From an optimization exercise on the open Yosys and OpenROAD flow, aimed at small area, a short achievable clock period and few clock cycles per item; shortcuts taken in it are not production practice. RTL that was checked went through simulation tests only; none was proved equivalent to the original. Some runs may be left out. An edit can pass the tests and still lose a function that they never use. The RTL of runs 2 to 6, 9 to 11, 14, 16 and 17 was laid out without a check of its function.

## flow/design.v

```verilog
typedef enum logic [2:0] {
  SEW8=0,
  SEW16=1,
  SEW32=2,
  SEW64=3
} RVVSEW;
typedef enum logic [2:0] {
  LMUL1=0,
  LMUL2=1,
  LMUL4=2,
  LMUL8=3,
  LMULRESERVED=4,
  LMUL1_8=5,  
  LMUL1_4=6,  
  LMUL1_2=7   
} RVVLMUL;
typedef enum logic [1:0] {
  RNU = 0,
  RNE = 1,
  RDN = 2,
  ROD = 3
} RVVXRM;
typedef struct packed {
  logic [$clog2(128)+1-1:0]         vl;        
  logic [$clog2(128)-1:0]     vstart;
  logic [1-1:0]  ma;         
  logic [1-1:0]  ta;         
  RVVXRM                        xrm;       
  RVVSEW                        sew;
  RVVLMUL                       lmul;
} RVVConfigState;
typedef enum logic [1:0] {
  LOAD=0,
  STORE=1,
  RVV=2
} RVVOpCode;
typedef struct packed {
  RVVOpCode             opcode;    
  logic [24:0]          bits;      
} RVVInstruction;
typedef struct packed {
  RVVOpCode             opcode;
  logic [24:0]          bits;
  logic [31:0]          rs1;
  RVVConfigState        arch_state;
} RVVCmd;
typedef enum logic [2:0] {
  ALU,
  MUL,
  MAC,
  PMT,
  RDT,
  CMP,
  DIV,
  LSU
} EXE_UNIT_e;
  parameter  OPIVV=3'b000;       
  parameter  OPFVV=3'b001;       
  parameter  OPMVV=3'b010;       
  parameter  OPIVI=3'b011;       
  parameter  OPIVX=3'b100;       
  parameter  OPFVF=3'b101;       
  parameter  OPMVX=3'b110;       
  parameter  OPCFG=3'b111;       
  parameter VADD            =   6'b000_000;
  parameter VSUB            =   6'b000_010;
  parameter VRSUB           =   6'b000_011;
  parameter VMINU           =   6'b000_100;
  parameter VMIN            =   6'b000_101;
  parameter VMAXU           =   6'b000_110;
  parameter VMAX            =   6'b000_111;
  parameter VAND            =   6'b001_001;
  parameter VOR             =   6'b001_010;
  parameter VXOR            =   6'b001_011;
  parameter VRGATHER        =   6'b001_100;
  parameter VSLIDEUP_RGATHEREI16    =   6'b001_110;
  parameter VSLIDEDOWN      =   6'b001_111;
  parameter VADC            =   6'b010_000;
  parameter VMADC           =   6'b010_001;
  parameter VSBC            =   6'b010_010;
  parameter VMSBC           =   6'b010_011;
  parameter VMERGE_VMV      =   6'b010_111;      
  parameter VMSEQ           =   6'b011_000;
  parameter VMSNE           =   6'b011_001;
  parameter VMSLTU          =   6'b011_010;
  parameter VMSLT           =   6'b011_011;
  parameter VMSLEU          =   6'b011_100;
  parameter VMSLE           =   6'b011_101;
  parameter VMSGTU          =   6'b011_110;
  parameter VMSGT           =   6'b011_111;
  parameter VSADDU          =   6'b100_000;
  parameter VSADD           =   6'b100_001;
  parameter VSSUBU          =   6'b100_010;
  parameter VSSUB           =   6'b100_011;
  parameter VSLL            =   6'b100_101;
  parameter VSMUL_VMVNRR    =   6'b100_111;      
  parameter VSRL            =   6'b101_000;
  parameter VSRA            =   6'b101_001;
  parameter VSSRL           =   6'b101_010;
  parameter VSSRA           =   6'b101_011;
  parameter VNSRL           =   6'b101_100;
  parameter VNSRA           =   6'b101_101;
  parameter VNCLIPU         =   6'b101_110;
  parameter VNCLIP          =   6'b101_111;
  parameter VWREDSUMU       =   6'b110_000;
  parameter VWREDSUM        =   6'b110_001;   
  parameter VREDSUM         =   6'b000_000;
  parameter VREDAND         =   6'b000_001;
  parameter VREDOR          =   6'b000_010;
  parameter VREDXOR         =   6'b000_011;
  parameter VREDMINU        =   6'b000_100;
  parameter VREDMIN         =   6'b000_101;
  parameter VREDMAXU        =   6'b000_110;
  parameter VREDMAX         =   6'b000_111;
  parameter VAADDU          =   6'b001_000;
  parameter VAADD           =   6'b001_001;
  parameter VASUBU          =   6'b001_010;
  parameter VASUB           =   6'b001_011;
  parameter VSLIDE1UP       =   6'b001_110;
  parameter VSLIDE1DOWN     =   6'b001_111;
  parameter VWXUNARY0       =   6'b010_000;      
  parameter VXUNARY0        =   6'b010_010;      
  parameter VMUNARY0        =   6'b010_100;      
  parameter VCOMPRESS       =   6'b010_111;
  parameter VMANDN          =   6'b011_000;
  parameter VMAND           =   6'b011_001;
  parameter VMOR            =   6'b011_010;
  parameter VMXOR           =   6'b011_011;
  parameter VMORN           =   6'b011_100;
  parameter VMNAND          =   6'b011_101;
  parameter VMNOR           =   6'b011_110;
  parameter VMXNOR          =   6'b011_111;
  parameter VDIVU           =   6'b100_000;
  parameter VDIV            =   6'b100_001;
  parameter VREMU           =   6'b100_010;
  parameter VREM            =   6'b100_011;
  parameter VMULHU          =   6'b100_100;
  parameter VMUL            =   6'b100_101;
  parameter VMULHSU         =   6'b100_110;
  parameter VMULH           =   6'b100_111;
  parameter VMADD           =   6'b101_001;
  parameter VNMSUB          =   6'b101_011;
  parameter VMACC           =   6'b101_101;
  parameter VNMSAC          =   6'b101_111;
  parameter VWADDU          =   6'b110_000;
  parameter VWADD           =   6'b110_001;
  parameter VWSUBU          =   6'b110_010;
  parameter VWSUB           =   6'b110_011;
  parameter VWADDU_W        =   6'b110_100;
  parameter VWADD_W         =   6'b110_101;
  parameter VWSUBU_W        =   6'b110_110;
  parameter VWSUB_W         =   6'b110_111;
  parameter VWMULU          =   6'b111_000;
  parameter VWMULSU         =   6'b111_010;
  parameter VWMUL           =   6'b111_011;
  parameter VWMACCU         =   6'b111_100;
  parameter VWMACC          =   6'b111_101;
  parameter VWMACCUS        =   6'b111_110;
  parameter VWMACCSU        =   6'b111_111;  
  parameter VMV_X_S         =   5'b00000;
  parameter VCPOP           =   5'b10000;
  parameter VFIRST          =   5'b10001;
  parameter VMV_S_X         =   5'b00000;   
  parameter VZEXT_VF4       =   5'b00100;
  parameter VSEXT_VF4       =   5'b00101;
  parameter VZEXT_VF2       =   5'b00110;
  parameter VSEXT_VF2       =   5'b00111;
  parameter VMSBF           =   5'b00001;
  parameter VMSOF           =   5'b00010;
  parameter VMSIF           =   5'b00011;
  parameter VIOTA           =   5'b10000;
  parameter VID             =   5'b10001;
typedef enum logic [1:0] {
  US,          
  IU,          
  CS,          
  IO           
} LSU_MOP_e;
typedef enum logic [1:0] {
  US_US,          
  US_WR,          
  US_MK,          
  US_FF           
} LSU_UMOP_e;
  parameter  UNIT_STRIDE       = 3'b000;
  parameter  UNORDERED_INDEX   = 3'b001;
  parameter  CONSTANT_STRIDE   = 3'b010;
  parameter  ORDERED_INDEX     = 3'b011;
  parameter  US_REGULAR        = 5'b00000;
  parameter  US_WHOLE_REGISTER = 5'b01000;
  parameter  US_MASK           = 5'b01011;
  parameter  US_FAULT_FIRST    = 5'b10000;
typedef enum logic [0:0] {
  IS_LOAD,        
  IS_STORE        
} LSU_IS_STORE_e;
typedef enum logic [0:0] {
  IS_SEGMENT,
  NONE      
} LSU_IS_SEG_e;
typedef struct packed {
  LSU_MOP_e         lsu_mop;
  LSU_UMOP_e        lsu_umop;
  LSU_IS_STORE_e    lsu_is_store;
  LSU_IS_SEG_e      lsu_is_seg;
} LSU_TYPE_t;
typedef union packed {
  logic   [6-1:0]         ari_funct6;
  LSU_TYPE_t                          lsu_funct6;
} FUNCT6_u;
typedef enum logic [2:0] {
  VVV,
  XVV,
  VVX,
  VXX,
  XVX,
  XXV,
  XXX
} UOP_CLASS_e;
typedef enum logic [3:0] {
  EMUL1,
  EMUL2,
  EMUL3,
  EMUL4,
  EMUL5,
  EMUL6,
  EMUL7,
  EMUL8,
  EMUL_NONE      
} EMUL_e;
typedef enum logic [2:0] {
  EEW_NONE,     
  EEW1,
  EEW8, 
  EEW16,
  EEW32
} EEW_e;
  parameter NREG1 = 3'b000;  
  parameter NREG2 = 3'b001;
  parameter NREG4 = 3'b011;
  parameter NREG8 = 3'b111;
  parameter NF1 = 3'b000;  
  parameter NF2 = 3'b001;
  parameter NF3 = 3'b010;
  parameter NF4 = 3'b011;
  parameter NF5 = 3'b100;
  parameter NF6 = 3'b101;
  parameter NF7 = 3'b110;
  parameter NF8 = 3'b111;
typedef struct packed {
  logic   [3-1:0]         uop_funct3;
  FUNCT6_u                            uop_funct6;
  EXE_UNIT_e                          uop_exe_unit; 
  UOP_CLASS_e                         uop_class;   
  RVVConfigState                      vector_csr;  
  logic   [$clog2(128)+1-1:0]             vs_evl;              
  logic                               ignore_vma;
  logic                               ignore_vta;
  logic                               force_vma_agnostic;  
  logic                               force_vta_agnostic;  
  logic                               vm;                  
  logic                               v0_valid;            
  logic   [5-1:0]  vd_index;            
  EEW_e                               vd_eew;  
  logic                               vd_valid;
  logic                               vs3_valid;           
  logic   [5-1:0]  vs1;              
  EEW_e                               vs1_eew;            
  logic                               vs1_index_valid;
  logic                               vs1_opcode_valid;
  logic   [5-1:0]  vs2_index; 	         
  EEW_e                               vs2_eew;
  logic                               vs2_valid;
  logic   [5-1:0]  rd_index; 	         
  logic                               rd_index_valid; 
  logic   [32-1:0] 	              rs1_data;            
  logic        	                      rs1_data_valid;                                
  logic   [$clog2(8)-1:0]      uop_index;           
  logic                               first_uop_valid;     
  logic                               last_uop_valid;      
  logic   [$clog2(8)-1:0]      seg_field_index;     
} UOP_QUEUE_t;    
typedef enum logic [1:0] {
  NOT_CHANGE = 2'b00,          
  TAIL       = 2'b01,          
  BODY_INACTIVE = 2'b10,       
  BODY_ACTIVE   = 2'b11        
} BYTE_TYPE_e;
typedef enum logic [0:0] {
  VRF,
  XRF
} W_DATA_TYPE_e;
typedef enum logic [1:0] {
  TRAP_DECODE,              
  TRAP_LSU,                 
  TRAP_LSU_FF               
} TRAP_INFO_e;
typedef BYTE_TYPE_e [(128/8)-1:0]      BYTE_TYPE_t;
typedef struct packed {
  logic   [$clog2(8)-1:0]      rob_entry;
  FUNCT6_u                            uop_funct6;  
  logic   [3-1:0]         uop_funct3;
  logic   [$clog2(128)-1:0]         vstart;
  logic   [$clog2(128)+1-1:0]             vl;       
  logic                               vm;               
  RVVXRM                              vxrm;       
  logic   [128-1:0]                 v0_data;
  logic                               v0_data_valid;
  logic   [128-1:0]                 vd_data;
  logic                               vd_data_valid;
  EEW_e                               vd_eew;  
  logic   [5-1:0]  vs1;              
  logic   [128-1:0]                 vs1_data;           
  logic                               vs1_data_valid; 
  logic   [128-1:0]                 vs2_data;	        
  logic                               vs2_data_valid;  
  EEW_e                               vs2_eew;
  logic   [32-1:0] 	              rs1_data;        
  logic        	                      rs1_data_valid;                                   
  logic   [$clog2(8)-1:0]      uop_index;      
} ALU_RS_t;    
typedef struct packed {
  logic   [$clog2(8)-1:0]      rob_entry;
  FUNCT6_u                            uop_funct6;
  logic   [3-1:0]         uop_funct3;
  logic   [128-1:0]                 vs1_data;           
  logic                               vs1_data_valid; 
  logic   [128-1:0]                 vs2_data;	        
  logic                               vs2_data_valid;  
  EEW_e                               vs2_eew;
  logic   [32-1:0] 	              rs1_data;     
  logic        	                      rs1_data_valid;                                   
} DIV_RS_t; 
typedef struct packed {   
  logic   [$clog2(8)-1:0]      rob_entry;
  FUNCT6_u                            uop_funct6;
  logic   [3-1:0]         uop_funct3;
  RVVXRM                              vxrm;       
  logic   [128-1:0]                 vs1_data;           
  logic                               vs1_data_valid; 
  logic   [128-1:0]                 vs2_data;	        
  logic                               vs2_data_valid; 
  EEW_e                               vs2_eew;  
  logic   [128-1:0]                 vs3_data;	 
  logic                               vs3_data_valid; 
  logic   [32-1:0] 	              rs1_data;          
  logic          	                    rs1_data_valid;   
  logic   [$clog2(8)-1:0]      uop_index; 
} MUL_RS_t;    
typedef struct packed {   
  logic   [$clog2(8)-1:0]      rob_entry;
  EXE_UNIT_e                          uop_exe_unit; 
  FUNCT6_u                            uop_funct6;
  logic   [3-1:0]         uop_funct3;
  logic   [$clog2(128)-1:0]         vstart;
  logic   [$clog2(128)+1-1:0]             vl;       
  logic   [$clog2(128)+1-1:0]             vlmax;       
  logic                               vm;               
  logic   [128-1:0]                 v0_data;
  logic                               v0_data_valid;
  logic   [128-1:0]                 vs1_data;          
  EEW_e                               vs1_eew;
  logic                               vs1_data_valid; 
  logic   [128-1:0]                 vs2_data;	        
  EEW_e                               vs2_eew;
  BYTE_TYPE_t                         vs2_type;
  logic                               vs2_data_valid; 
  logic   [128-1:0]                 vs3_data;	 
  logic                               vs3_data_valid; 
  logic   [32-1:0] 	              rs1_data;         
  logic        	                      rs1_data_valid;
  logic                               first_uop_valid;     
  logic                               last_uop_valid;     
  logic   [$clog2(8)-1:0]      uop_index;      
} PMT_RDT_RS_t;    
typedef struct packed {   
  logic                               vidx_valid; 
  logic   [5-1:0]  vidx_addr;
  logic   [128-1:0]                 vidx_data;             
  logic                               vregfile_read_valid; 
  logic   [5-1:0]  vregfile_read_addr;
  logic   [128-1:0]                 vregfile_read_data;    
  logic                               v0_valid;
  logic   [(128/8)-1:0]                v0_data;               
} UOP_RVV2LSU_t;    
typedef struct packed {
  logic   [$clog2(8)-1:0]      rob_entry;
  logic   [128-1:0]                 w_data;              
  logic                               w_valid;
  logic   [(128/8)-1:0]                vsaturate;
} PU2ROB_t;  
typedef struct packed {   
  logic                               valid;
  logic   [$clog2(8)-1:0]      rob_entry;
  LSU_IS_STORE_e                      lsu_class; 
  logic	[5-1:0] 	  vregfile_write_addr;  
} LSU_MAP_INFO_t; 
typedef struct packed {   
  logic                               vregfile_write_valid;
  logic	[5-1:0] 	  vregfile_write_addr;  
  logic	[128-1:0] 			          	vregfile_write_data;  	 
  logic                               lsu_vstore_last;
} UOP_LSU2RVV_t;  
typedef struct packed {
  logic                               w_valid;             
  logic [128-1:0]                   w_data;              
  logic [(128/8)-1:0]                  vsaturate;
} RES_ROB_t;
typedef struct packed {
  logic   [5-1:0]  w_index;             
  W_DATA_TYPE_e                       w_type;              
  BYTE_TYPE_t                         byte_type;           
  RVVConfigState                      vector_csr;          
  logic                               last_uop_valid;
} DP2ROB_t;
typedef struct packed {
  logic                               valid;               
  logic                               w_valid;             
  logic   [5-1:0]  w_index;             
  W_DATA_TYPE_e                       w_type;              
  logic   [128-1:0]                 w_data;              
  BYTE_TYPE_t                         byte_type;           
  RVVConfigState                      vector_csr;          
} ROB2DP_t;
typedef struct packed {
  logic                               w_valid;             
  logic   [5-1:0]  w_index;             
  logic   [128-1:0]                 w_data;              
  W_DATA_TYPE_e                       w_type;              
  BYTE_TYPE_t                         vd_type;             
  logic                               trap_flag;           
  RVVConfigState                      vector_csr;          
  logic   [(128/8)-1:0]                vxsaturate;          
} ROB2RT_t;  
typedef struct packed {
  logic                               valid;               
  DP2ROB_t                            uop_info;            
  RES_ROB_t                           uop_res;             
  logic                               uop_done;            
  logic                               trap;
} ROB_t;
typedef struct packed {
  logic   [5-1:0]  rt_index; 
  logic   [32-1:0]                 rt_data; 
}RT2XRF_t;
typedef struct packed {
  logic   [5-1:0]  rt_index; 
  logic   [128-1:0]                 rt_data;
  logic   [(128/8)-1:0]                rt_strobe; 
}RT2VRF_t;
typedef struct packed {
  logic   [$clog2(8)-1:0]      trap_uop_rob_entry;
} TRAP_t;  
typedef enum logic [0:0]{
  DIV_SIGN, 
  DIV_ZERO
} DIV_SIGN_SRC_e;   
module edff (q, en, d, clk, rst_n
);
  parameter WIDTH = 1;
  parameter INIT  = '0;
  output logic [WIDTH-1:0] q;
  input  logic             en;
  input  logic [WIDTH-1:0] d;
  input  logic             clk;
  input  logic             rst_n;
  always @(posedge clk or negedge rst_n)
    if (!rst_n)   q <= INIT;
    else if (en)  q <= d;
endmodule
module rvv_backend_div_unit_divider
(
  clk,
  rst_n,
  div_valid,
  opcode,
  src2_dividend,
  src1_divisor,
  result_quotient,
  result_remainder,
  result_valid,
  result_ready
);
  parameter DIV_WIDTH = 32;
  input   logic                 clk;
  input   logic                 rst_n;
  input   DIV_SIGN_SRC_e        opcode;
  input   logic                 div_valid;
  input   logic [DIV_WIDTH-1:0] src2_dividend;
  input   logic [DIV_WIDTH-1:0] src1_divisor;
  output  logic [DIV_WIDTH-1:0] result_quotient;
  output  logic [DIV_WIDTH-1:0] result_remainder;
  output  logic                 result_valid;
  input   logic                 result_ready;
  enum  logic [1:0] {DIV_IDLE, DIV_WORKING, DIV_PRINT, DIV_UNREACHABLE}
      state, next_state;
  logic [$clog2(DIV_WIDTH):0]   cnt_clzb;
  logic [$clog2(DIV_WIDTH):0]   clzb;
  logic [$clog2(DIV_WIDTH):0]   count_shift;
  logic [DIV_WIDTH-1:0]         quotient_r1;
  logic [DIV_WIDTH-1:0]         quotient_r2;
  logic [DIV_WIDTH-1:0]         quotient_r3;
  logic [DIV_WIDTH-1:0]         remainder_r1;
  logic [DIV_WIDTH-1:0]         remainder_r2;
  logic [DIV_WIDTH-1:0]         remainder_r3;
  logic [$clog2(DIV_WIDTH):0]   count_r1;
  logic [$clog2(DIV_WIDTH):0]   count_r2;
  logic [$clog2(DIV_WIDTH):0]   count_r3;
  logic                         dividend_en;
  logic [DIV_WIDTH-1:0]         dividend_d;
  logic [DIV_WIDTH-1:0]         dividend_q;
  logic                         divisor_en;
  logic [DIV_WIDTH-1:0]         divisor_d;
  logic [DIV_WIDTH-1:0]         divisor_q;
  logic                         quotient_en;
  logic [DIV_WIDTH-1:0]         quotient_d;
  logic [DIV_WIDTH-1:0]         quotient_q;
  logic                         remainder_en;
  logic [DIV_WIDTH-1:0]         remainder_d;
  logic [DIV_WIDTH-1:0]         remainder_q;
  logic                         count_en;
  logic [$clog2(DIV_WIDTH):0]   count_d;
  logic [$clog2(DIV_WIDTH):0]   count_q;
  logic                         q_sgn_en;
  logic                         q_sgn_d;
  logic                         q_sgn_q;
  logic                         r_sgn_en;
  logic                         r_sgn_d;
  logic                         r_sgn_q;
  edff
  #(
  .WIDTH    (DIV_WIDTH)
  )
  dividend
  (
    .clk    (clk),
    .rst_n  (rst_n),
    .en     (dividend_en),
    .d      (dividend_d),
    .q      (dividend_q)
  );
  edff
  #(
  .WIDTH    (DIV_WIDTH)
  )
  divisor
  (
    .clk    (clk),
    .rst_n  (rst_n),
    .en     (divisor_en),
    .d      (divisor_d),
    .q      (divisor_q)
  );
  edff
  #(
  .WIDTH    (DIV_WIDTH)
  )
  quotient
  (
    .clk    (clk),
    .rst_n  (rst_n),
    .en     (quotient_en),
    .d      (quotient_d),
    .q      (quotient_q)
  );
  edff
  #(
  .WIDTH    (DIV_WIDTH)
  )
  remainder
  (
    .clk    (clk),
    .rst_n  (rst_n),
    .en     (remainder_en),
    .d      (remainder_d),
    .q      (remainder_q)
  );
  edff
  #(
  .WIDTH    ($clog2(DIV_WIDTH)+1)
  )
  count
  (
    .clk    (clk),
    .rst_n  (rst_n),
    .en     (count_en),
    .d      (count_d),
    .q      (count_q)
  );
  edff
  #(
  .WIDTH    (1)
  )
  q_sgn
  (
    .clk    (clk),
    .rst_n  (rst_n),
    .en     (q_sgn_en),
    .d      (q_sgn_d),
    .q      (q_sgn_q)
  );
  edff
  #(
  .WIDTH    (1)
  )
  r_sgn
  (
    .clk    (clk),
    .rst_n  (rst_n),
    .en     (r_sgn_en),
    .d      (r_sgn_d),
    .q      (r_sgn_q)
  );
  always_ff @(posedge clk, negedge rst_n) begin
    if (rst_n=='b0) 
      state <= DIV_IDLE;
    else 
      state <= next_state;
  end
  always_comb begin
    next_state = state;
    case(state)
      DIV_IDLE: begin
        if(div_valid) begin
          if ((count_en=='b1)&(count_d=='b1))
            next_state = DIV_PRINT;
          else
            next_state = DIV_WORKING;
        end
      end
      DIV_WORKING: begin
        if(div_valid) begin
          if ((count_en=='b1)&(count_d=='b1))
            next_state = DIV_PRINT;
          else
            next_state = DIV_WORKING;
        end
      end
      DIV_PRINT: begin
        if ((div_valid)&(result_ready))
          next_state = DIV_IDLE;
        else
          next_state = DIV_PRINT;
      end
      DIV_UNREACHABLE: begin
        next_state = DIV_IDLE;
      end
      default: begin
        next_state = DIV_IDLE;
      end
    endcase
  end
  generate 
    if (DIV_WIDTH==32) begin
      assign clzb = f_clzb32(dividend_d);
      assign count_shift = 'd33 - clzb;            
    end
    else if (DIV_WIDTH==16) begin
      assign clzb = f_clzb16(dividend_d);
      assign count_shift = 'd17 - clzb;            
    end
    else if (DIV_WIDTH==8) begin
      assign clzb = f_clzb8(dividend_d);
      assign count_shift = 'd9 - clzb;            
    end
  endgenerate
  always_comb begin
    dividend_en      = 'b0;
    dividend_d       = 'b0;
    divisor_en       = 'b0;
    divisor_d        = 'b0;
    quotient_en      = 'b0;
    quotient_d       = 'b0;
    remainder_en     = 'b0;
    remainder_d      = 'b0;
    count_en         = 'b0;
    count_d          = 'b0;
    q_sgn_en         = 'b0;
    q_sgn_d          = 'b0;         
    r_sgn_en         = 'b0;
    r_sgn_d          = 'b0;
    cnt_clzb         = 'b0;
    quotient_r1      = 'b0;
    quotient_r2      = 'b0;
    quotient_r3      = 'b0;
    remainder_r1     = 'b0;
    remainder_r2     = 'b0;
    remainder_r3     = 'b0;
    count_r1         = 'b0;
    count_r2         = 'b0;
    count_r3         = 'b0;
    result_quotient  = 'b0;
    result_remainder = 'b0;
    result_valid     = 'b0;
    case(state)
      DIV_IDLE: begin
        if(div_valid) begin
          if(src1_divisor=='b0) begin
            dividend_en = 'b1;
            dividend_d  = 'b0;
            divisor_en = 'b1;
            divisor_d  = 'b0;
            quotient_en = 'b1;
            quotient_d  = '1;
            remainder_en = 'b1;
            remainder_d  = src2_dividend;
            q_sgn_en = 'b1;
            q_sgn_d  = 'b0;
            r_sgn_en = 'b1;
            r_sgn_d  = 'b0;
            count_en = 'b1;
            count_d  = 'b1;
          end
          else if ((opcode==DIV_SIGN)&(src2_dividend=={1'b1,{(DIV_WIDTH-1){1'b0}}})&(src1_divisor=='1)) begin
            dividend_en = 'b1;
            dividend_d  = 'b0;
            divisor_en = 'b1;
            divisor_d  = 'b0;
            quotient_en = 'b1;
            quotient_d  = {1'b1,{(DIV_WIDTH-1){1'b0}}};
            remainder_en = 'b1;
            remainder_d  = 'b0;
            q_sgn_en = 'b1;
            q_sgn_d  = 'b0;
            r_sgn_en = 'b1;
            r_sgn_d  = 'b0;
            count_en = 'b1;
            count_d  = 'b1;
          end
          else begin
            if(opcode==DIV_SIGN) begin
              dividend_d  = src2_dividend[DIV_WIDTH-1] ? (~(src2_dividend)+1) : src2_dividend;
              divisor_d  = src1_divisor[DIV_WIDTH-1] ? (~(src1_divisor )+1) : src1_divisor;
              q_sgn_d   = src2_dividend[DIV_WIDTH-1]^src1_divisor[DIV_WIDTH-1];
              r_sgn_d   = src2_dividend[DIV_WIDTH-1];
            end
            else begin
              dividend_d  = src2_dividend;
              divisor_d  = src1_divisor;
              q_sgn_d  = 'b0;
              r_sgn_d  = 'b0;
            end
            if ((dividend_d==dividend_q)&(divisor_d==divisor_q)&(q_sgn_d==q_sgn_q)&(r_sgn_d==r_sgn_q)) begin
              dividend_en = 'b0; 
              divisor_en = 'b0;
              q_sgn_en  = 'b0;
              r_sgn_en  = 'b0;
              count_en = 'b1;
              count_d  = 'b1;
            end
            else begin
              dividend_en = 'b1; 
              divisor_en = 'b1;
              q_sgn_en  = 'b1;
              r_sgn_en  = 'b1;
              cnt_clzb  = clzb;
              count_en  = 'b1;
              count_d   = count_shift;            
              quotient_en = 'b1;   
              quotient_d  = dividend_d<<cnt_clzb;
              remainder_en = 'b1;
              remainder_d  = 'b0;
            end
          end
        end
      end
      DIV_WORKING: begin
        if(div_valid) begin
          f_div_step (remainder_q ,quotient_q ,divisor_q,remainder_r1,quotient_r1);
          f_div_step (remainder_r1,quotient_r1,divisor_q,remainder_r2,quotient_r2);
          f_div_step (remainder_r2,quotient_r2,divisor_q,remainder_r3,quotient_r3);
          count_r1 = count_q - 'd1;
          count_r2 = count_q - 'd2;
          count_r3 = count_q - 'd3;
          quotient_en = 'b1;   
          remainder_en = 'b1;
          count_en = 'b1;
          case({{($clog2(DIV_WIDTH)-1){1'b0}},1'b1})
            count_r1: begin
              quotient_d  = quotient_r1;
              remainder_d = remainder_r1;
              count_d     = 'b1; 
            end
            count_r2: begin
              quotient_d  = quotient_r2;
              remainder_d = remainder_r2;
              count_d     = 'b1;            
            end
            default: begin
              quotient_d  = quotient_r3;
              remainder_d = remainder_r3;
              count_d     = count_r3;            
            end
          endcase
        end  
      end
      DIV_PRINT: begin
        result_valid = 'b1;
        result_quotient  = q_sgn_q ? ((~quotient_q )+'d1) : quotient_q;
        result_remainder = r_sgn_q ? ((~remainder_q)+'d1) : remainder_q;
        count_en = result_ready;
        count_d  = 'b0;
      end
    endcase
  end
  function [1:0] f_clzb2
  (   
    input logic [1:0] src
  );
    if (src==2'b00)
      f_clzb2 = 2'b10;
    else if (src==2'b01)
      f_clzb2 = 2'b01;
    else
      f_clzb2 = 2'b00;
  endfunction
  function [2:0] f_clzb4
  (
    input logic [3:0] src
  );
    logic [1:0] hi;
    logic [1:0] lo;
    hi = f_clzb2(src[3:2]);
    lo = f_clzb2(src[1:0]);
    if ((hi[1]==1'b1)&(lo[1]==1'b1))
      f_clzb4 = 3'b100;
    else if (hi[1]==1'b0)
      f_clzb4 = {1'b0,hi};
    else
      f_clzb4 = {2'b01,lo[0]};
  endfunction
  function [3:0] f_clzb8
  (
    input logic [7:0] src
  );
    logic [2:0] hi;
    logic [2:0] lo;
    hi = f_clzb4(src[7:4]);
    lo = f_clzb4(src[3:0]);
    if ((hi[2]==1'b1)&(lo[2]==1'b1))
      f_clzb8 = 4'b1000;
    else if (hi[2]==1'b0)
      f_clzb8 = {1'b0,hi};
    else
      f_clzb8 = {2'b01,lo[1:0]};
  endfunction
  function [4:0] f_clzb16
  (
    input logic [15:0] src
  );
    logic [3:0] hi;
    logic [3:0] lo;
    hi = f_clzb8(src[15:8]);
    lo = f_clzb8(src[7:0]);
    if ((hi[3]==1'b1)&(lo[3]==1'b1))
      f_clzb16 = 5'b1_0000;
    else if (hi[3]==1'b0)
      f_clzb16 = {1'b0,hi};
    else
      f_clzb16 = {2'b01,lo[2:0]};
  endfunction
  function [5:0] f_clzb32  
  (
    input logic [31:0] src
  );
    logic [4:0] hi;
    logic [4:0] lo;
    hi = f_clzb16(src[31:16]);
    lo = f_clzb16(src[15:0]);
    if ((hi[4]==1'b1)&(lo[4]==1'b1))
      f_clzb32 = 6'b10_0000;
    else if (hi[4]==1'b0)
      f_clzb32 = {1'b0,hi};
    else
      f_clzb32 = {2'b01,lo[3:0]};
  endfunction
  function void f_div_step
  (
    input  logic [DIV_WIDTH-1:0] remainder_in,
    input  logic [DIV_WIDTH-1:0] quotient_in,
    input  logic [DIV_WIDTH-1:0] divisor_in,
    output logic [DIV_WIDTH-1:0] remainder_out,
    output logic [DIV_WIDTH-1:0] quotient_out
  );
    logic [DIV_WIDTH-1:0] remainder_tmp;
    logic [DIV_WIDTH  :0] diff;
    remainder_tmp = {remainder_in[DIV_WIDTH-2:0],quotient_in[DIV_WIDTH-1]};
    diff = {1'b0,remainder_tmp} - {1'b0,divisor_in};
    if (diff[DIV_WIDTH]) begin
      remainder_out = remainder_tmp;
      quotient_out  = {quotient_in[DIV_WIDTH-2:0],1'b0};
    end
    else begin
      remainder_out = diff[DIV_WIDTH-1:0];
      quotient_out  = {quotient_in[DIV_WIDTH-2:0],1'b1};
    end
  endfunction
endmodule
module rvv_backend_div_unit
(
  clk,
  rst_n,
  div_uop_valid,
  div_uop,
  result_valid,
  result,
  result_ready
);
  input   logic     clk;
  input   logic     rst_n;
  input   logic     div_uop_valid;
  input   DIV_RS_t  div_uop;
  output  logic     result_valid;
  output  PU2ROB_t  result;
  input   logic     result_ready;
  logic   [$clog2(8)-1:0]  rob_entry;
  FUNCT6_u                        uop_funct6;
  logic   [3-1:0]     uop_funct3;
  logic   [128-1:0]             vs1_data;           
  logic                           vs1_data_valid; 
  logic   [128-1:0]             vs2_data;	        
  logic                           vs2_data_valid;  
  EEW_e                           vs2_eew;
  logic   [32-1:0] 	          rs1_data;        
  logic        	                  rs1_data_valid;
  logic                                                 uop_valid;
  logic   [(128/8)/2-1:0][8-1:0]               src2_data8;
  logic   [128/16/2-1:0][16-1:0]  src2_data16;
  logic   [128/32-1:0][32-1:0]      src2_data32;
  logic   [(128/8)/2-1:0][8-1:0]               src1_data8;
  logic   [128/16/2-1:0][16-1:0]  src1_data16;
  logic   [128/32-1:0][32-1:0]      src1_data32;
  logic   [(128/8)/2-1:0][8-1:0]               quotient8;
  logic   [128/16/2-1:0][16-1:0]  quotient16;
  logic   [128/32-1:0][32-1:0]      quotient32;
  logic   [(128/8)/2-1:0][8-1:0]               remainder8;
  logic   [128/16/2-1:0][16-1:0]  remainder16;
  logic   [128/32-1:0][32-1:0]      remainder32;
  logic   [(128/8)/2-1:0]                                result_valid8;
  logic   [128/16/2-1:0]                    result_valid16;
  logic   [128/32-1:0]                       result_valid32;
  logic   [128-1:0]                                   result_data; 
  logic                                                 result_all_valid; 
  DIV_SIGN_SRC_e                                        opcode;
  genvar                                                j;
  assign  rob_entry      = div_uop.rob_entry;
  assign  uop_funct6     = div_uop.uop_funct6;
  assign  uop_funct3     = div_uop.uop_funct3;
  assign  vs1_data       = div_uop.vs1_data;
  assign  vs1_data_valid = div_uop.vs1_data_valid;
  assign  vs2_data       = div_uop.vs2_data;
  assign  vs2_data_valid = div_uop.vs2_data_valid;
  assign  vs2_eew        = div_uop.vs2_eew;
  assign  rs1_data       = div_uop.rs1_data;
  assign  rs1_data_valid = div_uop.rs1_data_valid;
  always_comb begin
    uop_valid = 'b0;
    case(uop_funct3) 
      OPMVV: begin
        case(uop_funct6.ari_funct6)
          VDIVU,
          VDIV,
          VREMU,
          VREM: begin
            uop_valid = div_uop_valid&vs2_data_valid&vs1_data_valid;
          end
        endcase
      end
      OPMVX: begin
        case(uop_funct6.ari_funct6)
          VDIVU,
          VDIV,
          VREMU,
          VREM: begin
            uop_valid = div_uop_valid&vs2_data_valid&rs1_data_valid;
          end
        endcase
      end
    endcase
  end
  always_comb begin
    src2_data8   = 'b0;
    src2_data16  = 'b0;
    src2_data32  = 'b0;
    src1_data8   = 'b0;
    src1_data16  = 'b0;
    src1_data32  = 'b0;
    case(uop_funct3) 
      OPMVV: begin
        case(uop_funct6.ari_funct6)
          VDIVU,
          VREMU: begin
            case(vs2_eew)
              EEW8: begin
                for (int i=0;i<(128/8)/2;i++) begin
                  src2_data8[i] = vs2_data[i*8 +: 8];
                  src1_data8[i] = vs1_data[i*8 +: 8];
                end
                for (int i=(128/8)/2;i<(128/8)*3/4;i++) begin
                  src2_data16[i-(128/8)/2] = {8'b0,vs2_data[i*8 +: 8]};
                  src1_data16[i-(128/8)/2] = {8'b0,vs1_data[i*8 +: 8]};
                end
                for (int i=(128/8)*3/4;i<(128/8);i++) begin
                  src2_data32[i-(128/8)*3/4] = {24'b0,vs2_data[i*8 +: 8]};
                  src1_data32[i-(128/8)*3/4] = {24'b0,vs1_data[i*8 +: 8]};
                end
              end
              EEW16: begin
                for (int i=0;i<128/16/2;i++) begin
                  src2_data16[i] = vs2_data[i*16 +: 16];
                  src1_data16[i] = vs1_data[i*16 +: 16];
                end
                for (int i=128/16/2;i<128/16;i++) begin
                  src2_data32[i-128/16/2] = {16'b0,vs2_data[i*16 +: 16]};
                  src1_data32[i-128/16/2] = {16'b0,vs1_data[i*16 +: 16]};
                end
              end             
              EEW32: begin
                for (int i=0;i<128/32;i++) begin
                  src2_data32[i] = vs2_data[i*32 +: 32];
                  src1_data32[i] = vs1_data[i*32 +: 32];
                end             
              end
            endcase
          end
          VDIV,
          VREM: begin
            case(vs2_eew)
              EEW8: begin
                for (int i=0;i<(128/8)/2;i++) begin
                  src2_data8[i] = vs2_data[i*8 +: 8];
                  src1_data8[i] = vs1_data[i*8 +: 8];
                end
                for (int i=(128/8)/2;i<(128/8)*3/4;i++) begin
                  src2_data16[i-(128/8)/2] = {{8{vs2_data[(i+1)*8-1]}},vs2_data[i*8 +: 8]};
                  src1_data16[i-(128/8)/2] = {{8{vs1_data[(i+1)*8-1]}},vs1_data[i*8 +: 8]};
                end
                for (int i=(128/8)*3/4;i<(128/8);i++) begin
                  src2_data32[i-(128/8)*3/4] = {{24{vs2_data[(i+1)*8-1]}},vs2_data[i*8 +: 8]};
                  src1_data32[i-(128/8)*3/4] = {{24{vs1_data[(i+1)*8-1]}},vs1_data[i*8 +: 8]};
                end
              end
              EEW16: begin
                for (int i=0;i<128/16/2;i++) begin
                  src2_data16[i] = vs2_data[i*16 +: 16];
                  src1_data16[i] = vs1_data[i*16 +: 16];
                end
                for (int i=128/16/2;i<128/16;i++) begin
                  src2_data32[i-128/16/2] = {{16{vs2_data[(i+1)*16-1]}},vs2_data[i*16 +: 16]};
                  src1_data32[i-128/16/2] = {{16{vs1_data[(i+1)*16-1]}},vs1_data[i*16 +: 16]};
                end
              end             
              EEW32: begin
                for (int i=0;i<128/32;i++) begin
                  src2_data32[i] = vs2_data[i*32 +: 32];
                  src1_data32[i] = vs1_data[i*32 +: 32];
                end             
              end
            endcase
          end
        endcase
      end
      OPMVX: begin
        case(uop_funct6.ari_funct6)
          VDIVU,
          VREMU: begin
            case(vs2_eew)
              EEW8: begin
                for (int i=0;i<(128/8)/2;i++) begin
                  src2_data8[i] = vs2_data[i*8 +: 8];
                  src1_data8[i] = rs1_data[0             +: 8];
                end
                for (int i=(128/8)/2;i<(128/8)*3/4;i++) begin
                  src2_data16[i-(128/8)/2] = {8'b0,vs2_data[i*8 +: 8]};
                  src1_data16[i-(128/8)/2] = {8'b0,rs1_data[0             +: 8]};
                end
                for (int i=(128/8)*3/4;i<(128/8);i++) begin
                  src2_data32[i-(128/8)*3/4] = {24'b0,vs2_data[i*8 +: 8]};
                  src1_data32[i-(128/8)*3/4] = {24'b0,rs1_data[0             +: 8]};
                end
              end
              EEW16: begin
                for (int i=0;i<128/16/2;i++) begin
                  src2_data16[i] = vs2_data[i*16 +: 16];
                  src1_data16[i] = rs1_data[0              +: 16];
                end
                for (int i=128/16/2;i<128/16;i++) begin
                  src2_data32[i-128/16/2] = {16'b0,vs2_data[i*16 +: 16]};
                  src1_data32[i-128/16/2] = {16'b0,rs1_data[0              +: 16]};
                end
              end             
              EEW32: begin
                for (int i=0;i<128/32;i++) begin
                  src2_data32[i] = vs2_data[i*32 +: 32];
                  src1_data32[i] = rs1_data[0             +: 32];
                end             
              end
            endcase
          end
          VDIV,
          VREM: begin
            case(vs2_eew)
              EEW8: begin
                for (int i=0;i<(128/8)/2;i++) begin
                  src2_data8[i] = vs2_data[i*8 +: 8];
                  src1_data8[i] = rs1_data[0             +: 8];
                end
                for (int i=(128/8)/2;i<(128/8)*3/4;i++) begin
                  src2_data16[i-(128/8)/2] = {{8{vs2_data[(i+1)*8-1]}},vs2_data[i*8 +: 8]};
                  src1_data16[i-(128/8)/2] = {{8{rs1_data[      8-1]}},rs1_data[0             +: 8]};
                end
                for (int i=(128/8)*3/4;i<(128/8);i++) begin
                  src2_data32[i-(128/8)*3/4] = {{24{vs2_data[(i+1)*8-1]}},vs2_data[i*8 +: 8]};
                  src1_data32[i-(128/8)*3/4] = {{24{rs1_data[      8-1]}},rs1_data[0             +: 8]};
                end
              end
              EEW16: begin
                for (int i=0;i<128/16/2;i++) begin
                  src2_data16[i] = vs2_data[i*16 +: 16];
                  src1_data16[i] = rs1_data[0              +: 16];
                end
                for (int i=128/16/2;i<128/16;i++) begin
                  src2_data32[i-128/16/2] = {{16{vs2_data[(i+1)*16-1]}},vs2_data[i*16 +: 16]};
                  src1_data32[i-128/16/2] = {{16{rs1_data[      16-1]}},rs1_data[0              +: 16]};
                end
              end             
              EEW32: begin
                for (int i=0;i<128/32;i++) begin
                  src2_data32[i] = vs2_data[i*32 +: 32];
                  src1_data32[i] = rs1_data[0             +: 32];
                end             
              end
            endcase
          end
        endcase
      end
    endcase
  end
  always_comb begin
    opcode = DIV_SIGN;
    case(uop_funct3) 
      OPMVV,
      OPMVX: begin
        case(uop_funct6.ari_funct6)    
          VDIV,
          VREM: begin
            opcode = DIV_SIGN;
          end
          VDIVU,
          VREMU: begin
            opcode = DIV_ZERO;
          end
        endcase
      end
    endcase
  end
  generate
    for(j=0;j<(128/8)/2;j++) begin: DIVIDER8
      rvv_backend_div_unit_divider
      #(
        .DIV_WIDTH          (8)
      )
      divider_8bit
      (
        .clk                (clk),
        .rst_n              (rst_n),
        .div_valid          (uop_valid&(vs2_eew==EEW8)),
        .opcode             (opcode), 
        .src2_dividend      (src2_data8[j]),
        .src1_divisor       (src1_data8[j]),
        .result_quotient    (quotient8[j]),
        .result_remainder   (remainder8[j]),
        .result_valid       (result_valid8[j]),
        .result_ready       (result_ready&result_valid)
      );     
    end
  endgenerate 
  generate
    for(j=0;j<128/16/2;j++) begin: DIVIDER16
      rvv_backend_div_unit_divider
      #(
        .DIV_WIDTH          (16)
      )
      divider_16bit
      (
        .clk                (clk),
        .rst_n              (rst_n),
        .div_valid          (uop_valid&(vs2_eew!=EEW32)),
        .opcode             (opcode), 
        .src2_dividend      (src2_data16[j]),
        .src1_divisor       (src1_data16[j]),
        .result_quotient    (quotient16[j]),
        .result_remainder   (remainder16[j]),
        .result_valid       (result_valid16[j]),
        .result_ready       (result_ready&result_valid)
      );     
    end
  endgenerate 
  generate
    for(j=0;j<128/32;j++) begin: DIVIDER32
      rvv_backend_div_unit_divider
      #(
        .DIV_WIDTH          (32)
      )
      divider_32bit
      (
        .clk                (clk),
        .rst_n              (rst_n),
        .div_valid          (uop_valid),
        .opcode             (opcode), 
        .src2_dividend      (src2_data32[j]),
        .src1_divisor       (src1_data32[j]),
        .result_quotient    (quotient32[j]),
        .result_remainder   (remainder32[j]),
        .result_valid       (result_valid32[j]),
        .result_ready       (result_ready&result_valid)
      );     
    end
  endgenerate
  always_comb begin
    result_all_valid = 'b0;
    case(vs2_eew)
      EEW8: begin
        result_all_valid = ({result_valid8,result_valid16,result_valid32}=='1);
      end
      EEW16: begin
        result_all_valid = ({result_valid16,result_valid32}=='1);
      end
      EEW32: begin
        result_all_valid = (result_valid32=='1);
      end
    endcase
  end
  always_comb begin
    result_data = 'b0;
    case(uop_funct3) 
      OPMVV,
      OPMVX: begin
        case(uop_funct6.ari_funct6)
          VDIVU,
          VDIV: begin
            case(vs2_eew)
              EEW8: begin
                for (int i=0;i<(128/8)/2;i++) begin
                  result_data[i*8 +: 8] = quotient8[i];
                end
                for (int i=(128/8)/2;i<(128/8)*3/4;i++) begin
                  result_data[i*8 +: 8] = quotient16[i-(128/8)/2][0 +: 8];
                end
                for (int i=(128/8)*3/4;i<(128/8);i++) begin
                  result_data[i*8 +: 8] = quotient32[i-(128/8)*3/4][0 +: 8];
                end
              end
              EEW16: begin
                for (int i=0;i<128/16/2;i++) begin
                  result_data[i*16 +: 16] = quotient16[i];
                end
                for (int i=128/16/2;i<128/16;i++) begin
                  result_data[i*16 +: 16] = quotient32[i-128/16/2][0 +: 16];
                end
              end             
              EEW32: begin
                for (int i=0;i<128/32;i++) begin
                  result_data[i*32 +: 32] = quotient32[i];
                end             
              end
            endcase
          end
          VREMU,
          VREM: begin
            case(vs2_eew)
              EEW8: begin
                for (int i=0;i<(128/8)/2;i++) begin
                  result_data[i*8 +: 8] = remainder8[i];
                end
                for (int i=(128/8)/2;i<(128/8)*3/4;i++) begin
                  result_data[i*8 +: 8] = remainder16[i-(128/8)/2][0 +: 8];
                end
                for (int i=(128/8)*3/4;i<(128/8);i++) begin
                  result_data[i*8 +: 8] = remainder32[i-(128/8)*3/4][0 +: 8];
                end
              end
              EEW16: begin
                for (int i=0;i<128/16/2;i++) begin
                  result_data[i*16 +: 16] = remainder16[i];
                end
                for (int i=128/16/2;i<128/16;i++) begin
                  result_data[i*16 +: 16] = remainder32[i-128/16/2][0 +: 16];
                end
              end             
              EEW32: begin
                for (int i=0;i<128/32;i++) begin
                  result_data[i*32 +: 32] = remainder32[i];
                end             
              end
            endcase
          end
        endcase
      end
    endcase
  end
  assign result.rob_entry = rob_entry;
  assign result.w_data = result_data;
  assign result_valid = result_all_valid;
  assign result.w_valid = result_all_valid;
  assign result.vsaturate = 'b0;
endmodule
module rvv_div (
  input  logic         clk,
  input  logic         rst_n,
  input  logic         in_valid,
  input  logic [2:0]   in_rob_entry,
  input  logic [5:0]   in_funct6,
  input  logic [2:0]   in_funct3,
  input  logic [2:0]   in_eew,
  input  logic [127:0] in_vs1,
  input  logic [127:0] in_vs2,
  input  logic [31:0]  in_rs1,
  output logic         out_valid,
  output logic [2:0]   out_rob_entry,
  output logic [127:0] out_data,
  input  logic         out_ready
);
  DIV_RS_t uop;
  PU2ROB_t res;
  always_comb begin
    uop = '0;
    uop.rob_entry             = in_rob_entry;
    uop.uop_funct6.ari_funct6 = in_funct6;
    uop.uop_funct3            = in_funct3;
    uop.vs1_data              = in_vs1;
    uop.vs1_data_valid        = 1'b1;
    uop.vs2_data              = in_vs2;
    uop.vs2_data_valid        = 1'b1;
    uop.vs2_eew               = EEW_e'(in_eew);
    uop.rs1_data              = in_rs1;
    uop.rs1_data_valid        = 1'b1;
  end
  rvv_backend_div_unit u_div (
    .clk           (clk),
    .rst_n         (rst_n),
    .div_uop_valid (in_valid),
    .div_uop       (uop),
    .result_valid  (out_valid),
    .result        (res),
    .result_ready  (out_ready)
  );
  assign out_rob_entry = res.rob_entry;
  assign out_data      = res.w_data;
endmodule
```

## flow/run.sh

```bash
#!/bin/bash
# synth_recipe.tcl (not shown) runs the flow's synth.tcl, then flattens the netlist and writes it again
# the make line also repeats each setting of config.mk as NAME=value (left out here)
make -C /OpenROAD-flow-scripts/flow DESIGN_CONFIG=/design/flow/config.mk WORK_HOME=/design/flow/orfs CLKGATE_MAP_FILE= SYNTH_SCRIPT=/design/flow/synth_recipe.tcl finish
```

## flow/config.mk

```make
export PLATFORM = sky130hd
export DESIGN_NAME = rvv_div
export DESIGN_NICKNAME = rvv_div
export VERILOG_FILES = /design/flow/design.v
export SDC_FILE = /design/flow/constraint.sdc
export NUM_CORES = 8
export LEC_CHECK = 0
export CAP_MARGIN = 40
export CORE_MARGIN = 2
export CORE_UTILIZATION = 45
export SETUP_SLACK_MARGIN = 0.5
export SLEW_MARGIN = 40
```

## flow/constraint.sdc

```tcl
create_clock -name core_clock -period 11.5 [get_ports {clk}]
set_input_delay 2.3000 -clock core_clock [delete_from_list [all_inputs] [get_ports {clk}]]
set_output_delay 2.3000 -clock core_clock [all_outputs]
set_load 0.01 [all_outputs]
```

**Run 1: M2 wires**

Scale bar: 200 µm.
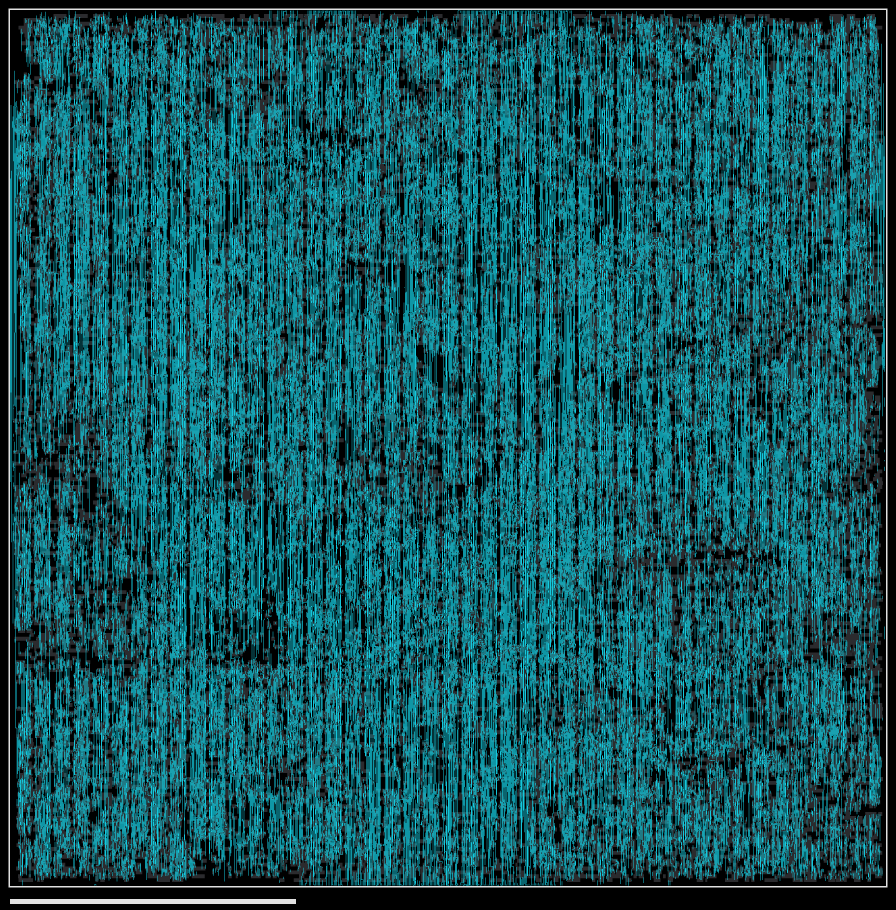
nets with wire on the layer: 20550
wire length on this layer: 404 mm
main direction: vertical
vias: 205000
final wirelength: 1060 mm
met2 Resource Use GR: 72.6%

**Run 1: the clock network**

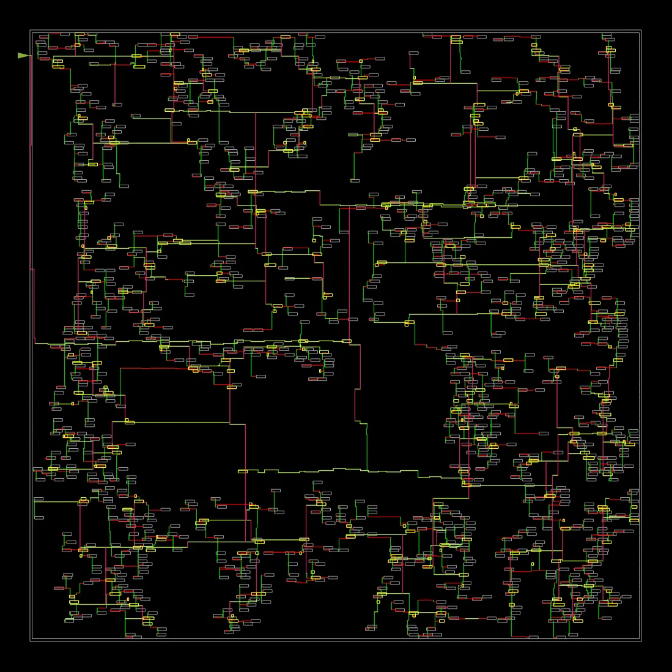
CTS Buf Count: 166
clock sinks: 1164

==> reports/results.txt, run 1 <==
Post-synthesis cell count: 23100
RePlAce Congestion: 1.16
Clock Latency Late Sink: 1.01 ns
Startpoint type of the worst setup path: flip-flop
Number of synthesized flops with an enable pin: 0
Met2 wire length: 404 mm
H-tree levels: 4
CP max FO: 11
Port Buffers: 432
Initial Util: 45.1%
CP Launch Point: u_div.DIVIDER32[3].divider_32bit.quotient.q[31]
Global-route wire length before repair: 1440 mm
Status: timing/DRC/antenna clean
Period minus WS final: 10.64 ns
Synth Flop Type: dfrtp_1
GRT met3 Usage: 24.9%
Commonest cells post-synth: nand2_1 (2814), nor2_1 (1997), o21ai_0 (1982), a21oi_1 (1860), xnor2_1 (1260)
Max_cap viols: 0
Die Span Y: 612 µm
Area of the core: 369000 µm²
Busiest grt layer: met2
Post-Layout Cell Count: 28900
Die W: 612 µm
Most Frequent Cell on Critical Path: buf_4
Synth warnings: 12
First DRT Iteration DRCs: 34100
Commonest non-fill, non-tap cell in the layout: nand2_1
Syn Area/Cell: 7.19 µm²
Testbench counts for the RTL of run 1, summed over its fixed seeds: cycles 268,954, uops 32,000.
**Run 1: clock wires, drivers and flops**

Scale bar: 200 µm.
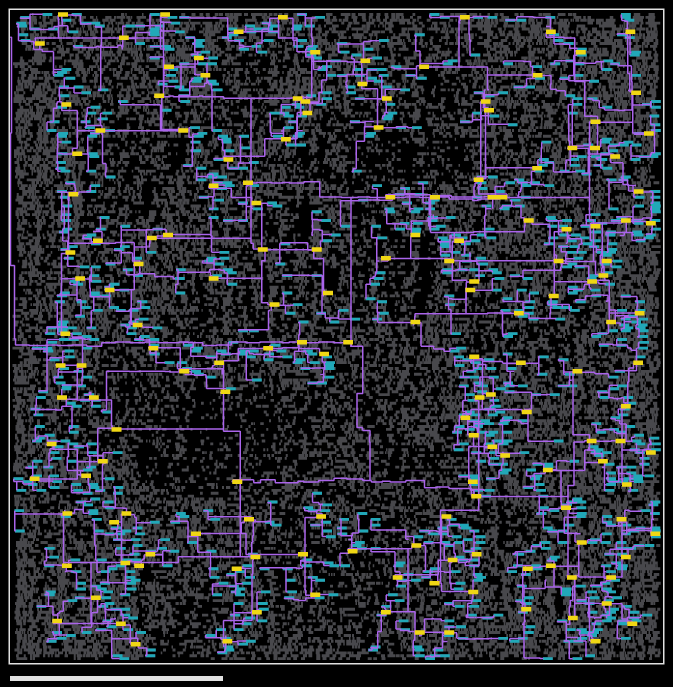
legend:
  clock wires:
    colour: purple
    length: 24.2 mm
  cells driving clock nets:
    colour: yellow
    count: 166
  flip-flops:
    colour: cyan
    count: 1164
flops lie: all over the die

==> run 1: final cells by class <==
class / count / area, µm²
fill: 36800 / 178000
multi-input combinational: 19400 / 129000
sequential: 1164 / 29100
timing repair buffer: 1868 / 15900
tap: 4950 / 6190
clock buffer: 215 / 4680
inverter: 999 / 3750
clock inverter: 79 / 1100
antenna: 186 / 465
==> run 1: kinds of logic after synthesis <==
logic type                 count (synthesis)  share of synthesized area, %
AOI/OAI and AO/OA                       7868                          30.7
DFF                                     1164                          17.5
muxes                                    855                          5.39
buffers and inverters                   2546                          6.24
xor gates and xnor gates                1993                          10.8
adders and majority gates               1000                          7.74
and+or+nand+nor                         7707                          21.6
==> run 1: state kept, by name (all words and copies together) (netlist names), 64 cells and up <==
signal / cells
u_div.DIVIDER8.divider_8bit.quotient.q: 64
u_div.DIVIDER8.divider_8bit.remainder.q: 64
u_div.DIVIDER32.divider_32bit.remainder.q: 128
u_div.DIVIDER32.divider_32bit.divisor.q: 128
u_div.DIVIDER32.divider_32bit.quotient.q: 128
u_div.DIVIDER8.divider_8bit.dividend.q: 64
u_div.DIVIDER16.divider_16bit.remainder.q: 64
u_div.DIVIDER16.divider_16bit.quotient.q: 64
u_div.DIVIDER16.divider_16bit.divisor.q: 64
u_div.DIVIDER32.divider_32bit.dividend.q: 128
u_div.DIVIDER16.divider_16bit.dividend.q: 64
u_div.DIVIDER8.divider_8bit.divisor.q: 64
==> run 1: metrics by stage <==
stage	setup TNS [ns]	hold WS (ns)
global route	0	0.501
global placement	-2.25	0.460
CTS	0	0.482
finish	0	0.477
detailed placement	-3.75	0.468
floorplan	0	0.449
==> run 1: final timing paths <==
| path | depth (start not counted) | to | slack, ns |
|---|---|---|---|
| min in group asynchronous | 1 | u_div.DIVIDER32[0].divider_32bit.remainder.q[21] | 1.22 |
| max in group asynchronous | 4 | u_div.DIVIDER8[5].divider_8bit.count.q[3] | 8.10 |
| setup reg to reg | 51 | u_div.DIVIDER32[3].divider_32bit.remainder.q[0] | 0.86 |
| hold / removal | 2 | u_div.DIVIDER8[7].divider_8bit.divisor.q[2] | 0.48 |
| hold reg to reg | 2 | u_div.DIVIDER8[7].divider_8bit.divisor.q[2] | 0.48 |
| setup / recovery | 51 | u_div.DIVIDER32[3].divider_32bit.remainder.q[0] | 0.86 |
**Run 1: routing view**

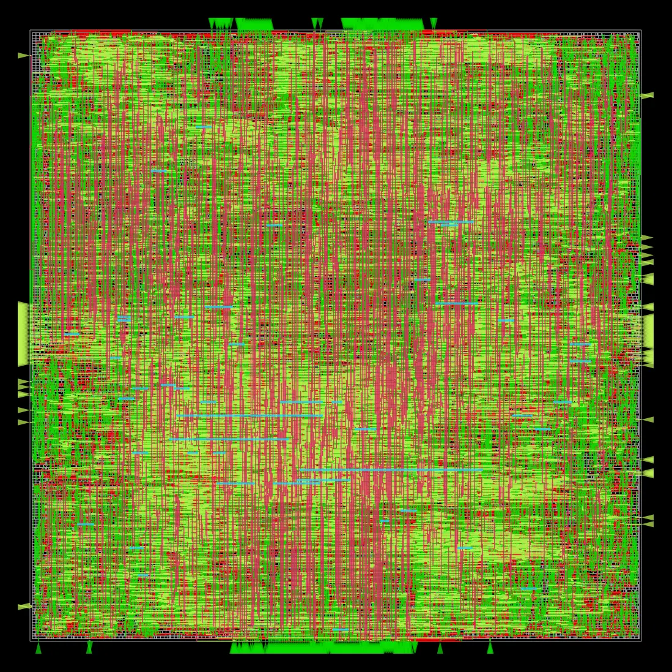

--- run 2 (changed files replaced; the others as in run 1) ---
==> flow/design.v <==
typedef enum logic [2:0] {
  SEW8=0,
  SEW16=1,
  SEW32=2,
  SEW64=3
} RVVSEW;
typedef enum logic [2:0] {
  LMUL1=0,
  LMUL2=1,
  LMUL4=2,
  LMUL8=3,
  LMULRESERVED=4,
  LMUL1_8=5,  
  LMUL1_4=6,  
  LMUL1_2=7   
} RVVLMUL;
typedef enum logic [1:0] {
  RNU = 0,
  RNE = 1,
  RDN = 2,
  ROD = 3
} RVVXRM;
typedef struct packed {
  logic [$clog2(128)+1-1:0]         vl;        
  logic [$clog2(128)-1:0]     vstart;
  logic [1-1:0]  ma;         
  logic [1-1:0]  ta;         
  RVVXRM                        xrm;       
  RVVSEW                        sew;
  RVVLMUL                       lmul;
} RVVConfigState;
typedef enum logic [1:0] {
  LOAD=0,
  STORE=1,
  RVV=2
} RVVOpCode;
typedef struct packed {
  RVVOpCode             opcode;    
  logic [24:0]          bits;      
} RVVInstruction;
typedef struct packed {
  RVVOpCode             opcode;
  logic [24:0]          bits;
  logic [31:0]          rs1;
  RVVConfigState        arch_state;
} RVVCmd;
typedef enum logic [2:0] {
  ALU,
  MUL,
  MAC,
  PMT,
  RDT,
  CMP,
  DIV,
  LSU
} EXE_UNIT_e;
  parameter  OPIVV=3'b000;       
  parameter  OPFVV=3'b001;       
  parameter  OPMVV=3'b010;       
  parameter  OPIVI=3'b011;       
  parameter  OPIVX=3'b100;       
  parameter  OPFVF=3'b101;       
  parameter  OPMVX=3'b110;       
  parameter  OPCFG=3'b111;       
  parameter VADD            =   6'b000_000;
  parameter VSUB            =   6'b000_010;
  parameter VRSUB           =   6'b000_011;
  parameter VMINU           =   6'b000_100;
  parameter VMIN            =   6'b000_101;
  parameter VMAXU           =   6'b000_110;
  parameter VMAX            =   6'b000_111;
  parameter VAND            =   6'b001_001;
  parameter VOR             =   6'b001_010;
  parameter VXOR            =   6'b001_011;
  parameter VRGATHER        =   6'b001_100;
  parameter VSLIDEUP_RGATHEREI16    =   6'b001_110;
  parameter VSLIDEDOWN      =   6'b001_111;
  parameter VADC            =   6'b010_000;
  parameter VMADC           =   6'b010_001;
  parameter VSBC            =   6'b010_010;
  parameter VMSBC           =   6'b010_011;
  parameter VMERGE_VMV      =   6'b010_111;      
  parameter VMSEQ           =   6'b011_000;
  parameter VMSNE           =   6'b011_001;
  parameter VMSLTU          =   6'b011_010;
  parameter VMSLT           =   6'b011_011;
  parameter VMSLEU          =   6'b011_100;
  parameter VMSLE           =   6'b011_101;
  parameter VMSGTU          =   6'b011_110;
  parameter VMSGT           =   6'b011_111;
  parameter VSADDU          =   6'b100_000;
  parameter VSADD           =   6'b100_001;
  parameter VSSUBU          =   6'b100_010;
  parameter VSSUB           =   6'b100_011;
  parameter VSLL            =   6'b100_101;
  parameter VSMUL_VMVNRR    =   6'b100_111;      
  parameter VSRL            =   6'b101_000;
  parameter VSRA            =   6'b101_001;
  parameter VSSRL           =   6'b101_010;
  parameter VSSRA           =   6'b101_011;
  parameter VNSRL           =   6'b101_100;
  parameter VNSRA           =   6'b101_101;
  parameter VNCLIPU         =   6'b101_110;
  parameter VNCLIP          =   6'b101_111;
  parameter VWREDSUMU       =   6'b110_000;
  parameter VWREDSUM        =   6'b110_001;   
  parameter VREDSUM         =   6'b000_000;
  parameter VREDAND         =   6'b000_001;
  parameter VREDOR          =   6'b000_010;
  parameter VREDXOR         =   6'b000_011;
  parameter VREDMINU        =   6'b000_100;
  parameter VREDMIN         =   6'b000_101;
  parameter VREDMAXU        =   6'b000_110;
  parameter VREDMAX         =   6'b000_111;
  parameter VAADDU          =   6'b001_000;
  parameter VAADD           =   6'b001_001;
  parameter VASUBU          =   6'b001_010;
  parameter VASUB           =   6'b001_011;
  parameter VSLIDE1UP       =   6'b001_110;
  parameter VSLIDE1DOWN     =   6'b001_111;
  parameter VWXUNARY0       =   6'b010_000;      
  parameter VXUNARY0        =   6'b010_010;      
  parameter VMUNARY0        =   6'b010_100;      
  parameter VCOMPRESS       =   6'b010_111;
  parameter VMANDN          =   6'b011_000;
  parameter VMAND           =   6'b011_001;
  parameter VMOR            =   6'b011_010;
  parameter VMXOR           =   6'b011_011;
  parameter VMORN           =   6'b011_100;
  parameter VMNAND          =   6'b011_101;
  parameter VMNOR           =   6'b011_110;
  parameter VMXNOR          =   6'b011_111;
  parameter VDIVU           =   6'b100_000;
  parameter VDIV            =   6'b100_001;
  parameter VREMU           =   6'b100_010;
  parameter VREM            =   6'b100_011;
  parameter VMULHU          =   6'b100_100;
  parameter VMUL            =   6'b100_101;
  parameter VMULHSU         =   6'b100_110;
  parameter VMULH           =   6'b100_111;
  parameter VMADD           =   6'b101_001;
  parameter VNMSUB          =   6'b101_011;
  parameter VMACC           =   6'b101_101;
  parameter VNMSAC          =   6'b101_111;
  parameter VWADDU          =   6'b110_000;
  parameter VWADD           =   6'b110_001;
  parameter VWSUBU          =   6'b110_010;
  parameter VWSUB           =   6'b110_011;
  parameter VWADDU_W        =   6'b110_100;
  parameter VWADD_W         =   6'b110_101;
  parameter VWSUBU_W        =   6'b110_110;
  parameter VWSUB_W         =   6'b110_111;
  parameter VWMULU          =   6'b111_000;
  parameter VWMULSU         =   6'b111_010;
  parameter VWMUL           =   6'b111_011;
  parameter VWMACCU         =   6'b111_100;
  parameter VWMACC          =   6'b111_101;
  parameter VWMACCUS        =   6'b111_110;
  parameter VWMACCSU        =   6'b111_111;  
  parameter VMV_X_S         =   5'b00000;
  parameter VCPOP           =   5'b10000;
  parameter VFIRST          =   5'b10001;
  parameter VMV_S_X         =   5'b00000;   
  parameter VZEXT_VF4       =   5'b00100;
  parameter VSEXT_VF4       =   5'b00101;
  parameter VZEXT_VF2       =   5'b00110;
  parameter VSEXT_VF2       =   5'b00111;
  parameter VMSBF           =   5'b00001;
  parameter VMSOF           =   5'b00010;
  parameter VMSIF           =   5'b00011;
  parameter VIOTA           =   5'b10000;
  parameter VID             =   5'b10001;
typedef enum logic [1:0] {
  US,          
  IU,          
  CS,          
  IO           
} LSU_MOP_e;
typedef enum logic [1:0] {
  US_US,          
  US_WR,          
  US_MK,          
  US_FF           
} LSU_UMOP_e;
  parameter  UNIT_STRIDE       = 3'b000;
  parameter  UNORDERED_INDEX   = 3'b001;
  parameter  CONSTANT_STRIDE   = 3'b010;
  parameter  ORDERED_INDEX     = 3'b011;
  parameter  US_REGULAR        = 5'b00000;
  parameter  US_WHOLE_REGISTER = 5'b01000;
  parameter  US_MASK           = 5'b01011;
  parameter  US_FAULT_FIRST    = 5'b10000;
typedef enum logic [0:0] {
  IS_LOAD,        
  IS_STORE        
} LSU_IS_STORE_e;
typedef enum logic [0:0] {
  IS_SEGMENT,
  NONE      
} LSU_IS_SEG_e;
typedef struct packed {
  LSU_MOP_e         lsu_mop;
  LSU_UMOP_e        lsu_umop;
  LSU_IS_STORE_e    lsu_is_store;
  LSU_IS_SEG_e      lsu_is_seg;
} LSU_TYPE_t;
typedef union packed {
  logic   [6-1:0]         ari_funct6;
  LSU_TYPE_t                          lsu_funct6;
} FUNCT6_u;
typedef enum logic [2:0] {
  VVV,
  XVV,
  VVX,
  VXX,
  XVX,
  XXV,
  XXX
} UOP_CLASS_e;
typedef enum logic [3:0] {
  EMUL1,
  EMUL2,
  EMUL3,
  EMUL4,
  EMUL5,
  EMUL6,
  EMUL7,
  EMUL8,
  EMUL_NONE      
} EMUL_e;
typedef enum logic [2:0] {
  EEW_NONE,     
  EEW1,
  EEW8, 
  EEW16,
  EEW32
} EEW_e;
  parameter NREG1 = 3'b000;  
  parameter NREG2 = 3'b001;
  parameter NREG4 = 3'b011;
  parameter NREG8 = 3'b111;
  parameter NF1 = 3'b000;  
  parameter NF2 = 3'b001;
  parameter NF3 = 3'b010;
  parameter NF4 = 3'b011;
  parameter NF5 = 3'b100;
  parameter NF6 = 3'b101;
  parameter NF7 = 3'b110;
  parameter NF8 = 3'b111;
typedef struct packed {
  logic   [3-1:0]         uop_funct3;
  FUNCT6_u                            uop_funct6;
  EXE_UNIT_e                          uop_exe_unit; 
  UOP_CLASS_e                         uop_class;   
  RVVConfigState                      vector_csr;  
  logic   [$clog2(128)+1-1:0]             vs_evl;              
  logic                               ignore_vma;
  logic                               ignore_vta;
  logic                               force_vma_agnostic;  
  logic                               force_vta_agnostic;  
  logic                               vm;                  
  logic                               v0_valid;            
  logic   [5-1:0]  vd_index;            
  EEW_e                               vd_eew;  
  logic                               vd_valid;
  logic                               vs3_valid;           
  logic   [5-1:0]  vs1;              
  EEW_e                               vs1_eew;            
  logic                               vs1_index_valid;
  logic                               vs1_opcode_valid;
  logic   [5-1:0]  vs2_index; 	         
  EEW_e                               vs2_eew;
  logic                               vs2_valid;
  logic   [5-1:0]  rd_index; 	         
  logic                               rd_index_valid; 
  logic   [32-1:0] 	              rs1_data;            
  logic        	                      rs1_data_valid;                                
  logic   [$clog2(8)-1:0]      uop_index;           
  logic                               first_uop_valid;     
  logic                               last_uop_valid;      
  logic   [$clog2(8)-1:0]      seg_field_index;     
} UOP_QUEUE_t;    
typedef enum logic [1:0] {
  NOT_CHANGE = 2'b00,          
  TAIL       = 2'b01,          
  BODY_INACTIVE = 2'b10,       
  BODY_ACTIVE   = 2'b11        
} BYTE_TYPE_e;
typedef enum logic [0:0] {
  VRF,
  XRF
} W_DATA_TYPE_e;
typedef enum logic [1:0] {
  TRAP_DECODE,              
  TRAP_LSU,                 
  TRAP_LSU_FF               
} TRAP_INFO_e;
typedef BYTE_TYPE_e [(128/8)-1:0]      BYTE_TYPE_t;
typedef struct packed {
  logic   [$clog2(8)-1:0]      rob_entry;
  FUNCT6_u                            uop_funct6;  
  logic   [3-1:0]         uop_funct3;
  logic   [$clog2(128)-1:0]         vstart;
  logic   [$clog2(128)+1-1:0]             vl;       
  logic                               vm;               
  RVVXRM                              vxrm;       
  logic   [128-1:0]                 v0_data;
  logic                               v0_data_valid;
  logic   [128-1:0]                 vd_data;
  logic                               vd_data_valid;
  EEW_e                               vd_eew;  
  logic   [5-1:0]  vs1;              
  logic   [128-1:0]                 vs1_data;           
  logic                               vs1_data_valid; 
  logic   [128-1:0]                 vs2_data;	        
  logic                               vs2_data_valid;  
  EEW_e                               vs2_eew;
  logic   [32-1:0] 	              rs1_data;        
  logic        	                      rs1_data_valid;                                   
  logic   [$clog2(8)-1:0]      uop_index;      
} ALU_RS_t;    
typedef struct packed {
  logic   [$clog2(8)-1:0]      rob_entry;
  FUNCT6_u                            uop_funct6;
  logic   [3-1:0]         uop_funct3;
  logic   [128-1:0]                 vs1_data;           
  logic                               vs1_data_valid; 
  logic   [128-1:0]                 vs2_data;	        
  logic                               vs2_data_valid;  
  EEW_e                               vs2_eew;
  logic   [32-1:0] 	              rs1_data;     
  logic        	                      rs1_data_valid;                                   
} DIV_RS_t; 
typedef struct packed {   
  logic   [$clog2(8)-1:0]      rob_entry;
  FUNCT6_u                            uop_funct6;
  logic   [3-1:0]         uop_funct3;
  RVVXRM                              vxrm;       
  logic   [128-1:0]                 vs1_data;           
  logic                               vs1_data_valid; 
  logic   [128-1:0]                 vs2_data;	        
  logic                               vs2_data_valid; 
  EEW_e                               vs2_eew;  
  logic   [128-1:0]                 vs3_data;	 
  logic                               vs3_data_valid; 
  logic   [32-1:0] 	              rs1_data;          
  logic          	                    rs1_data_valid;   
  logic   [$clog2(8)-1:0]      uop_index; 
} MUL_RS_t;    
typedef struct packed {   
  logic   [$clog2(8)-1:0]      rob_entry;
  EXE_UNIT_e                          uop_exe_unit; 
  FUNCT6_u                            uop_funct6;
  logic   [3-1:0]         uop_funct3;
  logic   [$clog2(128)-1:0]         vstart;
  logic   [$clog2(128)+1-1:0]             vl;       
  logic   [$clog2(128)+1-1:0]             vlmax;       
  logic                               vm;               
  logic   [128-1:0]                 v0_data;
  logic                               v0_data_valid;
  logic   [128-1:0]                 vs1_data;          
  EEW_e                               vs1_eew;
  logic                               vs1_data_valid; 
  logic   [128-1:0]                 vs2_data;	        
  EEW_e                               vs2_eew;
  BYTE_TYPE_t                         vs2_type;
  logic                               vs2_data_valid; 
  logic   [128-1:0]                 vs3_data;	 
  logic                               vs3_data_valid; 
  logic   [32-1:0] 	              rs1_data;         
  logic        	                      rs1_data_valid;
  logic                               first_uop_valid;     
  logic                               last_uop_valid;     
  logic   [$clog2(8)-1:0]      uop_index;      
} PMT_RDT_RS_t;    
typedef struct packed {   
  logic                               vidx_valid; 
  logic   [5-1:0]  vidx_addr;
  logic   [128-1:0]                 vidx_data;             
  logic                               vregfile_read_valid; 
  logic   [5-1:0]  vregfile_read_addr;
  logic   [128-1:0]                 vregfile_read_data;    
  logic                               v0_valid;
  logic   [(128/8)-1:0]                v0_data;               
} UOP_RVV2LSU_t;    
typedef struct packed {
  logic   [$clog2(8)-1:0]      rob_entry;
  logic   [128-1:0]                 w_data;              
  logic                               w_valid;
  logic   [(128/8)-1:0]                vsaturate;
} PU2ROB_t;  
typedef struct packed {   
  logic                               valid;
  logic   [$clog2(8)-1:0]      rob_entry;
  LSU_IS_STORE_e                      lsu_class; 
  logic	[5-1:0] 	  vregfile_write_addr;  
} LSU_MAP_INFO_t; 
typedef struct packed {   
  logic                               vregfile_write_valid;
  logic	[5-1:0] 	  vregfile_write_addr;  
  logic	[128-1:0] 			          	vregfile_write_data;  	 
  logic                               lsu_vstore_last;
} UOP_LSU2RVV_t;  
typedef struct packed {
  logic                               w_valid;             
  logic [128-1:0]                   w_data;              
  logic [(128/8)-1:0]                  vsaturate;
} RES_ROB_t;
typedef struct packed {
  logic   [5-1:0]  w_index;             
  W_DATA_TYPE_e                       w_type;              
  BYTE_TYPE_t                         byte_type;           
  RVVConfigState                      vector_csr;          
  logic                               last_uop_valid;
} DP2ROB_t;
typedef struct packed {
  logic                               valid;               
  logic                               w_valid;             
  logic   [5-1:0]  w_index;             
  W_DATA_TYPE_e                       w_type;              
  logic   [128-1:0]                 w_data;              
  BYTE_TYPE_t                         byte_type;           
  RVVConfigState                      vector_csr;          
} ROB2DP_t;
typedef struct packed {
  logic                               w_valid;             
  logic   [5-1:0]  w_index;             
  logic   [128-1:0]                 w_data;              
  W_DATA_TYPE_e                       w_type;              
  BYTE_TYPE_t                         vd_type;             
  logic                               trap_flag;           
  RVVConfigState                      vector_csr;          
  logic   [(128/8)-1:0]                vxsaturate;          
} ROB2RT_t;  
typedef struct packed {
  logic                               valid;               
  DP2ROB_t                            uop_info;            
  RES_ROB_t                           uop_res;             
  logic                               uop_done;            
  logic                               trap;
} ROB_t;
typedef struct packed {
  logic   [5-1:0]  rt_index; 
  logic   [32-1:0]                 rt_data; 
}RT2XRF_t;
typedef struct packed {
  logic   [5-1:0]  rt_index; 
  logic   [128-1:0]                 rt_data;
  logic   [(128/8)-1:0]                rt_strobe; 
}RT2VRF_t;
typedef struct packed {
  logic   [$clog2(8)-1:0]      trap_uop_rob_entry;
} TRAP_t;  
typedef enum logic [0:0]{
  DIV_SIGN, 
  DIV_ZERO
} DIV_SIGN_SRC_e;   
module rvv_div #(
  parameter int K = 2             
) (
  input  logic         clk,
  input  logic         rst_n,
  input  logic         in_valid,
  input  logic [2:0]   in_rob_entry,
  input  logic [5:0]   in_funct6,
  input  logic [2:0]   in_funct3,
  input  logic [2:0]   in_eew,
  input  logic [127:0] in_vs1,
  input  logic [127:0] in_vs2,
  input  logic [31:0]  in_rs1,
  output logic         out_valid,
  output logic [2:0]   out_rob_entry,
  output logic [127:0] out_data,
  input  logic         out_ready
);
  localparam int CW = 5;          
  function automatic logic [127:0] seg_neg(input logic [127:0] x,
                                           input logic [15:0]  neg,
                                           input logic [15:0]  st);
    logic [15:0] lo;
    logic        p;
    for (int j = 0; j < 16; j++) begin
      if (st[j] || j == 0) lo[j] = 1'b0;
      else                 lo[j] = lo[j-1] | (|x[8*(j-1) +: 8]);
    end
    for (int j = 0; j < 16; j++) begin
      p = lo[j];
      for (int b = 0; b < 8; b++) begin
        seg_neg[8*j+b] = x[8*j+b] ^ (neg[j] & p);
        p = p | x[8*j+b];
      end
    end
  endfunction
  logic        i_e8, i_e16, i_sgn, i_rem, i_vx;
  logic [15:0] i_st;              
  logic [7:0]  i_b  [16];         
  logic [15:0] i_bnz;             
  logic [15:0] i_sa, i_sb;        
  logic [15:0] i_bz;              
  logic [15:0] i_ci, i_neg;
  logic [127:0] i_d, i_q;
  assign i_e8  = (in_eew == 3'd2);
  assign i_e16 = (in_eew == 3'd3);
  assign i_sgn = in_funct6[0];
  assign i_rem = in_funct6[1];
  assign i_vx  = in_funct3[2];
  always_comb begin
    for (int j = 0; j < 16; j++) begin
      i_st[j] = i_e8 | (i_e16 & (j % 2 == 0)) | (j % 4 == 0);
      if (i_vx) i_b[j] = i_e8 ? in_rs1[7:0] : i_e16 ? in_rs1[8*(j%2) +: 8] : in_rs1[8*(j%4) +: 8];
      else      i_b[j] = in_vs1[8*j +: 8];
      i_bnz[j] = |i_b[j];
    end
    for (int j = 0; j < 16; j++) begin
      i_sa[j] = i_sgn & (i_e8 ? in_vs2[8*j+7] : i_e16 ? in_vs2[8*(j|1)+7] : in_vs2[8*(j|3)+7]);
      i_sb[j] = i_sgn & (i_e8 ? i_b[j][7]     : i_e16 ? i_b[j|1][7]       : i_b[j|3][7]);
      i_bz[j] = i_e8  ? ~i_bnz[j] :
                i_e16 ? ~(i_bnz[j & ~1] | i_bnz[j | 1]) :
                        ~(|i_bnz[(j & ~3) +: 4]);
      i_ci[j]  = ~i_sb[j];
      i_neg[j] = i_rem ? i_sa[j] : (i_sa[j] ^ i_sb[j]) & ~i_bz[j];
      i_d[8*j +: 8] = i_sb[j] ? i_b[j] : ~i_b[j];
    end
  end
  assign i_q = seg_neg(in_vs2, i_sa, i_st);
  logic [127:0]  d_q;             
  logic [15:0]   ci_q;            
  logic [15:0]   neg_q;           
  logic          e8_q, e16_q, rem_q;
  logic [2:0]    rob_q;
  always_ff @(posedge clk) begin
    d_q   <= i_d;
    ci_q  <= i_ci;
    neg_q <= i_neg;
    e8_q  <= i_e8;
    e16_q <= i_e16;
    rem_q <= i_rem;
    rob_q <= in_rob_entry;
  end
  logic          run_q, done_q;
  logic [CW-1:0] cnt_q;
  logic [127:0]  q_q, r_q;        
  logic [127:0]  q_it, r_it;
  always_ff @(posedge clk or negedge rst_n) begin
    if (!rst_n) begin
      run_q  <= 1'b0;
      done_q <= 1'b0;
      cnt_q  <= '0;
    end else if (run_q) begin
      cnt_q <= cnt_q - 1'b1;
      if (cnt_q == '0) begin
        run_q  <= 1'b0;
        done_q <= 1'b1;
      end
    end else if (done_q) begin
      if (out_ready) done_q <= 1'b0;
    end else if (in_valid) begin
      run_q <= 1'b1;
      cnt_q <= i_e8 ? CW'(8/K - 1) : i_e16 ? CW'(16/K - 1) : CW'(32/K - 1);
    end
  end
  always_ff @(posedge clk) begin
    if (run_q) begin
      q_q <= q_it;
      r_q <= r_it;
    end else if (!done_q) begin
      q_q <= i_q;
      r_q <= '0;
    end
  end
  logic [15:0] st;
  always_comb
    for (int j = 0; j < 16; j++)
      st[j] = e8_q | (e16_q & (j % 2 == 0)) | (j % 4 == 0);
  logic [127:0] r, rt, sm;
  logic [15:0]  qin, co, acc;
  logic [15:0]  qb [K];
  logic [36:0]  ga, gb, gs;
  logic         x, y;
  always_comb begin
    r = r_q;
    for (int s = 0; s < K; s++) begin
      for (int j = 0; j < 16; j++)
        qin[j] = e8_q  ? q_q[8*j+7-s] :
                 e16_q ? q_q[8*(j|1)+7-s] : q_q[8*(j|3)+7-s];
      for (int i = 0; i < 128; i++)
        if (i % 8 == 0 && (i == 0 || st[i/8])) rt[i] = qin[i/8];
        else                                   rt[i] = r[i-1];
      for (int g = 0; g < 4; g++) begin
        ga = '0;
        gb = '0;
        ga[0] = 1'b1;
        gb[0] = ci_q[4*g];
        for (int k = 0; k < 4; k++) begin
          ga[1+9*k +: 8] = rt[32*g+8*k +: 8];
          gb[1+9*k +: 8] = d_q[32*g+8*k +: 8];
          if (k > 0) begin
            ga[9*k] = st[4*g+k] ? ci_q[4*g+k] : 1'b1;
            gb[9*k] = st[4*g+k] ? ci_q[4*g+k] : 1'b0;
          end
        end
        gs = ga + gb;
        for (int k = 0; k < 4; k++) begin
          sm[32*g+8*k +: 8] = gs[1+9*k +: 8];
          if (k < 3) co[4*g+k] = gs[9*(k+1)] ^ ga[9*(k+1)] ^ gb[9*(k+1)];
          else       co[4*g+k] = gs[36];
        end
      end
      for (int j = 0; j < 16; j++) begin
        acc[j] = e8_q ? co[j] : e16_q ? co[j|1] : co[j|3];
        r[8*j +: 8] = acc[j] ? sm[8*j +: 8] : rt[8*j +: 8];
      end
      qb[s] = acc;
    end
    r_it = r;
    for (int i = 0; i < 128; i++)
      if (i % 8 < K && (i < 8 || st[i/8])) q_it[i] = qb[K-1-(i%8)][i/8];
      else                                 q_it[i] = q_q[i-K];
  end
  assign out_valid     = done_q;
  assign out_rob_entry = rob_q;
  assign out_data      = seg_neg(rem_q ? r_q : q_q, neg_q, st);
endmodule
**Run 2: routing view**

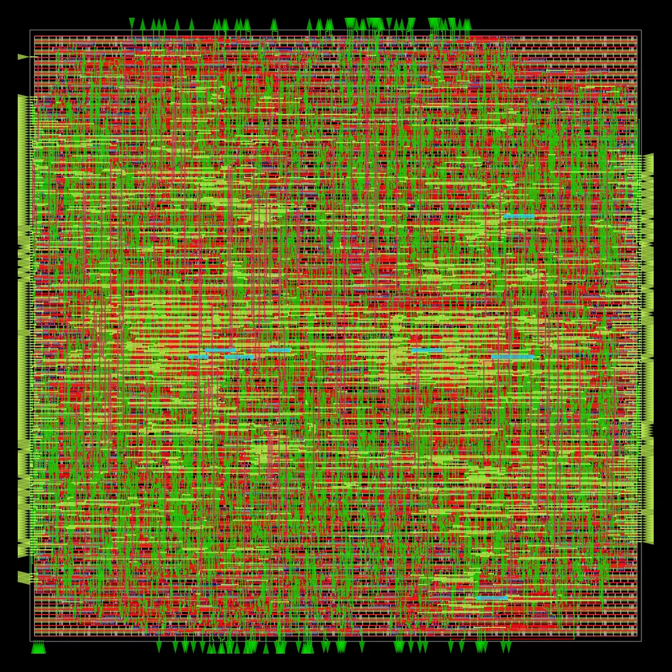
vias: 42300
Metal-1 WL: 74.9 mm

**Run 2: selected gate families**

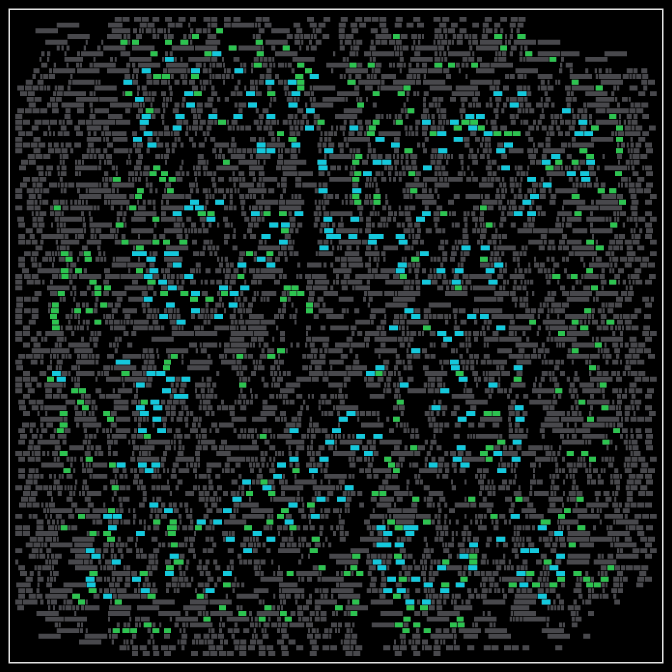
legend:
  multiplexers:
    colour: green
    cells: 327
    most_used: mux2i_1
    where: all over the die
  adder and majority cells:
    colour: cyan
    cells: 270
    most_used: ha_1

==> run 2 against run 1 <==
Net effect: global-route usage is 18 points lower; register-to-register slack improved by 1.5 ns; count of clock-buffer cells in the layout fell by 135; fmax rose by 17%; wire length down 83%; area after synthesis decreased by 75%; worst setup slack improved by 1.5 ns; first-iteration DRC count down 87%; cell count is 76% lower.
==> reports/results.txt, run 2 <==
Status: timing/DRC/antenna clean
CP max FO: 15 (+4)
Synth Area in Simple Gates: 17.6% (-4.0 points)
Commonest cells post-synth: nand2_1 (582), o21ai_0 (448), a21oi_1 (391), nor2_1 (380), xor2_1 (292)
Post-synthesis xor/xnor area fraction: 11.9% (+1.0 points)
Compound-Gate Fraction of Synth Area: 24.5% (-6.3 points)
Synth Flop Type: edfxtp_1
Commonest non-fill, non-tap cell in the layout: nand2_1
Clock Latency Late Sink: 0.63 ns (-0.38 ns)
Area of the core: 93200 µm² (-75%)
Mux cell area share after synthesis: 8.08% (+2.7 points)
Initial Util: 45.4% (+0.21 points)
Largest regs: d_q (128), q_q (128), r_q (128)
First DRT Iteration DRCs: 4518 (-87%)
Post-Layout Cell Count: 6836 (-76%)
Syn Area/Cell: 8.17 µm² (+14%)
Post-synthesis cell count: 5175 (-78%)
Multi-input gate area: 29700 µm² (-77%)
Startpoint type of the worst setup path: flip-flop
Number of synthesized flops with an enable pin: 256 (+256)
Die Span Y: 310 µm (-49%)
RePlAce Congestion: 0.994 (-14%)
Final wirelength: 178 mm (-83%)
Period minus WS final: 9.12 ns (-1.52 ns)
Total Negative Setup Slacks: 0 ns (unchanged)
FF/Latch Area: 11200 µm² (-62%)
Main combinational cell family by area after synthesis: compound AO/OA/AOI/OAI gates
H-tree levels: 2 (-2)
Die W: 310 µm (-49%)
Clock sinks: 429 (-63%)
Most Frequent Cell on Critical Path: o21ai_0
Max_cap viols: 0 (unchanged)
Global-route wire length before repair: 256 mm (-82%)
Synth warnings: 11 (-1)
-- run 2: changes by cell type after synthesis, sizes merged, moves of 359 or more --
cell    previous run  this run
a21oi           1867       400
buf              436        60
clkbuf          1111       159
dfrtp           1164         7
ha               952       262
inv              992       143
mux2i            580       221
nand2           2816       582
nor2            2001       382
nor3             526       132
o21ai           2043       465
xnor2           1263       280
xor2             694       292
-- run 2: per-stage QoR --
stage / area, µm² / utilization [%] / worst slack, ns / hold WS (ns)
floorplan: 42300 / - / 3.95 / 0.492
global placement: 47900 / 51.3 / 2.61 / 0.522
detailed placement: 47900 / 51.4 / 2.58 / 0.528
CTS: 49800 / 53.4 / 2.51 / 0.544
global route: 49800 / 53.5 / 1.91 / 0.562
finish: 49900 / 53.5 / 2.38 / 0.548
-- run 2: layout make-up --
class	instances	area share (%)
multi-input cells	4382	59.6
flip-flops and latches	429	22.5
repair buffers	507	9.87
clock buffers	80	3.30
well taps	1254	3.15
inverters	145	1.09
clock inverters	23	0.449
diodes	16	0.0803
-- run 2: cells by family after synthesis --
| family | after synthesis |
|---|---|
| compound gates | 1613 |
| simple gates | 1600 |
| xor+xnor | 572 |
| flops | 429 |
| buf+inv | 364 |
| mux | 327 |
| fa+ha+maj | 270 |
-- run 2: metal layers --
| metal | global-route usage (%) | wire [µm] |
|---|---|---|
| met1 | 48.0 | 74900 |
| met2 | 54.7 | 76000 |
| met3 | 9.82 | 19900 |
| met4 | 13.1 | 6780 |
| met5 | 0 | 105 |
-- run 2: worst paths after layout --
kind,startpoint,to,slack (ns),depth (start not counted)
worst max-delay path,e16_q,r_q[85],2.38,24
worst min-delay path,q_q[18],q_q[20],0.55,2
worst max register to register,e16_q,r_q[85],2.38,24
worst min register to register,q_q[18],q_q[20],0.55,2
max in group asynchronous,rst_n,run_q,9.28,1
min in group asynchronous,rst_n,cnt_q[0],1.94,1
**Run 2: M2 wires**

Scale bar: 100 µm.
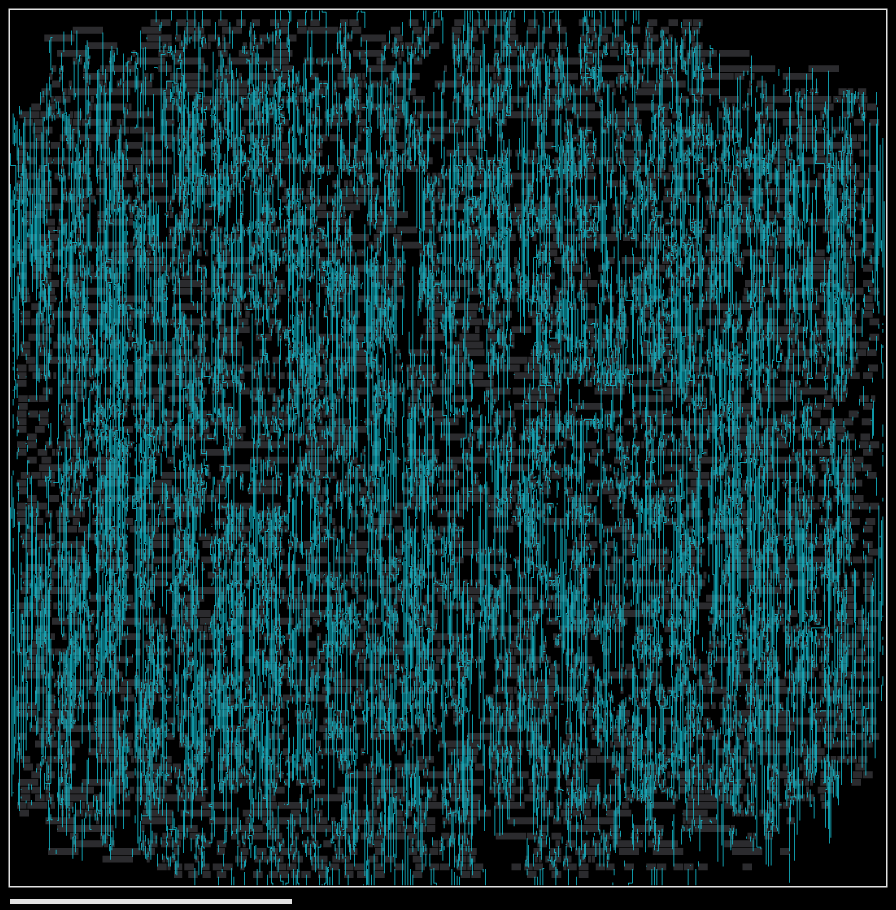

==> inputs of run 3 (changes only) <==
--- a/flow/design.v
+++ b/flow/design.v
@@ -456,7 +456,8 @@
   DIV_ZERO
 } DIV_SIGN_SRC_e;   
 module rvv_div #(
-  parameter int K = 2             
+  parameter int K   = 2,          
+  parameter int ADD = 1           
 ) (
   input  logic         clk,
   input  logic         rst_n,
@@ -491,6 +492,40 @@
       end
     end
   endfunction
+  function automatic logic [71:0] add36(input logic [35:0] a, input logic [35:0] b);
+    logic [35:0] g, p, c;
+    if (ADD == 0) begin
+      logic [36:0] t;
+      t = {1'b0, a} + {1'b0, b};
+      c = {t[36], t[35:1] ^ a[35:1] ^ b[35:1]};
+      add36 = {c, t[35:0]};
+    end else begin
+      g = a & b;
+      p = a ^ b;
+      if (ADD == 1) begin
+        for (int l = 1; l < 36; l = l * 2)
+          for (int i = 2*l-1; i < 36; i = i + 2*l) begin
+            g[i] = g[i] | (p[i] & g[i-l]);
+            p[i] = p[i] & p[i-l];
+          end
+        for (int l = 16; l >= 1; l = l / 2)
+          for (int i = 3*l-1; i < 36; i = i + 2*l) begin
+            g[i] = g[i] | (p[i] & g[i-l]);
+            p[i] = p[i] & p[i-l];
+          end
+      end else if (ADD == 2) begin
+        for (int k = 0; k < 6; k++)
+          for (int i = 0; i < 36; i++)
+            if ((i >> k) & 1) begin
+              g[i] = g[i] | (p[i] & g[((i >> k) << k) - 1]);
+              p[i] = p[i] & p[((i >> k) << k) - 1];
+            end
+      end else begin
+        for (int i = 1; i < 36; i++) g[i] = g[i] | (p[i] & g[i-1]);
+      end
+      add36 = {g, a ^ b ^ {g[34:0], 1'b0}};
+    end
+  endfunction
   logic        i_e8, i_e16, i_sgn, i_rem, i_vx;
   logic [15:0] i_st;              
   logic [7:0]  i_b  [16];         
@@ -575,7 +610,8 @@
   logic [127:0] r, rt, sm;
   logic [15:0]  qin, co, acc;
   logic [15:0]  qb [K];
-  logic [36:0]  ga, gb, gs;
+  logic [35:0]  ga, gb;
+  logic [71:0]  gs;
   logic         x, y;
   always_comb begin
     r = r_q;
@@ -599,11 +635,10 @@
             gb[9*k] = st[4*g+k] ? ci_q[4*g+k] : 1'b0;
           end
         end
-        gs = ga + gb;
+        gs = add36(ga, gb);
         for (int k = 0; k < 4; k++) begin
           sm[32*g+8*k +: 8] = gs[1+9*k +: 8];
-          if (k < 3) co[4*g+k] = gs[9*(k+1)] ^ ga[9*(k+1)] ^ gb[9*(k+1)];
-          else       co[4*g+k] = gs[36];
+          co[4*g+k] = gs[36 + 9*(k+1) - 1];
         end
       end
       for (int j = 0; j < 16; j++) begin
--- a/flow/config.mk
+++ b/flow/config.mk
@@ -8,5 +8,5 @@
 export CAP_MARGIN = 40
 export CORE_MARGIN = 2
 export CORE_UTILIZATION = 45
-export SETUP_SLACK_MARGIN = 0.5
+export SETUP_SLACK_MARGIN = 5
 export SLEW_MARGIN = 40
**Run 3: M2 wires**

Scale bar: 100 µm.
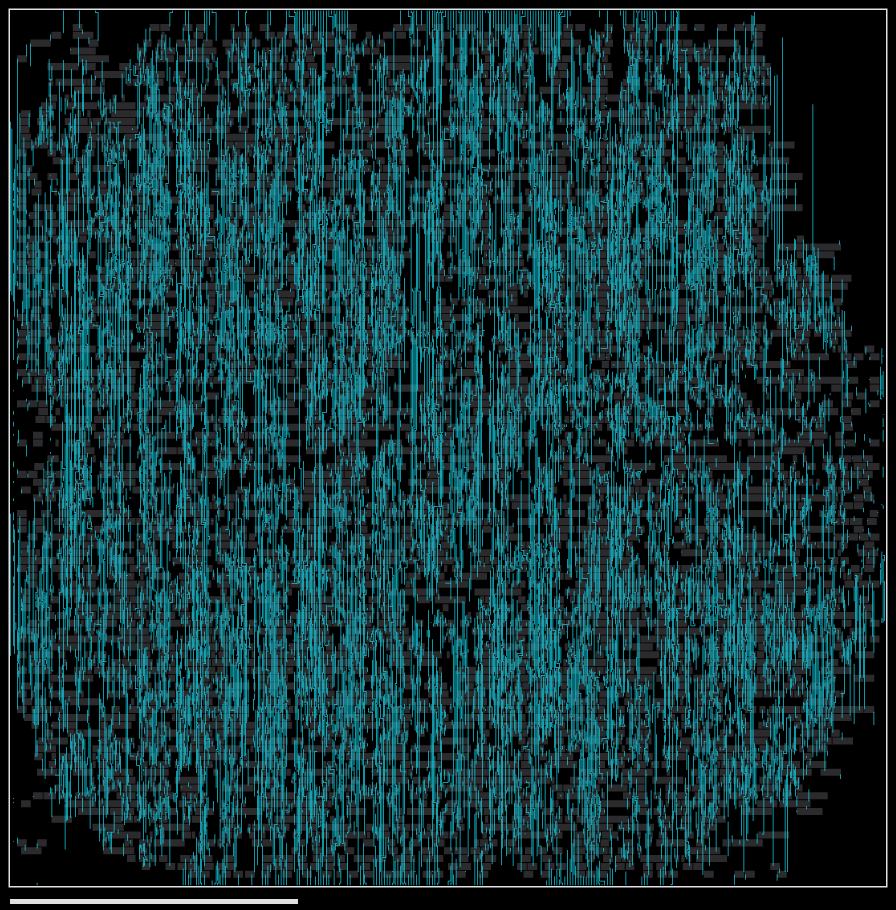
main direction: vertical
share of all routed wire: 44%
longest straight run: 122 µm
nets with wire on the layer: 5042
vias: 38700
met2 Resource Use GR: 52.7%
final wirelength: 165 mm

==> run 3 against run 2 <==
Net effect: still clean on timing, DRC and antenna; core utilization increased by 6.1 points; area after synthesis down 4.3%; critical path depth up 5; critical path type unchanged; highest routed layer unchanged; clock skew grew 0.0016 ns; cell count decreased by 5.5%; sequential share of layout area shrank 1.3 points.
==> reports/results.txt, run 3 <==
Clock sinks: 429 (unchanged)
Period minus WS final: 6.49 ns (-2.63 ns)
Grt met1 use: 44.5% (-3.5 points)
Post-Layout Cell Count: 6457 (-5.5%)
Pre-CTS WS: 3.33 ns (+0.754 ns)
Crit. End Element: flip-flop
RePlAce Congestion: 0.963 (-3.1%)
Number of synthesized flops with an enable pin: 256 (unchanged)
Endpoints failing hold: 0
Post-route cell area: 52900 µm² (+6.1%)
Commonest cells post-synth: nand2_1 (453), o21ai_0 (365), nor2_1 (334), a21oi_1 (274), inv_1 (270)
Area of the core: 88800 µm² (-4.7%)
Post-DP Area: 46200 µm² (-3.5%)
Max_cap viols: 0 (unchanged)
Multi-input gate area: 29800 µm² (+0.25%)
Root Buffer: clkbuf_16
Hold Path Class: reg2reg
Port Buffers: 432
Commonest non-fill, non-tap cell in the layout: nand2_1
Cell with the most instances after synthesis: nand2_1
Initial Util: 45.6% (+0.23 points)
FF/Latch Area: 11200 µm² (about the same)
Asr flop ratio synth: 1.63%
CP max FO: 9 (-6)
CP max stage cell: a221o_1
Synth warnings: 11 (unchanged)
H-tree levels: 2 (unchanged)
Busiest grt layer: met2
Startpoint type of the worst setup path: flip-flop
Area contributors post-synth: edfxtp_1 (19%), dfxtp_1 (8.2%), ha_1 (7.7%), fa_1 (6.5%), mux2i_1 (6.0%)
Post-synthesis cell count: 4610 (-11%)
Die W: 304 µm (-2.1%)
Largest regs: d_q (128), q_q (128), r_q (128)
Clock Latency Late Sink: 0.64 ns (about the same)
Syn Area/Cell: 8.78 µm² (+7.5%)
Area delta synth->final: 30.8%
Global-route wire length before repair: 235 mm (-8.3%)
Mapped Nets: 5299
Total Negative Setup Slacks: 0 ns (unchanged)
Worst setup margin: 5.01 ns (+2.63 ns)
Vias in the first global route: 36500
Status: timing/DRC/antenna clean
Fin nets: 5931
Count of cell types in the netlist: 117
Die Span Y: 304 µm (-2.1%)
Synth Flop Type: edfxtp_1
GRT met3 Usage: 7.78% (-2.0 points)
First DRT Iteration DRCs: 3549 (-21%)
**Run 3: routing view**

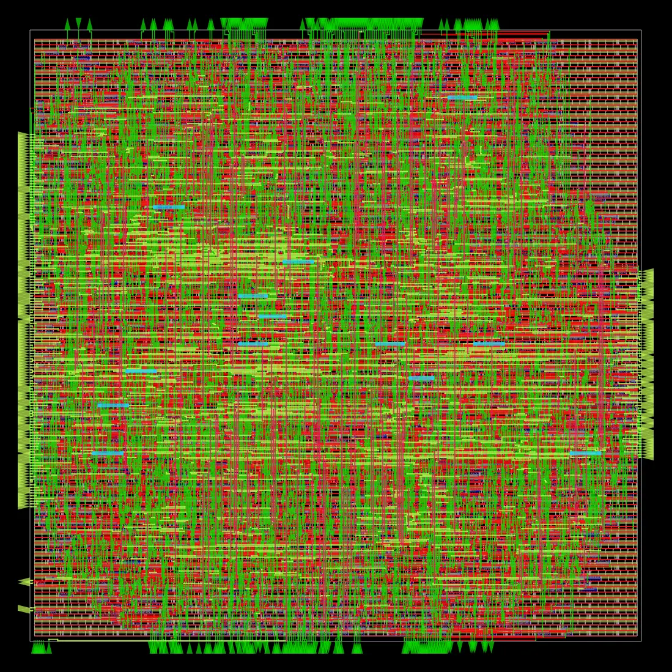
Metal-1 WL: 68.3 mm
Total GRT Usage: 33.7%

## run 3: through the flow
step	hold slack, ns	utilization (%)
after floorplan	0.470	-
after global placement	0.492	51.9
after detailed placement	0.498	52.1
after CTS	0.510	56.3
after global routing	0.536	59.6
final	0.511	59.6
## run 3: worst paths after layout
path                                from        to  slack [ns]  depth (start not counted)
worst max-delay path               e16_q   r_q[79]        5.01                         29
worst min-delay path            cnt_q[0]  cnt_q[0]        0.51                          1
worst max register to register     e16_q   r_q[79]        5.01                         29
worst min register to register  cnt_q[0]  cnt_q[0]        0.51                          1
max in group asynchronous          rst_n     run_q        9.27                          1
min in group asynchronous          rst_n  cnt_q[3]        1.94                          1
## run 3: metal layers
layer  vias up  part of all wire [%]
met3       381                   9.7
met5         -                  0.10
met2      1720                    44
li1      17800                     -
met1     18800                    41
met4        26                   5.1
## run 3: critical path, delay by kind of cell, from the launching register on
kind            cells  cell delay, ns
compound gates     15            3.36
simple gates        3            0.52
fa+ha+maj           2            0.66
mux                 2            0.41
flops               1            0.38
buf+inv             7            0.96
## run 3: kinds of logic (layout without fill, tap and decap cells)
family / Yosys count / in the layout / synth area share [%]
muxes: 315 / 316 / 8.07
adders and majority gates: 382 / 382 / 14.3
AOI/OAI and AO/OA: 1231 / 1236 / 19.6
xor gates and xnor gates: 479 / 479 / 10.4
and+or+nand+nor: 1293 / 1293 / 15.3
buffers and inverters: 481 / 1152 / 4.81
other: 0 / 5 / 0
DFF: 429 / 429 / 27.6
## run 3: what timing repair did
item | 4_1_cts | 5_1_grt
pin swaps | 68 | 157
gates cloned | 8 | 9
hold buffers | 0 | 0
buffers inserted | 102 | 164
gates resized for setup | 188 | 321
setup endpoints to repair | 235 | 168
## run 3: final cells by class
cell class	count	share of cell area [%]
diodes	5	0.0236
multi-input cells	3706	56.3
well taps	1165	2.75
repair buffers	778	14.4
clock inverters	23	0.461
clock buffers	77	2.87
inverters	274	1.95
flip-flops and latches	429	21.2
**Run 3: selected gate families**

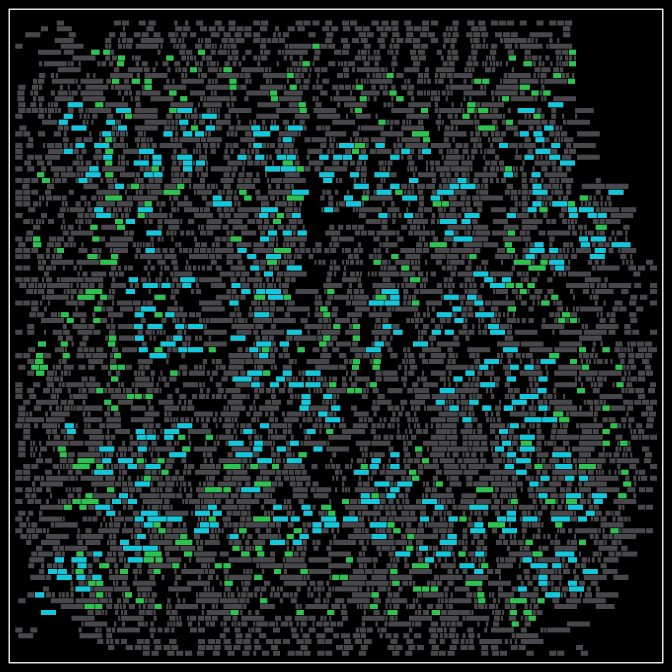

==> inputs of run 4 (changes only) <==
--- a/flow/design.v
+++ b/flow/design.v
@@ -533,7 +533,7 @@
   logic [15:0] i_sa, i_sb;        
   logic [15:0] i_bz;              
   logic [15:0] i_ci, i_neg;
-  logic [127:0] i_d, i_q;
+  logic [127:0] i_d;
   assign i_e8  = (in_eew == 3'd2);
   assign i_e16 = (in_eew == 3'd3);
   assign i_sgn = in_funct6[0];
@@ -557,7 +557,6 @@
       i_d[8*j +: 8] = i_sb[j] ? i_b[j] : ~i_b[j];
     end
   end
-  assign i_q = seg_neg(in_vs2, i_sa, i_st);
   logic [127:0]  d_q;             
   logic [15:0]   ci_q;            
   logic [15:0]   neg_q;           
@@ -599,7 +598,7 @@
       q_q <= q_it;
       r_q <= r_it;
     end else if (!done_q) begin
-      q_q <= i_q;
+      q_q <= nx;
       r_q <= '0;
     end
   end
@@ -652,7 +651,12 @@
       if (i % 8 < K && (i < 8 || st[i/8])) q_it[i] = qb[K-1-(i%8)][i/8];
       else                                 q_it[i] = q_q[i-K];
   end
+  logic         idle;
+  logic [127:0] nx;
+  assign idle = ~run_q & ~done_q;
+  assign nx   = seg_neg(idle ? in_vs2 : rem_q ? r_q : q_q,
+                        idle ? i_sa : neg_q, idle ? i_st : st);
   assign out_valid     = done_q;
   assign out_rob_entry = rob_q;
-  assign out_data      = seg_neg(rem_q ? r_q : q_q, neg_q, st);
+  assign out_data      = nx;
 endmodule
**Run 4: selected gate families**

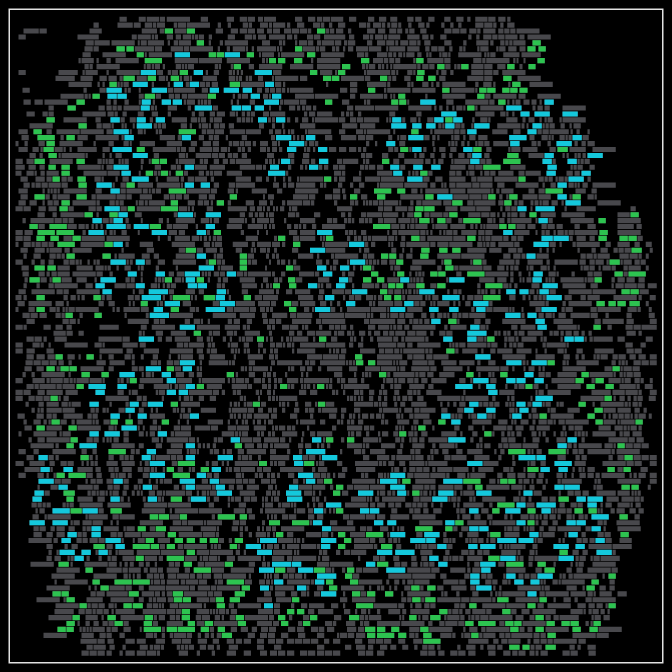
legend:
  multiplexers:
    colour: green
    cells: 473
    most_used: mux2i_1
    where: all over the die
  adder and majority cells:
    colour: cyan
    cells: 382
    most_used: ha_1
    where: all over the die
commonest non-fill, non-tap cell in the layout: buf_4
multi-input gate share of the layout cell area: 55.2%
Post-Layout Cell Count: 6387

==> run 4 against run 3 <==
Net effect: still clean on timing, DRC and antenna; wire length up 3.4%; core utilization is 4.0 points higher; cell count fell by 1.1%; first-iteration DRC count up 12%; via count is 0.17% higher; global-route usage up 1.7 points; final area grew 4.1%; register-to-register slack lost 0.06 ns; count of clock-buffer cells in the layout up 3; critical path depth is 15 lower; synthesized cell count decreased by 5.9%; critical path type is now in2out; largest cell class unchanged.
==> reports/results.txt, run 4 <==
Port Buffers: 432 (unchanged)
Mapped Nets: 5025 (-5.2%)
Area delta synth->final: 40.3%
Largest regs: d_q (128), q_q (128), r_q (128)
Area contributors post-synth: edfxtp_1 (20%), dfxtp_1 (8.5%), ha_1 (8.0%), mux2i_1 (6.8%), fa_1 (6.7%)
Reg-to-Reg Start: e16_q
Status: timing/DRC/antenna clean
Total Negative Setup Slacks: 0 ns (unchanged)
Hold slack final: 0.507 ns (-0.00317 ns)
FF-to-FF setup slack: 4.95 ns (-0.06 ns)
Commonest cells post-synth: a21oi_1 (401), nor2_1 (355), nand2_1 (345), inv_1 (276), mux2i_1 (266)
Endpoints failing hold: 0 (unchanged)
Clock sinks: 429 (unchanged)
Syn Area/Cell: 9.05 µm² (+3.1%)
Crit. End Element: output pin
Hold Startpoint: cnt_q[0]
H-tree levels: 2 (unchanged)
RePlAce Congestion: 0.950 (-1.3%)
Pre-CTS WS: 2.96 ns (-0.375 ns)
CP max FO: 4 (-5)
Core Util, Final: 63.6% (+4.0 points)
Hold Path Class: reg2reg
Vias: 38800 (+0.17%)
Number of synthesized flops with an enable pin: 256 (unchanged)
Cell with the most instances after synthesis: a21oi_1
Root Buffer: clkbuf_16
Vias in the first global route: 35800 (-1.8%)
First DRT Iteration DRCs: 3970 (+12%)
Area of the core: 86600 µm² (-2.4%)
Post-synthesis cell count: 4336 (-5.9%)
R2r endpoint: r_q[123]
Max_cap viols: 0 (unchanged)
Worst Hold Depth: 1 (unchanged)
Count of cell types in the netlist: 105 (-10%)
Synth Flop Type: edfxtp_1
Fin nets: 5855 (-1.3%)
Die W: 299 µm (-1.5%)
**Run 4: routing view**

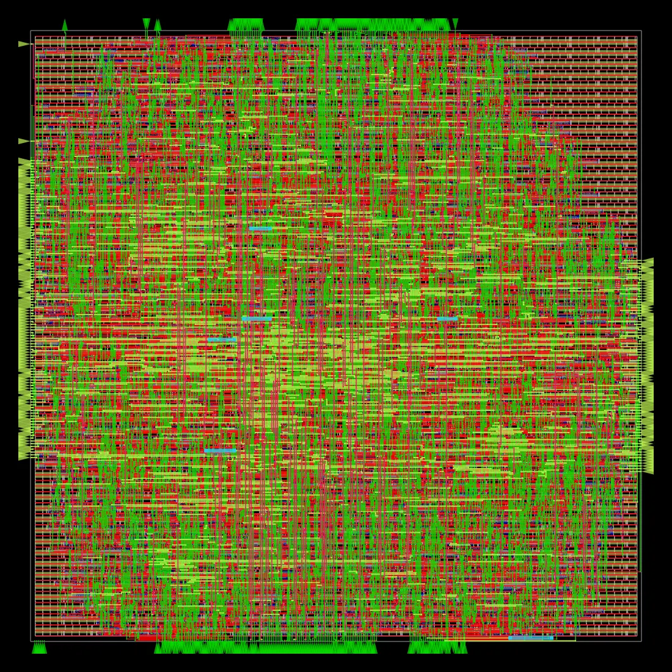
metal3 WL: 16.7 mm
final wirelength: 171 mm
met2 wire length: 74.7 mm
Metal-1 WL: 70.6 mm
Total GRT Usage: 35.4%

-- run 4: final cells by class --
cell class	count	share of cell area, %
antenna	19	0.0863
multi-input combinational	3428	55.2
timing repair buffer	975	16.4
clock inverter	24	0.429
tap	1155	2.62
sequential	429	20.3
clock buffer	80	2.97
inverter	277	1.93
-- run 4: critical path: stages --
cell,delay [ns]
buf_6,0.10
buf_12,0.13
or3b_4,0.41
inv_8,0.08
a21boi_4,0.08
buf_12,0.17
o21ai_4,0.09
a21oi_4,0.11
o31ai_4,0.33
buf_4,0.18
and4_4,0.26
a21oi_2,0.08
xnor2_2,0.26
buf_2,0.18
-- run 4: stage by stage --
stage	instances	instance area [µm²]
after floorplan	4336	39500
after global placement	5767	44700
final	6387	55100
after global routing	6378	55100
after CTS	6123	50600
after detailed placement	5769	44800
-- run 4: cell families after synthesis --
logic type	synth area share, %
xor gates and xnor gates	7.99
and+or+nand+nor	12.7
buffers and inverters	5.09
DFF	28.5
AOI/OAI and AO/OA	18.2
muxes	12.9
adders and majority gates	14.7
-- run 4: how the worst max path moves through the flow --
stage | start | to | slack, ns | cells past startpoint
floorplan | e8_q | r_q[18] | 4.34 | 35
global placement | in_eew[1] | out_data[127] | 2.95 | 11
detailed placement | e8_q | r_q[22] | 2.96 | 28
CTS | in_vs2[48] | out_data[63] | 4.34 | 11
global route | in_vs2[37] | out_data[63] | 4.37 | 11
finish | in_eew[0] | out_data[61] | 4.42 | 14
-- run 4: timing repair --
action                     CTS  global route
buffers inserted           237           237
resized for setup          909           624
pin swaps                  178           292
setup endpoints to repair  268           254
gates cloned                13             8
-- run 4: per-layer routing --
layer  global-route usage (%)  share of wire (%)  vias to the layer above
met4                     15.2                5.2                       12
met5                        0              0.044                        -
li1                         -                  -                    17200
met1                     49.2                 41                    19100
met3                     7.07                9.8                      429
met2                     53.4                 44                     1982
**Run 4: M2 wires**

Scale bar: 100 µm.
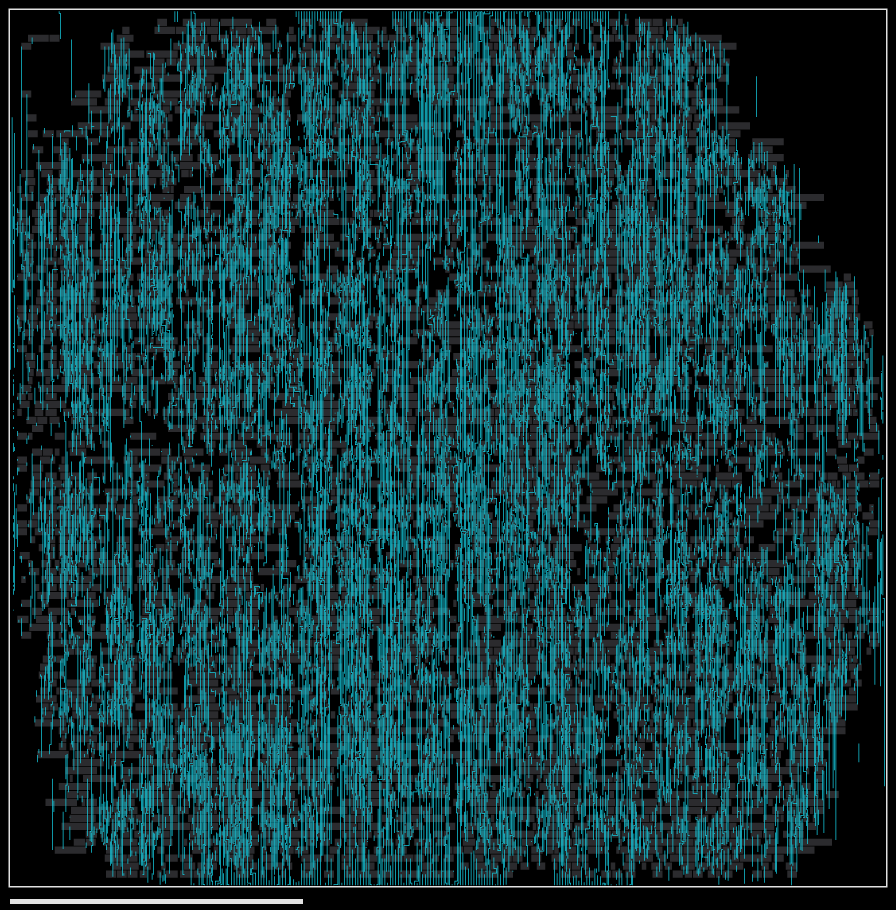

==> inputs of run 5 (changes only) <==
--- a/flow/design.v
+++ b/flow/design.v
@@ -456,8 +456,9 @@
   DIV_ZERO
 } DIV_SIGN_SRC_e;   
 module rvv_div #(
-  parameter int K   = 2,          
-  parameter int ADD = 1           
+  parameter int K   = 1,          
+  parameter int ADD = 1,          
+  parameter int FIX = 1           
 ) (
   input  logic         clk,
   input  logic         rst_n,
@@ -571,21 +572,28 @@
     rem_q <= i_rem;
     rob_q <= in_rob_entry;
   end
-  logic          run_q, done_q;
+  logic          run_q, fix_q, done_q;
   logic [CW-1:0] cnt_q;
   logic [127:0]  q_q, r_q;        
   logic [127:0]  q_it, r_it;
+  logic          need_fix;
+  assign need_fix = (FIX != 0) & (rem_q | (|neg_q));
   always_ff @(posedge clk or negedge rst_n) begin
     if (!rst_n) begin
       run_q  <= 1'b0;
+      fix_q  <= 1'b0;
       done_q <= 1'b0;
       cnt_q  <= '0;
     end else if (run_q) begin
       cnt_q <= cnt_q - 1'b1;
       if (cnt_q == '0) begin
         run_q  <= 1'b0;
-        done_q <= 1'b1;
+        fix_q  <= need_fix;
+        done_q <= ~need_fix;
       end
+    end else if (fix_q) begin
+      fix_q  <= 1'b0;
+      done_q <= 1'b1;
     end else if (done_q) begin
       if (out_ready) done_q <= 1'b0;
     end else if (in_valid) begin
@@ -599,7 +607,7 @@
       r_q <= r_it;
     end else if (!done_q) begin
       q_q <= nx;
-      r_q <= '0;
+      if (!fix_q) r_q <= '0;
     end
   end
   logic [15:0] st;
@@ -653,10 +661,10 @@
   end
   logic         idle;
   logic [127:0] nx;
-  assign idle = ~run_q & ~done_q;
+  assign idle = ~run_q & ~fix_q & ~done_q;
   assign nx   = seg_neg(idle ? in_vs2 : rem_q ? r_q : q_q,
                         idle ? i_sa : neg_q, idle ? i_st : st);
   assign out_valid     = done_q;
   assign out_rob_entry = rob_q;
-  assign out_data      = nx;
+  assign out_data      = (FIX != 0) ? q_q : nx;
 endmodule
**Run 5: M2 wires**

Scale bar: 100 µm.
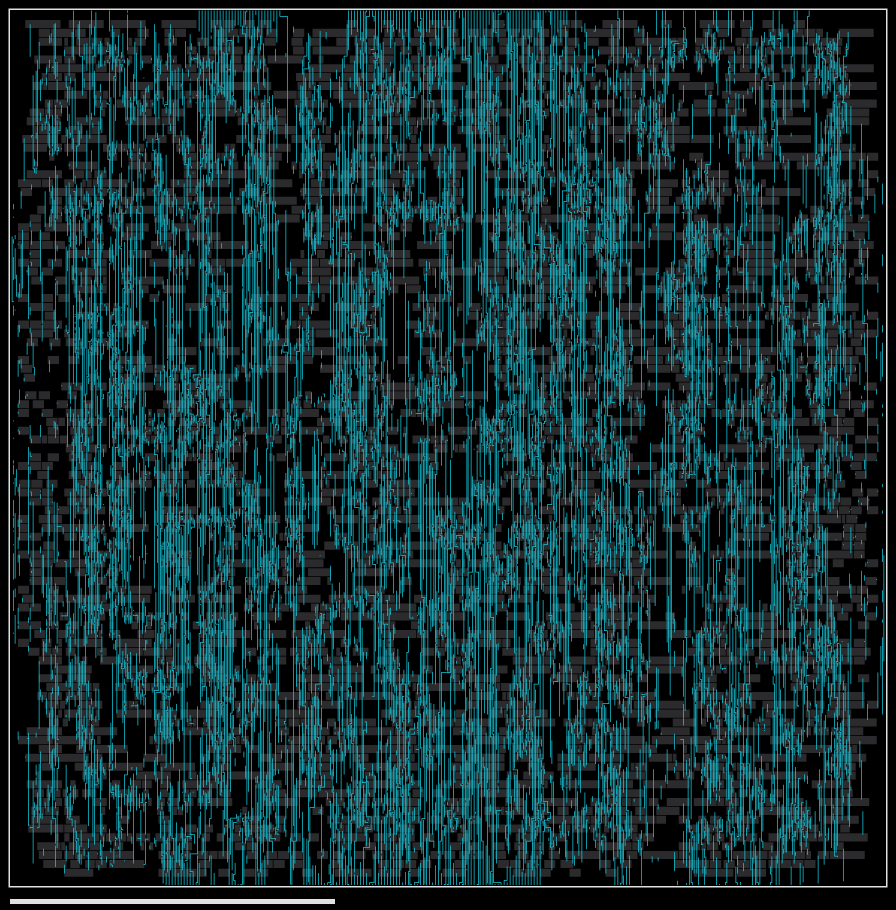
main direction: vertical
nets with wire on the layer: 3682
share of all routed wire: 47%
vias: 28600
final wirelength: 119 mm
met2 Resource Use GR: 52.4%

==> run 5 against run 4 <==
Net effect: core utilization fell by 8.1 points; largest cell class unchanged; wire length is 30% lower; critical endpoint is now q_q[29]; synthesized cell count down 20%; final area decreased by 30%; area after synthesis fell by 19%; worst setup slack improved by 0.87 ns; register-to-register slack better by 1.0 ns.
==> reports/results.txt, run 5 <==
Status: timing/DRC/antenna clean
Mapped Area: 31700 µm²
CP Launch Point: in_eew[2]
Io pins: 439
Port Buffers: 432 (unchanged)
RePlAce Congestion: 0.943 (-0.80%)
Total Negative Setup Slacks: 0 ns (unchanged)
Die Span Y: 270 µm
Root Buffer: clkbuf_16
FF-to-FF setup slack: 5.99 ns (+1.04 ns)
Area of the core: 69900 µm² (-19%)
Hold Startpoint: cnt_q[0]
Syn Area/Cell: 9.16 µm² (+1.2%)
Fin nets: 4323 (-26%)
Endpoints failing hold: 0 (unchanged)
Antenna violations before repair: 7
Max_cap viols: 0 (unchanged)
First DRT Iteration DRCs: 2348 (-41%)
Reg-to-Reg Start: run_q
Post-route cell area: 38800 µm² (-30%)
Cell with the most instances after synthesis: nand2_1
Mapped Nets: 3964 (-21%)
Post-synthesis cell count: 3463 (-20%)
Via density: 5.95
Hold Path Class: reg2reg
CTS tree: built
Crit. End Element: flip-flop
Final setup viols: 0
Cts repair resizes: 0 (-100%)
Max Clk Rate: 0.161 GHz
Commonest cells post-synth: nand2_1 (329), nor2_1 (320), mux2i_1 (261), o21ai_0 (259), edfxtp_1 (256)
Die area: 72600 µm²
Setup Buffers After CTS: 0 (-100%)
Area delta synth->final: 22.4%
Count of cell types in the netlist: 83 (-21%)
Commonest non-fill, non-tap cell in the layout: clkdlybuf4s50_1
CP max FO: 35 (+31)
Die W: 270 µm (-10%)
Clock sinks: 430 (+0.23%)
Asr flop ratio synth: 1.86%
Number of synthesized flops with an enable pin: 256 (unchanged)
Largest regs: d_q (128), q_q (128), r_q (128)
H-tree levels: 2 (unchanged)
Total GRT Usage: 31.8% (-3.6 points)
Clock slew seen by the registers of the worst setup and hold paths: 0.05 ns
Synth Flop Type: edfxtp_1
Synth warnings: 7
Area contributors post-synth: edfxtp_1 (24%), dfxtp_1 (10%), mux2i_1 (8.2%), xnor2_1 (5.7%), ha_1 (5.0%)
Multi-input gate area: 19400 µm²
Final Slew Violations: 0
Vias in the first global route: 28300 (-21%)
Post-DP Area: 37000 µm² (-17%)
**Run 5: clock wires, drivers and flops**

Scale bar: 100 µm.
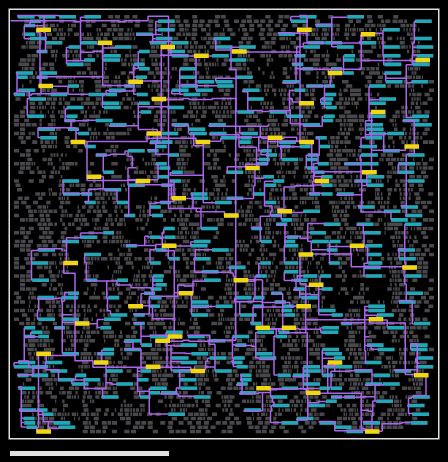
legend:
  flip-flops:
    colour: cyan
    count: 430
  clock wires:
    colour: purple
    length: 7020 µm
  cells driving clock nets:
    colour: yellow
    count: 54
routed clock nets: 55
flops lie: all over the die
Setup Skew: 0.0290 ns
Clock Latency Late Sink: 0.63 ns

[run 5: logic make-up after synthesis]
group	share of synthesized area, %
compound gates	17.3
xor+xnor	7.90
fa+ha+maj	9.26
buf+inv	3.77
flops	35.3
mux	11.7
simple gates	14.8
[run 5: layout make-up]
type | count | area share (%)
repair buffers | 497 | 12.4
diodes | 4 | 0.0258
multi-input cells | 2736 | 50.1
clock inverters | 24 | 0.525
well taps | 940 | 3.03
flip-flops and latches | 430 | 28.9
clock buffers | 77 | 4.03
inverters | 103 | 1.01
[run 5: through the flow]
step / setup slack (ns) / utilization (%) / cells / hold WS, ns
global route: 5.09 / 55.5 / 4810 / 0.522
CTS: 5.37 / 55.5 / 4807 / 0.506
finish: 5.29 / 55.5 / 4811 / 0.510
floorplan: 6.32 / - / 3463 / 0.461
global placement: 4.56 / 52.8 / 4701 / 0.481
detailed placement: 4.71 / 53.0 / 4706 / 0.501
[run 5: path summary, 6_finish.rpt]
| check | endpoint | cells after the start |
|---|---|---|
| worst min register to register | cnt_q[0] | 1 |
| worst max-delay path | q_q[29] | 14 |
| min in group asynchronous | run_q | 1 |
| worst max register to register | q_q[125] | 12 |
| worst min-delay path | cnt_q[0] | 1 |
| max in group asynchronous | run_q | 1 |
[run 5: worst max-delay path, cell delays in order]
cell and delay, ns:
clkdlybuf4s50_1 0.56, or3b_1 0.42, buf_4 0.24, inv_2 0.07, buf_4 0.41, mux2i_2 0.31, buf_4 0.26, o211ai_1 0.10
o211ai_1 0.26, o21ai_0 0.61, a21o_1 0.39, a31oi_1 0.16, xor2_1 0.18, mux2_2 0.27
[run 5: layer usage]
layer	GRT usage, %	up-vias	share of wire (%)
li1	-	13200	-
met1	42.1	14000	42
met2	52.4	1191	47
met3	4.80	227	7.0
met4	11.9	4	3.9
met5	0	-	0.023
**Run 5: cell sizes after repair**

Scale bar: 100 µm.
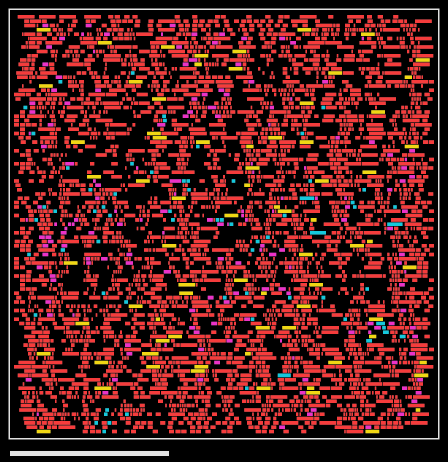

==> inputs of run 6 (changes only) <==
--- a/flow/design.v
+++ b/flow/design.v
@@ -457,8 +457,7 @@
 } DIV_SIGN_SRC_e;   
 module rvv_div #(
   parameter int K   = 1,          
-  parameter int ADD = 1,          
-  parameter int FIX = 1           
+  parameter int ADD = 1           
 ) (
   input  logic         clk,
   input  logic         rst_n,
@@ -514,15 +513,13 @@
             g[i] = g[i] | (p[i] & g[i-l]);
             p[i] = p[i] & p[i-l];
           end
-      end else if (ADD == 2) begin
+      end else begin
         for (int k = 0; k < 6; k++)
           for (int i = 0; i < 36; i++)
             if ((i >> k) & 1) begin
               g[i] = g[i] | (p[i] & g[((i >> k) << k) - 1]);
               p[i] = p[i] & p[((i >> k) << k) - 1];
             end
-      end else begin
-        for (int i = 1; i < 36; i++) g[i] = g[i] | (p[i] & g[i-1]);
       end
       add36 = {g, a ^ b ^ {g[34:0], 1'b0}};
     end
@@ -534,7 +531,7 @@
   logic [15:0] i_sa, i_sb;        
   logic [15:0] i_bz;              
   logic [15:0] i_ci, i_neg;
-  logic [127:0] i_d;
+  logic [127:0] i_d, i_na;
   assign i_e8  = (in_eew == 3'd2);
   assign i_e16 = (in_eew == 3'd3);
   assign i_sgn = in_funct6[0];
@@ -558,26 +555,31 @@
       i_d[8*j +: 8] = i_sb[j] ? i_b[j] : ~i_b[j];
     end
   end
+  assign i_na = seg_neg(in_vs2, i_sa, i_st);
   logic [127:0]  d_q;             
   logic [15:0]   ci_q;            
+  logic [15:0]   sa_q;            
   logic [15:0]   neg_q;           
   logic          e8_q, e16_q, rem_q;
   logic [2:0]    rob_q;
   always_ff @(posedge clk) begin
     d_q   <= i_d;
     ci_q  <= i_ci;
+    sa_q  <= i_sa;
     neg_q <= i_neg;
     e8_q  <= i_e8;
     e16_q <= i_e16;
     rem_q <= i_rem;
     rob_q <= in_rob_entry;
   end
-  logic          run_q, fix_q, done_q;
+  logic          run_q, fix_q, done_q, first_q;
   logic [CW-1:0] cnt_q;
   logic [127:0]  q_q, r_q;        
-  logic [127:0]  q_it, r_it;
-  logic          need_fix;
-  assign need_fix = (FIX != 0) & (rem_q | (|neg_q));
+  logic [127:0]  q_it, r_it, nx;
+  logic          idle, need_fix;
+  logic [15:0]   qn_q [K];        
+  assign idle = ~run_q & ~fix_q & ~done_q;
+  assign need_fix = rem_q | (|neg_q);
   always_ff @(posedge clk or negedge rst_n) begin
     if (!rst_n) begin
       run_q  <= 1'b0;
@@ -602,30 +604,40 @@
     end
   end
   always_ff @(posedge clk) begin
-    if (run_q) begin
+    first_q <= idle;
+    if (idle) begin
+      q_q <= in_vs2;
+      r_q <= '0;
+    end else if (run_q) begin
       q_q <= q_it;
       r_q <= r_it;
-    end else if (!done_q) begin
+    end else if (fix_q) begin
       q_q <= nx;
-      if (!fix_q) r_q <= '0;
     end
+    for (int s = 0; s < K; s++)
+      for (int j = 0; j < 16; j++)
+        if (idle)
+          qn_q[s][j] <= i_e8  ? i_na[8*j+7-s] :
+                        i_e16 ? i_na[8*(j|1)+7-s] : i_na[8*(j|3)+7-s];
+        else
+          qn_q[s][j] <= e8_q  ? nx[8*j+7-K-s] :
+                        e16_q ? nx[8*(j|1)+7-K-s] : nx[8*(j|3)+7-K-s];
   end
   logic [15:0] st;
   always_comb
     for (int j = 0; j < 16; j++)
       st[j] = e8_q | (e16_q & (j % 2 == 0)) | (j % 4 == 0);
+  assign nx = seg_neg((fix_q & rem_q) ? r_q : q_q,
+                      fix_q ? neg_q : first_q ? sa_q : 16'h0, st);
   logic [127:0] r, rt, sm;
   logic [15:0]  qin, co, acc;
   logic [15:0]  qb [K];
   logic [35:0]  ga, gb;
   logic [71:0]  gs;
-  logic         x, y;
   always_comb begin
     r = r_q;
     for (int s = 0; s < K; s++) begin
-      for (int j = 0; j < 16; j++)
-        qin[j] = e8_q  ? q_q[8*j+7-s] :
-                 e16_q ? q_q[8*(j|1)+7-s] : q_q[8*(j|3)+7-s];
+      qin = qn_q[s];
       for (int i = 0; i < 128; i++)
         if (i % 8 == 0 && (i == 0 || st[i/8])) rt[i] = qin[i/8];
         else                                   rt[i] = r[i-1];
@@ -657,14 +669,9 @@
     r_it = r;
     for (int i = 0; i < 128; i++)
       if (i % 8 < K && (i < 8 || st[i/8])) q_it[i] = qb[K-1-(i%8)][i/8];
-      else                                 q_it[i] = q_q[i-K];
+      else                                 q_it[i] = nx[i-K];
   end
-  logic         idle;
-  logic [127:0] nx;
-  assign idle = ~run_q & ~fix_q & ~done_q;
-  assign nx   = seg_neg(idle ? in_vs2 : rem_q ? r_q : q_q,
-                        idle ? i_sa : neg_q, idle ? i_st : st);
   assign out_valid     = done_q;
   assign out_rob_entry = rob_q;
-  assign out_data      = (FIX != 0) ? q_q : nx;
+  assign out_data      = q_q;
 endmodule
==> flow/flow/run.sh (new file) <==
#!/bin/bash
set -euo pipefail
bash standard.sh SETUP_SLACK_MARGIN=7.7 > standard.log 2>&1
==> flow/standard.sh (new file) <==
#!/bin/bash
# synth_recipe.tcl (not shown) runs the flow's synth.tcl, then flattens the netlist and writes it again
# the make line also repeats each setting of config.mk as NAME=value (left out here)
make -C /OpenROAD-flow-scripts/flow DESIGN_CONFIG=/design/flow/config.mk WORK_HOME=/design/flow/orfs CLKGATE_MAP_FILE= SYNTH_SCRIPT=/design/flow/synth_recipe.tcl "${@:-finish}"
--- a/flow/config.mk
+++ b/flow/config.mk
@@ -8,5 +8,4 @@
 export CAP_MARGIN = 40
 export CORE_MARGIN = 2
 export CORE_UTILIZATION = 45
-export SETUP_SLACK_MARGIN = 5
 export SLEW_MARGIN = 40
removed: flow/run.sh
**Run 6: cell sizes after repair**

Scale bar: 100 µm.
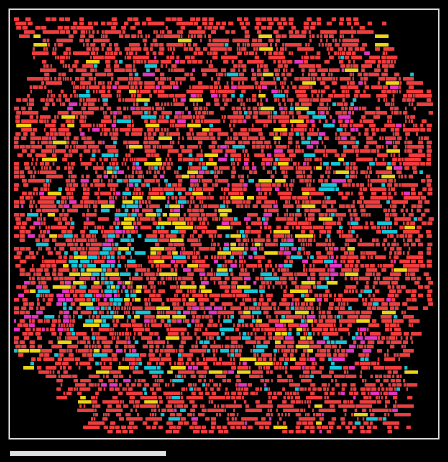
legend:
  drive 6 and up:
    colour: yellow
    cells: 165
  drive 3 to 4:
    colour: cyan
    cells: 290
  drive 1 or less:
    colour: red
    cells: 3638
  drive 2:
    colour: magenta
    cells: 210

==> run 6 against run 5 <==
Net effect: still clean on timing, DRC and antenna; via count rose by 14%; first-iteration DRC count rose by 57%; sequential share of layout area fell by 4.5 points; critical path depth fell by 2; count of clock-buffer cells in the layout rose by 2; hold slack got worse by 0.051 ns; critical endpoint is now neg_q[9].
==> reports/results.txt, run 6 <==
Clock Latency Late Sink: 0.63 ns (about the same)
CTS tree: built
CP max FO: 5 (-86%)
Largest regs: d_q (128), q_q (128), r_q (128)
Worst setup margin: 7.41 ns (+2.13 ns)
Vias in the first global route: 29800 (+5.5%)
Antenna violations before repair: 3 (-4)
Crit path max-delay family: compound AO/OA/AOI/OAI gates
Status: timing/DRC/antenna clean
Mapped Area: 32800 µm² (+3.3%)
Syn Area/Cell: 8.77 µm² (-4.3%)
R2R cell count: 13 (+1)
Commonest cells post-synth: nand2_1 (378), dfxtp_1 (327), mux2i_1 (296), a21oi_1 (278), nor2_1 (277)
H-tree levels: 2 (unchanged)
Count of cell types in the netlist: 99 (+19%)
CP Depth: 12 (-2)
Via density: 6.18 (+3.9%)
FF-to-FF setup slack: 7.72 ns (+1.73 ns)
Final wirelength: 139 mm (+17%)
Synth Flop Type: dfxtp_1
WP buf/inv: 4 (-1)
Total Negative Setup Slacks: 0 ns (unchanged)
Synth warnings: 10 (+3)
Port Buffers: 432 (unchanged)
Clock slew seen by the registers of the worst setup and hold paths: 0.06 ns (about the same)
Critical path's largest stage delay: 0.36 ns (-0.25 ns)
Final Slew Violations: 0 (unchanged)
Die Span Y: 274 µm (+1.6%)
Final setup viols: 0 (unchanged)
Fin nets: 4758 (+10%)
Worst Hold Depth: 2 (+1)
Root Buffer: clkbuf_16
Mapped Nets: 4236 (+6.9%)
Die W: 274 µm (+1.6%)
Max_cap viols: 0 (unchanged)
Multi-input gate area: 22300 µm² (+15%)
Die area: 75000 µm² (+3.2%)
Endpoints failing hold: 0 (unchanged)
RePlAce Congestion: 0.940 (-0.34%)
Max Clk Rate: 0.245 GHz (+52%)
Commonest non-fill, non-tap cell in the layout: nand2_1
Pre-CTS WS: 5.15 ns (+0.441 ns)
Area delta synth->final: 32.8%
Post-synthesis cell count: 3735 (+7.9%)
First DRT Iteration DRCs: 3686 (+57%)
Cell with the most instances after synthesis: nand2_1
**Run 6: the clock network**

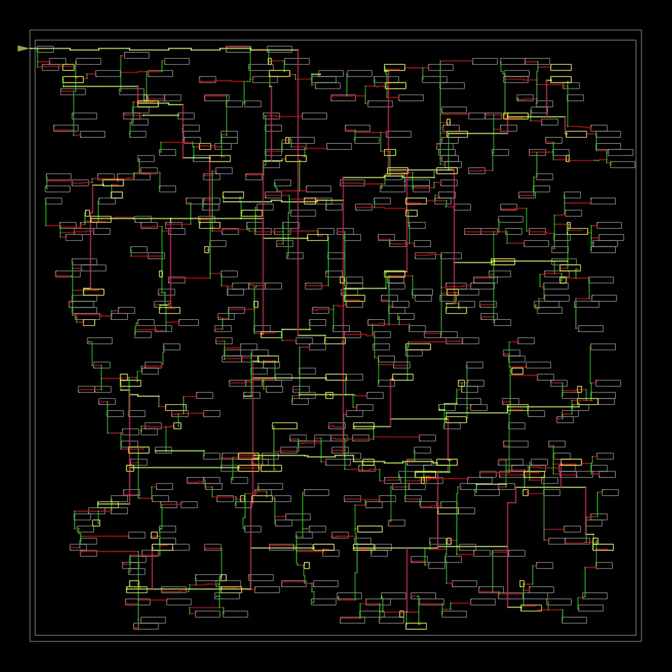
CTS Buf Count: 56
clock sinks: 463
Setup Skew: 0.0177 ns
Seq cells: 463

## run 6: final timing paths
kind | from | end
max | in_eew[0] | neg_q[9]
min | r_q[127] | r_q[127]
max reg2reg | e8_q | r_q[9]
min reg2reg | r_q[127] | r_q[127]
max in group asynchronous | rst_n | run_q
min in group asynchronous | rst_n | fix_q
## run 6: metal layers
| layer | up-vias | share of wire, % | global-route usage [%] |
|---|---|---|---|
| met5 | - | 0.0072 | 0 |
| met4 | 2 | 4.9 | 14.4 |
| met3 | 304 | 11 | 7.39 |
| met2 | 1781 | 43 | 52.6 |
| met1 | 15700 | 41 | 48.8 |
| li1 | 14700 | - | - |
## run 6: logic make-up (layout without fill, tap and decap cells)
kind of cell / Yosys count / in the layout / share of synthesized area, %
adder cells (fa/ha/maj): 194 / 194 / 8.97
flip-flops: 463 / 463 / 32.3
buffers and inverters: 359 / 923 / 4.48
AO/OA/AOI/OAI: 1072 / 1073 / 21.6
AND/OR/NAND/NOR: 1019 / 1022 / 14.5
XOR/XNOR: 309 / 309 / 8.28
other: 0 / 2 / 0
multiplexers: 319 / 319 / 9.87
## run 6: timing repair
action,in CTS,in global routing
setup endpoints to repair,555,188
resized for setup,396,196
buffers inserted,96,75
cloned,10,9
pin swaps,45,71
## run 6: per-stage QoR
step	hold WS (ns)	utilization [%]	instances	cell area, µm²
2_1_floorplan	0.424	-	3735	33200
4_1_cts	0.464	58.4	5166	41900
5_1_grt	0.496	60.7	5253	43500
3_5_place_dp	0.449	53.2	4956	38200
6_report	0.459	60.7	5255	43500
3_3_place_gp	0.440	53.0	4948	38000
## run 6: area by class of cell
type                    instances  share of cell area [%]
repair buffers                685                    16.0
well taps                     950                    2.73
diodes                          2                  0.0115
clock inverters                25                   0.541
clock buffers                  79                    3.80
inverters                     134                    1.23
flip-flops and latches        463                    24.4
multi-input cells            2917                    51.3
**Run 6: M2 wires**

Scale bar: 100 µm.
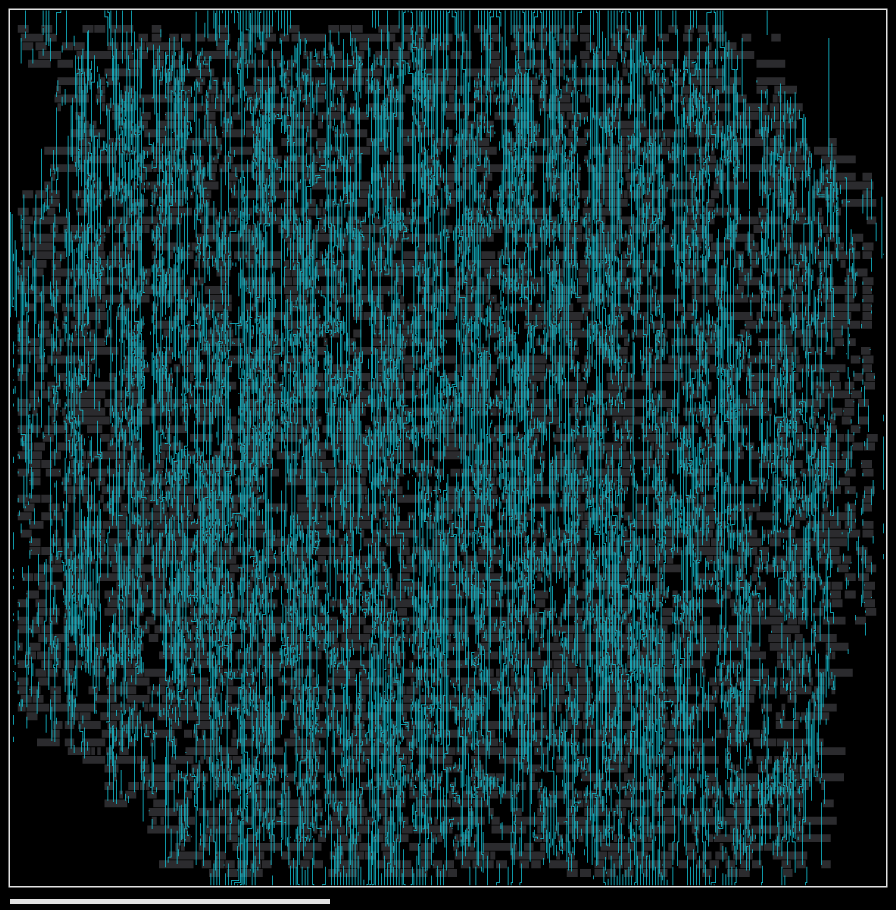

==> inputs of run 7 (changes only) <==
--- a/flow/design.v
+++ b/flow/design.v
@@ -526,47 +526,41 @@
   endfunction
   logic        i_e8, i_e16, i_sgn, i_rem, i_vx;
   logic [15:0] i_st;              
-  logic [7:0]  i_b  [16];         
-  logic [15:0] i_bnz;             
   logic [15:0] i_sa, i_sb;        
-  logic [15:0] i_bz;              
-  logic [15:0] i_ci, i_neg;
+  logic [15:0] i_sv;              
+  logic        i_sr;              
+  logic [31:0] i_rx;              
   logic [127:0] i_d, i_na;
   assign i_e8  = (in_eew == 3'd2);
   assign i_e16 = (in_eew == 3'd3);
   assign i_sgn = in_funct6[0];
   assign i_rem = in_funct6[1];
   assign i_vx  = in_funct3[2];
+  assign i_sr = i_sgn & (i_e8 ? in_rs1[7] : i_e16 ? in_rs1[15] : in_rs1[31]);
+  assign i_rx = in_rs1 ^ {32{~i_sr}};
   always_comb begin
     for (int j = 0; j < 16; j++) begin
       i_st[j] = i_e8 | (i_e16 & (j % 2 == 0)) | (j % 4 == 0);
-      if (i_vx) i_b[j] = i_e8 ? in_rs1[7:0] : i_e16 ? in_rs1[8*(j%2) +: 8] : in_rs1[8*(j%4) +: 8];
-      else      i_b[j] = in_vs1[8*j +: 8];
-      i_bnz[j] = |i_b[j];
-    end
-    for (int j = 0; j < 16; j++) begin
       i_sa[j] = i_sgn & (i_e8 ? in_vs2[8*j+7] : i_e16 ? in_vs2[8*(j|1)+7] : in_vs2[8*(j|3)+7]);
-      i_sb[j] = i_sgn & (i_e8 ? i_b[j][7]     : i_e16 ? i_b[j|1][7]       : i_b[j|3][7]);
-      i_bz[j] = i_e8  ? ~i_bnz[j] :
-                i_e16 ? ~(i_bnz[j & ~1] | i_bnz[j | 1]) :
-                        ~(|i_bnz[(j & ~3) +: 4]);
-      i_ci[j]  = ~i_sb[j];
-      i_neg[j] = i_rem ? i_sa[j] : (i_sa[j] ^ i_sb[j]) & ~i_bz[j];
-      i_d[8*j +: 8] = i_sb[j] ? i_b[j] : ~i_b[j];
+      i_sv[j] = i_sgn & (i_e8 ? in_vs1[8*j+7] : i_e16 ? in_vs1[8*(j|1)+7] : in_vs1[8*(j|3)+7]);
+      i_sb[j] = i_vx ? i_sr : i_sv[j];
+      i_d[8*j +: 8] = i_vx ? (i_e8  ? i_rx[7:0] :
+                              i_e16 ? i_rx[8*(j%2) +: 8] : i_rx[8*(j%4) +: 8])
+                           : in_vs1[8*j +: 8] ^ {8{~i_sv[j]}};
     end
   end
   assign i_na = seg_neg(in_vs2, i_sa, i_st);
   logic [127:0]  d_q;             
   logic [15:0]   ci_q;            
   logic [15:0]   sa_q;            
-  logic [15:0]   neg_q;           
+  logic [15:0]   st_q;            
   logic          e8_q, e16_q, rem_q;
   logic [2:0]    rob_q;
   always_ff @(posedge clk) begin
     d_q   <= i_d;
-    ci_q  <= i_ci;
+    ci_q  <= ~i_sb;
     sa_q  <= i_sa;
-    neg_q <= i_neg;
+    st_q  <= i_st;
     e8_q  <= i_e8;
     e16_q <= i_e16;
     rem_q <= i_rem;
@@ -579,7 +573,7 @@
   logic          idle, need_fix;
   logic [15:0]   qn_q [K];        
   assign idle = ~run_q & ~fix_q & ~done_q;
-  assign need_fix = rem_q | (|neg_q);
+  assign need_fix = rem_q | (|neg);
   always_ff @(posedge clk or negedge rst_n) begin
     if (!rst_n) begin
       run_q  <= 1'b0;
@@ -623,12 +617,17 @@
           qn_q[s][j] <= e8_q  ? nx[8*j+7-K-s] :
                         e16_q ? nx[8*(j|1)+7-K-s] : nx[8*(j|3)+7-K-s];
   end
-  logic [15:0] st;
-  always_comb
-    for (int j = 0; j < 16; j++)
-      st[j] = e8_q | (e16_q & (j % 2 == 0)) | (j % 4 == 0);
+  logic [15:0] st, d1, bz, neg;
+  assign st = st_q;
+  always_comb begin
+    for (int j = 0; j < 16; j++) d1[j] = &d_q[8*j +: 8];
+    for (int j = 0; j < 16; j++) begin
+      bz[j]  = ci_q[j] & (e8_q ? d1[j] : e16_q ? d1[j & ~1] & d1[j | 1] : &d1[(j & ~3) +: 4]);
+      neg[j] = rem_q ? sa_q[j] : (sa_q[j] ^ ~ci_q[j]) & ~bz[j];
+    end
+  end
   assign nx = seg_neg((fix_q & rem_q) ? r_q : q_q,
-                      fix_q ? neg_q : first_q ? sa_q : 16'h0, st);
+                      fix_q ? neg : first_q ? sa_q : 16'h0, st);
   logic [127:0] r, rt, sm;
   logic [15:0]  qin, co, acc;
   logic [15:0]  qb [K];
==> flow/flow/run.sh (replaced) <==
#!/bin/bash
set -euo pipefail
bash standard.sh SETUP_SLACK_MARGIN=7.9 finish > standard.log 2>&1
**Run 7: M2 wires**

Scale bar: 100 µm.
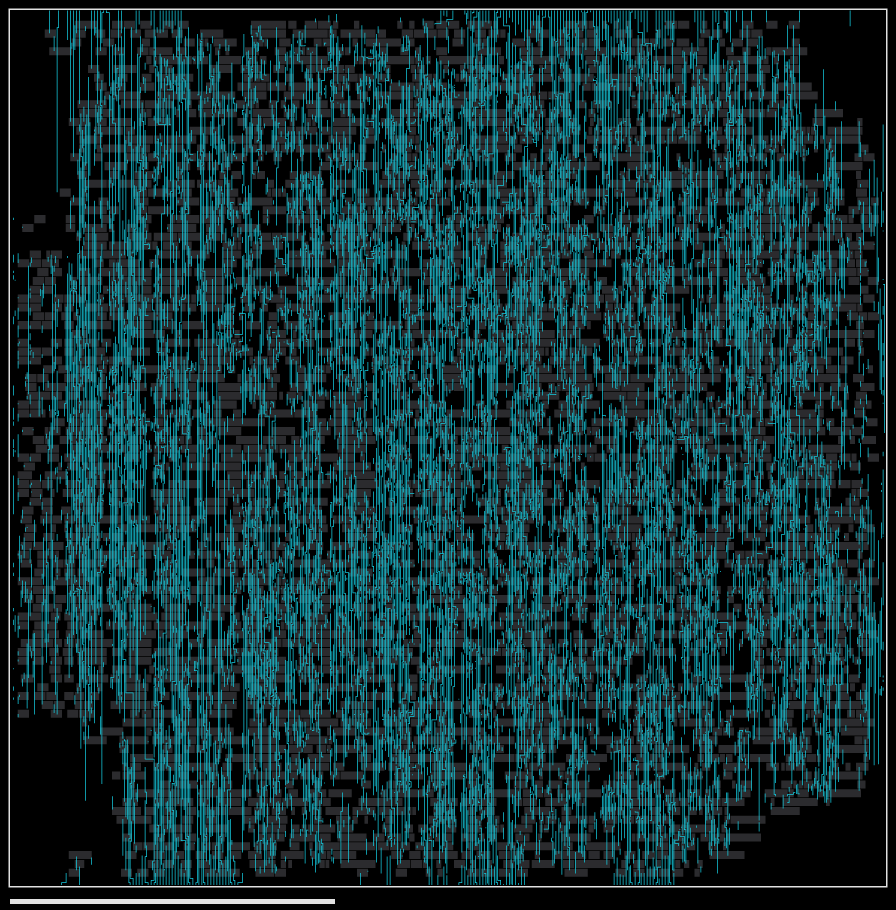
main direction: vertical
share of all routed wire: 42%
wire length on this layer: 58.5 mm
vias: 32000
final wirelength: 139 mm
met2 Resource Use GR: 53.7%

==> run 7 against run 6 <==
Net effect: sequential share of layout area down 0.27 points; wire length is essentially flat; synthesized cell count decreased by 2.9%; die area down 2.9%; flip-flop and latch count is 15 lower; core utilization rose by 0.43 points; via count decreased by 1.4%; clock skew about the same; critical path type unchanged; largest cell class unchanged; highest routed layer unchanged.
==> reports/results.txt, run 7 <==
Status: timing/DRC/antenna clean
Metal-1 WL: 58.5 mm (+1.7%)
Count of cell types in the netlist: 97 (-2.0%)
Clock slew seen by the registers of the worst setup and hold paths: 0.06 ns (about the same)
Clock sinks: 448 (-3.2%)
Syn Area/Cell: 8.76 µm² (-0.13%)
Via density: 6.14 (-0.71%)
Synth Flop Type: dfxtp_1
Metal3 WL: 16.9 mm (+11%)
Post-Layout Cell Count: 5218 (-0.70%)
Fin nets: 4734 (-0.50%)
R2r endpoint: r_q[55]
Commonest cells post-synth: nand2_1 (388), o21ai_0 (337), dfxtp_1 (312), mux2i_1 (270), a21oi_1 (233)
Synth warnings: 9 (-1)
Commonest non-fill, non-tap cell in the layout: nand2_1
H-tree levels: 2 (unchanged)
R2R cell count: 18 (+5)
Post-DP Area: 37200 µm² (-2.6%)
CTS Buf Count: 53 (-5.4%)
CP Launch Point: in_eew[2]
Cell with the most instances after synthesis: nand2_1
Root Buffer: clkbuf_16
Mapped Area: 31800 µm² (-3.0%)
CP max FO: 7 (+2)
Setup Skew: 0.0177 ns (-0.00000390 ns)
Die area: 72800 µm² (-2.9%)
Placed cells: 4831 (-2.5%)
Port Buffers: 432 (unchanged)
CTS tree: built
Total Negative Setup Slacks: 0 ns (unchanged)
Testbench counts for the RTL of run 7, summed over its fixed seeds: cycles 693,362, uops 32,000.
**Run 7: cell sizes after repair**

Scale bar: 100 µm.
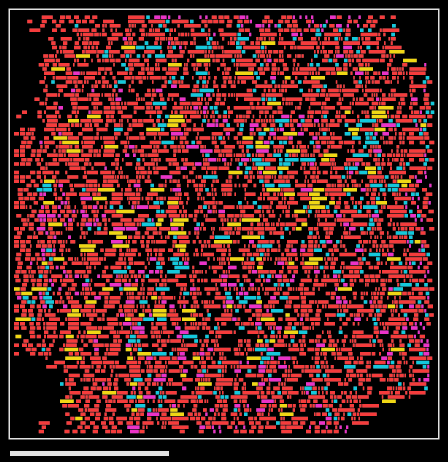
legend:
  drive 3 to 4:
    colour: cyan
    cells: 372
  drive 1 or less:
    colour: red
    cells: 3416
  drive 2:
    colour: magenta
    cells: 343
  drive 6 and up:
    colour: yellow
    cells: 147
non-clock buffer total of the final layout: 754
post-route cell area: 42800 µm²
area delta synth->final: 34.6%
worst setup margin: 7.65 ns

## run 7: final cells by class
cell class / count / area (µm²) / share of cell area, %
well taps: 940 / 1180 / 2.75
clock buffers: 78 / 1550 / 3.63
repair buffers: 754 / 7070 / 16.5
inverters: 114 / 452 / 1.06
multi-input cells: 2862 / 21900 / 51.3
flip-flops and latches: 448 / 10300 / 24.1
clock inverters: 22 / 282 / 0.658
## run 7: what timing repair did
item,4_1_cts,5_1_grt
cloned,8,6
gates resized for setup,637,256
endpoints found under the setup margin,551,325
pin swaps,73,85
setup buffers,199,74
## run 7: worst min-delay path by stage
| stage | from | endpoint | slack [ns] | depth (start not counted) |
|---|---|---|---|---|
| final | r_q[63] | r_q[63] | 0.45 | 2 |
| after CTS | r_q[63] | r_q[63] | 0.46 | 2 |
| after detailed placement | r_q[63] | r_q[63] | 0.45 | 2 |
| after global routing | r_q[63] | r_q[63] | 0.48 | 2 |
| after global placement | r_q[63] | r_q[63] | 0.44 | 2 |
| after floorplan | r_q[127] | r_q[127] | 0.42 | 2 |
## run 7: cells by family (layout without fill, tap and decap cells)
logic type / Yosys count / in the layout / share of synthesized area (%)
fa+ha+maj: 194 / 194 / 9.24
flops: 448 / 448 / 32.4
mux: 287 / 287 / 9.11
compound gates: 1082 / 1085 / 21.7
buf+inv: 323 / 968 / 4.24
simple gates: 960 / 962 / 14.1
xor+xnor: 334 / 334 / 9.23
## run 7: worst max-delay path, stage by stage
cell,delay [ns]
buf_6,0.09
or3b_4,0.42
buf_16,0.20
buf_4,0.18
o31ai_4,0.05
and3_4,0.24
a21oi_1,0.09
o21ai_2,0.19
buf_4,0.13
buf_4,0.09
buf_4,0.09
nand2_2,0.05
o21ai_2,0.15
nand2_1,0.06
nand3_1,0.07
## run 7: routing by layer
layer  vias up  GRT usage [%]
met3       304           9.14
li1      14500              -
met4         2           12.3
met2      1841           53.7
met1     15400           51.3
met5         -              0
**Run 7: selected gate families**

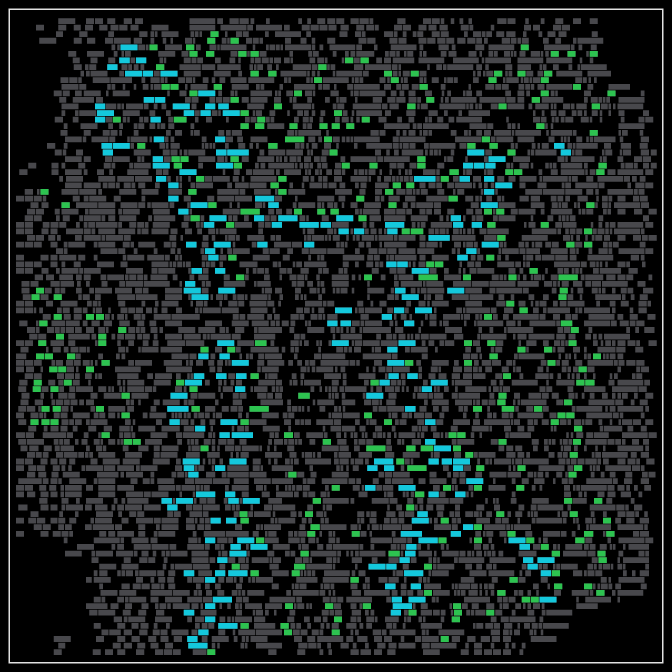

==> inputs of run 8 (changes only) <==
==> flow/flow/run.sh (replaced) <==
#!/bin/bash
set -euo pipefail
bash standard.sh SETUP_SLACK_MARGIN=7.9 "BUFFER_PORTS_ARGS=-buffer_cell sky130_fd_sc_hd__buf_1" finish > standard.log 2>&1
**Run 8: selected gate families**

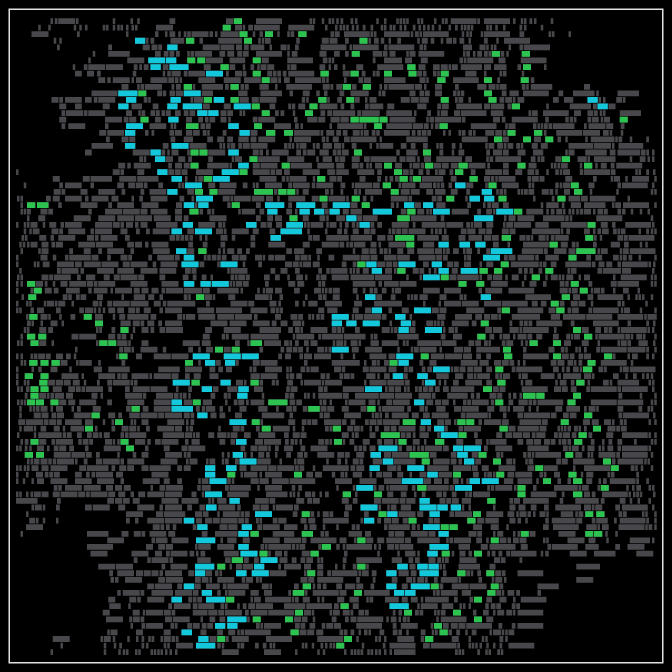
legend:
  multiplexers:
    colour: green
    cells: 287
    most_used: mux2i_1
    where: all over the die
  adder and majority cells:
    colour: cyan
    cells: 194
    most_used: ha_1
commonest non-fill, non-tap cell in the layout: buf_1
Post-Layout Cell Count: 5134

==> run 8 against run 7 <==
Net effect: still clean; flip-flop and latch count stayed put; via count is 0.43% lower; wire length is 1.1% lower; cell count is 1.6% lower; core utilization is 3.9 points lower; die area stayed put; global-route usage is 0.39 points lower; area after synthesis stayed put; synthesized cell count stayed put; hold slack better by 0.0054 ns.
==> reports/results.txt, run 8 <==
Post-synthesis xor/xnor area fraction: 9.23% (unchanged)
Clock-cell share: 4.48% (+0.19 points)
Setup Skew: 0.0367 ns (+0.0190 ns)
Post-route cell area: 40100 µm² (-6.3%)
Cell with the most instances after synthesis: nand2_1
Non-clock buffer total of the final layout: 671 (-11%)
Critical path's largest stage delay: 0.42 ns (about the same)
WP buf/inv: 4 (-2)
CTS tree: built
# clk buffers: 79 (+1.3%)
Mux cell area share after synthesis: 9.11% (unchanged)
Multi-input gate area: 21900 µm² (-0.19%)
CP max FO: 5 (-2)
GRT met3 Usage: 8.40% (-0.74 points)
Die area: 72800 µm² (unchanged)
Post-DP Area: 34500 µm² (-7.3%)
CP Cell Sequence: clkbuf_16 > buf_12 > or3b_4 > buf_16 > o31ai_4 > and3_4 > nor2b_4 > o2111ai_2 > a21boi_2 > nand2_1 > buf_4 > a32o_1 > nor2_1
CTS Buf Count: 53 (unchanged)
Synth Flop Type: dfxtp_1
Adder-Cell Fraction of Synth Area: 9.24% (unchanged)
Status: timing/DRC/antenna clean
Crit path max-delay family: simple AND/OR/NAND/NOR gates
Total Negative Setup Slacks: 0 ns (unchanged)
Synth warnings: 9 (unchanged)
Synth Area in Simple Gates: 14.1% (unchanged)
Fin nets: 4649 (-1.8%)
FF/Latch Area: 10300 µm² (about the same)
Compound-Gate Fraction of Synth Area: 21.7% (unchanged)
Tapcell count: 940 (unchanged)
Area delta synth->final: 26.1%
**Run 8: routing view**

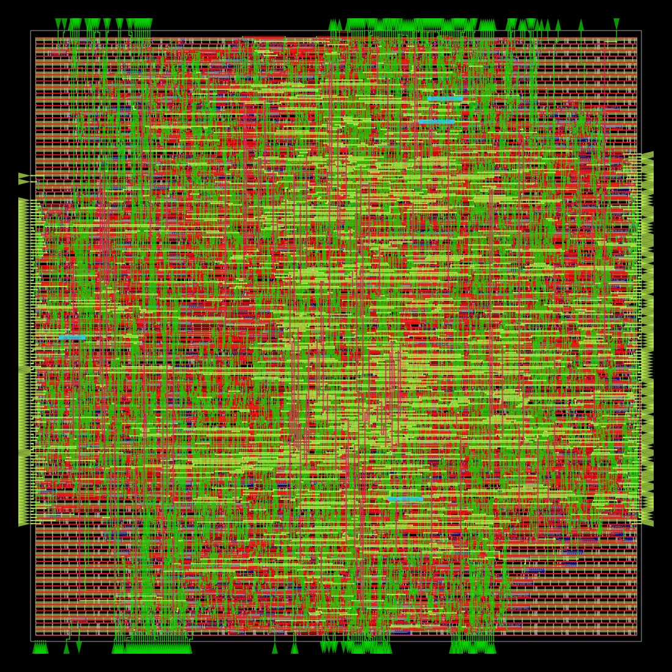
Total GRT Usage: 35.9%
final wirelength: 138 mm
vias: 31900

==> run 8: changes by cell type in the layout (fill, tap and decap cells not counted), sizes merged, moves of 5 or more <==
| cell | delta |
|---|---|
| buf | +269 |
| clkdlybuf4s15 | -60 |
| clkbuf | -13 |
| dlymetal6s2s | -7 |
| dlygate4sd2 | -15 |
| clkinvlp | -5 |
| clkdlybuf4s50 | -257 |
==> run 8: timing repair <==
action | CTS | global route
cloned | 14 | 4
setup endpoints to repair | 408 | 294
pin swaps | 60 | 107
buffers inserted | 105 | 74
resized for setup | 192 | 218
==> run 8: worst paths after layout <==
path | startpoint | endpoint | slack, ns | cells past startpoint
worst max-delay path | in_eew[0] | qn_q[0][9] | 7.56 | 13
worst min-delay path | r_q[63] | r_q[63] | 0.45 | 2
worst max register to register | st_q[13] | r_q[52] | 7.64 | 20
worst min register to register | r_q[63] | r_q[63] | 0.45 | 2
max in group asynchronous | rst_n | fix_q | 9.53 | 1
min in group asynchronous | rst_n | cnt_q[1] | 1.61 | 1
==> run 8: through the flow <==
| stage | hold slack (ns) | util, % | instances | setup slack, ns |
|---|---|---|---|---|
| CTS | 0.452 | 54.8 | 5051 | 7.58 |
| finish | 0.452 | 57.2 | 5134 | 7.56 |
| detailed placement | 0.450 | 49.2 | 4835 | 6.29 |
| floorplan | 0.424 | - | 3628 | 7.27 |
| global placement | 0.442 | 49.2 | 4834 | 6.31 |
| global route | 0.468 | 57.2 | 5131 | 7.50 |
==> run 8: kinds of logic after synthesis <==
logic type,count (synthesis)
AOI/OAI and AO/OA,1082
and+or+nand+nor,960
DFF,448
xor gates and xnor gates,334
buffers and inverters,323
muxes,287
adders and majority gates,194
==> run 8: tightest hold or removal path, stage by stage, from the launching register on <==
cell and delay, ns:
dfxtp_1 0.31, nand2_1 0.05, o21ai_1 0.05
==> run 8: metal layers <==
layer	part of all wire, %	up-vias
met2	43	1944
met1	42	15400
met3	12	272
li1	-	14300
met4	3.5	8
met5	0.037	-
**Run 8: M2 wires**

Scale bar: 100 µm.
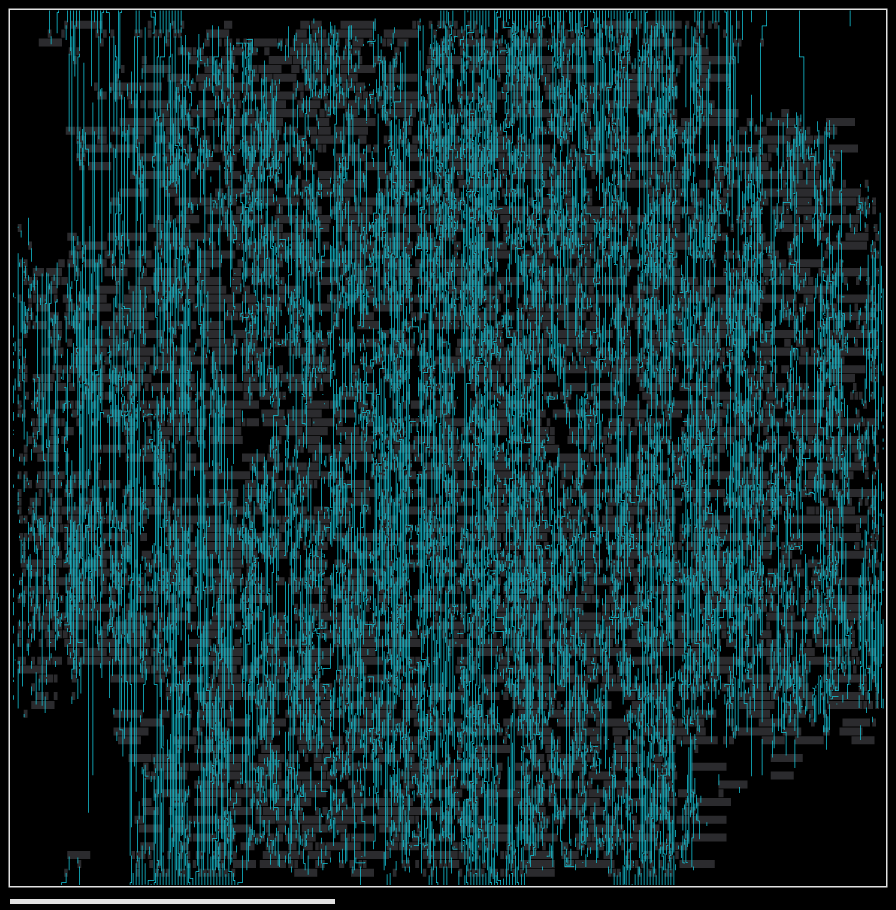

==> inputs of run 9 (changes only) <==
--- a/flow/design.v
+++ b/flow/design.v
@@ -530,7 +530,7 @@
   logic [15:0] i_sv;              
   logic        i_sr;              
   logic [31:0] i_rx;              
-  logic [127:0] i_d, i_na;
+  logic [127:0] i_d;
   assign i_e8  = (in_eew == 3'd2);
   assign i_e16 = (in_eew == 3'd3);
   assign i_sgn = in_funct6[0];
@@ -549,7 +549,20 @@
                            : in_vs1[8*j +: 8] ^ {8{~i_sv[j]}};
     end
   end
-  assign i_na = seg_neg(in_vs2, i_sa, i_st);
+  function automatic logic mag_bit(input logic [127:0] a, input logic sgn,
+                                   input int lsb, input int w, input int s);
+    logic below;
+    below = 1'b0;
+    for (int i = lsb; i < lsb + w - 1 - s; i++) below = below | a[i];
+    mag_bit = a[lsb+w-1-s] ^ (sgn & a[lsb+w-1] & below);
+  endfunction
+  logic [15:0] i_qn [K];
+  always_comb
+    for (int s = 0; s < K; s++)
+      for (int j = 0; j < 16; j++)
+        i_qn[s][j] = i_e8  ? mag_bit(in_vs2, i_sgn, 8*j, 8, s) :
+                     i_e16 ? mag_bit(in_vs2, i_sgn, 16*(j/2), 16, s) :
+                             mag_bit(in_vs2, i_sgn, 32*(j/4), 32, s);
   logic [127:0]  d_q;             
   logic [15:0]   ci_q;            
   logic [15:0]   sa_q;            
@@ -599,20 +612,14 @@
   end
   always_ff @(posedge clk) begin
     first_q <= idle;
-    if (idle) begin
-      q_q <= in_vs2;
-      r_q <= '0;
-    end else if (run_q) begin
-      q_q <= q_it;
-      r_q <= r_it;
-    end else if (fix_q) begin
-      q_q <= nx;
-    end
+    r_q <= idle ? '0 : r_it;
+    if (idle)       q_q <= in_vs2;
+    else if (run_q) q_q <= q_it;
+    else if (fix_q) q_q <= nx;
     for (int s = 0; s < K; s++)
       for (int j = 0; j < 16; j++)
         if (idle)
-          qn_q[s][j] <= i_e8  ? i_na[8*j+7-s] :
-                        i_e16 ? i_na[8*(j|1)+7-s] : i_na[8*(j|3)+7-s];
+          qn_q[s][j] <= i_qn[s][j];
         else
           qn_q[s][j] <= e8_q  ? nx[8*j+7-K-s] :
                         e16_q ? nx[8*(j|1)+7-K-s] : nx[8*(j|3)+7-K-s];
**Run 9: M2 wires**

Scale bar: 100 µm.
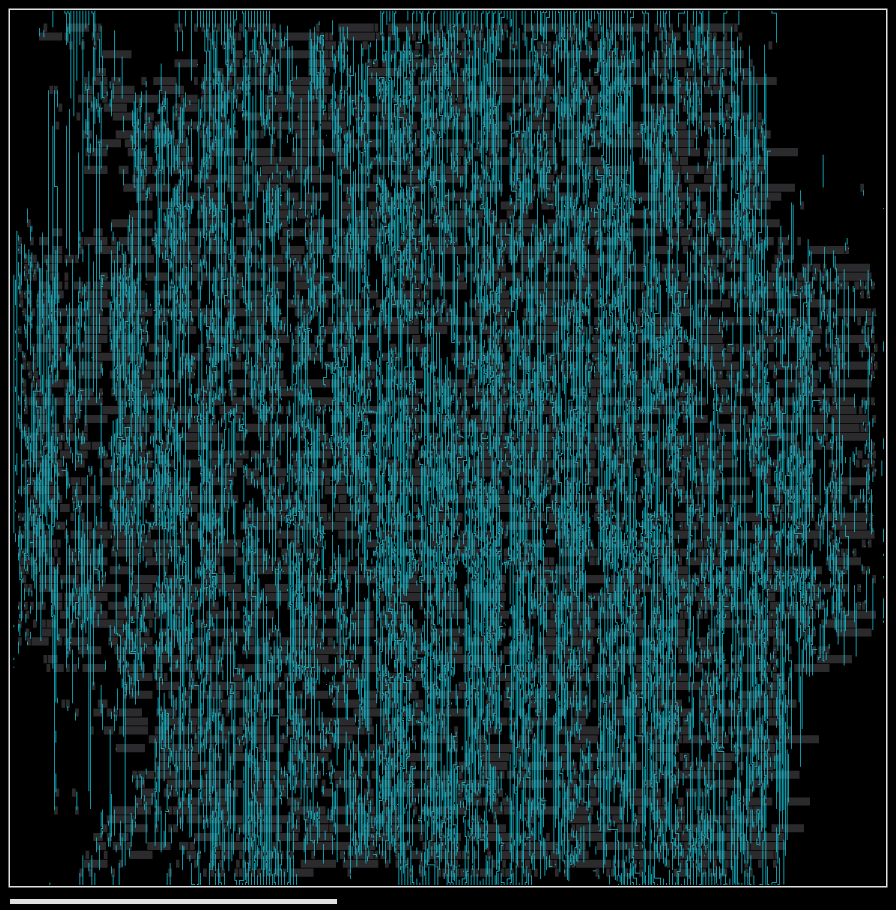
main direction: vertical
longest straight run: 109 µm
nets with wire on the layer: 3778
share of all routed wire: 45%
wire length on this layer: 59.2 mm
vias: 30900
final wirelength: 132 mm
met2 Resource Use GR: 56.1%

==> run 9 against run 8 <==
Net effect: worst setup slack improved by 0.11 ns; still clean; final area down 4.1%; largest cell class unchanged; global-route usage shrank 0.59 points.
==> reports/results.txt, run 9 <==
Synth Flop Type: dfxtp_1
CP Cell Sequence: buf_1 > or4_4 > o41ai_4 > nand2_1 > a211o_1 > a21oi_4 > nor3_2 > a31oi_1 > a21boi_2
Total GRT Usage: 35.3% (-0.59 points)
Reg-to-Reg Start: fix_q
Critical path destination: qn_q[0][2]
Setup Skew: 0.0235 ns (-0.0132 ns)
Max Clk Rate: 0.261 GHz
Commonest non-fill, non-tap cell in the layout: buf_1
Crit path max-delay family: compound AO/OA/AOI/OAI gates
Mapped Area: 31300 µm²
Cell with the most instances after synthesis: nand2_1
Area delta synth->final: 22.7%
CP Launch Point: in_vs2[2]
Core Util, Final: 56.0% (-1.3 points)
Critical path's largest stage delay: 0.56 ns (+0.14 ns)
Clock Latency Late Sink: 0.62 ns
FF-to-FF setup slack: 7.86 ns (+0.22 ns)
CTS tree: built
Seq/Total Area, Yosys: 32.8%
Die area: 71700 µm² (-1.4%)
Total Negative Setup Slacks: 0 ns (unchanged)
Status: timing/DRC/antenna clean
R2R cell count: 13 (-35%)
Fin nets: 4512 (-2.9%)
Synth warnings: 8 (-1)
WP buf/inv: 1 (-3)
R2r endpoint: qn_q[0][8]
**Run 9: the clock network**

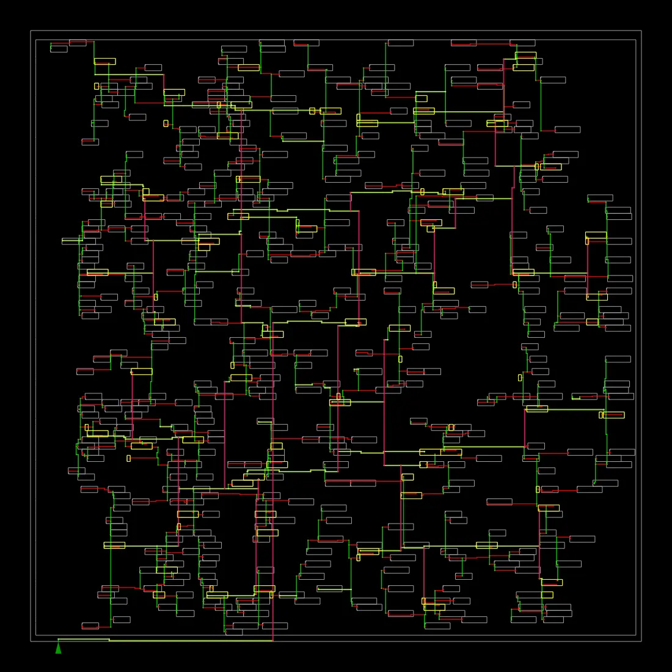
CTS Buf Count: 52
clock sinks: 448

==> run 9: cell count changes after synthesis, moves of 19 or more <==
| cell | before | now |
|---|---|---|
| a211oi_1 | 61 | 89 |
| a21oi_1 | 233 | 252 |
| a22o_1 | 22 | 3 |
| inv_1 | 111 | 55 |
| mux2i_1 | 270 | 245 |
| o21ai_0 | 337 | 278 |
==> run 9: cell type report <==
type | instances | area [µm²]
diodes | 9 | 22.5
clock buffers | 85 | 1590
clock inverters | 11 | 63.8
inverters | 59 | 274
fillers | 6502 | 30300
repair inverters | 1 | 11.3
well taps | 931 | 1160
flip-flops and latches | 448 | 10300
repair buffers | 604 | 3590
multi-input cells | 2845 | 21400
==> run 9: per-layer routing <==
layer / wire (µm) / track usage, % / share of wire, %
met2: 59200 / 56.1 / 45
met4: 6090 / 14.5 / 4.6
met5: 53 / 0 / 0.040
met3: 13900 / 8.09 / 11
met1: 52800 / 46.3 / 40
==> run 9: worst min path at each step <==
stage / from / to / slack (ns) / cells past startpoint
after global routing: cnt_q[0] / cnt_q[0] / 0.51 / 1
final: cnt_q[0] / cnt_q[0] / 0.47 / 1
after floorplan: cnt_q[0] / cnt_q[0] / 0.43 / 1
after CTS: cnt_q[0] / cnt_q[0] / 0.47 / 1
after global placement: cnt_q[0] / cnt_q[0] / 0.46 / 1
after detailed placement: cnt_q[0] / cnt_q[0] / 0.46 / 1
==> run 9: metrics by stage <==
step	instance area, µm²	cells	worst slack [ns]	hold slack (ns)
floorplan	31900	3553	7.59	0.432
global placement	34100	4753	6.50	0.462
detailed placement	34200	4753	6.53	0.460
CTS	37400	4932	7.69	0.475
global route	38400	4985	7.67	0.510
finish	38400	4993	7.67	0.474
==> run 9: kinds of logic (layout without fill, tap and decap cells) <==
| family | count (synthesis) | after routing | share of synthesized area, % |
|---|---|---|---|
| other | 0 | 9 | 0 |
| and+or+nand+nor | 1000 | 1003 | 15.0 |
| adders and majority gates | 194 | 194 | 9.38 |
| AOI/OAI and AO/OA | 1061 | 1061 | 21.8 |
| DFF | 448 | 448 | 32.8 |
| buffers and inverters | 263 | 760 | 3.44 |
| muxes | 261 | 261 | 8.40 |
| xor gates and xnor gates | 326 | 326 | 9.16 |
==> run 9: timing repair <==
item	in CTS	in global routing
resized for setup	130	135
pin swaps	33	47
cloned	8	4
setup endpoints to repair	413	225
buffers inserted	75	48
**Run 9: routing view**

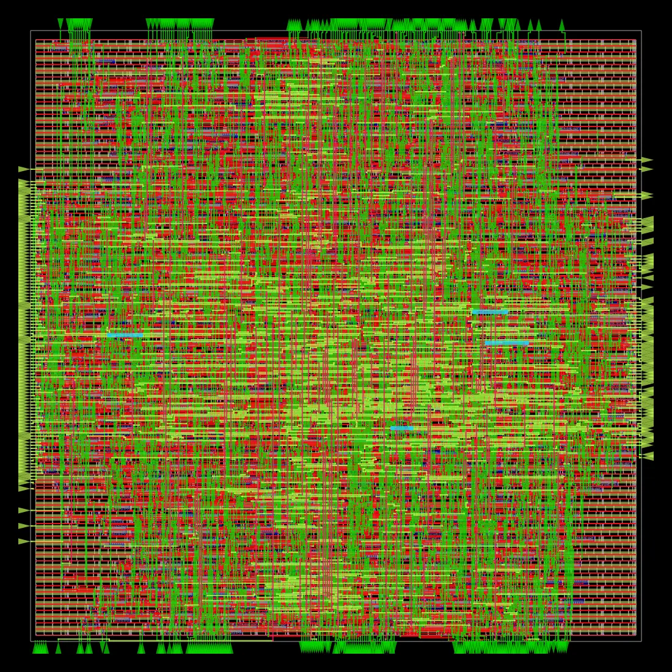

==> inputs of run 10 (changes only) <==
--- a/flow/design.v
+++ b/flow/design.v
@@ -456,7 +456,7 @@
   DIV_ZERO
 } DIV_SIGN_SRC_e;   
 module rvv_div #(
-  parameter int K   = 1,          
+  parameter int K   = 2,          
   parameter int ADD = 1           
 ) (
   input  logic         clk,
==> flow/flow/run.sh (replaced) <==
#!/bin/bash
set -euo pipefail
bash standard.sh SETUP_SLACK_MARGIN=5.7 "BUFFER_PORTS_ARGS=-buffer_cell sky130_fd_sc_hd__buf_1" finish > standard.log 2>&1
**Run 10: routing view**

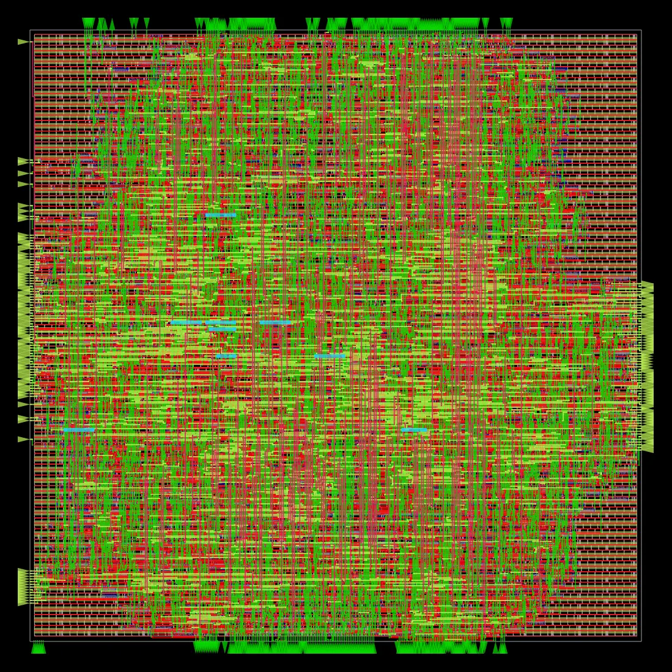
metal3 WL: 21.3 mm
Total GRT Usage: 38.2%
final wirelength: 191 mm
vias: 43900
Metal-1 WL: 74.2 mm

==> run 10 against run 9 <==
Net effect: sequential share of layout area decreased by 6.6 points; hold slack gained 0.010 ns; still clean; synthesized cell count grew 40%.
==> reports/results.txt, run 10 <==
Worst setup margin: 5.37 ns (-2.30 ns)
Compound-Gate Fraction of Synth Area: 24.4% (+2.7 points)
Area delta synth->final: 25.0%
Post-DP Area: 45400 µm² (+33%)
Multi-input gate area: 32200 µm² (+50%)
Mux cell area share after synthesis: 8.60% (+0.19 points)
Filler cells: 8394 (+29%)
Commonest non-fill, non-tap cell in the layout: buf_1
Max Clk Rate: 0.163 GHz (-37%)
Placed cells: 6456 (+36%)
CTS Buf Count: 57 (+9.6%)
WP buf/inv: 8 (+7)
Synth Flop Type: dfxtp_1
Post-Layout Cell Count: 6882 (+38%)
Status: timing/DRC/antenna clean
Mapped Area: 42000 µm² (+34%)
CTS tree: built
Post-route cell area: 52500 µm² (+37%)
Clock sinks: 464 (+3.6%)
Setup Skew: 0.0154 ns (-0.00806 ns)
Die area: 95900 µm² (+34%)
Crit path max-delay family: compound AO/OA/AOI/OAI gates
FF/Latch Area: 10600 µm² (+3.0%)
Critical path's largest stage delay: 0.54 ns (-0.02 ns)
Main combinational cell family by area after synthesis: compound AO/OA/AOI/OAI gates
Fin nets: 6226 (+38%)
Seq/Total Area, Yosys: 25.2% (-7.6 points)
**Run 10: M2 wires**

Scale bar: 100 µm.
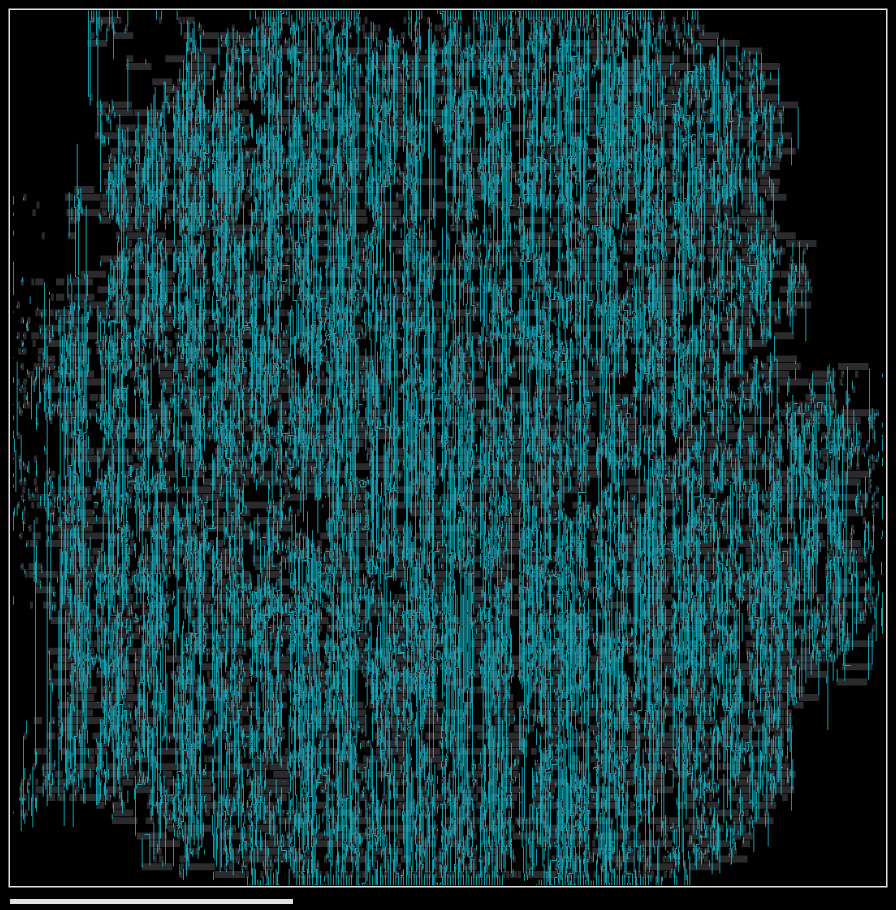
wire length on this layer: 81.3 mm
longest straight run: 137 µm

[run 10: changes by cell type after synthesis, sizes merged, moves of 36 or more]
| cell | before | now |
|---|---|---|
| nand2 | 375 | 449 |
| xnor2 | 187 | 230 |
| inv | 55 | 262 |
| o21ai | 305 | 382 |
| mux2 | 16 | 63 |
| xor2 | 139 | 184 |
| fa | 68 | 132 |
| nor2 | 239 | 303 |
| a21oi | 253 | 391 |
| mux2i | 245 | 289 |
| clkbuf | 136 | 180 |
| ha | 126 | 250 |
| nor3 | 63 | 99 |
[run 10: timing repair]
item / 4_1_cts / 5_1_grt
buffers inserted: 167 / 93
resized for setup: 244 / 318
setup endpoints to repair: 144 / 140
gates cloned: 11 / 5
pin swaps: 122 / 159
[run 10: cell type report]
type	instances	share of cell area [%]
multi-input cells	3975	61.3
clock buffers	79	3.21
flip-flops and latches	464	20.2
clock inverters	25	0.460
diodes	46	0.219
well taps	1254	2.99
inverters	264	1.93
repair buffers	775	9.69
[run 10: stage by stage]
| stage | hold slack (ns) | util (%) |
|---|---|---|
| after detailed placement | 0.468 | 48.8 |
| after global placement | 0.466 | 48.6 |
| final | 0.484 | 56.5 |
| after floorplan | 0.442 | - |
| after CTS | 0.481 | 54.0 |
| after global routing | 0.521 | 56.5 |
[run 10: routing by layer]
layer / global-route usage, % / part of all wire [%] / up-vias
met5: 0 / 0.060 / -
met4: 25.6 / 7.6 / 18
met3: 9.19 / 11 / 630
met2: 56.4 / 42 / 2746
met1: 49.3 / 39 / 21100
li1: - / - / 19400
[run 10: worst paths after layout]
kind / end / slack, ns / start / cells past startpoint
setup reg to reg: r_q[120] / 5.37 / st_q[13] / 30
setup / recovery: r_q[120] / 5.37 / st_q[13] / 30
min in group asynchronous: cnt_q[1] / 1.58 / rst_n / 1
hold / removal: cnt_q[0] / 0.48 / cnt_q[0] / 1
hold reg to reg: cnt_q[0] / 0.48 / cnt_q[0] / 1
max in group asynchronous: run_q / 9.53 / rst_n / 1
**Run 10: clock wires, drivers and flops**

Scale bar: 100 µm.
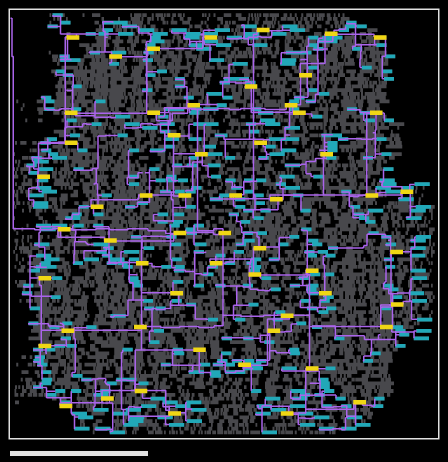

==> inputs of run 11 (changes only) <==
--- a/flow/design.v
+++ b/flow/design.v
@@ -456,7 +456,7 @@
   DIV_ZERO
 } DIV_SIGN_SRC_e;   
 module rvv_div #(
-  parameter int K   = 2,          
+  parameter int K   = 1,          
   parameter int ADD = 1           
 ) (
   input  logic         clk,
@@ -556,13 +556,28 @@
     for (int i = lsb; i < lsb + w - 1 - s; i++) below = below | a[i];
     mag_bit = a[lsb+w-1-s] ^ (sgn & a[lsb+w-1] & below);
   endfunction
+  function automatic logic or_bits(input logic [127:0] a, input int lo, input int n);
+    or_bits = 1'b0;
+    for (int i = lo; i < lo + n; i++) or_bits = or_bits | a[i];
+  endfunction
   logic [15:0] i_qn [K];
-  always_comb
+  logic [15:0] i_bo;              
+  always_comb begin
+    for (int j = 0; j < 16; j++) i_bo[j] = |in_vs2[8*j +: 8];
     for (int s = 0; s < K; s++)
       for (int j = 0; j < 16; j++)
-        i_qn[s][j] = i_e8  ? mag_bit(in_vs2, i_sgn, 8*j, 8, s) :
-                     i_e16 ? mag_bit(in_vs2, i_sgn, 16*(j/2), 16, s) :
-                             mag_bit(in_vs2, i_sgn, 32*(j/4), 32, s);
+        if (j % 2 == 1)
+          i_qn[s][j] = mag_bit(in_vs2, i_sgn, 8*j, 8, s);
+        else if (j % 4 == 2)
+          i_qn[s][j] = i_e8 ? mag_bit(in_vs2, i_sgn, 8*j, 8, s) :
+                       mag_bit(in_vs2, i_sgn, 8*j, 16, s);
+        else
+          i_qn[s][j] = i_e8  ? mag_bit(in_vs2, i_sgn, 8*j, 8, s) :
+                       i_e16 ? mag_bit(in_vs2, i_sgn, 8*j, 16, s) :
+                       in_vs2[8*j+31-s] ^ (i_sgn & in_vs2[8*j+31] &
+                                           (i_bo[j] | i_bo[j+1] | i_bo[j+2] |
+                                            or_bits(in_vs2, 8*j+24, 7-s)));
+  end
   logic [127:0]  d_q;             
   logic [15:0]   ci_q;            
   logic [15:0]   sa_q;            
@@ -579,14 +594,17 @@
     rem_q <= i_rem;
     rob_q <= in_rob_entry;
   end
-  logic          run_q, fix_q, done_q, first_q;
+  logic          run_q, fix_q, done_q;
+  logic          nsel_q;          
+  logic [15:0]   nflag_q;         
   logic [CW-1:0] cnt_q;
   logic [127:0]  q_q, r_q;        
   logic [127:0]  q_it, r_it, nx;
-  logic          idle, need_fix;
+  logic          idle, need_fix, to_fix;
   logic [15:0]   qn_q [K];        
   assign idle = ~run_q & ~fix_q & ~done_q;
   assign need_fix = rem_q | (|neg);
+  assign to_fix   = run_q & (cnt_q == '0) & need_fix;
   always_ff @(posedge clk or negedge rst_n) begin
     if (!rst_n) begin
       run_q  <= 1'b0;
@@ -611,7 +629,8 @@
     end
   end
   always_ff @(posedge clk) begin
-    first_q <= idle;
+    nsel_q  <= to_fix & rem_q;
+    nflag_q <= idle ? i_sa : to_fix ? neg : 16'h0;
     r_q <= idle ? '0 : r_it;
     if (idle)       q_q <= in_vs2;
     else if (run_q) q_q <= q_it;
@@ -633,8 +652,7 @@
       neg[j] = rem_q ? sa_q[j] : (sa_q[j] ^ ~ci_q[j]) & ~bz[j];
     end
   end
-  assign nx = seg_neg((fix_q & rem_q) ? r_q : q_q,
-                      fix_q ? neg : first_q ? sa_q : 16'h0, st);
+  assign nx = seg_neg(nsel_q ? r_q : q_q, nflag_q, st);
   logic [127:0] r, rt, sm;
   logic [15:0]  qin, co, acc;
   logic [15:0]  qb [K];
==> flow/flow/run.sh (replaced) <==
#!/bin/bash
set -euo pipefail
bash standard.sh SETUP_SLACK_MARGIN=7.9 "BUFFER_PORTS_ARGS=-buffer_cell sky130_fd_sc_hd__buf_1" finish > standard.log 2>&1
**Run 11: clock wires, drivers and flops**

Scale bar: 100 µm.
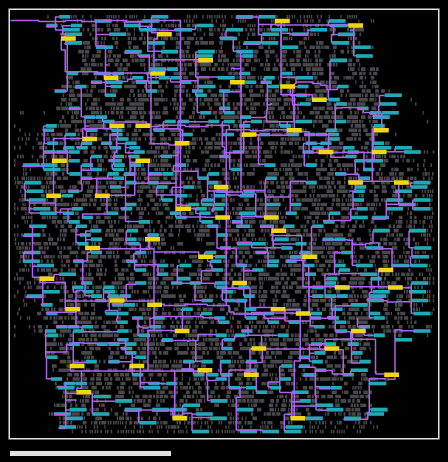
legend:
  cells driving clock nets:
    colour: yellow
    count: 56
  flip-flops:
    colour: cyan
    count: 464
  clock wires:
    colour: purple
    length: 7070 µm
routed clock nets: 57
flops lie: all over the die

==> run 11 against run 10 <==
Net effect: still clean; cell count decreased by 29%; count of clock-buffer cells in the layout unchanged; critical endpoint is now r_q[33].
==> reports/results.txt, run 11 <==
Post-route cell area: 37200 µm² (-29%)
Hold slack final: 0.472 ns (-0.0117 ns)
Vias: 29300 (-33%)
Post-Layout Cell Count: 4863 (-29%)
Post-DP Area: 33600 µm² (-26%)
CTS tree: built
Hold Startpoint: qn_q[0][4]
Worst setup margin: 7.82 ns (+2.46 ns)
Placed cells: 4676 (-28%)
Status: timing/DRC/antenna clean
Seq/Total Area, Yosys: 34.2% (+8.9 points)
Mapped Area: 31000 µm² (-26%)
Max Clk Rate: 0.272 GHz (+67%)
Total GRT Usage: 32.5% (-5.7 points)
Final wirelength: 121 mm (-37%)
Synth Flop Type: dfxtp_1
Met2 Resource Use GR: 49.7% (-6.8 points)
Commonest non-fill, non-tap cell in the layout: buf_1
Area delta synth->final: 20.0%
Die area: 71100 µm² (-26%)
Busiest grt layer: met2
GRT met3 Usage: 6.34% (-2.9 points)
DP HPWL: 87.2 mm
CP Launch Point: st_q[14]
Core Util, Final: 54.4% (-2.1 points)
Reg-to-Reg Start: st_q[14]
Grt met1 use: 45.9% (-3.4 points)
Setup Skew: 0.0137 ns (-0.00170 ns)
**Run 11: the clock network**

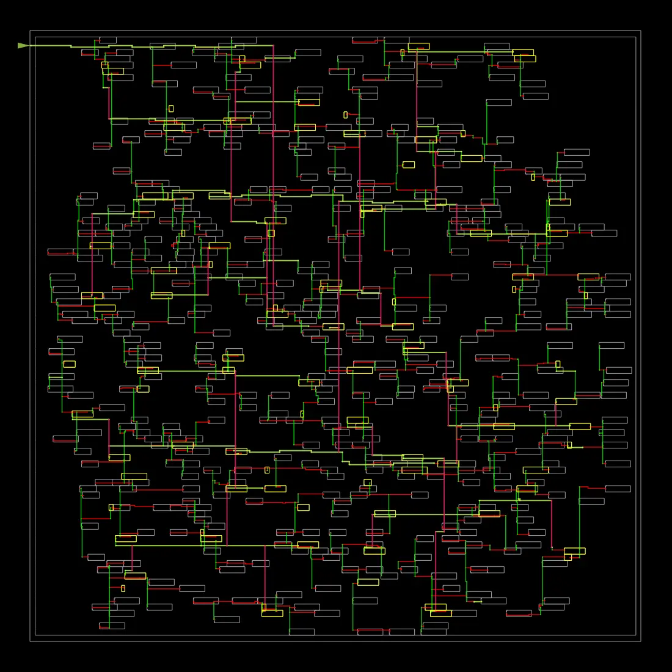
Clock Latency Late Sink: 0.62 ns
clock sinks: 464
CTS Buf Count: 56
Seq cells: 464

run 11: changes by cell type in the layout (fill, tap and decap cells not counted), sizes merged, moves of 34 or more:
cell	change
xor2	-65
inv	-133
diode	-39
buf	-239
mux2i	-90
ha	-124
nor2	-34
nand2	-113
o21ai	-80
nor3	-37
fa	-64
a21oi	-111
run 11: logic make-up after synthesis:
logic type	share of synthesized area, %
XOR/XNOR	9.39
flip-flops	34.2
AND/OR/NAND/NOR	14.0
multiplexers	8.13
adder cells (fa/ha/maj)	9.46
buffers and inverters	4.13
AO/OA/AOI/OAI	20.7
run 11: layout make-up:
type / count / area (µm²)
diodes: 7 / 17.5
multi-input cells: 2745 / 20200
well taps: 882 / 1100
fillers: 6495 / 31200
repair buffers: 533 / 2830
flip-flops and latches: 464 / 10600
clock inverters: 25 / 292
clock buffers: 79 / 1670
inverters: 128 / 504
run 11: critical path: stages, from the launching register on:
cell and delay [ns]:
dfxtp_2 0.35, buf_12 0.15, buf_4 0.16, inv_1 0.55, nand4_1 0.24, a311o_2 0.52
buf_4 0.17, nand2_2 0.12, o311ai_4 0.13, a31oi_4 0.42, or2_4 0.23, o221a_4 0.26
mux2i_2 0.25
run 11: repair_timing:
action | 4_1_cts | 5_1_grt
setup buffers | 45 | 20
setup endpoints to repair | 398 | 194
gates cloned | 5 | 6
resized for setup | 93 | 89
pin swaps | 20 | 29
run 11: path summary, 6_finish.rpt:
path,end,slack (ns),depth (start not counted)
min in group asynchronous,done_q,1.61,1
worst max-delay path,r_q[33],7.82,12
worst min-delay path,r_q[32],0.47,2
max in group asynchronous,run_q,9.52,1
worst min register to register,r_q[32],0.47,2
worst max register to register,r_q[33],7.82,12
run 11: layer usage:
metal,vias up,part of all wire (%)
met4,12,3.6
met2,1367,44
met3,234,10
met1,14200,43
li1,13600,-
met5,-,0.065
**Run 11: cell sizes after repair**

Scale bar: 100 µm.
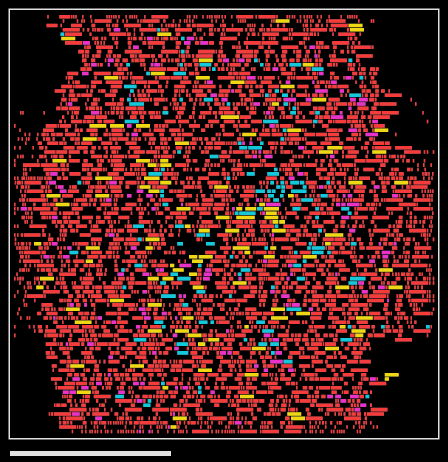

==> inputs of run 12 (changes only) <==
--- a/flow/design.v
+++ b/flow/design.v
@@ -582,6 +582,7 @@
   logic [15:0]   ci_q;            
   logic [15:0]   sa_q;            
   logic [15:0]   st_q;            
+  logic [15:0]   sx_q, sy_q;      
   logic          e8_q, e16_q, rem_q;
   logic [2:0]    rob_q;
   always_ff @(posedge clk) begin
@@ -589,6 +590,10 @@
     ci_q  <= ~i_sb;
     sa_q  <= i_sa;
     st_q  <= i_st;
+    for (int j = 0; j < 16; j++) begin
+      sx_q[j] <= i_st[j] ? ~i_sb[j] : 1'b1;
+      sy_q[j] <= i_st[j] ? ~i_sb[j] : 1'b0;
+    end
     e8_q  <= i_e8;
     e16_q <= i_e16;
     rem_q <= i_rem;
@@ -598,10 +603,12 @@
   logic          nsel_q;          
   logic [15:0]   nflag_q;         
   logic [CW-1:0] cnt_q;
-  logic [127:0]  q_q, r_q;        
-  logic [127:0]  q_it, r_it, nx;
+  logic [127:0]  q_q;             
+  logic [127:0]  t_q;             
+  logic [15:0]   rm_q;            
+  logic [127:0]  q_it, t_it, r_it, rf, nx;
+  logic [15:0]   qn;              
   logic          idle, need_fix, to_fix;
-  logic [15:0]   qn_q [K];        
   assign idle = ~run_q & ~fix_q & ~done_q;
   assign need_fix = rem_q | (|neg);
   assign to_fix   = run_q & (cnt_q == '0) & need_fix;
@@ -631,18 +638,21 @@
   always_ff @(posedge clk) begin
     nsel_q  <= to_fix & rem_q;
     nflag_q <= idle ? i_sa : to_fix ? neg : 16'h0;
-    r_q <= idle ? '0 : r_it;
+    for (int i = 0; i < 128; i++)
+      if (idle) t_q[i] <= (i % 8 == 0) & i_st[i/8] & i_qn[0][i/8];
+      else      t_q[i] <= t_it[i];
+    for (int j = 0; j < 16; j++) rm_q[j] <= r_it[8*j+7];
     if (idle)       q_q <= in_vs2;
     else if (run_q) q_q <= q_it;
     else if (fix_q) q_q <= nx;
-    for (int s = 0; s < K; s++)
-      for (int j = 0; j < 16; j++)
-        if (idle)
-          qn_q[s][j] <= i_qn[s][j];
-        else
-          qn_q[s][j] <= e8_q  ? nx[8*j+7-K-s] :
-                        e16_q ? nx[8*(j|1)+7-K-s] : nx[8*(j|3)+7-K-s];
   end
+  always_comb
+    for (int i = 0; i < 128; i++)
+      if (i % 8 == 7 && (i == 127 || st[i/8+1])) rf[i] = rm_q[i/8];
+      else                                       rf[i] = t_q[i+1];
+  always_comb
+    for (int j = 0; j < 16; j++)
+      qn[j] = e8_q ? nx[8*j+6] : e16_q ? nx[8*(j|1)+6] : nx[8*(j|3)+6];
   logic [15:0] st, d1, bz, neg;
   assign st = st_q;
   always_comb begin
@@ -652,48 +662,41 @@
       neg[j] = rem_q ? sa_q[j] : (sa_q[j] ^ ~ci_q[j]) & ~bz[j];
     end
   end
-  assign nx = seg_neg(nsel_q ? r_q : q_q, nflag_q, st);
-  logic [127:0] r, rt, sm;
-  logic [15:0]  qin, co, acc;
-  logic [15:0]  qb [K];
+  assign nx = seg_neg(nsel_q ? rf : q_q, nflag_q, st);
+  logic [127:0] sm;
+  logic [15:0]  co, acc;
   logic [35:0]  ga, gb;
   logic [71:0]  gs;
   always_comb begin
-    r = r_q;
-    for (int s = 0; s < K; s++) begin
-      qin = qn_q[s];
-      for (int i = 0; i < 128; i++)
-        if (i % 8 == 0 && (i == 0 || st[i/8])) rt[i] = qin[i/8];
-        else                                   rt[i] = r[i-1];
-      for (int g = 0; g < 4; g++) begin
-        ga = '0;
-        gb = '0;
-        ga[0] = 1'b1;
-        gb[0] = ci_q[4*g];
-        for (int k = 0; k < 4; k++) begin
-          ga[1+9*k +: 8] = rt[32*g+8*k +: 8];
-          gb[1+9*k +: 8] = d_q[32*g+8*k +: 8];
-          if (k > 0) begin
-            ga[9*k] = st[4*g+k] ? ci_q[4*g+k] : 1'b1;
-            gb[9*k] = st[4*g+k] ? ci_q[4*g+k] : 1'b0;
-          end
-        end
-        gs = add36(ga, gb);
-        for (int k = 0; k < 4; k++) begin
-          sm[32*g+8*k +: 8] = gs[1+9*k +: 8];
-          co[4*g+k] = gs[36 + 9*(k+1) - 1];
+    for (int g = 0; g < 4; g++) begin
+      ga = '0;
+      gb = '0;
+      ga[0] = 1'b1;
+      gb[0] = ci_q[4*g];
+      for (int k = 0; k < 4; k++) begin
+        ga[1+9*k +: 8] = t_q[32*g+8*k +: 8];
+        gb[1+9*k +: 8] = d_q[32*g+8*k +: 8];
+        if (k > 0) begin
+          ga[9*k] = sx_q[4*g+k];
+          gb[9*k] = sy_q[4*g+k];
         end
       end
-      for (int j = 0; j < 16; j++) begin
-        acc[j] = e8_q ? co[j] : e16_q ? co[j|1] : co[j|3];
-        r[8*j +: 8] = acc[j] ? sm[8*j +: 8] : rt[8*j +: 8];
+      gs = add36(ga, gb);
+      for (int k = 0; k < 4; k++) begin
+        sm[32*g+8*k +: 8] = gs[1+9*k +: 8];
+        co[4*g+k] = gs[36 + 9*(k+1) - 1];
       end
-      qb[s] = acc;
     end
-    r_it = r;
+    for (int j = 0; j < 16; j++) begin
+      acc[j] = e8_q ? co[j] : e16_q ? co[j|1] : co[j|3];
+      r_it[8*j +: 8] = acc[j] ? sm[8*j +: 8] : t_q[8*j +: 8];
+    end
+    for (int i = 0; i < 128; i++)
+      if (i % 8 == 0 && (i == 0 || st[i/8])) t_it[i] = qn[i/8];
+      else                                   t_it[i] = r_it[i-1];
     for (int i = 0; i < 128; i++)
-      if (i % 8 < K && (i < 8 || st[i/8])) q_it[i] = qb[K-1-(i%8)][i/8];
-      else                                 q_it[i] = nx[i-K];
+      if (i % 8 == 0 && (i == 0 || st[i/8])) q_it[i] = acc[i/8];
+      else                                   q_it[i] = nx[i-1];
   end
   assign out_valid     = done_q;
   assign out_rob_entry = rob_q;
--- a/flow/config.mk
+++ b/flow/config.mk
@@ -7,5 +7,5 @@
 export LEC_CHECK = 0
 export CAP_MARGIN = 40
 export CORE_MARGIN = 2
-export CORE_UTILIZATION = 45
+export CORE_UTILIZATION = 60
 export SLEW_MARGIN = 40
**Run 12: cell sizes after repair**

Scale bar: 50 µm.
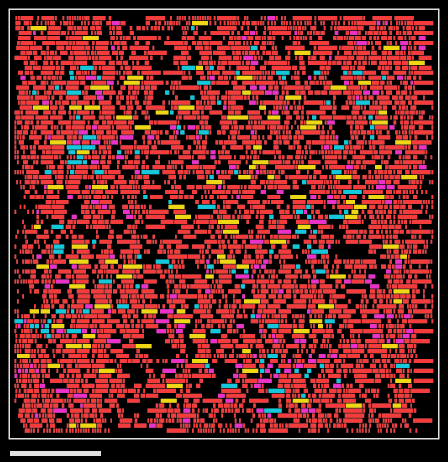
legend:
  drive 1 or less:
    colour: red
    cells: 3608
  drive 6 and up:
    colour: yellow
    cells: 105
  drive 2:
    colour: magenta
    cells: 197
  drive 3 to 4:
    colour: cyan
    cells: 115

==> run 12 against run 11 <==
Net effect: non-clock buffer count decreased by 14; sequential share of layout area increased by 1.3 points; first-iteration DRC count increased by 27%; fmax increased by 1.2%; flip-flop and latch count increased by 24; global-route usage increased by 11 points; largest cell class unchanged.
==> reports/results.txt, run 12 <==
WP buf/inv: 1 (-3)
Core Util, Final: 71.0% (+17 points)
Worst Hold Depth: 1 (-1)
Total GRT Usage: 43.5% (+11 points)
FF-to-FF setup slack: 7.96 ns (+0.14 ns)
CP max stage cell: edfxtp_1
CTS Buf Count: 53 (-5.4%)
Reg-to-Reg Start: t_q[118]
Clock Latency Late Sink: 0.64 ns (+0.02 ns)
Status: timing/DRC/antenna clean
Clock sinks: 488 (+5.2%)
Area delta synth->final: 17.1%
Seq/Total Area, Yosys: 34.9% (+0.68 points)
Max Clk Rate: 0.275 GHz (+1.2%)
R2R cell count: 10 (-2)
Die area: 54900 µm² (-23%)
CP Cell Sequence: buf_1
Vias: 31100 (+6.1%)
Mapped Area: 31800 µm² (+2.5%)
DP HPWL: 90.2 mm (+3.4%)
CTS tree: built
Final wirelength: 122 mm (+1.5%)
Yosys reg bits: 488
Synth Flop Type: dfxtp_1
Post-DP Area: 34100 µm² (+1.3%)
Placed cells: 4563 (-2.4%)
Crit path max-delay family: flip-flops
Hold Startpoint: cnt_q[0]
Testbench counts for the RTL of run 12, summed over its fixed seeds: cycles 693,362, uops 32,000.
**Run 12: selected gate families**

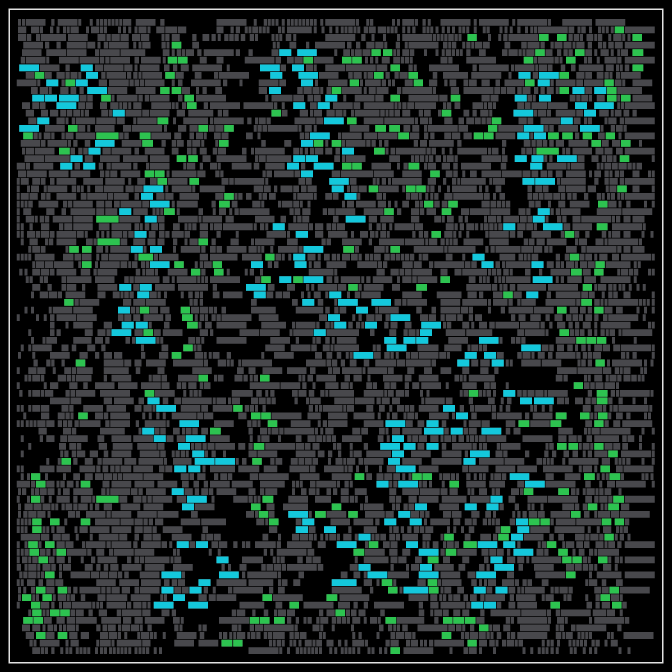
legend:
  adder and majority cells:
    colour: cyan
    cells: 206
    most_used: ha_1
    where: all over the die
  multiplexers:
    colour: green
    cells: 257
    most_used: mux2i_1
    where: all over the die

[run 12: cell count changes after synthesis, sizes merged, moves of 24 or more]
cell / previous run / this run
dfxtp: 328 / 352
o31ai: 49 / 85
a211oi: 111 / 87
nand2: 336 / 312
nor2: 269 / 295
o21ai: 302 / 326
a21oi: 279 / 245
[run 12: how the worst max path moves through the flow]
stage,startpoint,to,slack (ns),cells after the start
2_1_floorplan,in_eew[2],d_q[112],7.77,11
3_3_place_gp,in_eew[0],sx_q[10],6.17,8
3_5_place_dp,in_eew[0],sx_q[6],6.30,8
4_1_cts,q_q[17],out_data[17],7.90,1
5_1_grt,d_q[1],q_q[16],7.85,15
6_report,q_q[104],out_data[104],7.87,1
[run 12: layout make-up]
type,count,area (µm²)
Antenna cell,4,10.0
Clock buffer,78,1640
Clock inverter,21,196
Fill cell,4094,15200
Inverter,142,556
Multi-Input combinational cell,2777,20300
Sequential cell,488,11100
Tap cell,688,861
Timing Repair Buffer,519,2610
[run 12: kinds of logic after synthesis]
family | synth area share [%]
muxes | 8.29
DFF | 34.9
buffers and inverters | 4.03
adders and majority gates | 9.70
AOI/OAI and AO/OA | 19.7
xor gates and xnor gates | 9.28
and+or+nand+nor | 14.1
[run 12: timing repair]
item	in CTS	in global routing
pin swaps	6	19
resized for setup	79	102
endpoints found under the setup margin	376	253
gates cloned	3	0
hold buffers	0	0
buffers inserted	30	17
[run 12: routing by layer]
metal	vias to the layer above	wire [µm]	part of all wire (%)	GRT usage (%)
met5	-	159	0.13	1.96
met4	5	7880	6.4	24.4
li1	13800	-	-	-
met1	14800	47600	39	58.3
met2	2127	51500	42	63.4
met3	423	15400	13	11.5
**Run 12: M2 wires**

Scale bar: 50 µm.
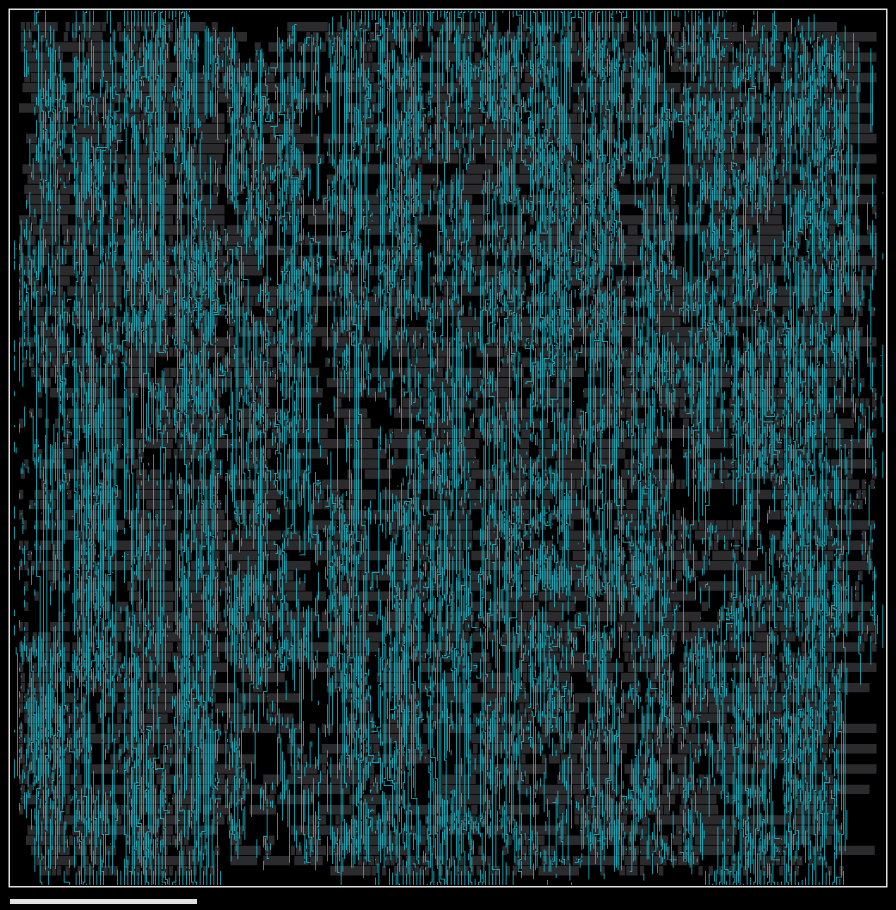

==> inputs of run 13 (changes only) <==
--- a/flow/config.mk
+++ b/flow/config.mk
@@ -7,5 +7,5 @@
 export LEC_CHECK = 0
 export CAP_MARGIN = 40
 export CORE_MARGIN = 2
-export CORE_UTILIZATION = 60
+export CORE_UTILIZATION = 45
 export SLEW_MARGIN = 40
**Run 13: M2 wires**

Scale bar: 100 µm.
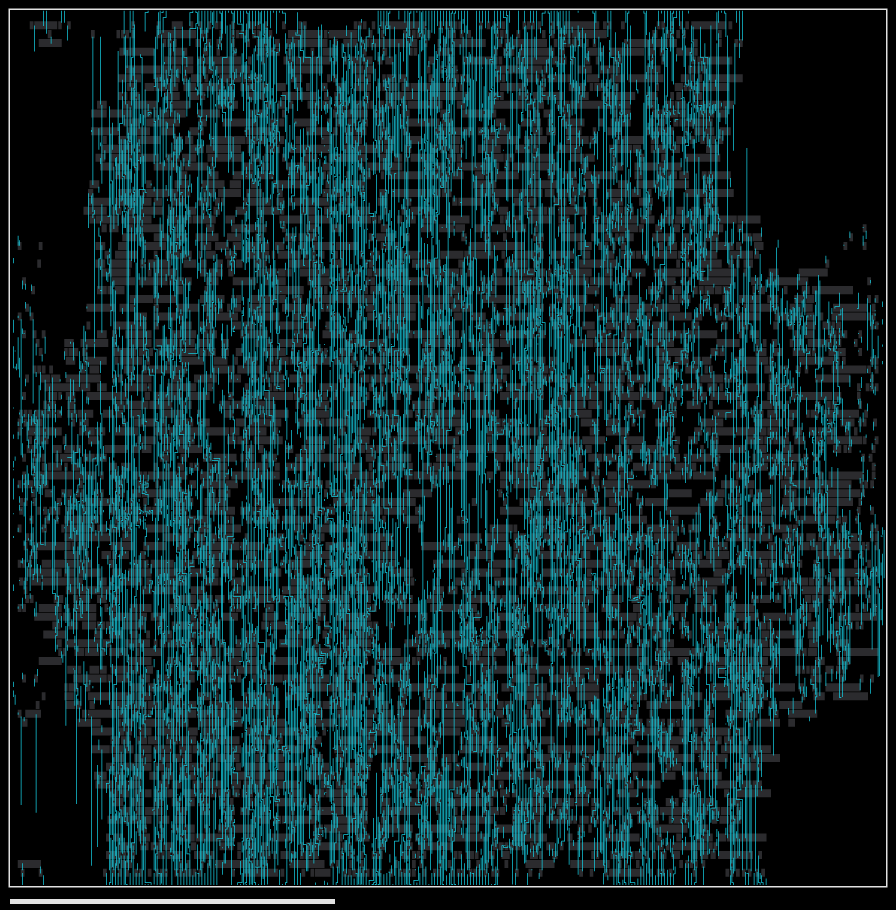
longest straight run: 104 µm
main direction: vertical
share of all routed wire: 44%
wire length on this layer: 54.6 mm
vias: 29800
met2 Resource Use GR: 50.7%
final wirelength: 125 mm

**Run 13: routing view**

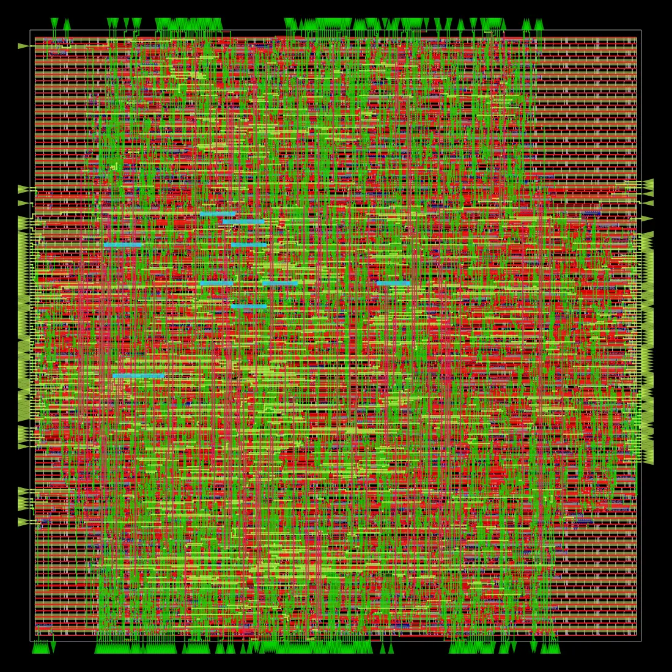
metal3 WL: 11.0 mm
WL per Instance: 25.1 µm

==> run 13 against run 12 <==
Net effect: still clean; global-route usage is 10 points lower; sequential share of layout area is 0.20 points lower; non-clock buffer count is 3 lower; core utilization is 17 points lower; highest routed layer unchanged; cell count is 5.6% higher; register-to-register slack hardly changed; flip-flop and latch count stayed put; critical path type is now in2reg; largest cell class unchanged; clock skew is 0.0088 ns lower.
==> reports/results.txt, run 13 <==
Core Util, Final: 53.5% (-17 points)
DP HPWL: 88.3 mm (-2.1%)
Max Clk Rate: 0.277 GHz (+0.51%)
Filler cells: 6663 (+63%)
Fin nets: 4496
Clock sinks: 488 (unchanged)
CTS Buf Count: 57 (+7.5%)
Total Negative Setup Slacks: 0 ns
Largest regs: d_q (128), q_q (128), t_q (128)
Hold Buf Count CTS: 0 (unchanged)
Yosys reg bits: 488 (unchanged)
Post-synthesis cell count: 3593
CP max stage cell: nand2_2
Synth Flop Type: dfxtp_1
H-tree levels: 2
CP Cell Sequence: clkbuf_2 > buf_12 > mux2i_1 > o21ai_2 > nand2_1 > clkbuf_8 > xnor2_1 > nand2_2 > o21ai_0
Slew HR: 42.0%
Period utilization: 31.4%
CTS tree: built
Synth warnings: 15
Via density: 5.99
Status: timing/DRC/antenna clean
Area delta synth->final: 17.8%
Mapped Area: 31800 µm² (unchanged)
Total GRT Usage: 33.1% (-10 points)
Die area: 72900 µm² (+33%)
Syn Area/Cell: 8.86 µm²
Seq/Total Area, Yosys: 34.9% (unchanged)
==> run 13: cell types whose count changed in the layout (fill, tap and decap cells not counted), moves of 6 or more <==
cell,change
o21ai_0,+14
diode_2,+6
nand2_4,+18
o21ai_1,-8
clkbuf_8,+11
nand2_1,-24
nand2_2,+7
buf_12,-6
==> run 13: cell families (layout without fill, tap and decap cells) <==
family	count (synthesis)	count (layout)	synth area share [%]
other cells	0	10	0
fa+ha+maj	206	206	9.70
mux	257	257	8.29
buf+inv	329	764	4.03
flops	488	488	34.9
simple gates	974	975	14.1
compound gates	1002	1002	19.7
xor+xnor	337	337	9.28
==> run 13: area by class of cell <==
class	count	area, µm²	share of cell area (%)
tap	940	1180	3.14
antenna	10	25.0	0.0667
timing repair buffer	516	2550	6.79
inverter	142	556	1.48
sequential	488	11100	29.6
multi-input combinational	2777	20200	53.9
clock inverter	13	93.8	0.250
timing repair inverter	1	6.26	0.0167
clock buffer	92	1760	4.69
==> run 13: what timing repair did <==
action / in CTS / in global routing
cloned: 4 / 1
setup endpoints to repair: 351 / 270
pin swaps: 6 / 12
buffers inserted: 26 / 16
resized for setup: 101 / 75
==> run 13: per-stage QoR <==
step	area, µm²	setup slack [ns]	hold WS (ns)	instances
global placement	34300	6.21	0.456	4813
global route	37500	7.83	0.484	4977
finish	37500	7.89	0.467	4979
floorplan	32000	7.77	0.432	3593
detailed placement	34400	6.19	0.461	4815
CTS	36900	7.88	0.469	4950
==> run 13: critical path, delay by kind of cell <==
family,cells,cell delay [ns]
multiplexers,1,0.12
AO/OA/AOI/OAI,2,0.37
buffers and inverters,3,0.63
AND/OR/NAND/NOR,2,0.43
XOR/XNOR,1,0.20
==> run 13: path summary, 6_finish.rpt <==
check	start	to	slack (ns)	cells after the start
setup / recovery	in_eew[0]	d_q[123]	7.89	9
max in group asynchronous	rst_n	run_q	9.50	1
hold reg to reg	cnt_q[0]	cnt_q[0]	0.47	1
hold / removal	cnt_q[0]	cnt_q[0]	0.47	1
setup reg to reg	st_q[13]	fix_q	7.96	10
min in group asynchronous	rst_n	cnt_q[2]	1.61	1
==> run 13: routing by layer <==
| layer | part of all wire [%] | vias to the layer above | GRT usage, % |
|---|---|---|---|
| met4 | 6.0 | 18 | 17.9 |
| li1 | - | 13700 | - |
| met5 | 0.11 | - | 0 |
| met2 | 44 | 1410 | 50.7 |
| met1 | 41 | 14400 | 43.7 |
| met3 | 8.8 | 298 | 6.89 |
**Run 13: selected gate families**

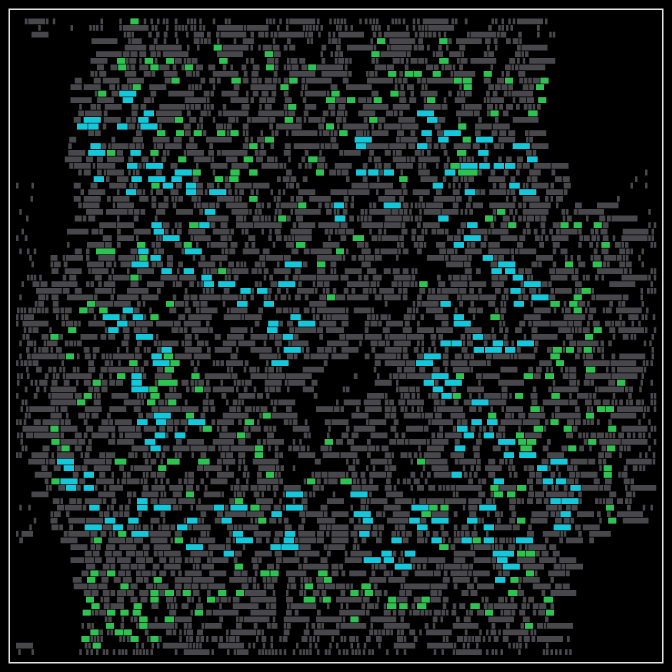

==> inputs of run 14 (changes only) <==
--- a/flow/design.v
+++ b/flow/design.v
@@ -457,7 +457,7 @@
 } DIV_SIGN_SRC_e;   
 module rvv_div #(
   parameter int K   = 1,          
-  parameter int ADD = 1           
+  parameter int ADD = 2           
 ) (
   input  logic         clk,
   input  logic         rst_n,
**Run 14: selected gate families**

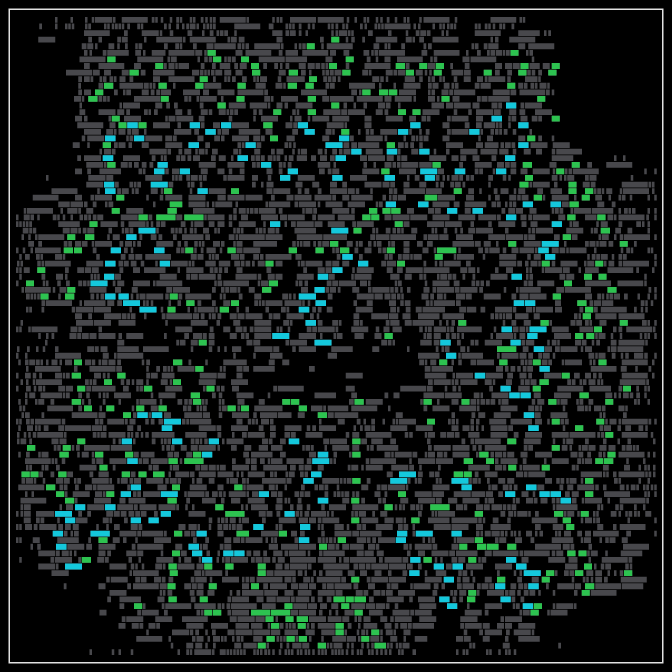
legend:
  adder and majority cells:
    colour: cyan
    cells: 162
    most_used: ha_1
    where: all over the die
  multiplexers:
    colour: green
    cells: 308
    most_used: mux2i_1
    where: all over the die
multi-input gate share of the layout cell area: 53.8%
Post-Layout Cell Count: 5027

**Run 14: M2 wires**

Scale bar: 100 µm.
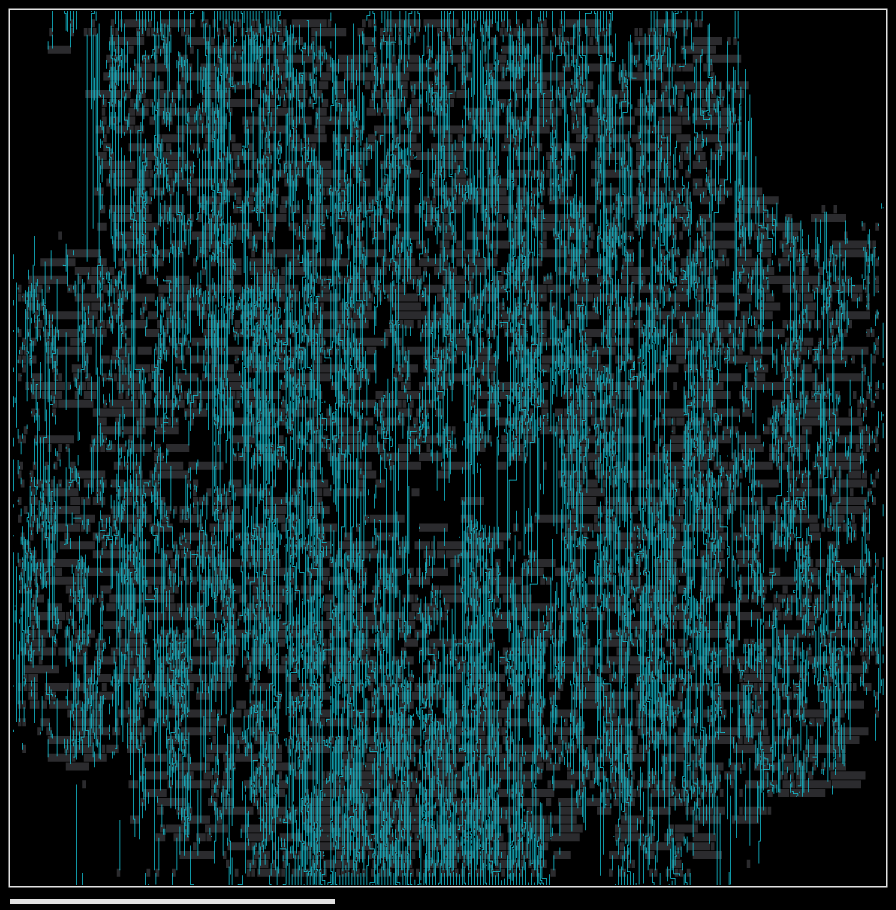
share of all routed wire: 44%
nets with wire on the layer: 3744
main direction: vertical
wire length on this layer: 53.8 mm
longest straight run: 96.7 µm

==> run 14 against run 13 <==
Net effect: critical endpoint is now t_q[32]; flip-flop and latch count is the same; largest cell class unchanged; first-iteration DRC count shrank 1.4%; fmax shrank 1.7%; area after synthesis shrank 0.47%.
==> reports/results.txt, run 14 <==
Pre-antenna DRT Iters: 6
Worst setup margin: 7.83 ns (-0.0619 ns)
Area delta synth->final: 19.2%
Hold slack final: 0.486 ns (+0.0183 ns)
Via density: 5.91 (-1.4%)
Max Clk Rate: 0.272 GHz (-1.7%)
DP HPWL: 88.1 mm (-0.20%)
Die area: 72500 µm² (-0.46%)
Post-synthesis cell count: 3612 (+0.53%)
WL per Instance: 24.4 µm (-2.8%)
Synth Flop Type: dfxtp_1
Pre-CTS WS: 6.04 ns (-0.152 ns)
Maximum clock insertion buffer count: 3
Global-route wire length before repair: 177 mm
Clock sinks: 488 (unchanged)
DRC: 0
Post-route cell area: 37800 µm² (+0.71%)
Vias: 29700 (-0.49%)
Io pins: 439
Synth warnings: 15 (unchanged)
Post-synth top area share: 22.3%
Status: timing/DRC/antenna clean
Yosys reg bits: 488 (unchanged)
Slew HR: 44.8% (+2.8 points)
Asr flop ratio synth: 1.64%
Number of synthesized flops with an enable pin: 128
Commonest cells after routing, fill and taps aside: buf_1 (417), dfxtp_1 (347), nand2_1 (321), o21ai_0 (319), nor2_1 (294)
Total GRT Usage: 32.3% (-0.84 points)
Seq/Total Area, Yosys: 35.0% (+0.17 points)
Root Buffer: clkbuf_16
Fin nets: 4499 (+0.067%)
Gr ovfl total: 0
Final setup viols: 0
Placed cells: 4839 (+0.50%)
Mapped Area: 31700 µm² (-0.47%)
Final wirelength: 123 mm (-1.9%)
CTS Buf Count: 57 (unchanged)
Largest regs: d_q (128), q_q (128), t_q (128)
Total Negative Setup Slacks: 0 ns (unchanged)
Commonest non-fill, non-tap cell in the layout: buf_1
Period utilization: 31.9% (+0.54 points)
Data required, critical path: 12.03 ns
Core Util, Final: 54.0% (+0.47 points)
Area contributors post-synth: dfxtp_1 (22%), edfxtp_1 (12%), mux2i_1 (8.0%), xnor2_1 (5.6%), ha_1 (5.5%)
Hold Buf Count CTS: 0 (unchanged)
Area of the core: 69900 µm²
CTS tree: built
Fraction of layout cells with a size suffix above 1: 11.0%
H-tree levels: 2 (unchanged)
Post-DP Area: 34100 µm² (-0.66%)
Syn Area/Cell: 8.77 µm² (-1.0%)
Die W: 269 µm
Setup Skew: 0.0155 ns
Clock slew seen by the registers of the worst setup and hold paths: 0.06 ns
Worst Path Arrival: 4.21 ns
## run 14: cell types whose count changed after synthesis, sizes merged, moves of 18 or more
cell / change
fa: -44
xor2: +35
a21oi: +29
nand3: -19
inv: -47
nand2: +45
a21o: -18
o31ai: -47
mux2i: +49
o21ai: +34
a211oi: -21
clkbuf: -20
nor3: +24
## run 14: what timing repair did
action | CTS | global route
endpoints found under the setup margin | 340 | 163
pin swaps | 7 | 20
resized for setup | 144 | 67
buffers inserted | 29 | 36
gates cloned | 3 | 4
## run 14: cell families (layout without fill, tap and decap cells)
| group | count (synthesis) | in the layout | synth area share, % |
|---|---|---|---|
| and+or+nand+nor | 1030 | 1030 | 15.1 |
| AOI/OAI and AO/OA | 987 | 988 | 19.3 |
| DFF | 488 | 488 | 35.0 |
| xor gates and xnor gates | 361 | 361 | 10.1 |
| muxes | 308 | 308 | 10.0 |
| buffers and inverters | 276 | 736 | 3.60 |
| adders and majority gates | 162 | 162 | 6.97 |
| other | 0 | 14 | 0 |
## run 14: per-layer routing
layer | vias to the layer above | wire length, µm | GRT usage [%] | part of all wire (%)
met2 | 1252 | 53800 | 50.3 | 44
met4 | 14 | 6840 | 16.2 | 5.6
met1 | 14200 | 51600 | 42.8 | 42
li1 | 13900 | - | - | -
met3 | 280 | 10400 | 5.88 | 8.5
met5 | - | 84 | 0 | 0.068
## run 14: worst paths after layout
path,slack [ns],end,startpoint,cells past startpoint
max,7.83,t_q[32],in_vs2[51],11
min,0.49,t_q[1],t_q[0],2
max reg2reg,7.96,q_q[94],st_q[13],11
min reg2reg,0.49,t_q[1],t_q[0],2
max in group asynchronous,9.51,run_q,rst_n,1
min in group asynchronous,1.61,cnt_q[0],rst_n,1
## run 14: cell type report
class                   count  area (µm²)
fillers                  6589       32100
multi-input cells        2849       20300
flip-flops and latches    488       11100
repair buffers            534        2820
clock buffers              88        1740
well taps                 940        1180
inverters                  97         425
clock inverters            14         100
diodes                     14        35.0
repair inverters            3        33.8
## run 14: critical path: stages
cell      delay (ns)
buf_1           0.10
nor4_2          0.30
nand2_1         0.19
or3_4           0.40
nor2_1          0.09
nor2_1          0.05
nor3_1          0.17
o21ai_1         0.08
a21oi_1         0.21
o211ai_1        0.11
a21oi_1         0.20
**Run 14: routing view**

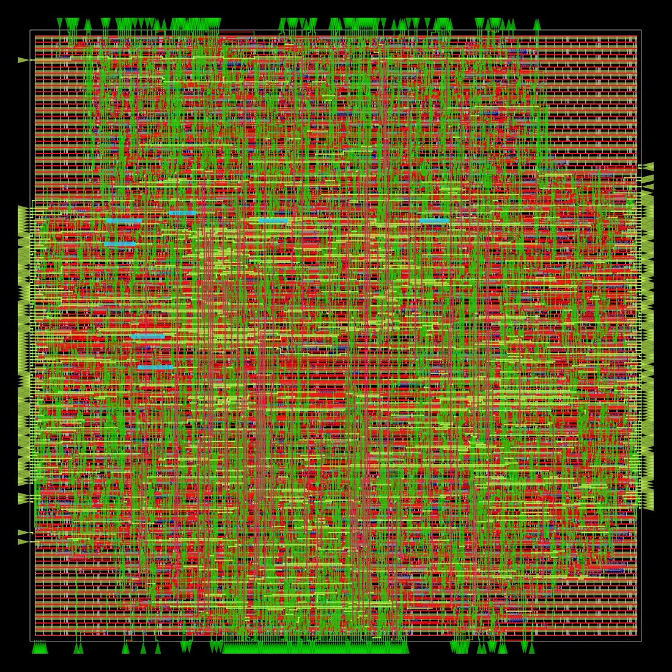

==> inputs of run 15 (changes only) <==
--- a/flow/design.v
+++ b/flow/design.v
@@ -457,7 +457,7 @@
 } DIV_SIGN_SRC_e;   
 module rvv_div #(
   parameter int K   = 1,          
-  parameter int ADD = 2           
+  parameter int ADD = 1           
 ) (
   input  logic         clk,
   input  logic         rst_n,
==> flow/flow/run.sh (replaced) <==
#!/bin/bash
set -euo pipefail
bash standard.sh SETUP_SLACK_MARGIN=7.5 "BUFFER_PORTS_ARGS=-buffer_cell sky130_fd_sc_hd__buf_1" finish > standard.log 2>&1
**Run 15: routing view**

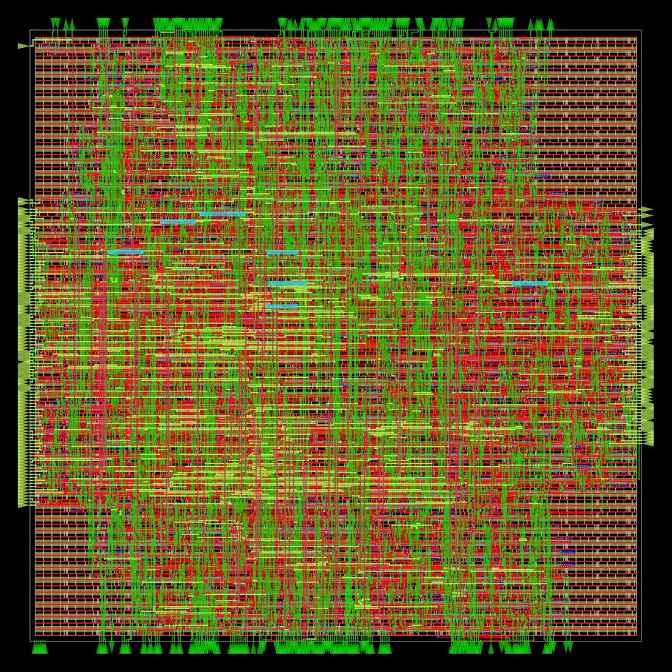
Total GRT Usage: 31.9%
Metal-1 WL: 51.1 mm
final wirelength: 120 mm

**Run 15: M2 wires**

Scale bar: 100 µm.
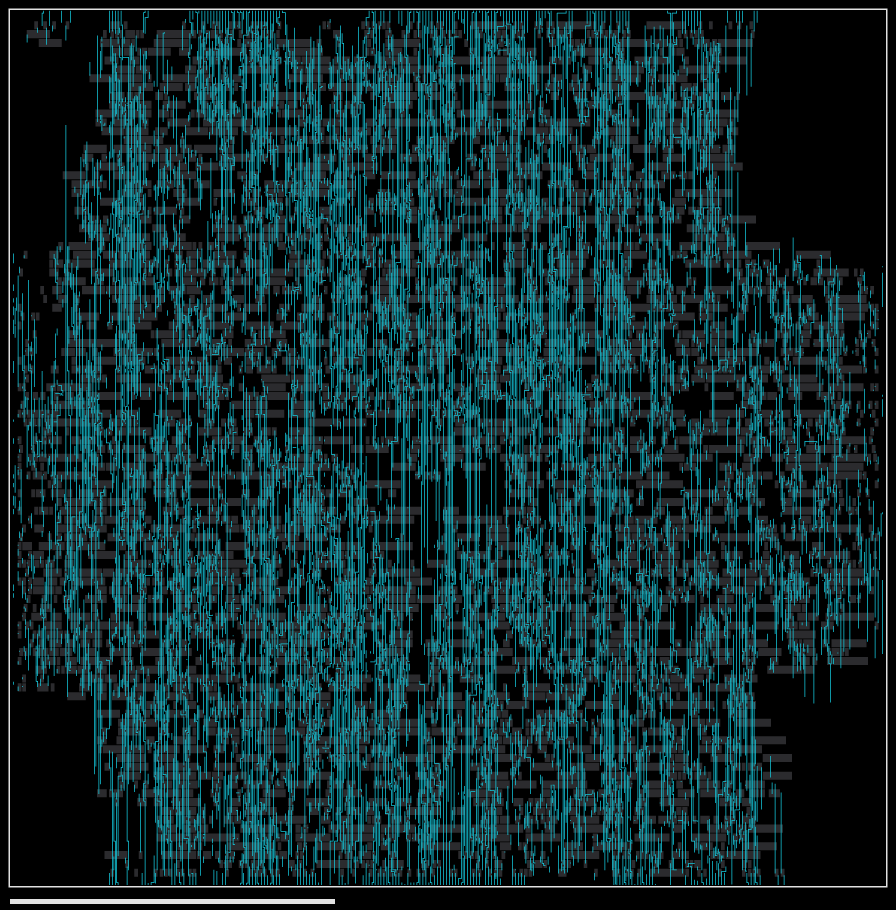
longest straight run: 117 µm
wire length on this layer: 53.1 mm
met2 Resource Use GR: 49.6%
vias: 29000

==> run 15 against run 14 <==
Net effect: non-clock buffer count decreased by 52; sequential share of layout area up 0.78 points; critical endpoint is now d_q[80]; cell count fell by 1.7%; flip-flop and latch count did not move; worst setup slack got worse by 0.24 ns; final area fell by 2.6%; die area up 0.46%; fmax shrank 6.2%; count of clock-buffer cells in the layout did not move.
==> reports/results.txt, run 15 <==
FF-to-FF setup slack: 7.64 ns (-0.32 ns)
Gr ovfl total: 0 (unchanged)
R2r endpoint: q_q[26]
Filler cells: 6653 (+0.97%)
Via density: 5.87 (-0.57%)
Adder-Cell Fraction of Synth Area: 9.70% (+2.7 points)
Post-synth top area share: 22.1% (-0.10 points)
Top Metal Used: met5
Clock sinks: 488 (unchanged)
Status: timing/DRC/antenna clean
Total Negative Setup Slacks: 0 ns (unchanged)
WL per Instance: 24.3 µm (-0.45%)
Metal3 WL: 9.81 mm (-5.5%)
Max Clk Rate: 0.255 GHz (-6.2%)
Area of the core: 70000 µm² (+0.17%)
Final setup viols: 0 (unchanged)
Io pins: 439 (unchanged)
Seq/Total Area, Yosys: 34.9% (-0.17 points)
H-tree levels: 2 (unchanged)
Commonest cells after routing, fill and taps aside: buf_1 (429), dfxtp_1 (349), o21ai_0 (314), nor2_1 (288), nand2_1 (282)
Asr flop ratio synth: 1.64% (unchanged)
CTS Buf Count: 57 (unchanged)
Slew HR: 39.3% (-5.5 points)
Global-route wire length before repair: 176 mm (-0.82%)
Mapped Area: 31800 µm² (+0.47%)
Testbench counts for the RTL of run 15, summed over its fixed seeds: cycles 693,362, uops 32,000.
run 15: cell types whose count changed in the layout (fill, tap and decap cells not counted), sizes merged, moves of 15 or more:
cell / previous run / this run
a211oi: 66 / 87
a21o: 39 / 57
a21oi: 275 / 245
buf: 526 / 480
fa: 24 / 68
inv: 97 / 142
mux2i: 257 / 208
nand2: 357 / 312
nand3: 58 / 77
nor3: 85 / 61
o21ai: 360 / 326
o31ai: 38 / 85
or3: 19 / 34
xor2: 156 / 121
run 15: worst max-delay path, delay by kind of cell:
family                    cells  cell delay, ns
AOI/OAI and AO/OA             2            0.28
buffers and inverters         4            0.84
xor gates and xnor gates      1            0.18
and+or+nand+nor               4            0.72
run 15: worst min path at each step:
| stage | end | slack (ns) | startpoint | cells past startpoint |
|---|---|---|---|---|
| 3_3_place_gp | cnt_q[0] | 0.46 | cnt_q[0] | 1 |
| 5_1_grt | t_q[1] | 0.51 | t_q[0] | 2 |
| 6_report | t_q[1] | 0.48 | t_q[0] | 2 |
| 3_5_place_dp | t_q[65] | 0.46 | t_q[64] | 2 |
| 2_1_floorplan | cnt_q[0] | 0.43 | cnt_q[0] | 1 |
| 4_1_cts | t_q[65] | 0.47 | t_q[64] | 2 |
run 15: metal layers:
layer,vias to the layer above,GRT usage [%]
li1,13700,-
met1,13900,42.4
met2,1195,49.6
met3,254,6.64
met4,14,15.2
met5,-,0
run 15: through the flow:
step / area (µm²)
finish: 36800
global route: 36800
CTS: 36500
detailed placement: 34300
global placement: 34300
floorplan: 31900
run 15: repair_timing:
action / in CTS / in global routing
endpoints found under the hold margin: 0 / 0
setup endpoints to repair: 224 / 207
pin swaps: 0 / 2
gates resized for setup: 48 / 42
buffers inserted: 5 / 3
run 15: layout make-up:
| cell class | instances | area [µm²] | area share [%] |
|---|---|---|---|
| well taps | 940 | 1180 | 3.20 |
| diodes | 9 | 22.5 | 0.0612 |
| clock inverters | 18 | 174 | 0.473 |
| inverters | 142 | 539 | 1.47 |
| clock buffers | 88 | 1760 | 4.79 |
| repair buffers | 482 | 2170 | 5.89 |
| flip-flops and latches | 488 | 11100 | 30.2 |
| multi-input cells | 2776 | 19800 | 53.9 |
**Run 15: selected gate families**

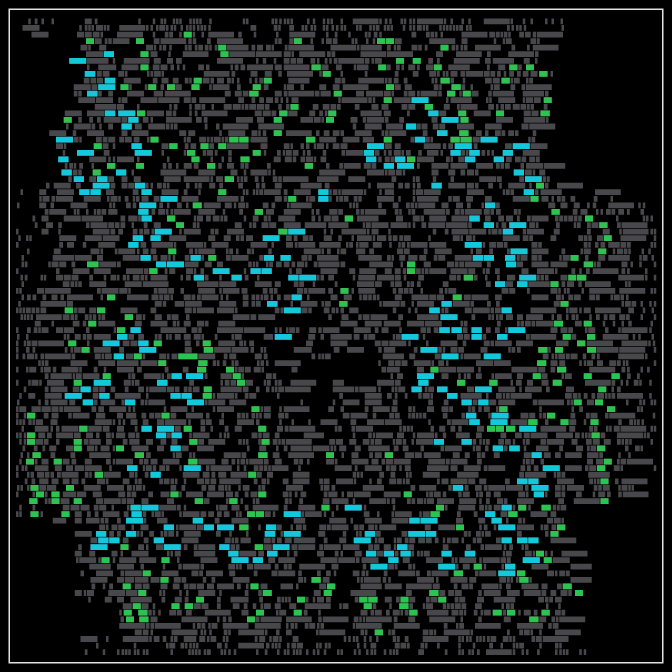

==> inputs of run 16 (changes only) <==
--- a/flow/design.v
+++ b/flow/design.v
@@ -531,8 +531,8 @@
   logic        i_sr;              
   logic [31:0] i_rx;              
   logic [127:0] i_d;
-  assign i_e8  = (in_eew == 3'd2);
-  assign i_e16 = (in_eew == 3'd3);
+  assign i_e8  = ~in_eew[2] & ~in_eew[0];
+  assign i_e16 = ~in_eew[2] &  in_eew[0];
   assign i_sgn = in_funct6[0];
   assign i_rem = in_funct6[1];
   assign i_vx  = in_funct3[2];
@@ -549,12 +549,12 @@
                            : in_vs1[8*j +: 8] ^ {8{~i_sv[j]}};
     end
   end
-  function automatic logic mag_bit(input logic [127:0] a, input logic sgn,
+  function automatic logic mag_bit(input logic [127:0] a, input logic neg,
                                    input int lsb, input int w, input int s);
     logic below;
     below = 1'b0;
     for (int i = lsb; i < lsb + w - 1 - s; i++) below = below | a[i];
-    mag_bit = a[lsb+w-1-s] ^ (sgn & a[lsb+w-1] & below);
+    mag_bit = a[lsb+w-1-s] ^ (neg & below);
   endfunction
   function automatic logic or_bits(input logic [127:0] a, input int lo, input int n);
     or_bits = 1'b0;
@@ -564,19 +564,17 @@
   logic [15:0] i_bo;              
   always_comb begin
     for (int j = 0; j < 16; j++) i_bo[j] = |in_vs2[8*j +: 8];
-    for (int s = 0; s < K; s++)
-      for (int j = 0; j < 16; j++)
-        if (j % 2 == 1)
-          i_qn[s][j] = mag_bit(in_vs2, i_sgn, 8*j, 8, s);
-        else if (j % 4 == 2)
-          i_qn[s][j] = i_e8 ? mag_bit(in_vs2, i_sgn, 8*j, 8, s) :
-                       mag_bit(in_vs2, i_sgn, 8*j, 16, s);
-        else
-          i_qn[s][j] = i_e8  ? mag_bit(in_vs2, i_sgn, 8*j, 8, s) :
-                       i_e16 ? mag_bit(in_vs2, i_sgn, 8*j, 16, s) :
-                       in_vs2[8*j+31-s] ^ (i_sgn & in_vs2[8*j+31] &
-                                           (i_bo[j] | i_bo[j+1] | i_bo[j+2] |
-                                            or_bits(in_vs2, 8*j+24, 7-s)));
+    for (int j = 0; j < 16; j++)
+      if (j % 2 == 1)
+        i_qn[0][j] = mag_bit(in_vs2, i_sa[j], 8*j, 8, 0);
+      else if (j % 4 == 2)
+        i_qn[0][j] = i_e8 ? mag_bit(in_vs2, i_sa[j], 8*j, 8, 0) :
+                            mag_bit(in_vs2, i_sa[j], 8*j, 16, 0);
+      else
+        i_qn[0][j] = i_e8  ? mag_bit(in_vs2, i_sa[j], 8*j, 8, 0) :
+                     i_e16 ? mag_bit(in_vs2, i_sa[j], 8*j, 16, 0) :
+                     in_vs2[8*j+31] & ~(i_sa[j] & (i_bo[j] | i_bo[j+1] | i_bo[j+2] |
+                                                   or_bits(in_vs2, 8*j+24, 7)));
   end
   logic [127:0]  d_q;             
   logic [15:0]   ci_q;            
@@ -608,9 +606,9 @@
   logic [15:0]   rm_q;            
   logic [127:0]  q_it, t_it, r_it, rf, nx;
   logic [15:0]   qn;              
-  logic          idle, need_fix, to_fix;
+  logic          idle, need_fix, to_fix, fixn_q;
   assign idle = ~run_q & ~fix_q & ~done_q;
-  assign need_fix = rem_q | (|neg);
+  assign need_fix = fixn_q;
   assign to_fix   = run_q & (cnt_q == '0) & need_fix;
   always_ff @(posedge clk or negedge rst_n) begin
     if (!rst_n) begin
@@ -636,6 +634,7 @@
     end
   end
   always_ff @(posedge clk) begin
+    fixn_q  <= rem_q | (|neg);    
     nsel_q  <= to_fix & rem_q;
     nflag_q <= idle ? i_sa : to_fix ? neg : 16'h0;
     for (int i = 0; i < 128; i++)
==> flow/flow/run.sh (replaced) <==
#!/bin/bash
set -euo pipefail
bash standard.sh SETUP_SLACK_MARGIN=7.9 "BUFFER_PORTS_ARGS=-buffer_cell sky130_fd_sc_hd__buf_1" finish > standard.log 2>&1
--- a/flow/config.mk
+++ b/flow/config.mk
@@ -8,4 +8,6 @@
 export CAP_MARGIN = 40
 export CORE_MARGIN = 2
 export CORE_UTILIZATION = 45
+export CTS_CLUSTER_DIAMETER = 100
+export CTS_CLUSTER_SIZE = 30
 export SLEW_MARGIN = 40
**Run 16: selected gate families**

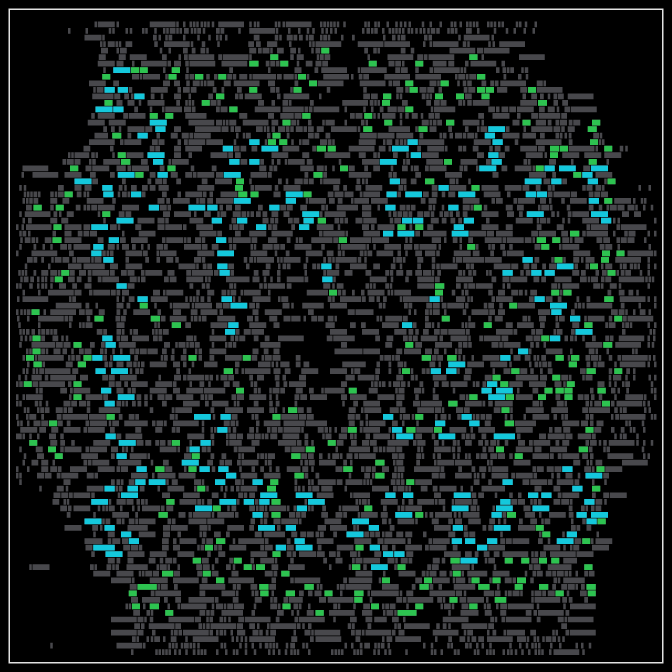
legend:
  multiplexers:
    colour: green
    cells: 259
    most_used: mux2i_1
    where: all over the die
  adder and majority cells:
    colour: cyan
    cells: 206
    most_used: ha_1
multi-input gate share of the layout cell area: 55.2%
Post-Layout Cell Count: 4988

==> run 16 against run 15 <==
Net effect: final area increased by 0.23%; count of clock-buffer cells in the layout is 58 lower; core utilization is 0.15 points lower; critical path depth shrank 1; still clean; die area up 0.96%.
==> reports/results.txt, run 16 <==
Status: timing/DRC/antenna clean
Seq/Total Area, Yosys: 34.6% (-0.27 points)
Commonest cells after routing, fill and taps aside: buf_1 (422), dfxtp_1 (337), nand2_1 (320), o21ai_0 (295), nor2_1 (288)
H-tree levels: 1 (-1)
CTS Buf Count: 28 (-51%)
Metal-1 WL: 50.5 mm (-1.2%)
Post-DP Area: 34700 µm² (+1.0%)
Mapped Area: 32100 µm² (+0.98%)
Io pins: 439 (unchanged)
Synth warnings: 15
Top Metal Used: met5
Gr ovfl total: 0 (unchanged)
Total GRT Usage: 32.2% (+0.27 points)
Total Negative Setup Slacks: 0 ns (unchanged)
Global-route wire length before repair: 180 mm (+2.3%)
Final setup viols: 0 (unchanged)
Post-route cell area: 36900 µm² (+0.23%)
Clock sinks: 489 (+0.20%)
Max Clk Rate: 0.278 GHz (+8.9%)
Post-synth top area share: 22.0% (-0.15 points)
**Run 16: M2 wires**

Scale bar: 100 µm.
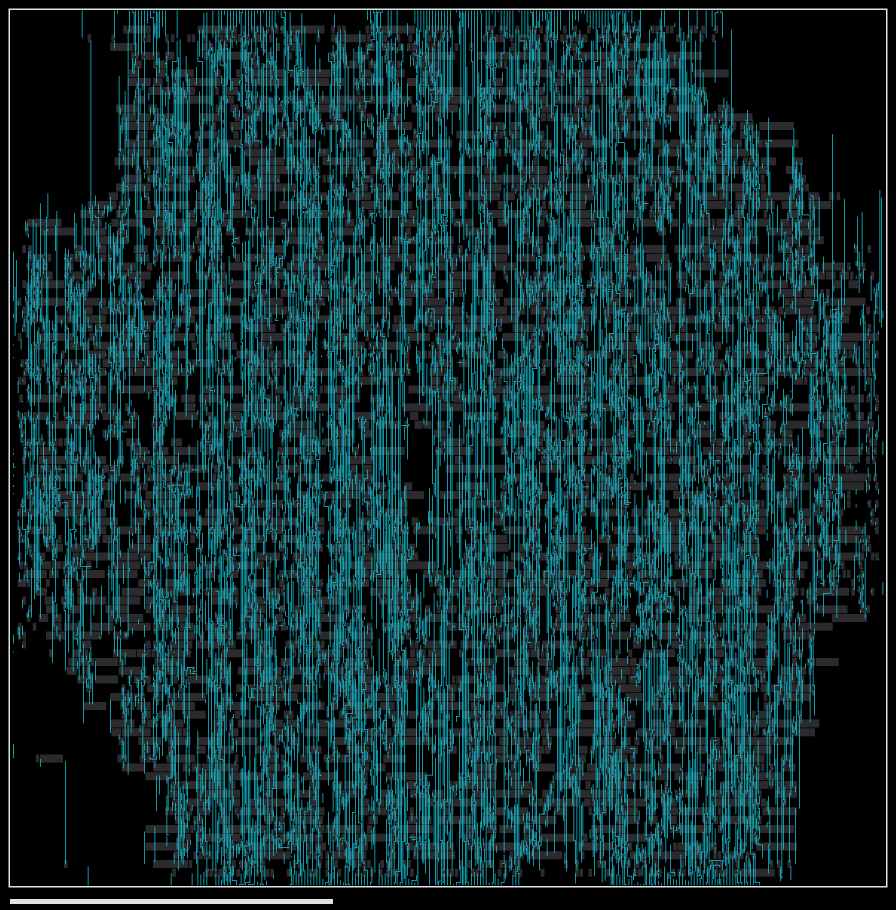
longest straight run: 92.5 µm
wire length on this layer: 57.8 mm
share of all routed wire: 47%
main direction: vertical
final wirelength: 123 mm
vias: 29800
met2 Resource Use GR: 53.9%

[run 16: cell types whose count changed after synthesis, sizes merged, moves of 14 or more]
| cell | delta |
|---|---|
| nand2 | +33 |
| o31ai | -43 |
| nand3 | -15 |
| nor3 | +14 |
| and3 | +16 |
| xor2 | -56 |
| xnor2 | +65 |
| a21oi | +43 |
[run 16: metal layers]
metal | global-route usage [%] | vias to the layer above
met3 | 4.18 | 239
li1 | - | 13800
met4 | 12.8 | 6
met2 | 53.9 | 1233
met5 | 0 | -
met1 | 42.2 | 14500
[run 16: worst paths after layout]
kind	start	cells after the start	slack [ns]	endpoint
max	in_eew[2]	10	7.90	t_q[120]
min	t_q[32]	2	0.47	t_q[33]
max reg2reg	nsel_q	10	7.97	t_q[32]
min reg2reg	t_q[32]	2	0.47	t_q[33]
max in group asynchronous	rst_n	1	9.49	run_q
min in group asynchronous	rst_n	1	1.61	cnt_q[1]
[run 16: what timing repair did]
action	in CTS	in global routing
hold buffers	0	0
endpoints found under the setup margin	349	143
pin swaps	4	11
cloned	3	1
gates resized for setup	85	71
setup buffers	23	22
[run 16: area by class of cell]
type                       instances  area [µm²]
fill                            6831       33500
multi-input combinational       2831       20300
sequential                       489       11100
timing repair buffer             517        2540
tap                              940        1180
clock buffer                      30         751
inverter                         150         601
clock inverter                    22         297
antenna                            9        22.5
[run 16: cells by family (layout without fill, tap and decap cells)]
| family | count (synthesis) | after routing | share of synthesized area (%) |
|---|---|---|---|
| AND/OR/NAND/NOR | 1011 | 1012 | 14.5 |
| AO/OA/AOI/OAI | 1008 | 1008 | 19.4 |
| flip-flops | 489 | 489 | 34.6 |
| XOR/XNOR | 346 | 346 | 9.46 |
| buffers and inverters | 337 | 719 | 4.18 |
| multiplexers | 259 | 259 | 8.32 |
| adder cells (fa/ha/maj) | 206 | 206 | 9.61 |
| other | 0 | 9 | 0 |
[run 16: worst max-delay path: stages]
cell and delay [ns]:
clkbuf_4 0.17, buf_12 0.17, or2_4 0.30, buf_4 0.20, nor2_2 0.25, buf_4 0.26
nand2_1 0.07, a21oi_1 0.19, a31oi_1 0.06, o21ai_0 0.12
[run 16: stage by stage]
step / setup slack [ns]
final: 7.90
after global routing: 7.80
after floorplan: 7.70
after global placement: 6.30
after detailed placement: 6.32
after CTS: 7.89
**Run 16: routing view**

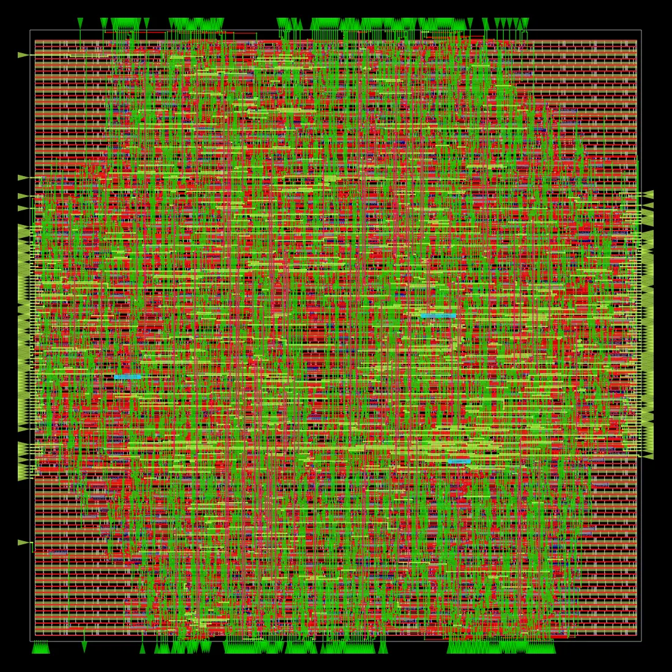

==> inputs of run 17 (changes only) <==
--- a/flow/config.mk
+++ b/flow/config.mk
@@ -5,9 +5,8 @@
 export SDC_FILE = /design/flow/constraint.sdc
 export NUM_CORES = 8
 export LEC_CHECK = 0
+export ABC_AREA = 1
 export CAP_MARGIN = 40
 export CORE_MARGIN = 2
 export CORE_UTILIZATION = 45
-export CTS_CLUSTER_DIAMETER = 100
-export CTS_CLUSTER_SIZE = 30
 export SLEW_MARGIN = 40
**Run 17: routing view**

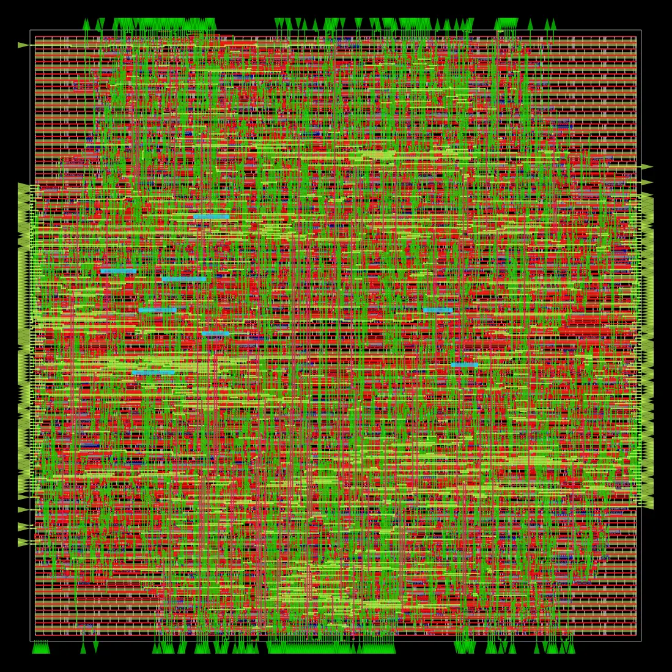
metal3 WL: 11.4 mm
vias: 30500
Total GRT Usage: 33.1%

==> run 17 against run 16 <==
Net effect: hold slack improved by 0.036 ns; flip-flop and latch count did not move; global-route usage rose by 0.94 points; wire length fell by 1.7%; critical endpoint is now d_q[25]; sequential share of layout area fell by 0.25 points; count of clock-buffer cells in the layout rose by 58; fmax fell by 3.4%; still clean; clock skew fell by 0.0085 ns; die area fell by 3.3%; area after synthesis fell by 3.3%.
==> reports/results.txt, run 17 <==
Metal-1 WL: 50.6 mm (+0.24%)
Gr ovfl total: 0 (unchanged)
Largest net degree at the start of global routing: 73
CTS Buf Count: 57 (+100%)
Busiest grt layer: met2
Area of the core: 68500 µm²
Filler cells: 6646 (-2.7%)
WL per Instance: 22.4 µm
Vias in the first global route: 28300
Io pins: 439 (unchanged)
Global-route wire length before repair: 175 mm (-2.4%)
Met2 wire length: 53.6 mm
Post-DP Area: 33500 µm² (-3.3%)
Area contributors post-synth: dfxtp_1 (23%), edfxtp_1 (12%), nand2_1 (10%), o21ai_0 (6.3%), xor2_1 (6.0%)
Post-synthesis cell count: 4016
Maximum clock insertion buffer count: 3
Synth warnings: 15 (unchanged)
Yosys reg bits: 489
Hold Buf Count CTS: 0 (unchanged)
H-tree levels: 2 (+1)
Initial Util: 45.4%
FF/Latch Area: 11100 µm² (-0.21%)
Mapped Nets: 4529
Multi-input gate area: 18500 µm² (-8.8%)
Total Negative Setup Slacks: 0 ns (unchanged)
Clock sinks: 489 (unchanged)
Mapped Area: 31100 µm² (-3.3%)
Post-Layout Cell Count: 5382 (+7.9%)
GRT met3 Usage: 7.75% (+3.6 points)
Hold Path Class: reg2reg
Commonest cells after routing, fill and taps aside: nand2_1 (800), buf_1 (424), inv_1 (367), dfxtp_1 (350), o21ai_0 (311)
RePlAce Congestion: 0.964
Startpoint type of the worst setup path: input pin
Grt met1 use: 44.0% (+1.9 points)
Die area: 71100 µm²
Seq/Total Area, Yosys: 35.8% (+1.2 points)
Max Clk Rate: 0.269 GHz (-3.4%)
DRC: 0
Root Buffer: clkbuf_16
Post-synth top area share: 22.8% (+0.76 points)
Post-route cell area: 37100 µm² (+0.63%)
Syn Area/Cell: 7.73 µm²
Top Metal Used: met5
Final setup viols: 0 (unchanged)
Status: timing/DRC/antenna clean
**Run 17: M2 wires**

Scale bar: 100 µm.
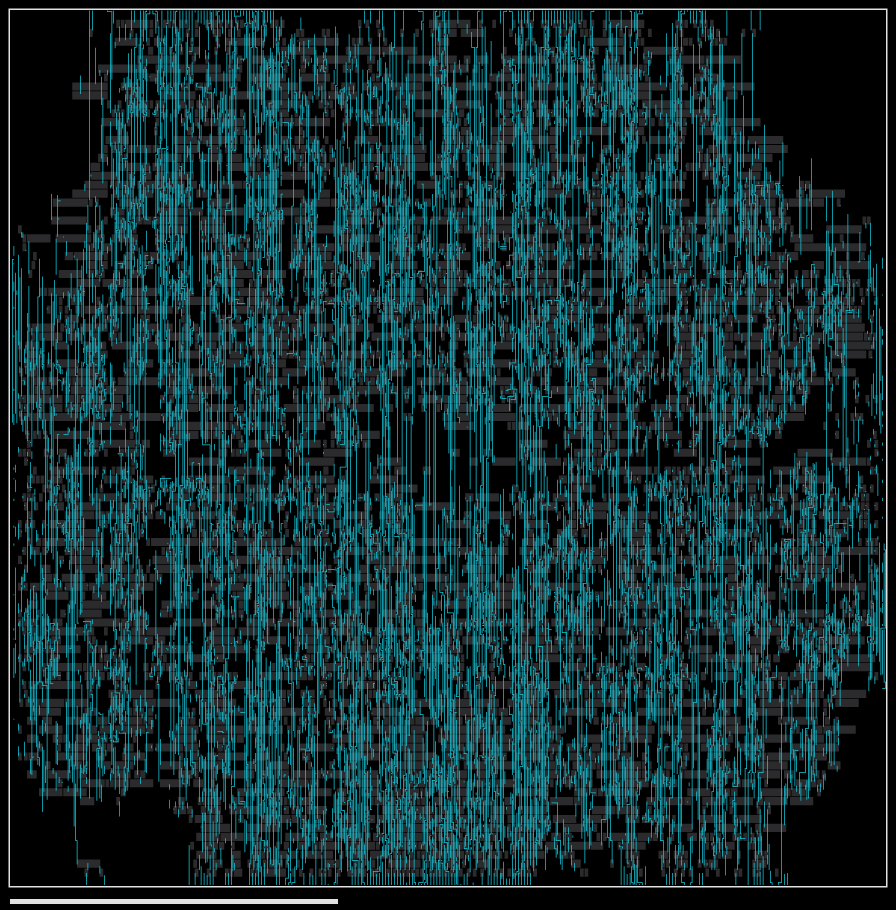
wire length on this layer: 53.6 mm
main direction: vertical
share of all routed wire: 44%
longest straight run: 121 µm
met2 Resource Use GR: 51.9%
final wirelength: 121 mm

==> run 17: changes by cell type after synthesis, moves of 79 or more <==
cell     change
mux2i_1    -172
o21ai_0     +79
xnor2_1    -208
nand3_1    +103
nand2_1    +522
xor2_1     +149
inv_1      +237
==> run 17: through the flow <==
| step | utilization, % | setup WS, ns | hold WS (ns) |
|---|---|---|---|
| global placement | 48.9 | 6.20 | 0.479 |
| floorplan | - | 7.81 | 0.456 |
| finish | 54.2 | 7.78 | 0.502 |
| global route | 54.2 | 7.74 | 0.542 |
| CTS | 52.9 | 7.84 | 0.502 |
| detailed placement | 49.0 | 6.24 | 0.495 |
==> run 17: path summary, 6_finish.rpt <==
check	cells past startpoint	end	startpoint	slack, ns
setup reg to reg	15	t_q[0]	nsel_q	8.06
max in group asynchronous	1	run_q	rst_n	9.54
hold reg to reg	1	cnt_q[0]	cnt_q[0]	0.50
min in group asynchronous	1	fix_q	rst_n	1.60
hold / removal	1	cnt_q[0]	cnt_q[0]	0.50
setup / recovery	14	d_q[25]	in_eew[2]	7.78
==> run 17: repair_timing <==
action	in CTS	in global routing
setup endpoints to repair	339	272
resized for setup	87	136
setup buffers	31	33
gates cloned	6	3
pin swaps	9	21
==> run 17: layout make-up <==
type                    instances  area share, %
diodes                          6         0.0405
clock buffers                  88           4.83
clock inverters                18          0.351
inverters                     399           4.36
multi-input cells            2967           50.0
flip-flops and latches        489           30.0
well taps                     882           2.97
repair buffers                528           7.36
repair inverters                5          0.121
==> run 17: kinds of logic after synthesis <==
logic type,synth area share [%]
xor gates and xnor gates,8.07
adders and majority gates,9.94
DFF,35.8
buffers and inverters,7.14
AOI/OAI and AO/OA,16.7
muxes,0.935
and+or+nand+nor,21.5
==> run 17: worst max-delay path: stages <==
cell      delay [ns]
buf_6           0.09
buf_12          0.13
nor2_4          0.18
clkinv_8        0.12
o221ai_4        0.18
nor2_4          0.11
buf_12          0.14
buf_16          0.13
xor2_2          0.15
nor2_1          0.12
a21oi_2         0.05
o21ai_2         0.28
nand2_4         0.17
nand2_1         0.11

==> screenshots <==
The clock network.
shot_01.png
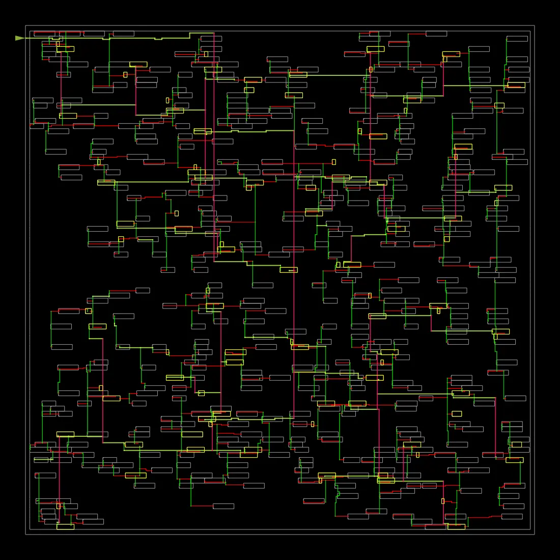
shot_02.png
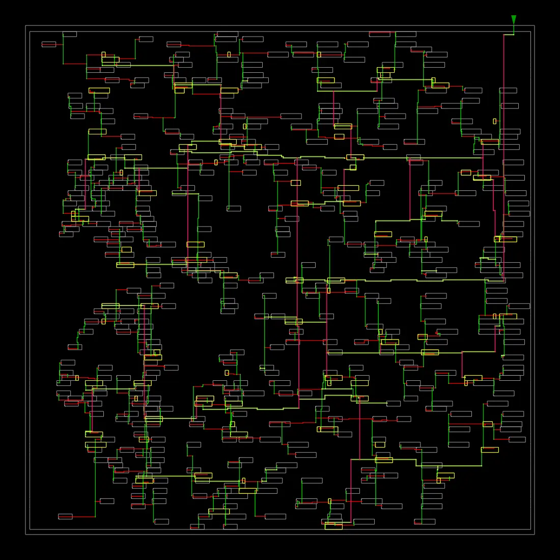
shot_03.png
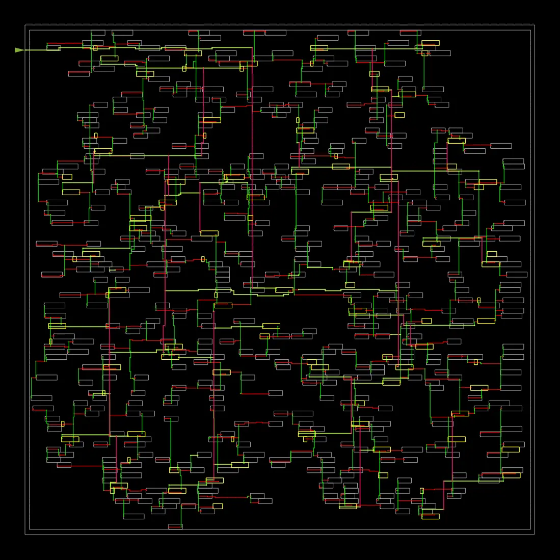
shot_04.png
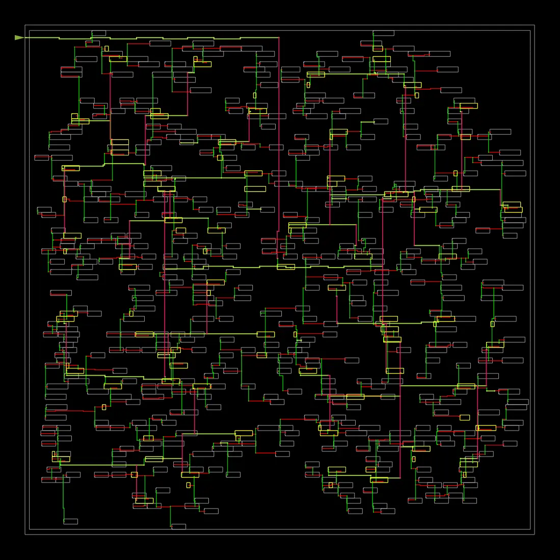
shot_05.png
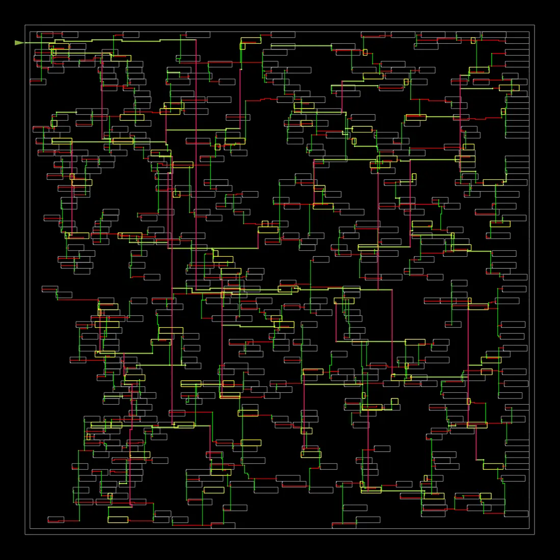
shot_06.png
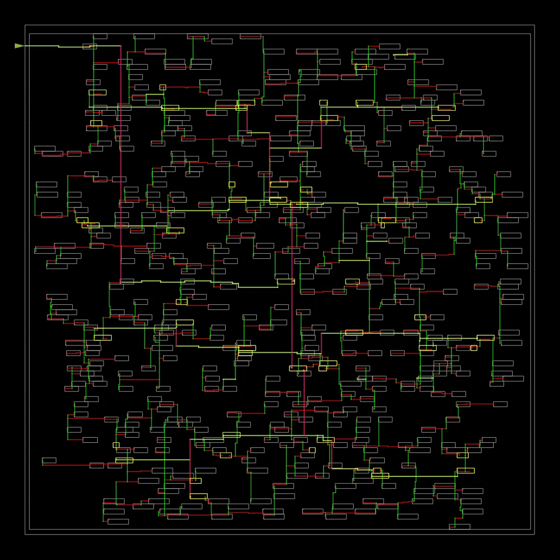
shot_01.png is run 5.
shot_04.png is run 17.
shot_03.png is run 14.
shot_05.png is run 12.
shot_06.png is run 16.
shot_02.png is run 8.
Of these, fewest clock buffers: shot_06.png

-- afterwards: timing with drivers on the ports --
Ports are ideal in the flow. The routed layouts listed here were re-timed in OpenROAD. Step 1 sets driving cells, clkbuf_16 on the clock port and buf_2 on the other inputs (assumed; they add their load-dependent delay and slew). Step 2 times the ports against the registers' clock, not the clock port: input delays grow and output delays shrink by t, the midpoint of the rising clock arrivals with the driver on. a / b / c = ideal ports / drivers / drivers and shift; a / b = the first two.
run | t, ns | slack for setup (ns) | worst setup path at the end | worst slew at a driven data input, ns | pins driven straight from the clock port
run 1 | 1.093 | 0.860 / 0.860 / 0.490 | input to register | 0.42 | 1
run 2 | 0.702 | 2.376 / 2.376 / 2.376 | register to register | 0.23 | 1
run 3 | 0.698 | 5.010 / 5.010 / 4.424 | input to register | 0.18 | 1
run 4 | 0.720 | 4.422 / 4.388 / 4.392 | input to output | 0.18 | 1
run 5 | 0.686 | 5.289 / 5.331 / 4.644 | input to register | 0.11 | 1
run 6 | 0.692 | 7.415 / 7.321 / 6.629 | input to register | 0.33 | 1
run 7 | 0.685 | 7.651 / 7.587 / 6.902 | input to register | 0.22 | 1
run 8 | 0.684 | 7.559 / 7.585 / 6.901 | input to register | 0.17 | 1
run 9 | 0.675 | 7.665 / 7.690 / 7.015 | input to register | 0.16 | 1
run 10 | 0.728 | 5.368 / 5.368 / 5.368 | register to register | 0.18 | 1
run 11 | 0.681 | 7.825 / 7.825 / 7.193 | input to register | 0.14 | 1
run 12 | 0.686 | 7.870 / 7.804 / 7.237 | input to register | 0.11 | 1
run 13 | 0.695 | 7.888 / 7.843 / 7.237 | input to register | 0.16 | 1
run 14 | 0.684 | 7.826 / 7.844 / 7.185 | input to register | 0.14 | 1
run 15 | 0.693 | 7.584 / 7.630 / 6.937 | input to register | 0.14 | 1
run 16 | 0.683 | 7.904 / 7.851 / 7.265 | input to register | 0.12 | 1
run 17 | 0.692 | 7.777 / 7.800 / 7.121 | input to register | 0.16 | 1
After both steps setup and hold are still met in every run listed. The setup slack of run 6, which loses most, moves by -0.094 ns with the drivers and by -0.786 ns with both steps.
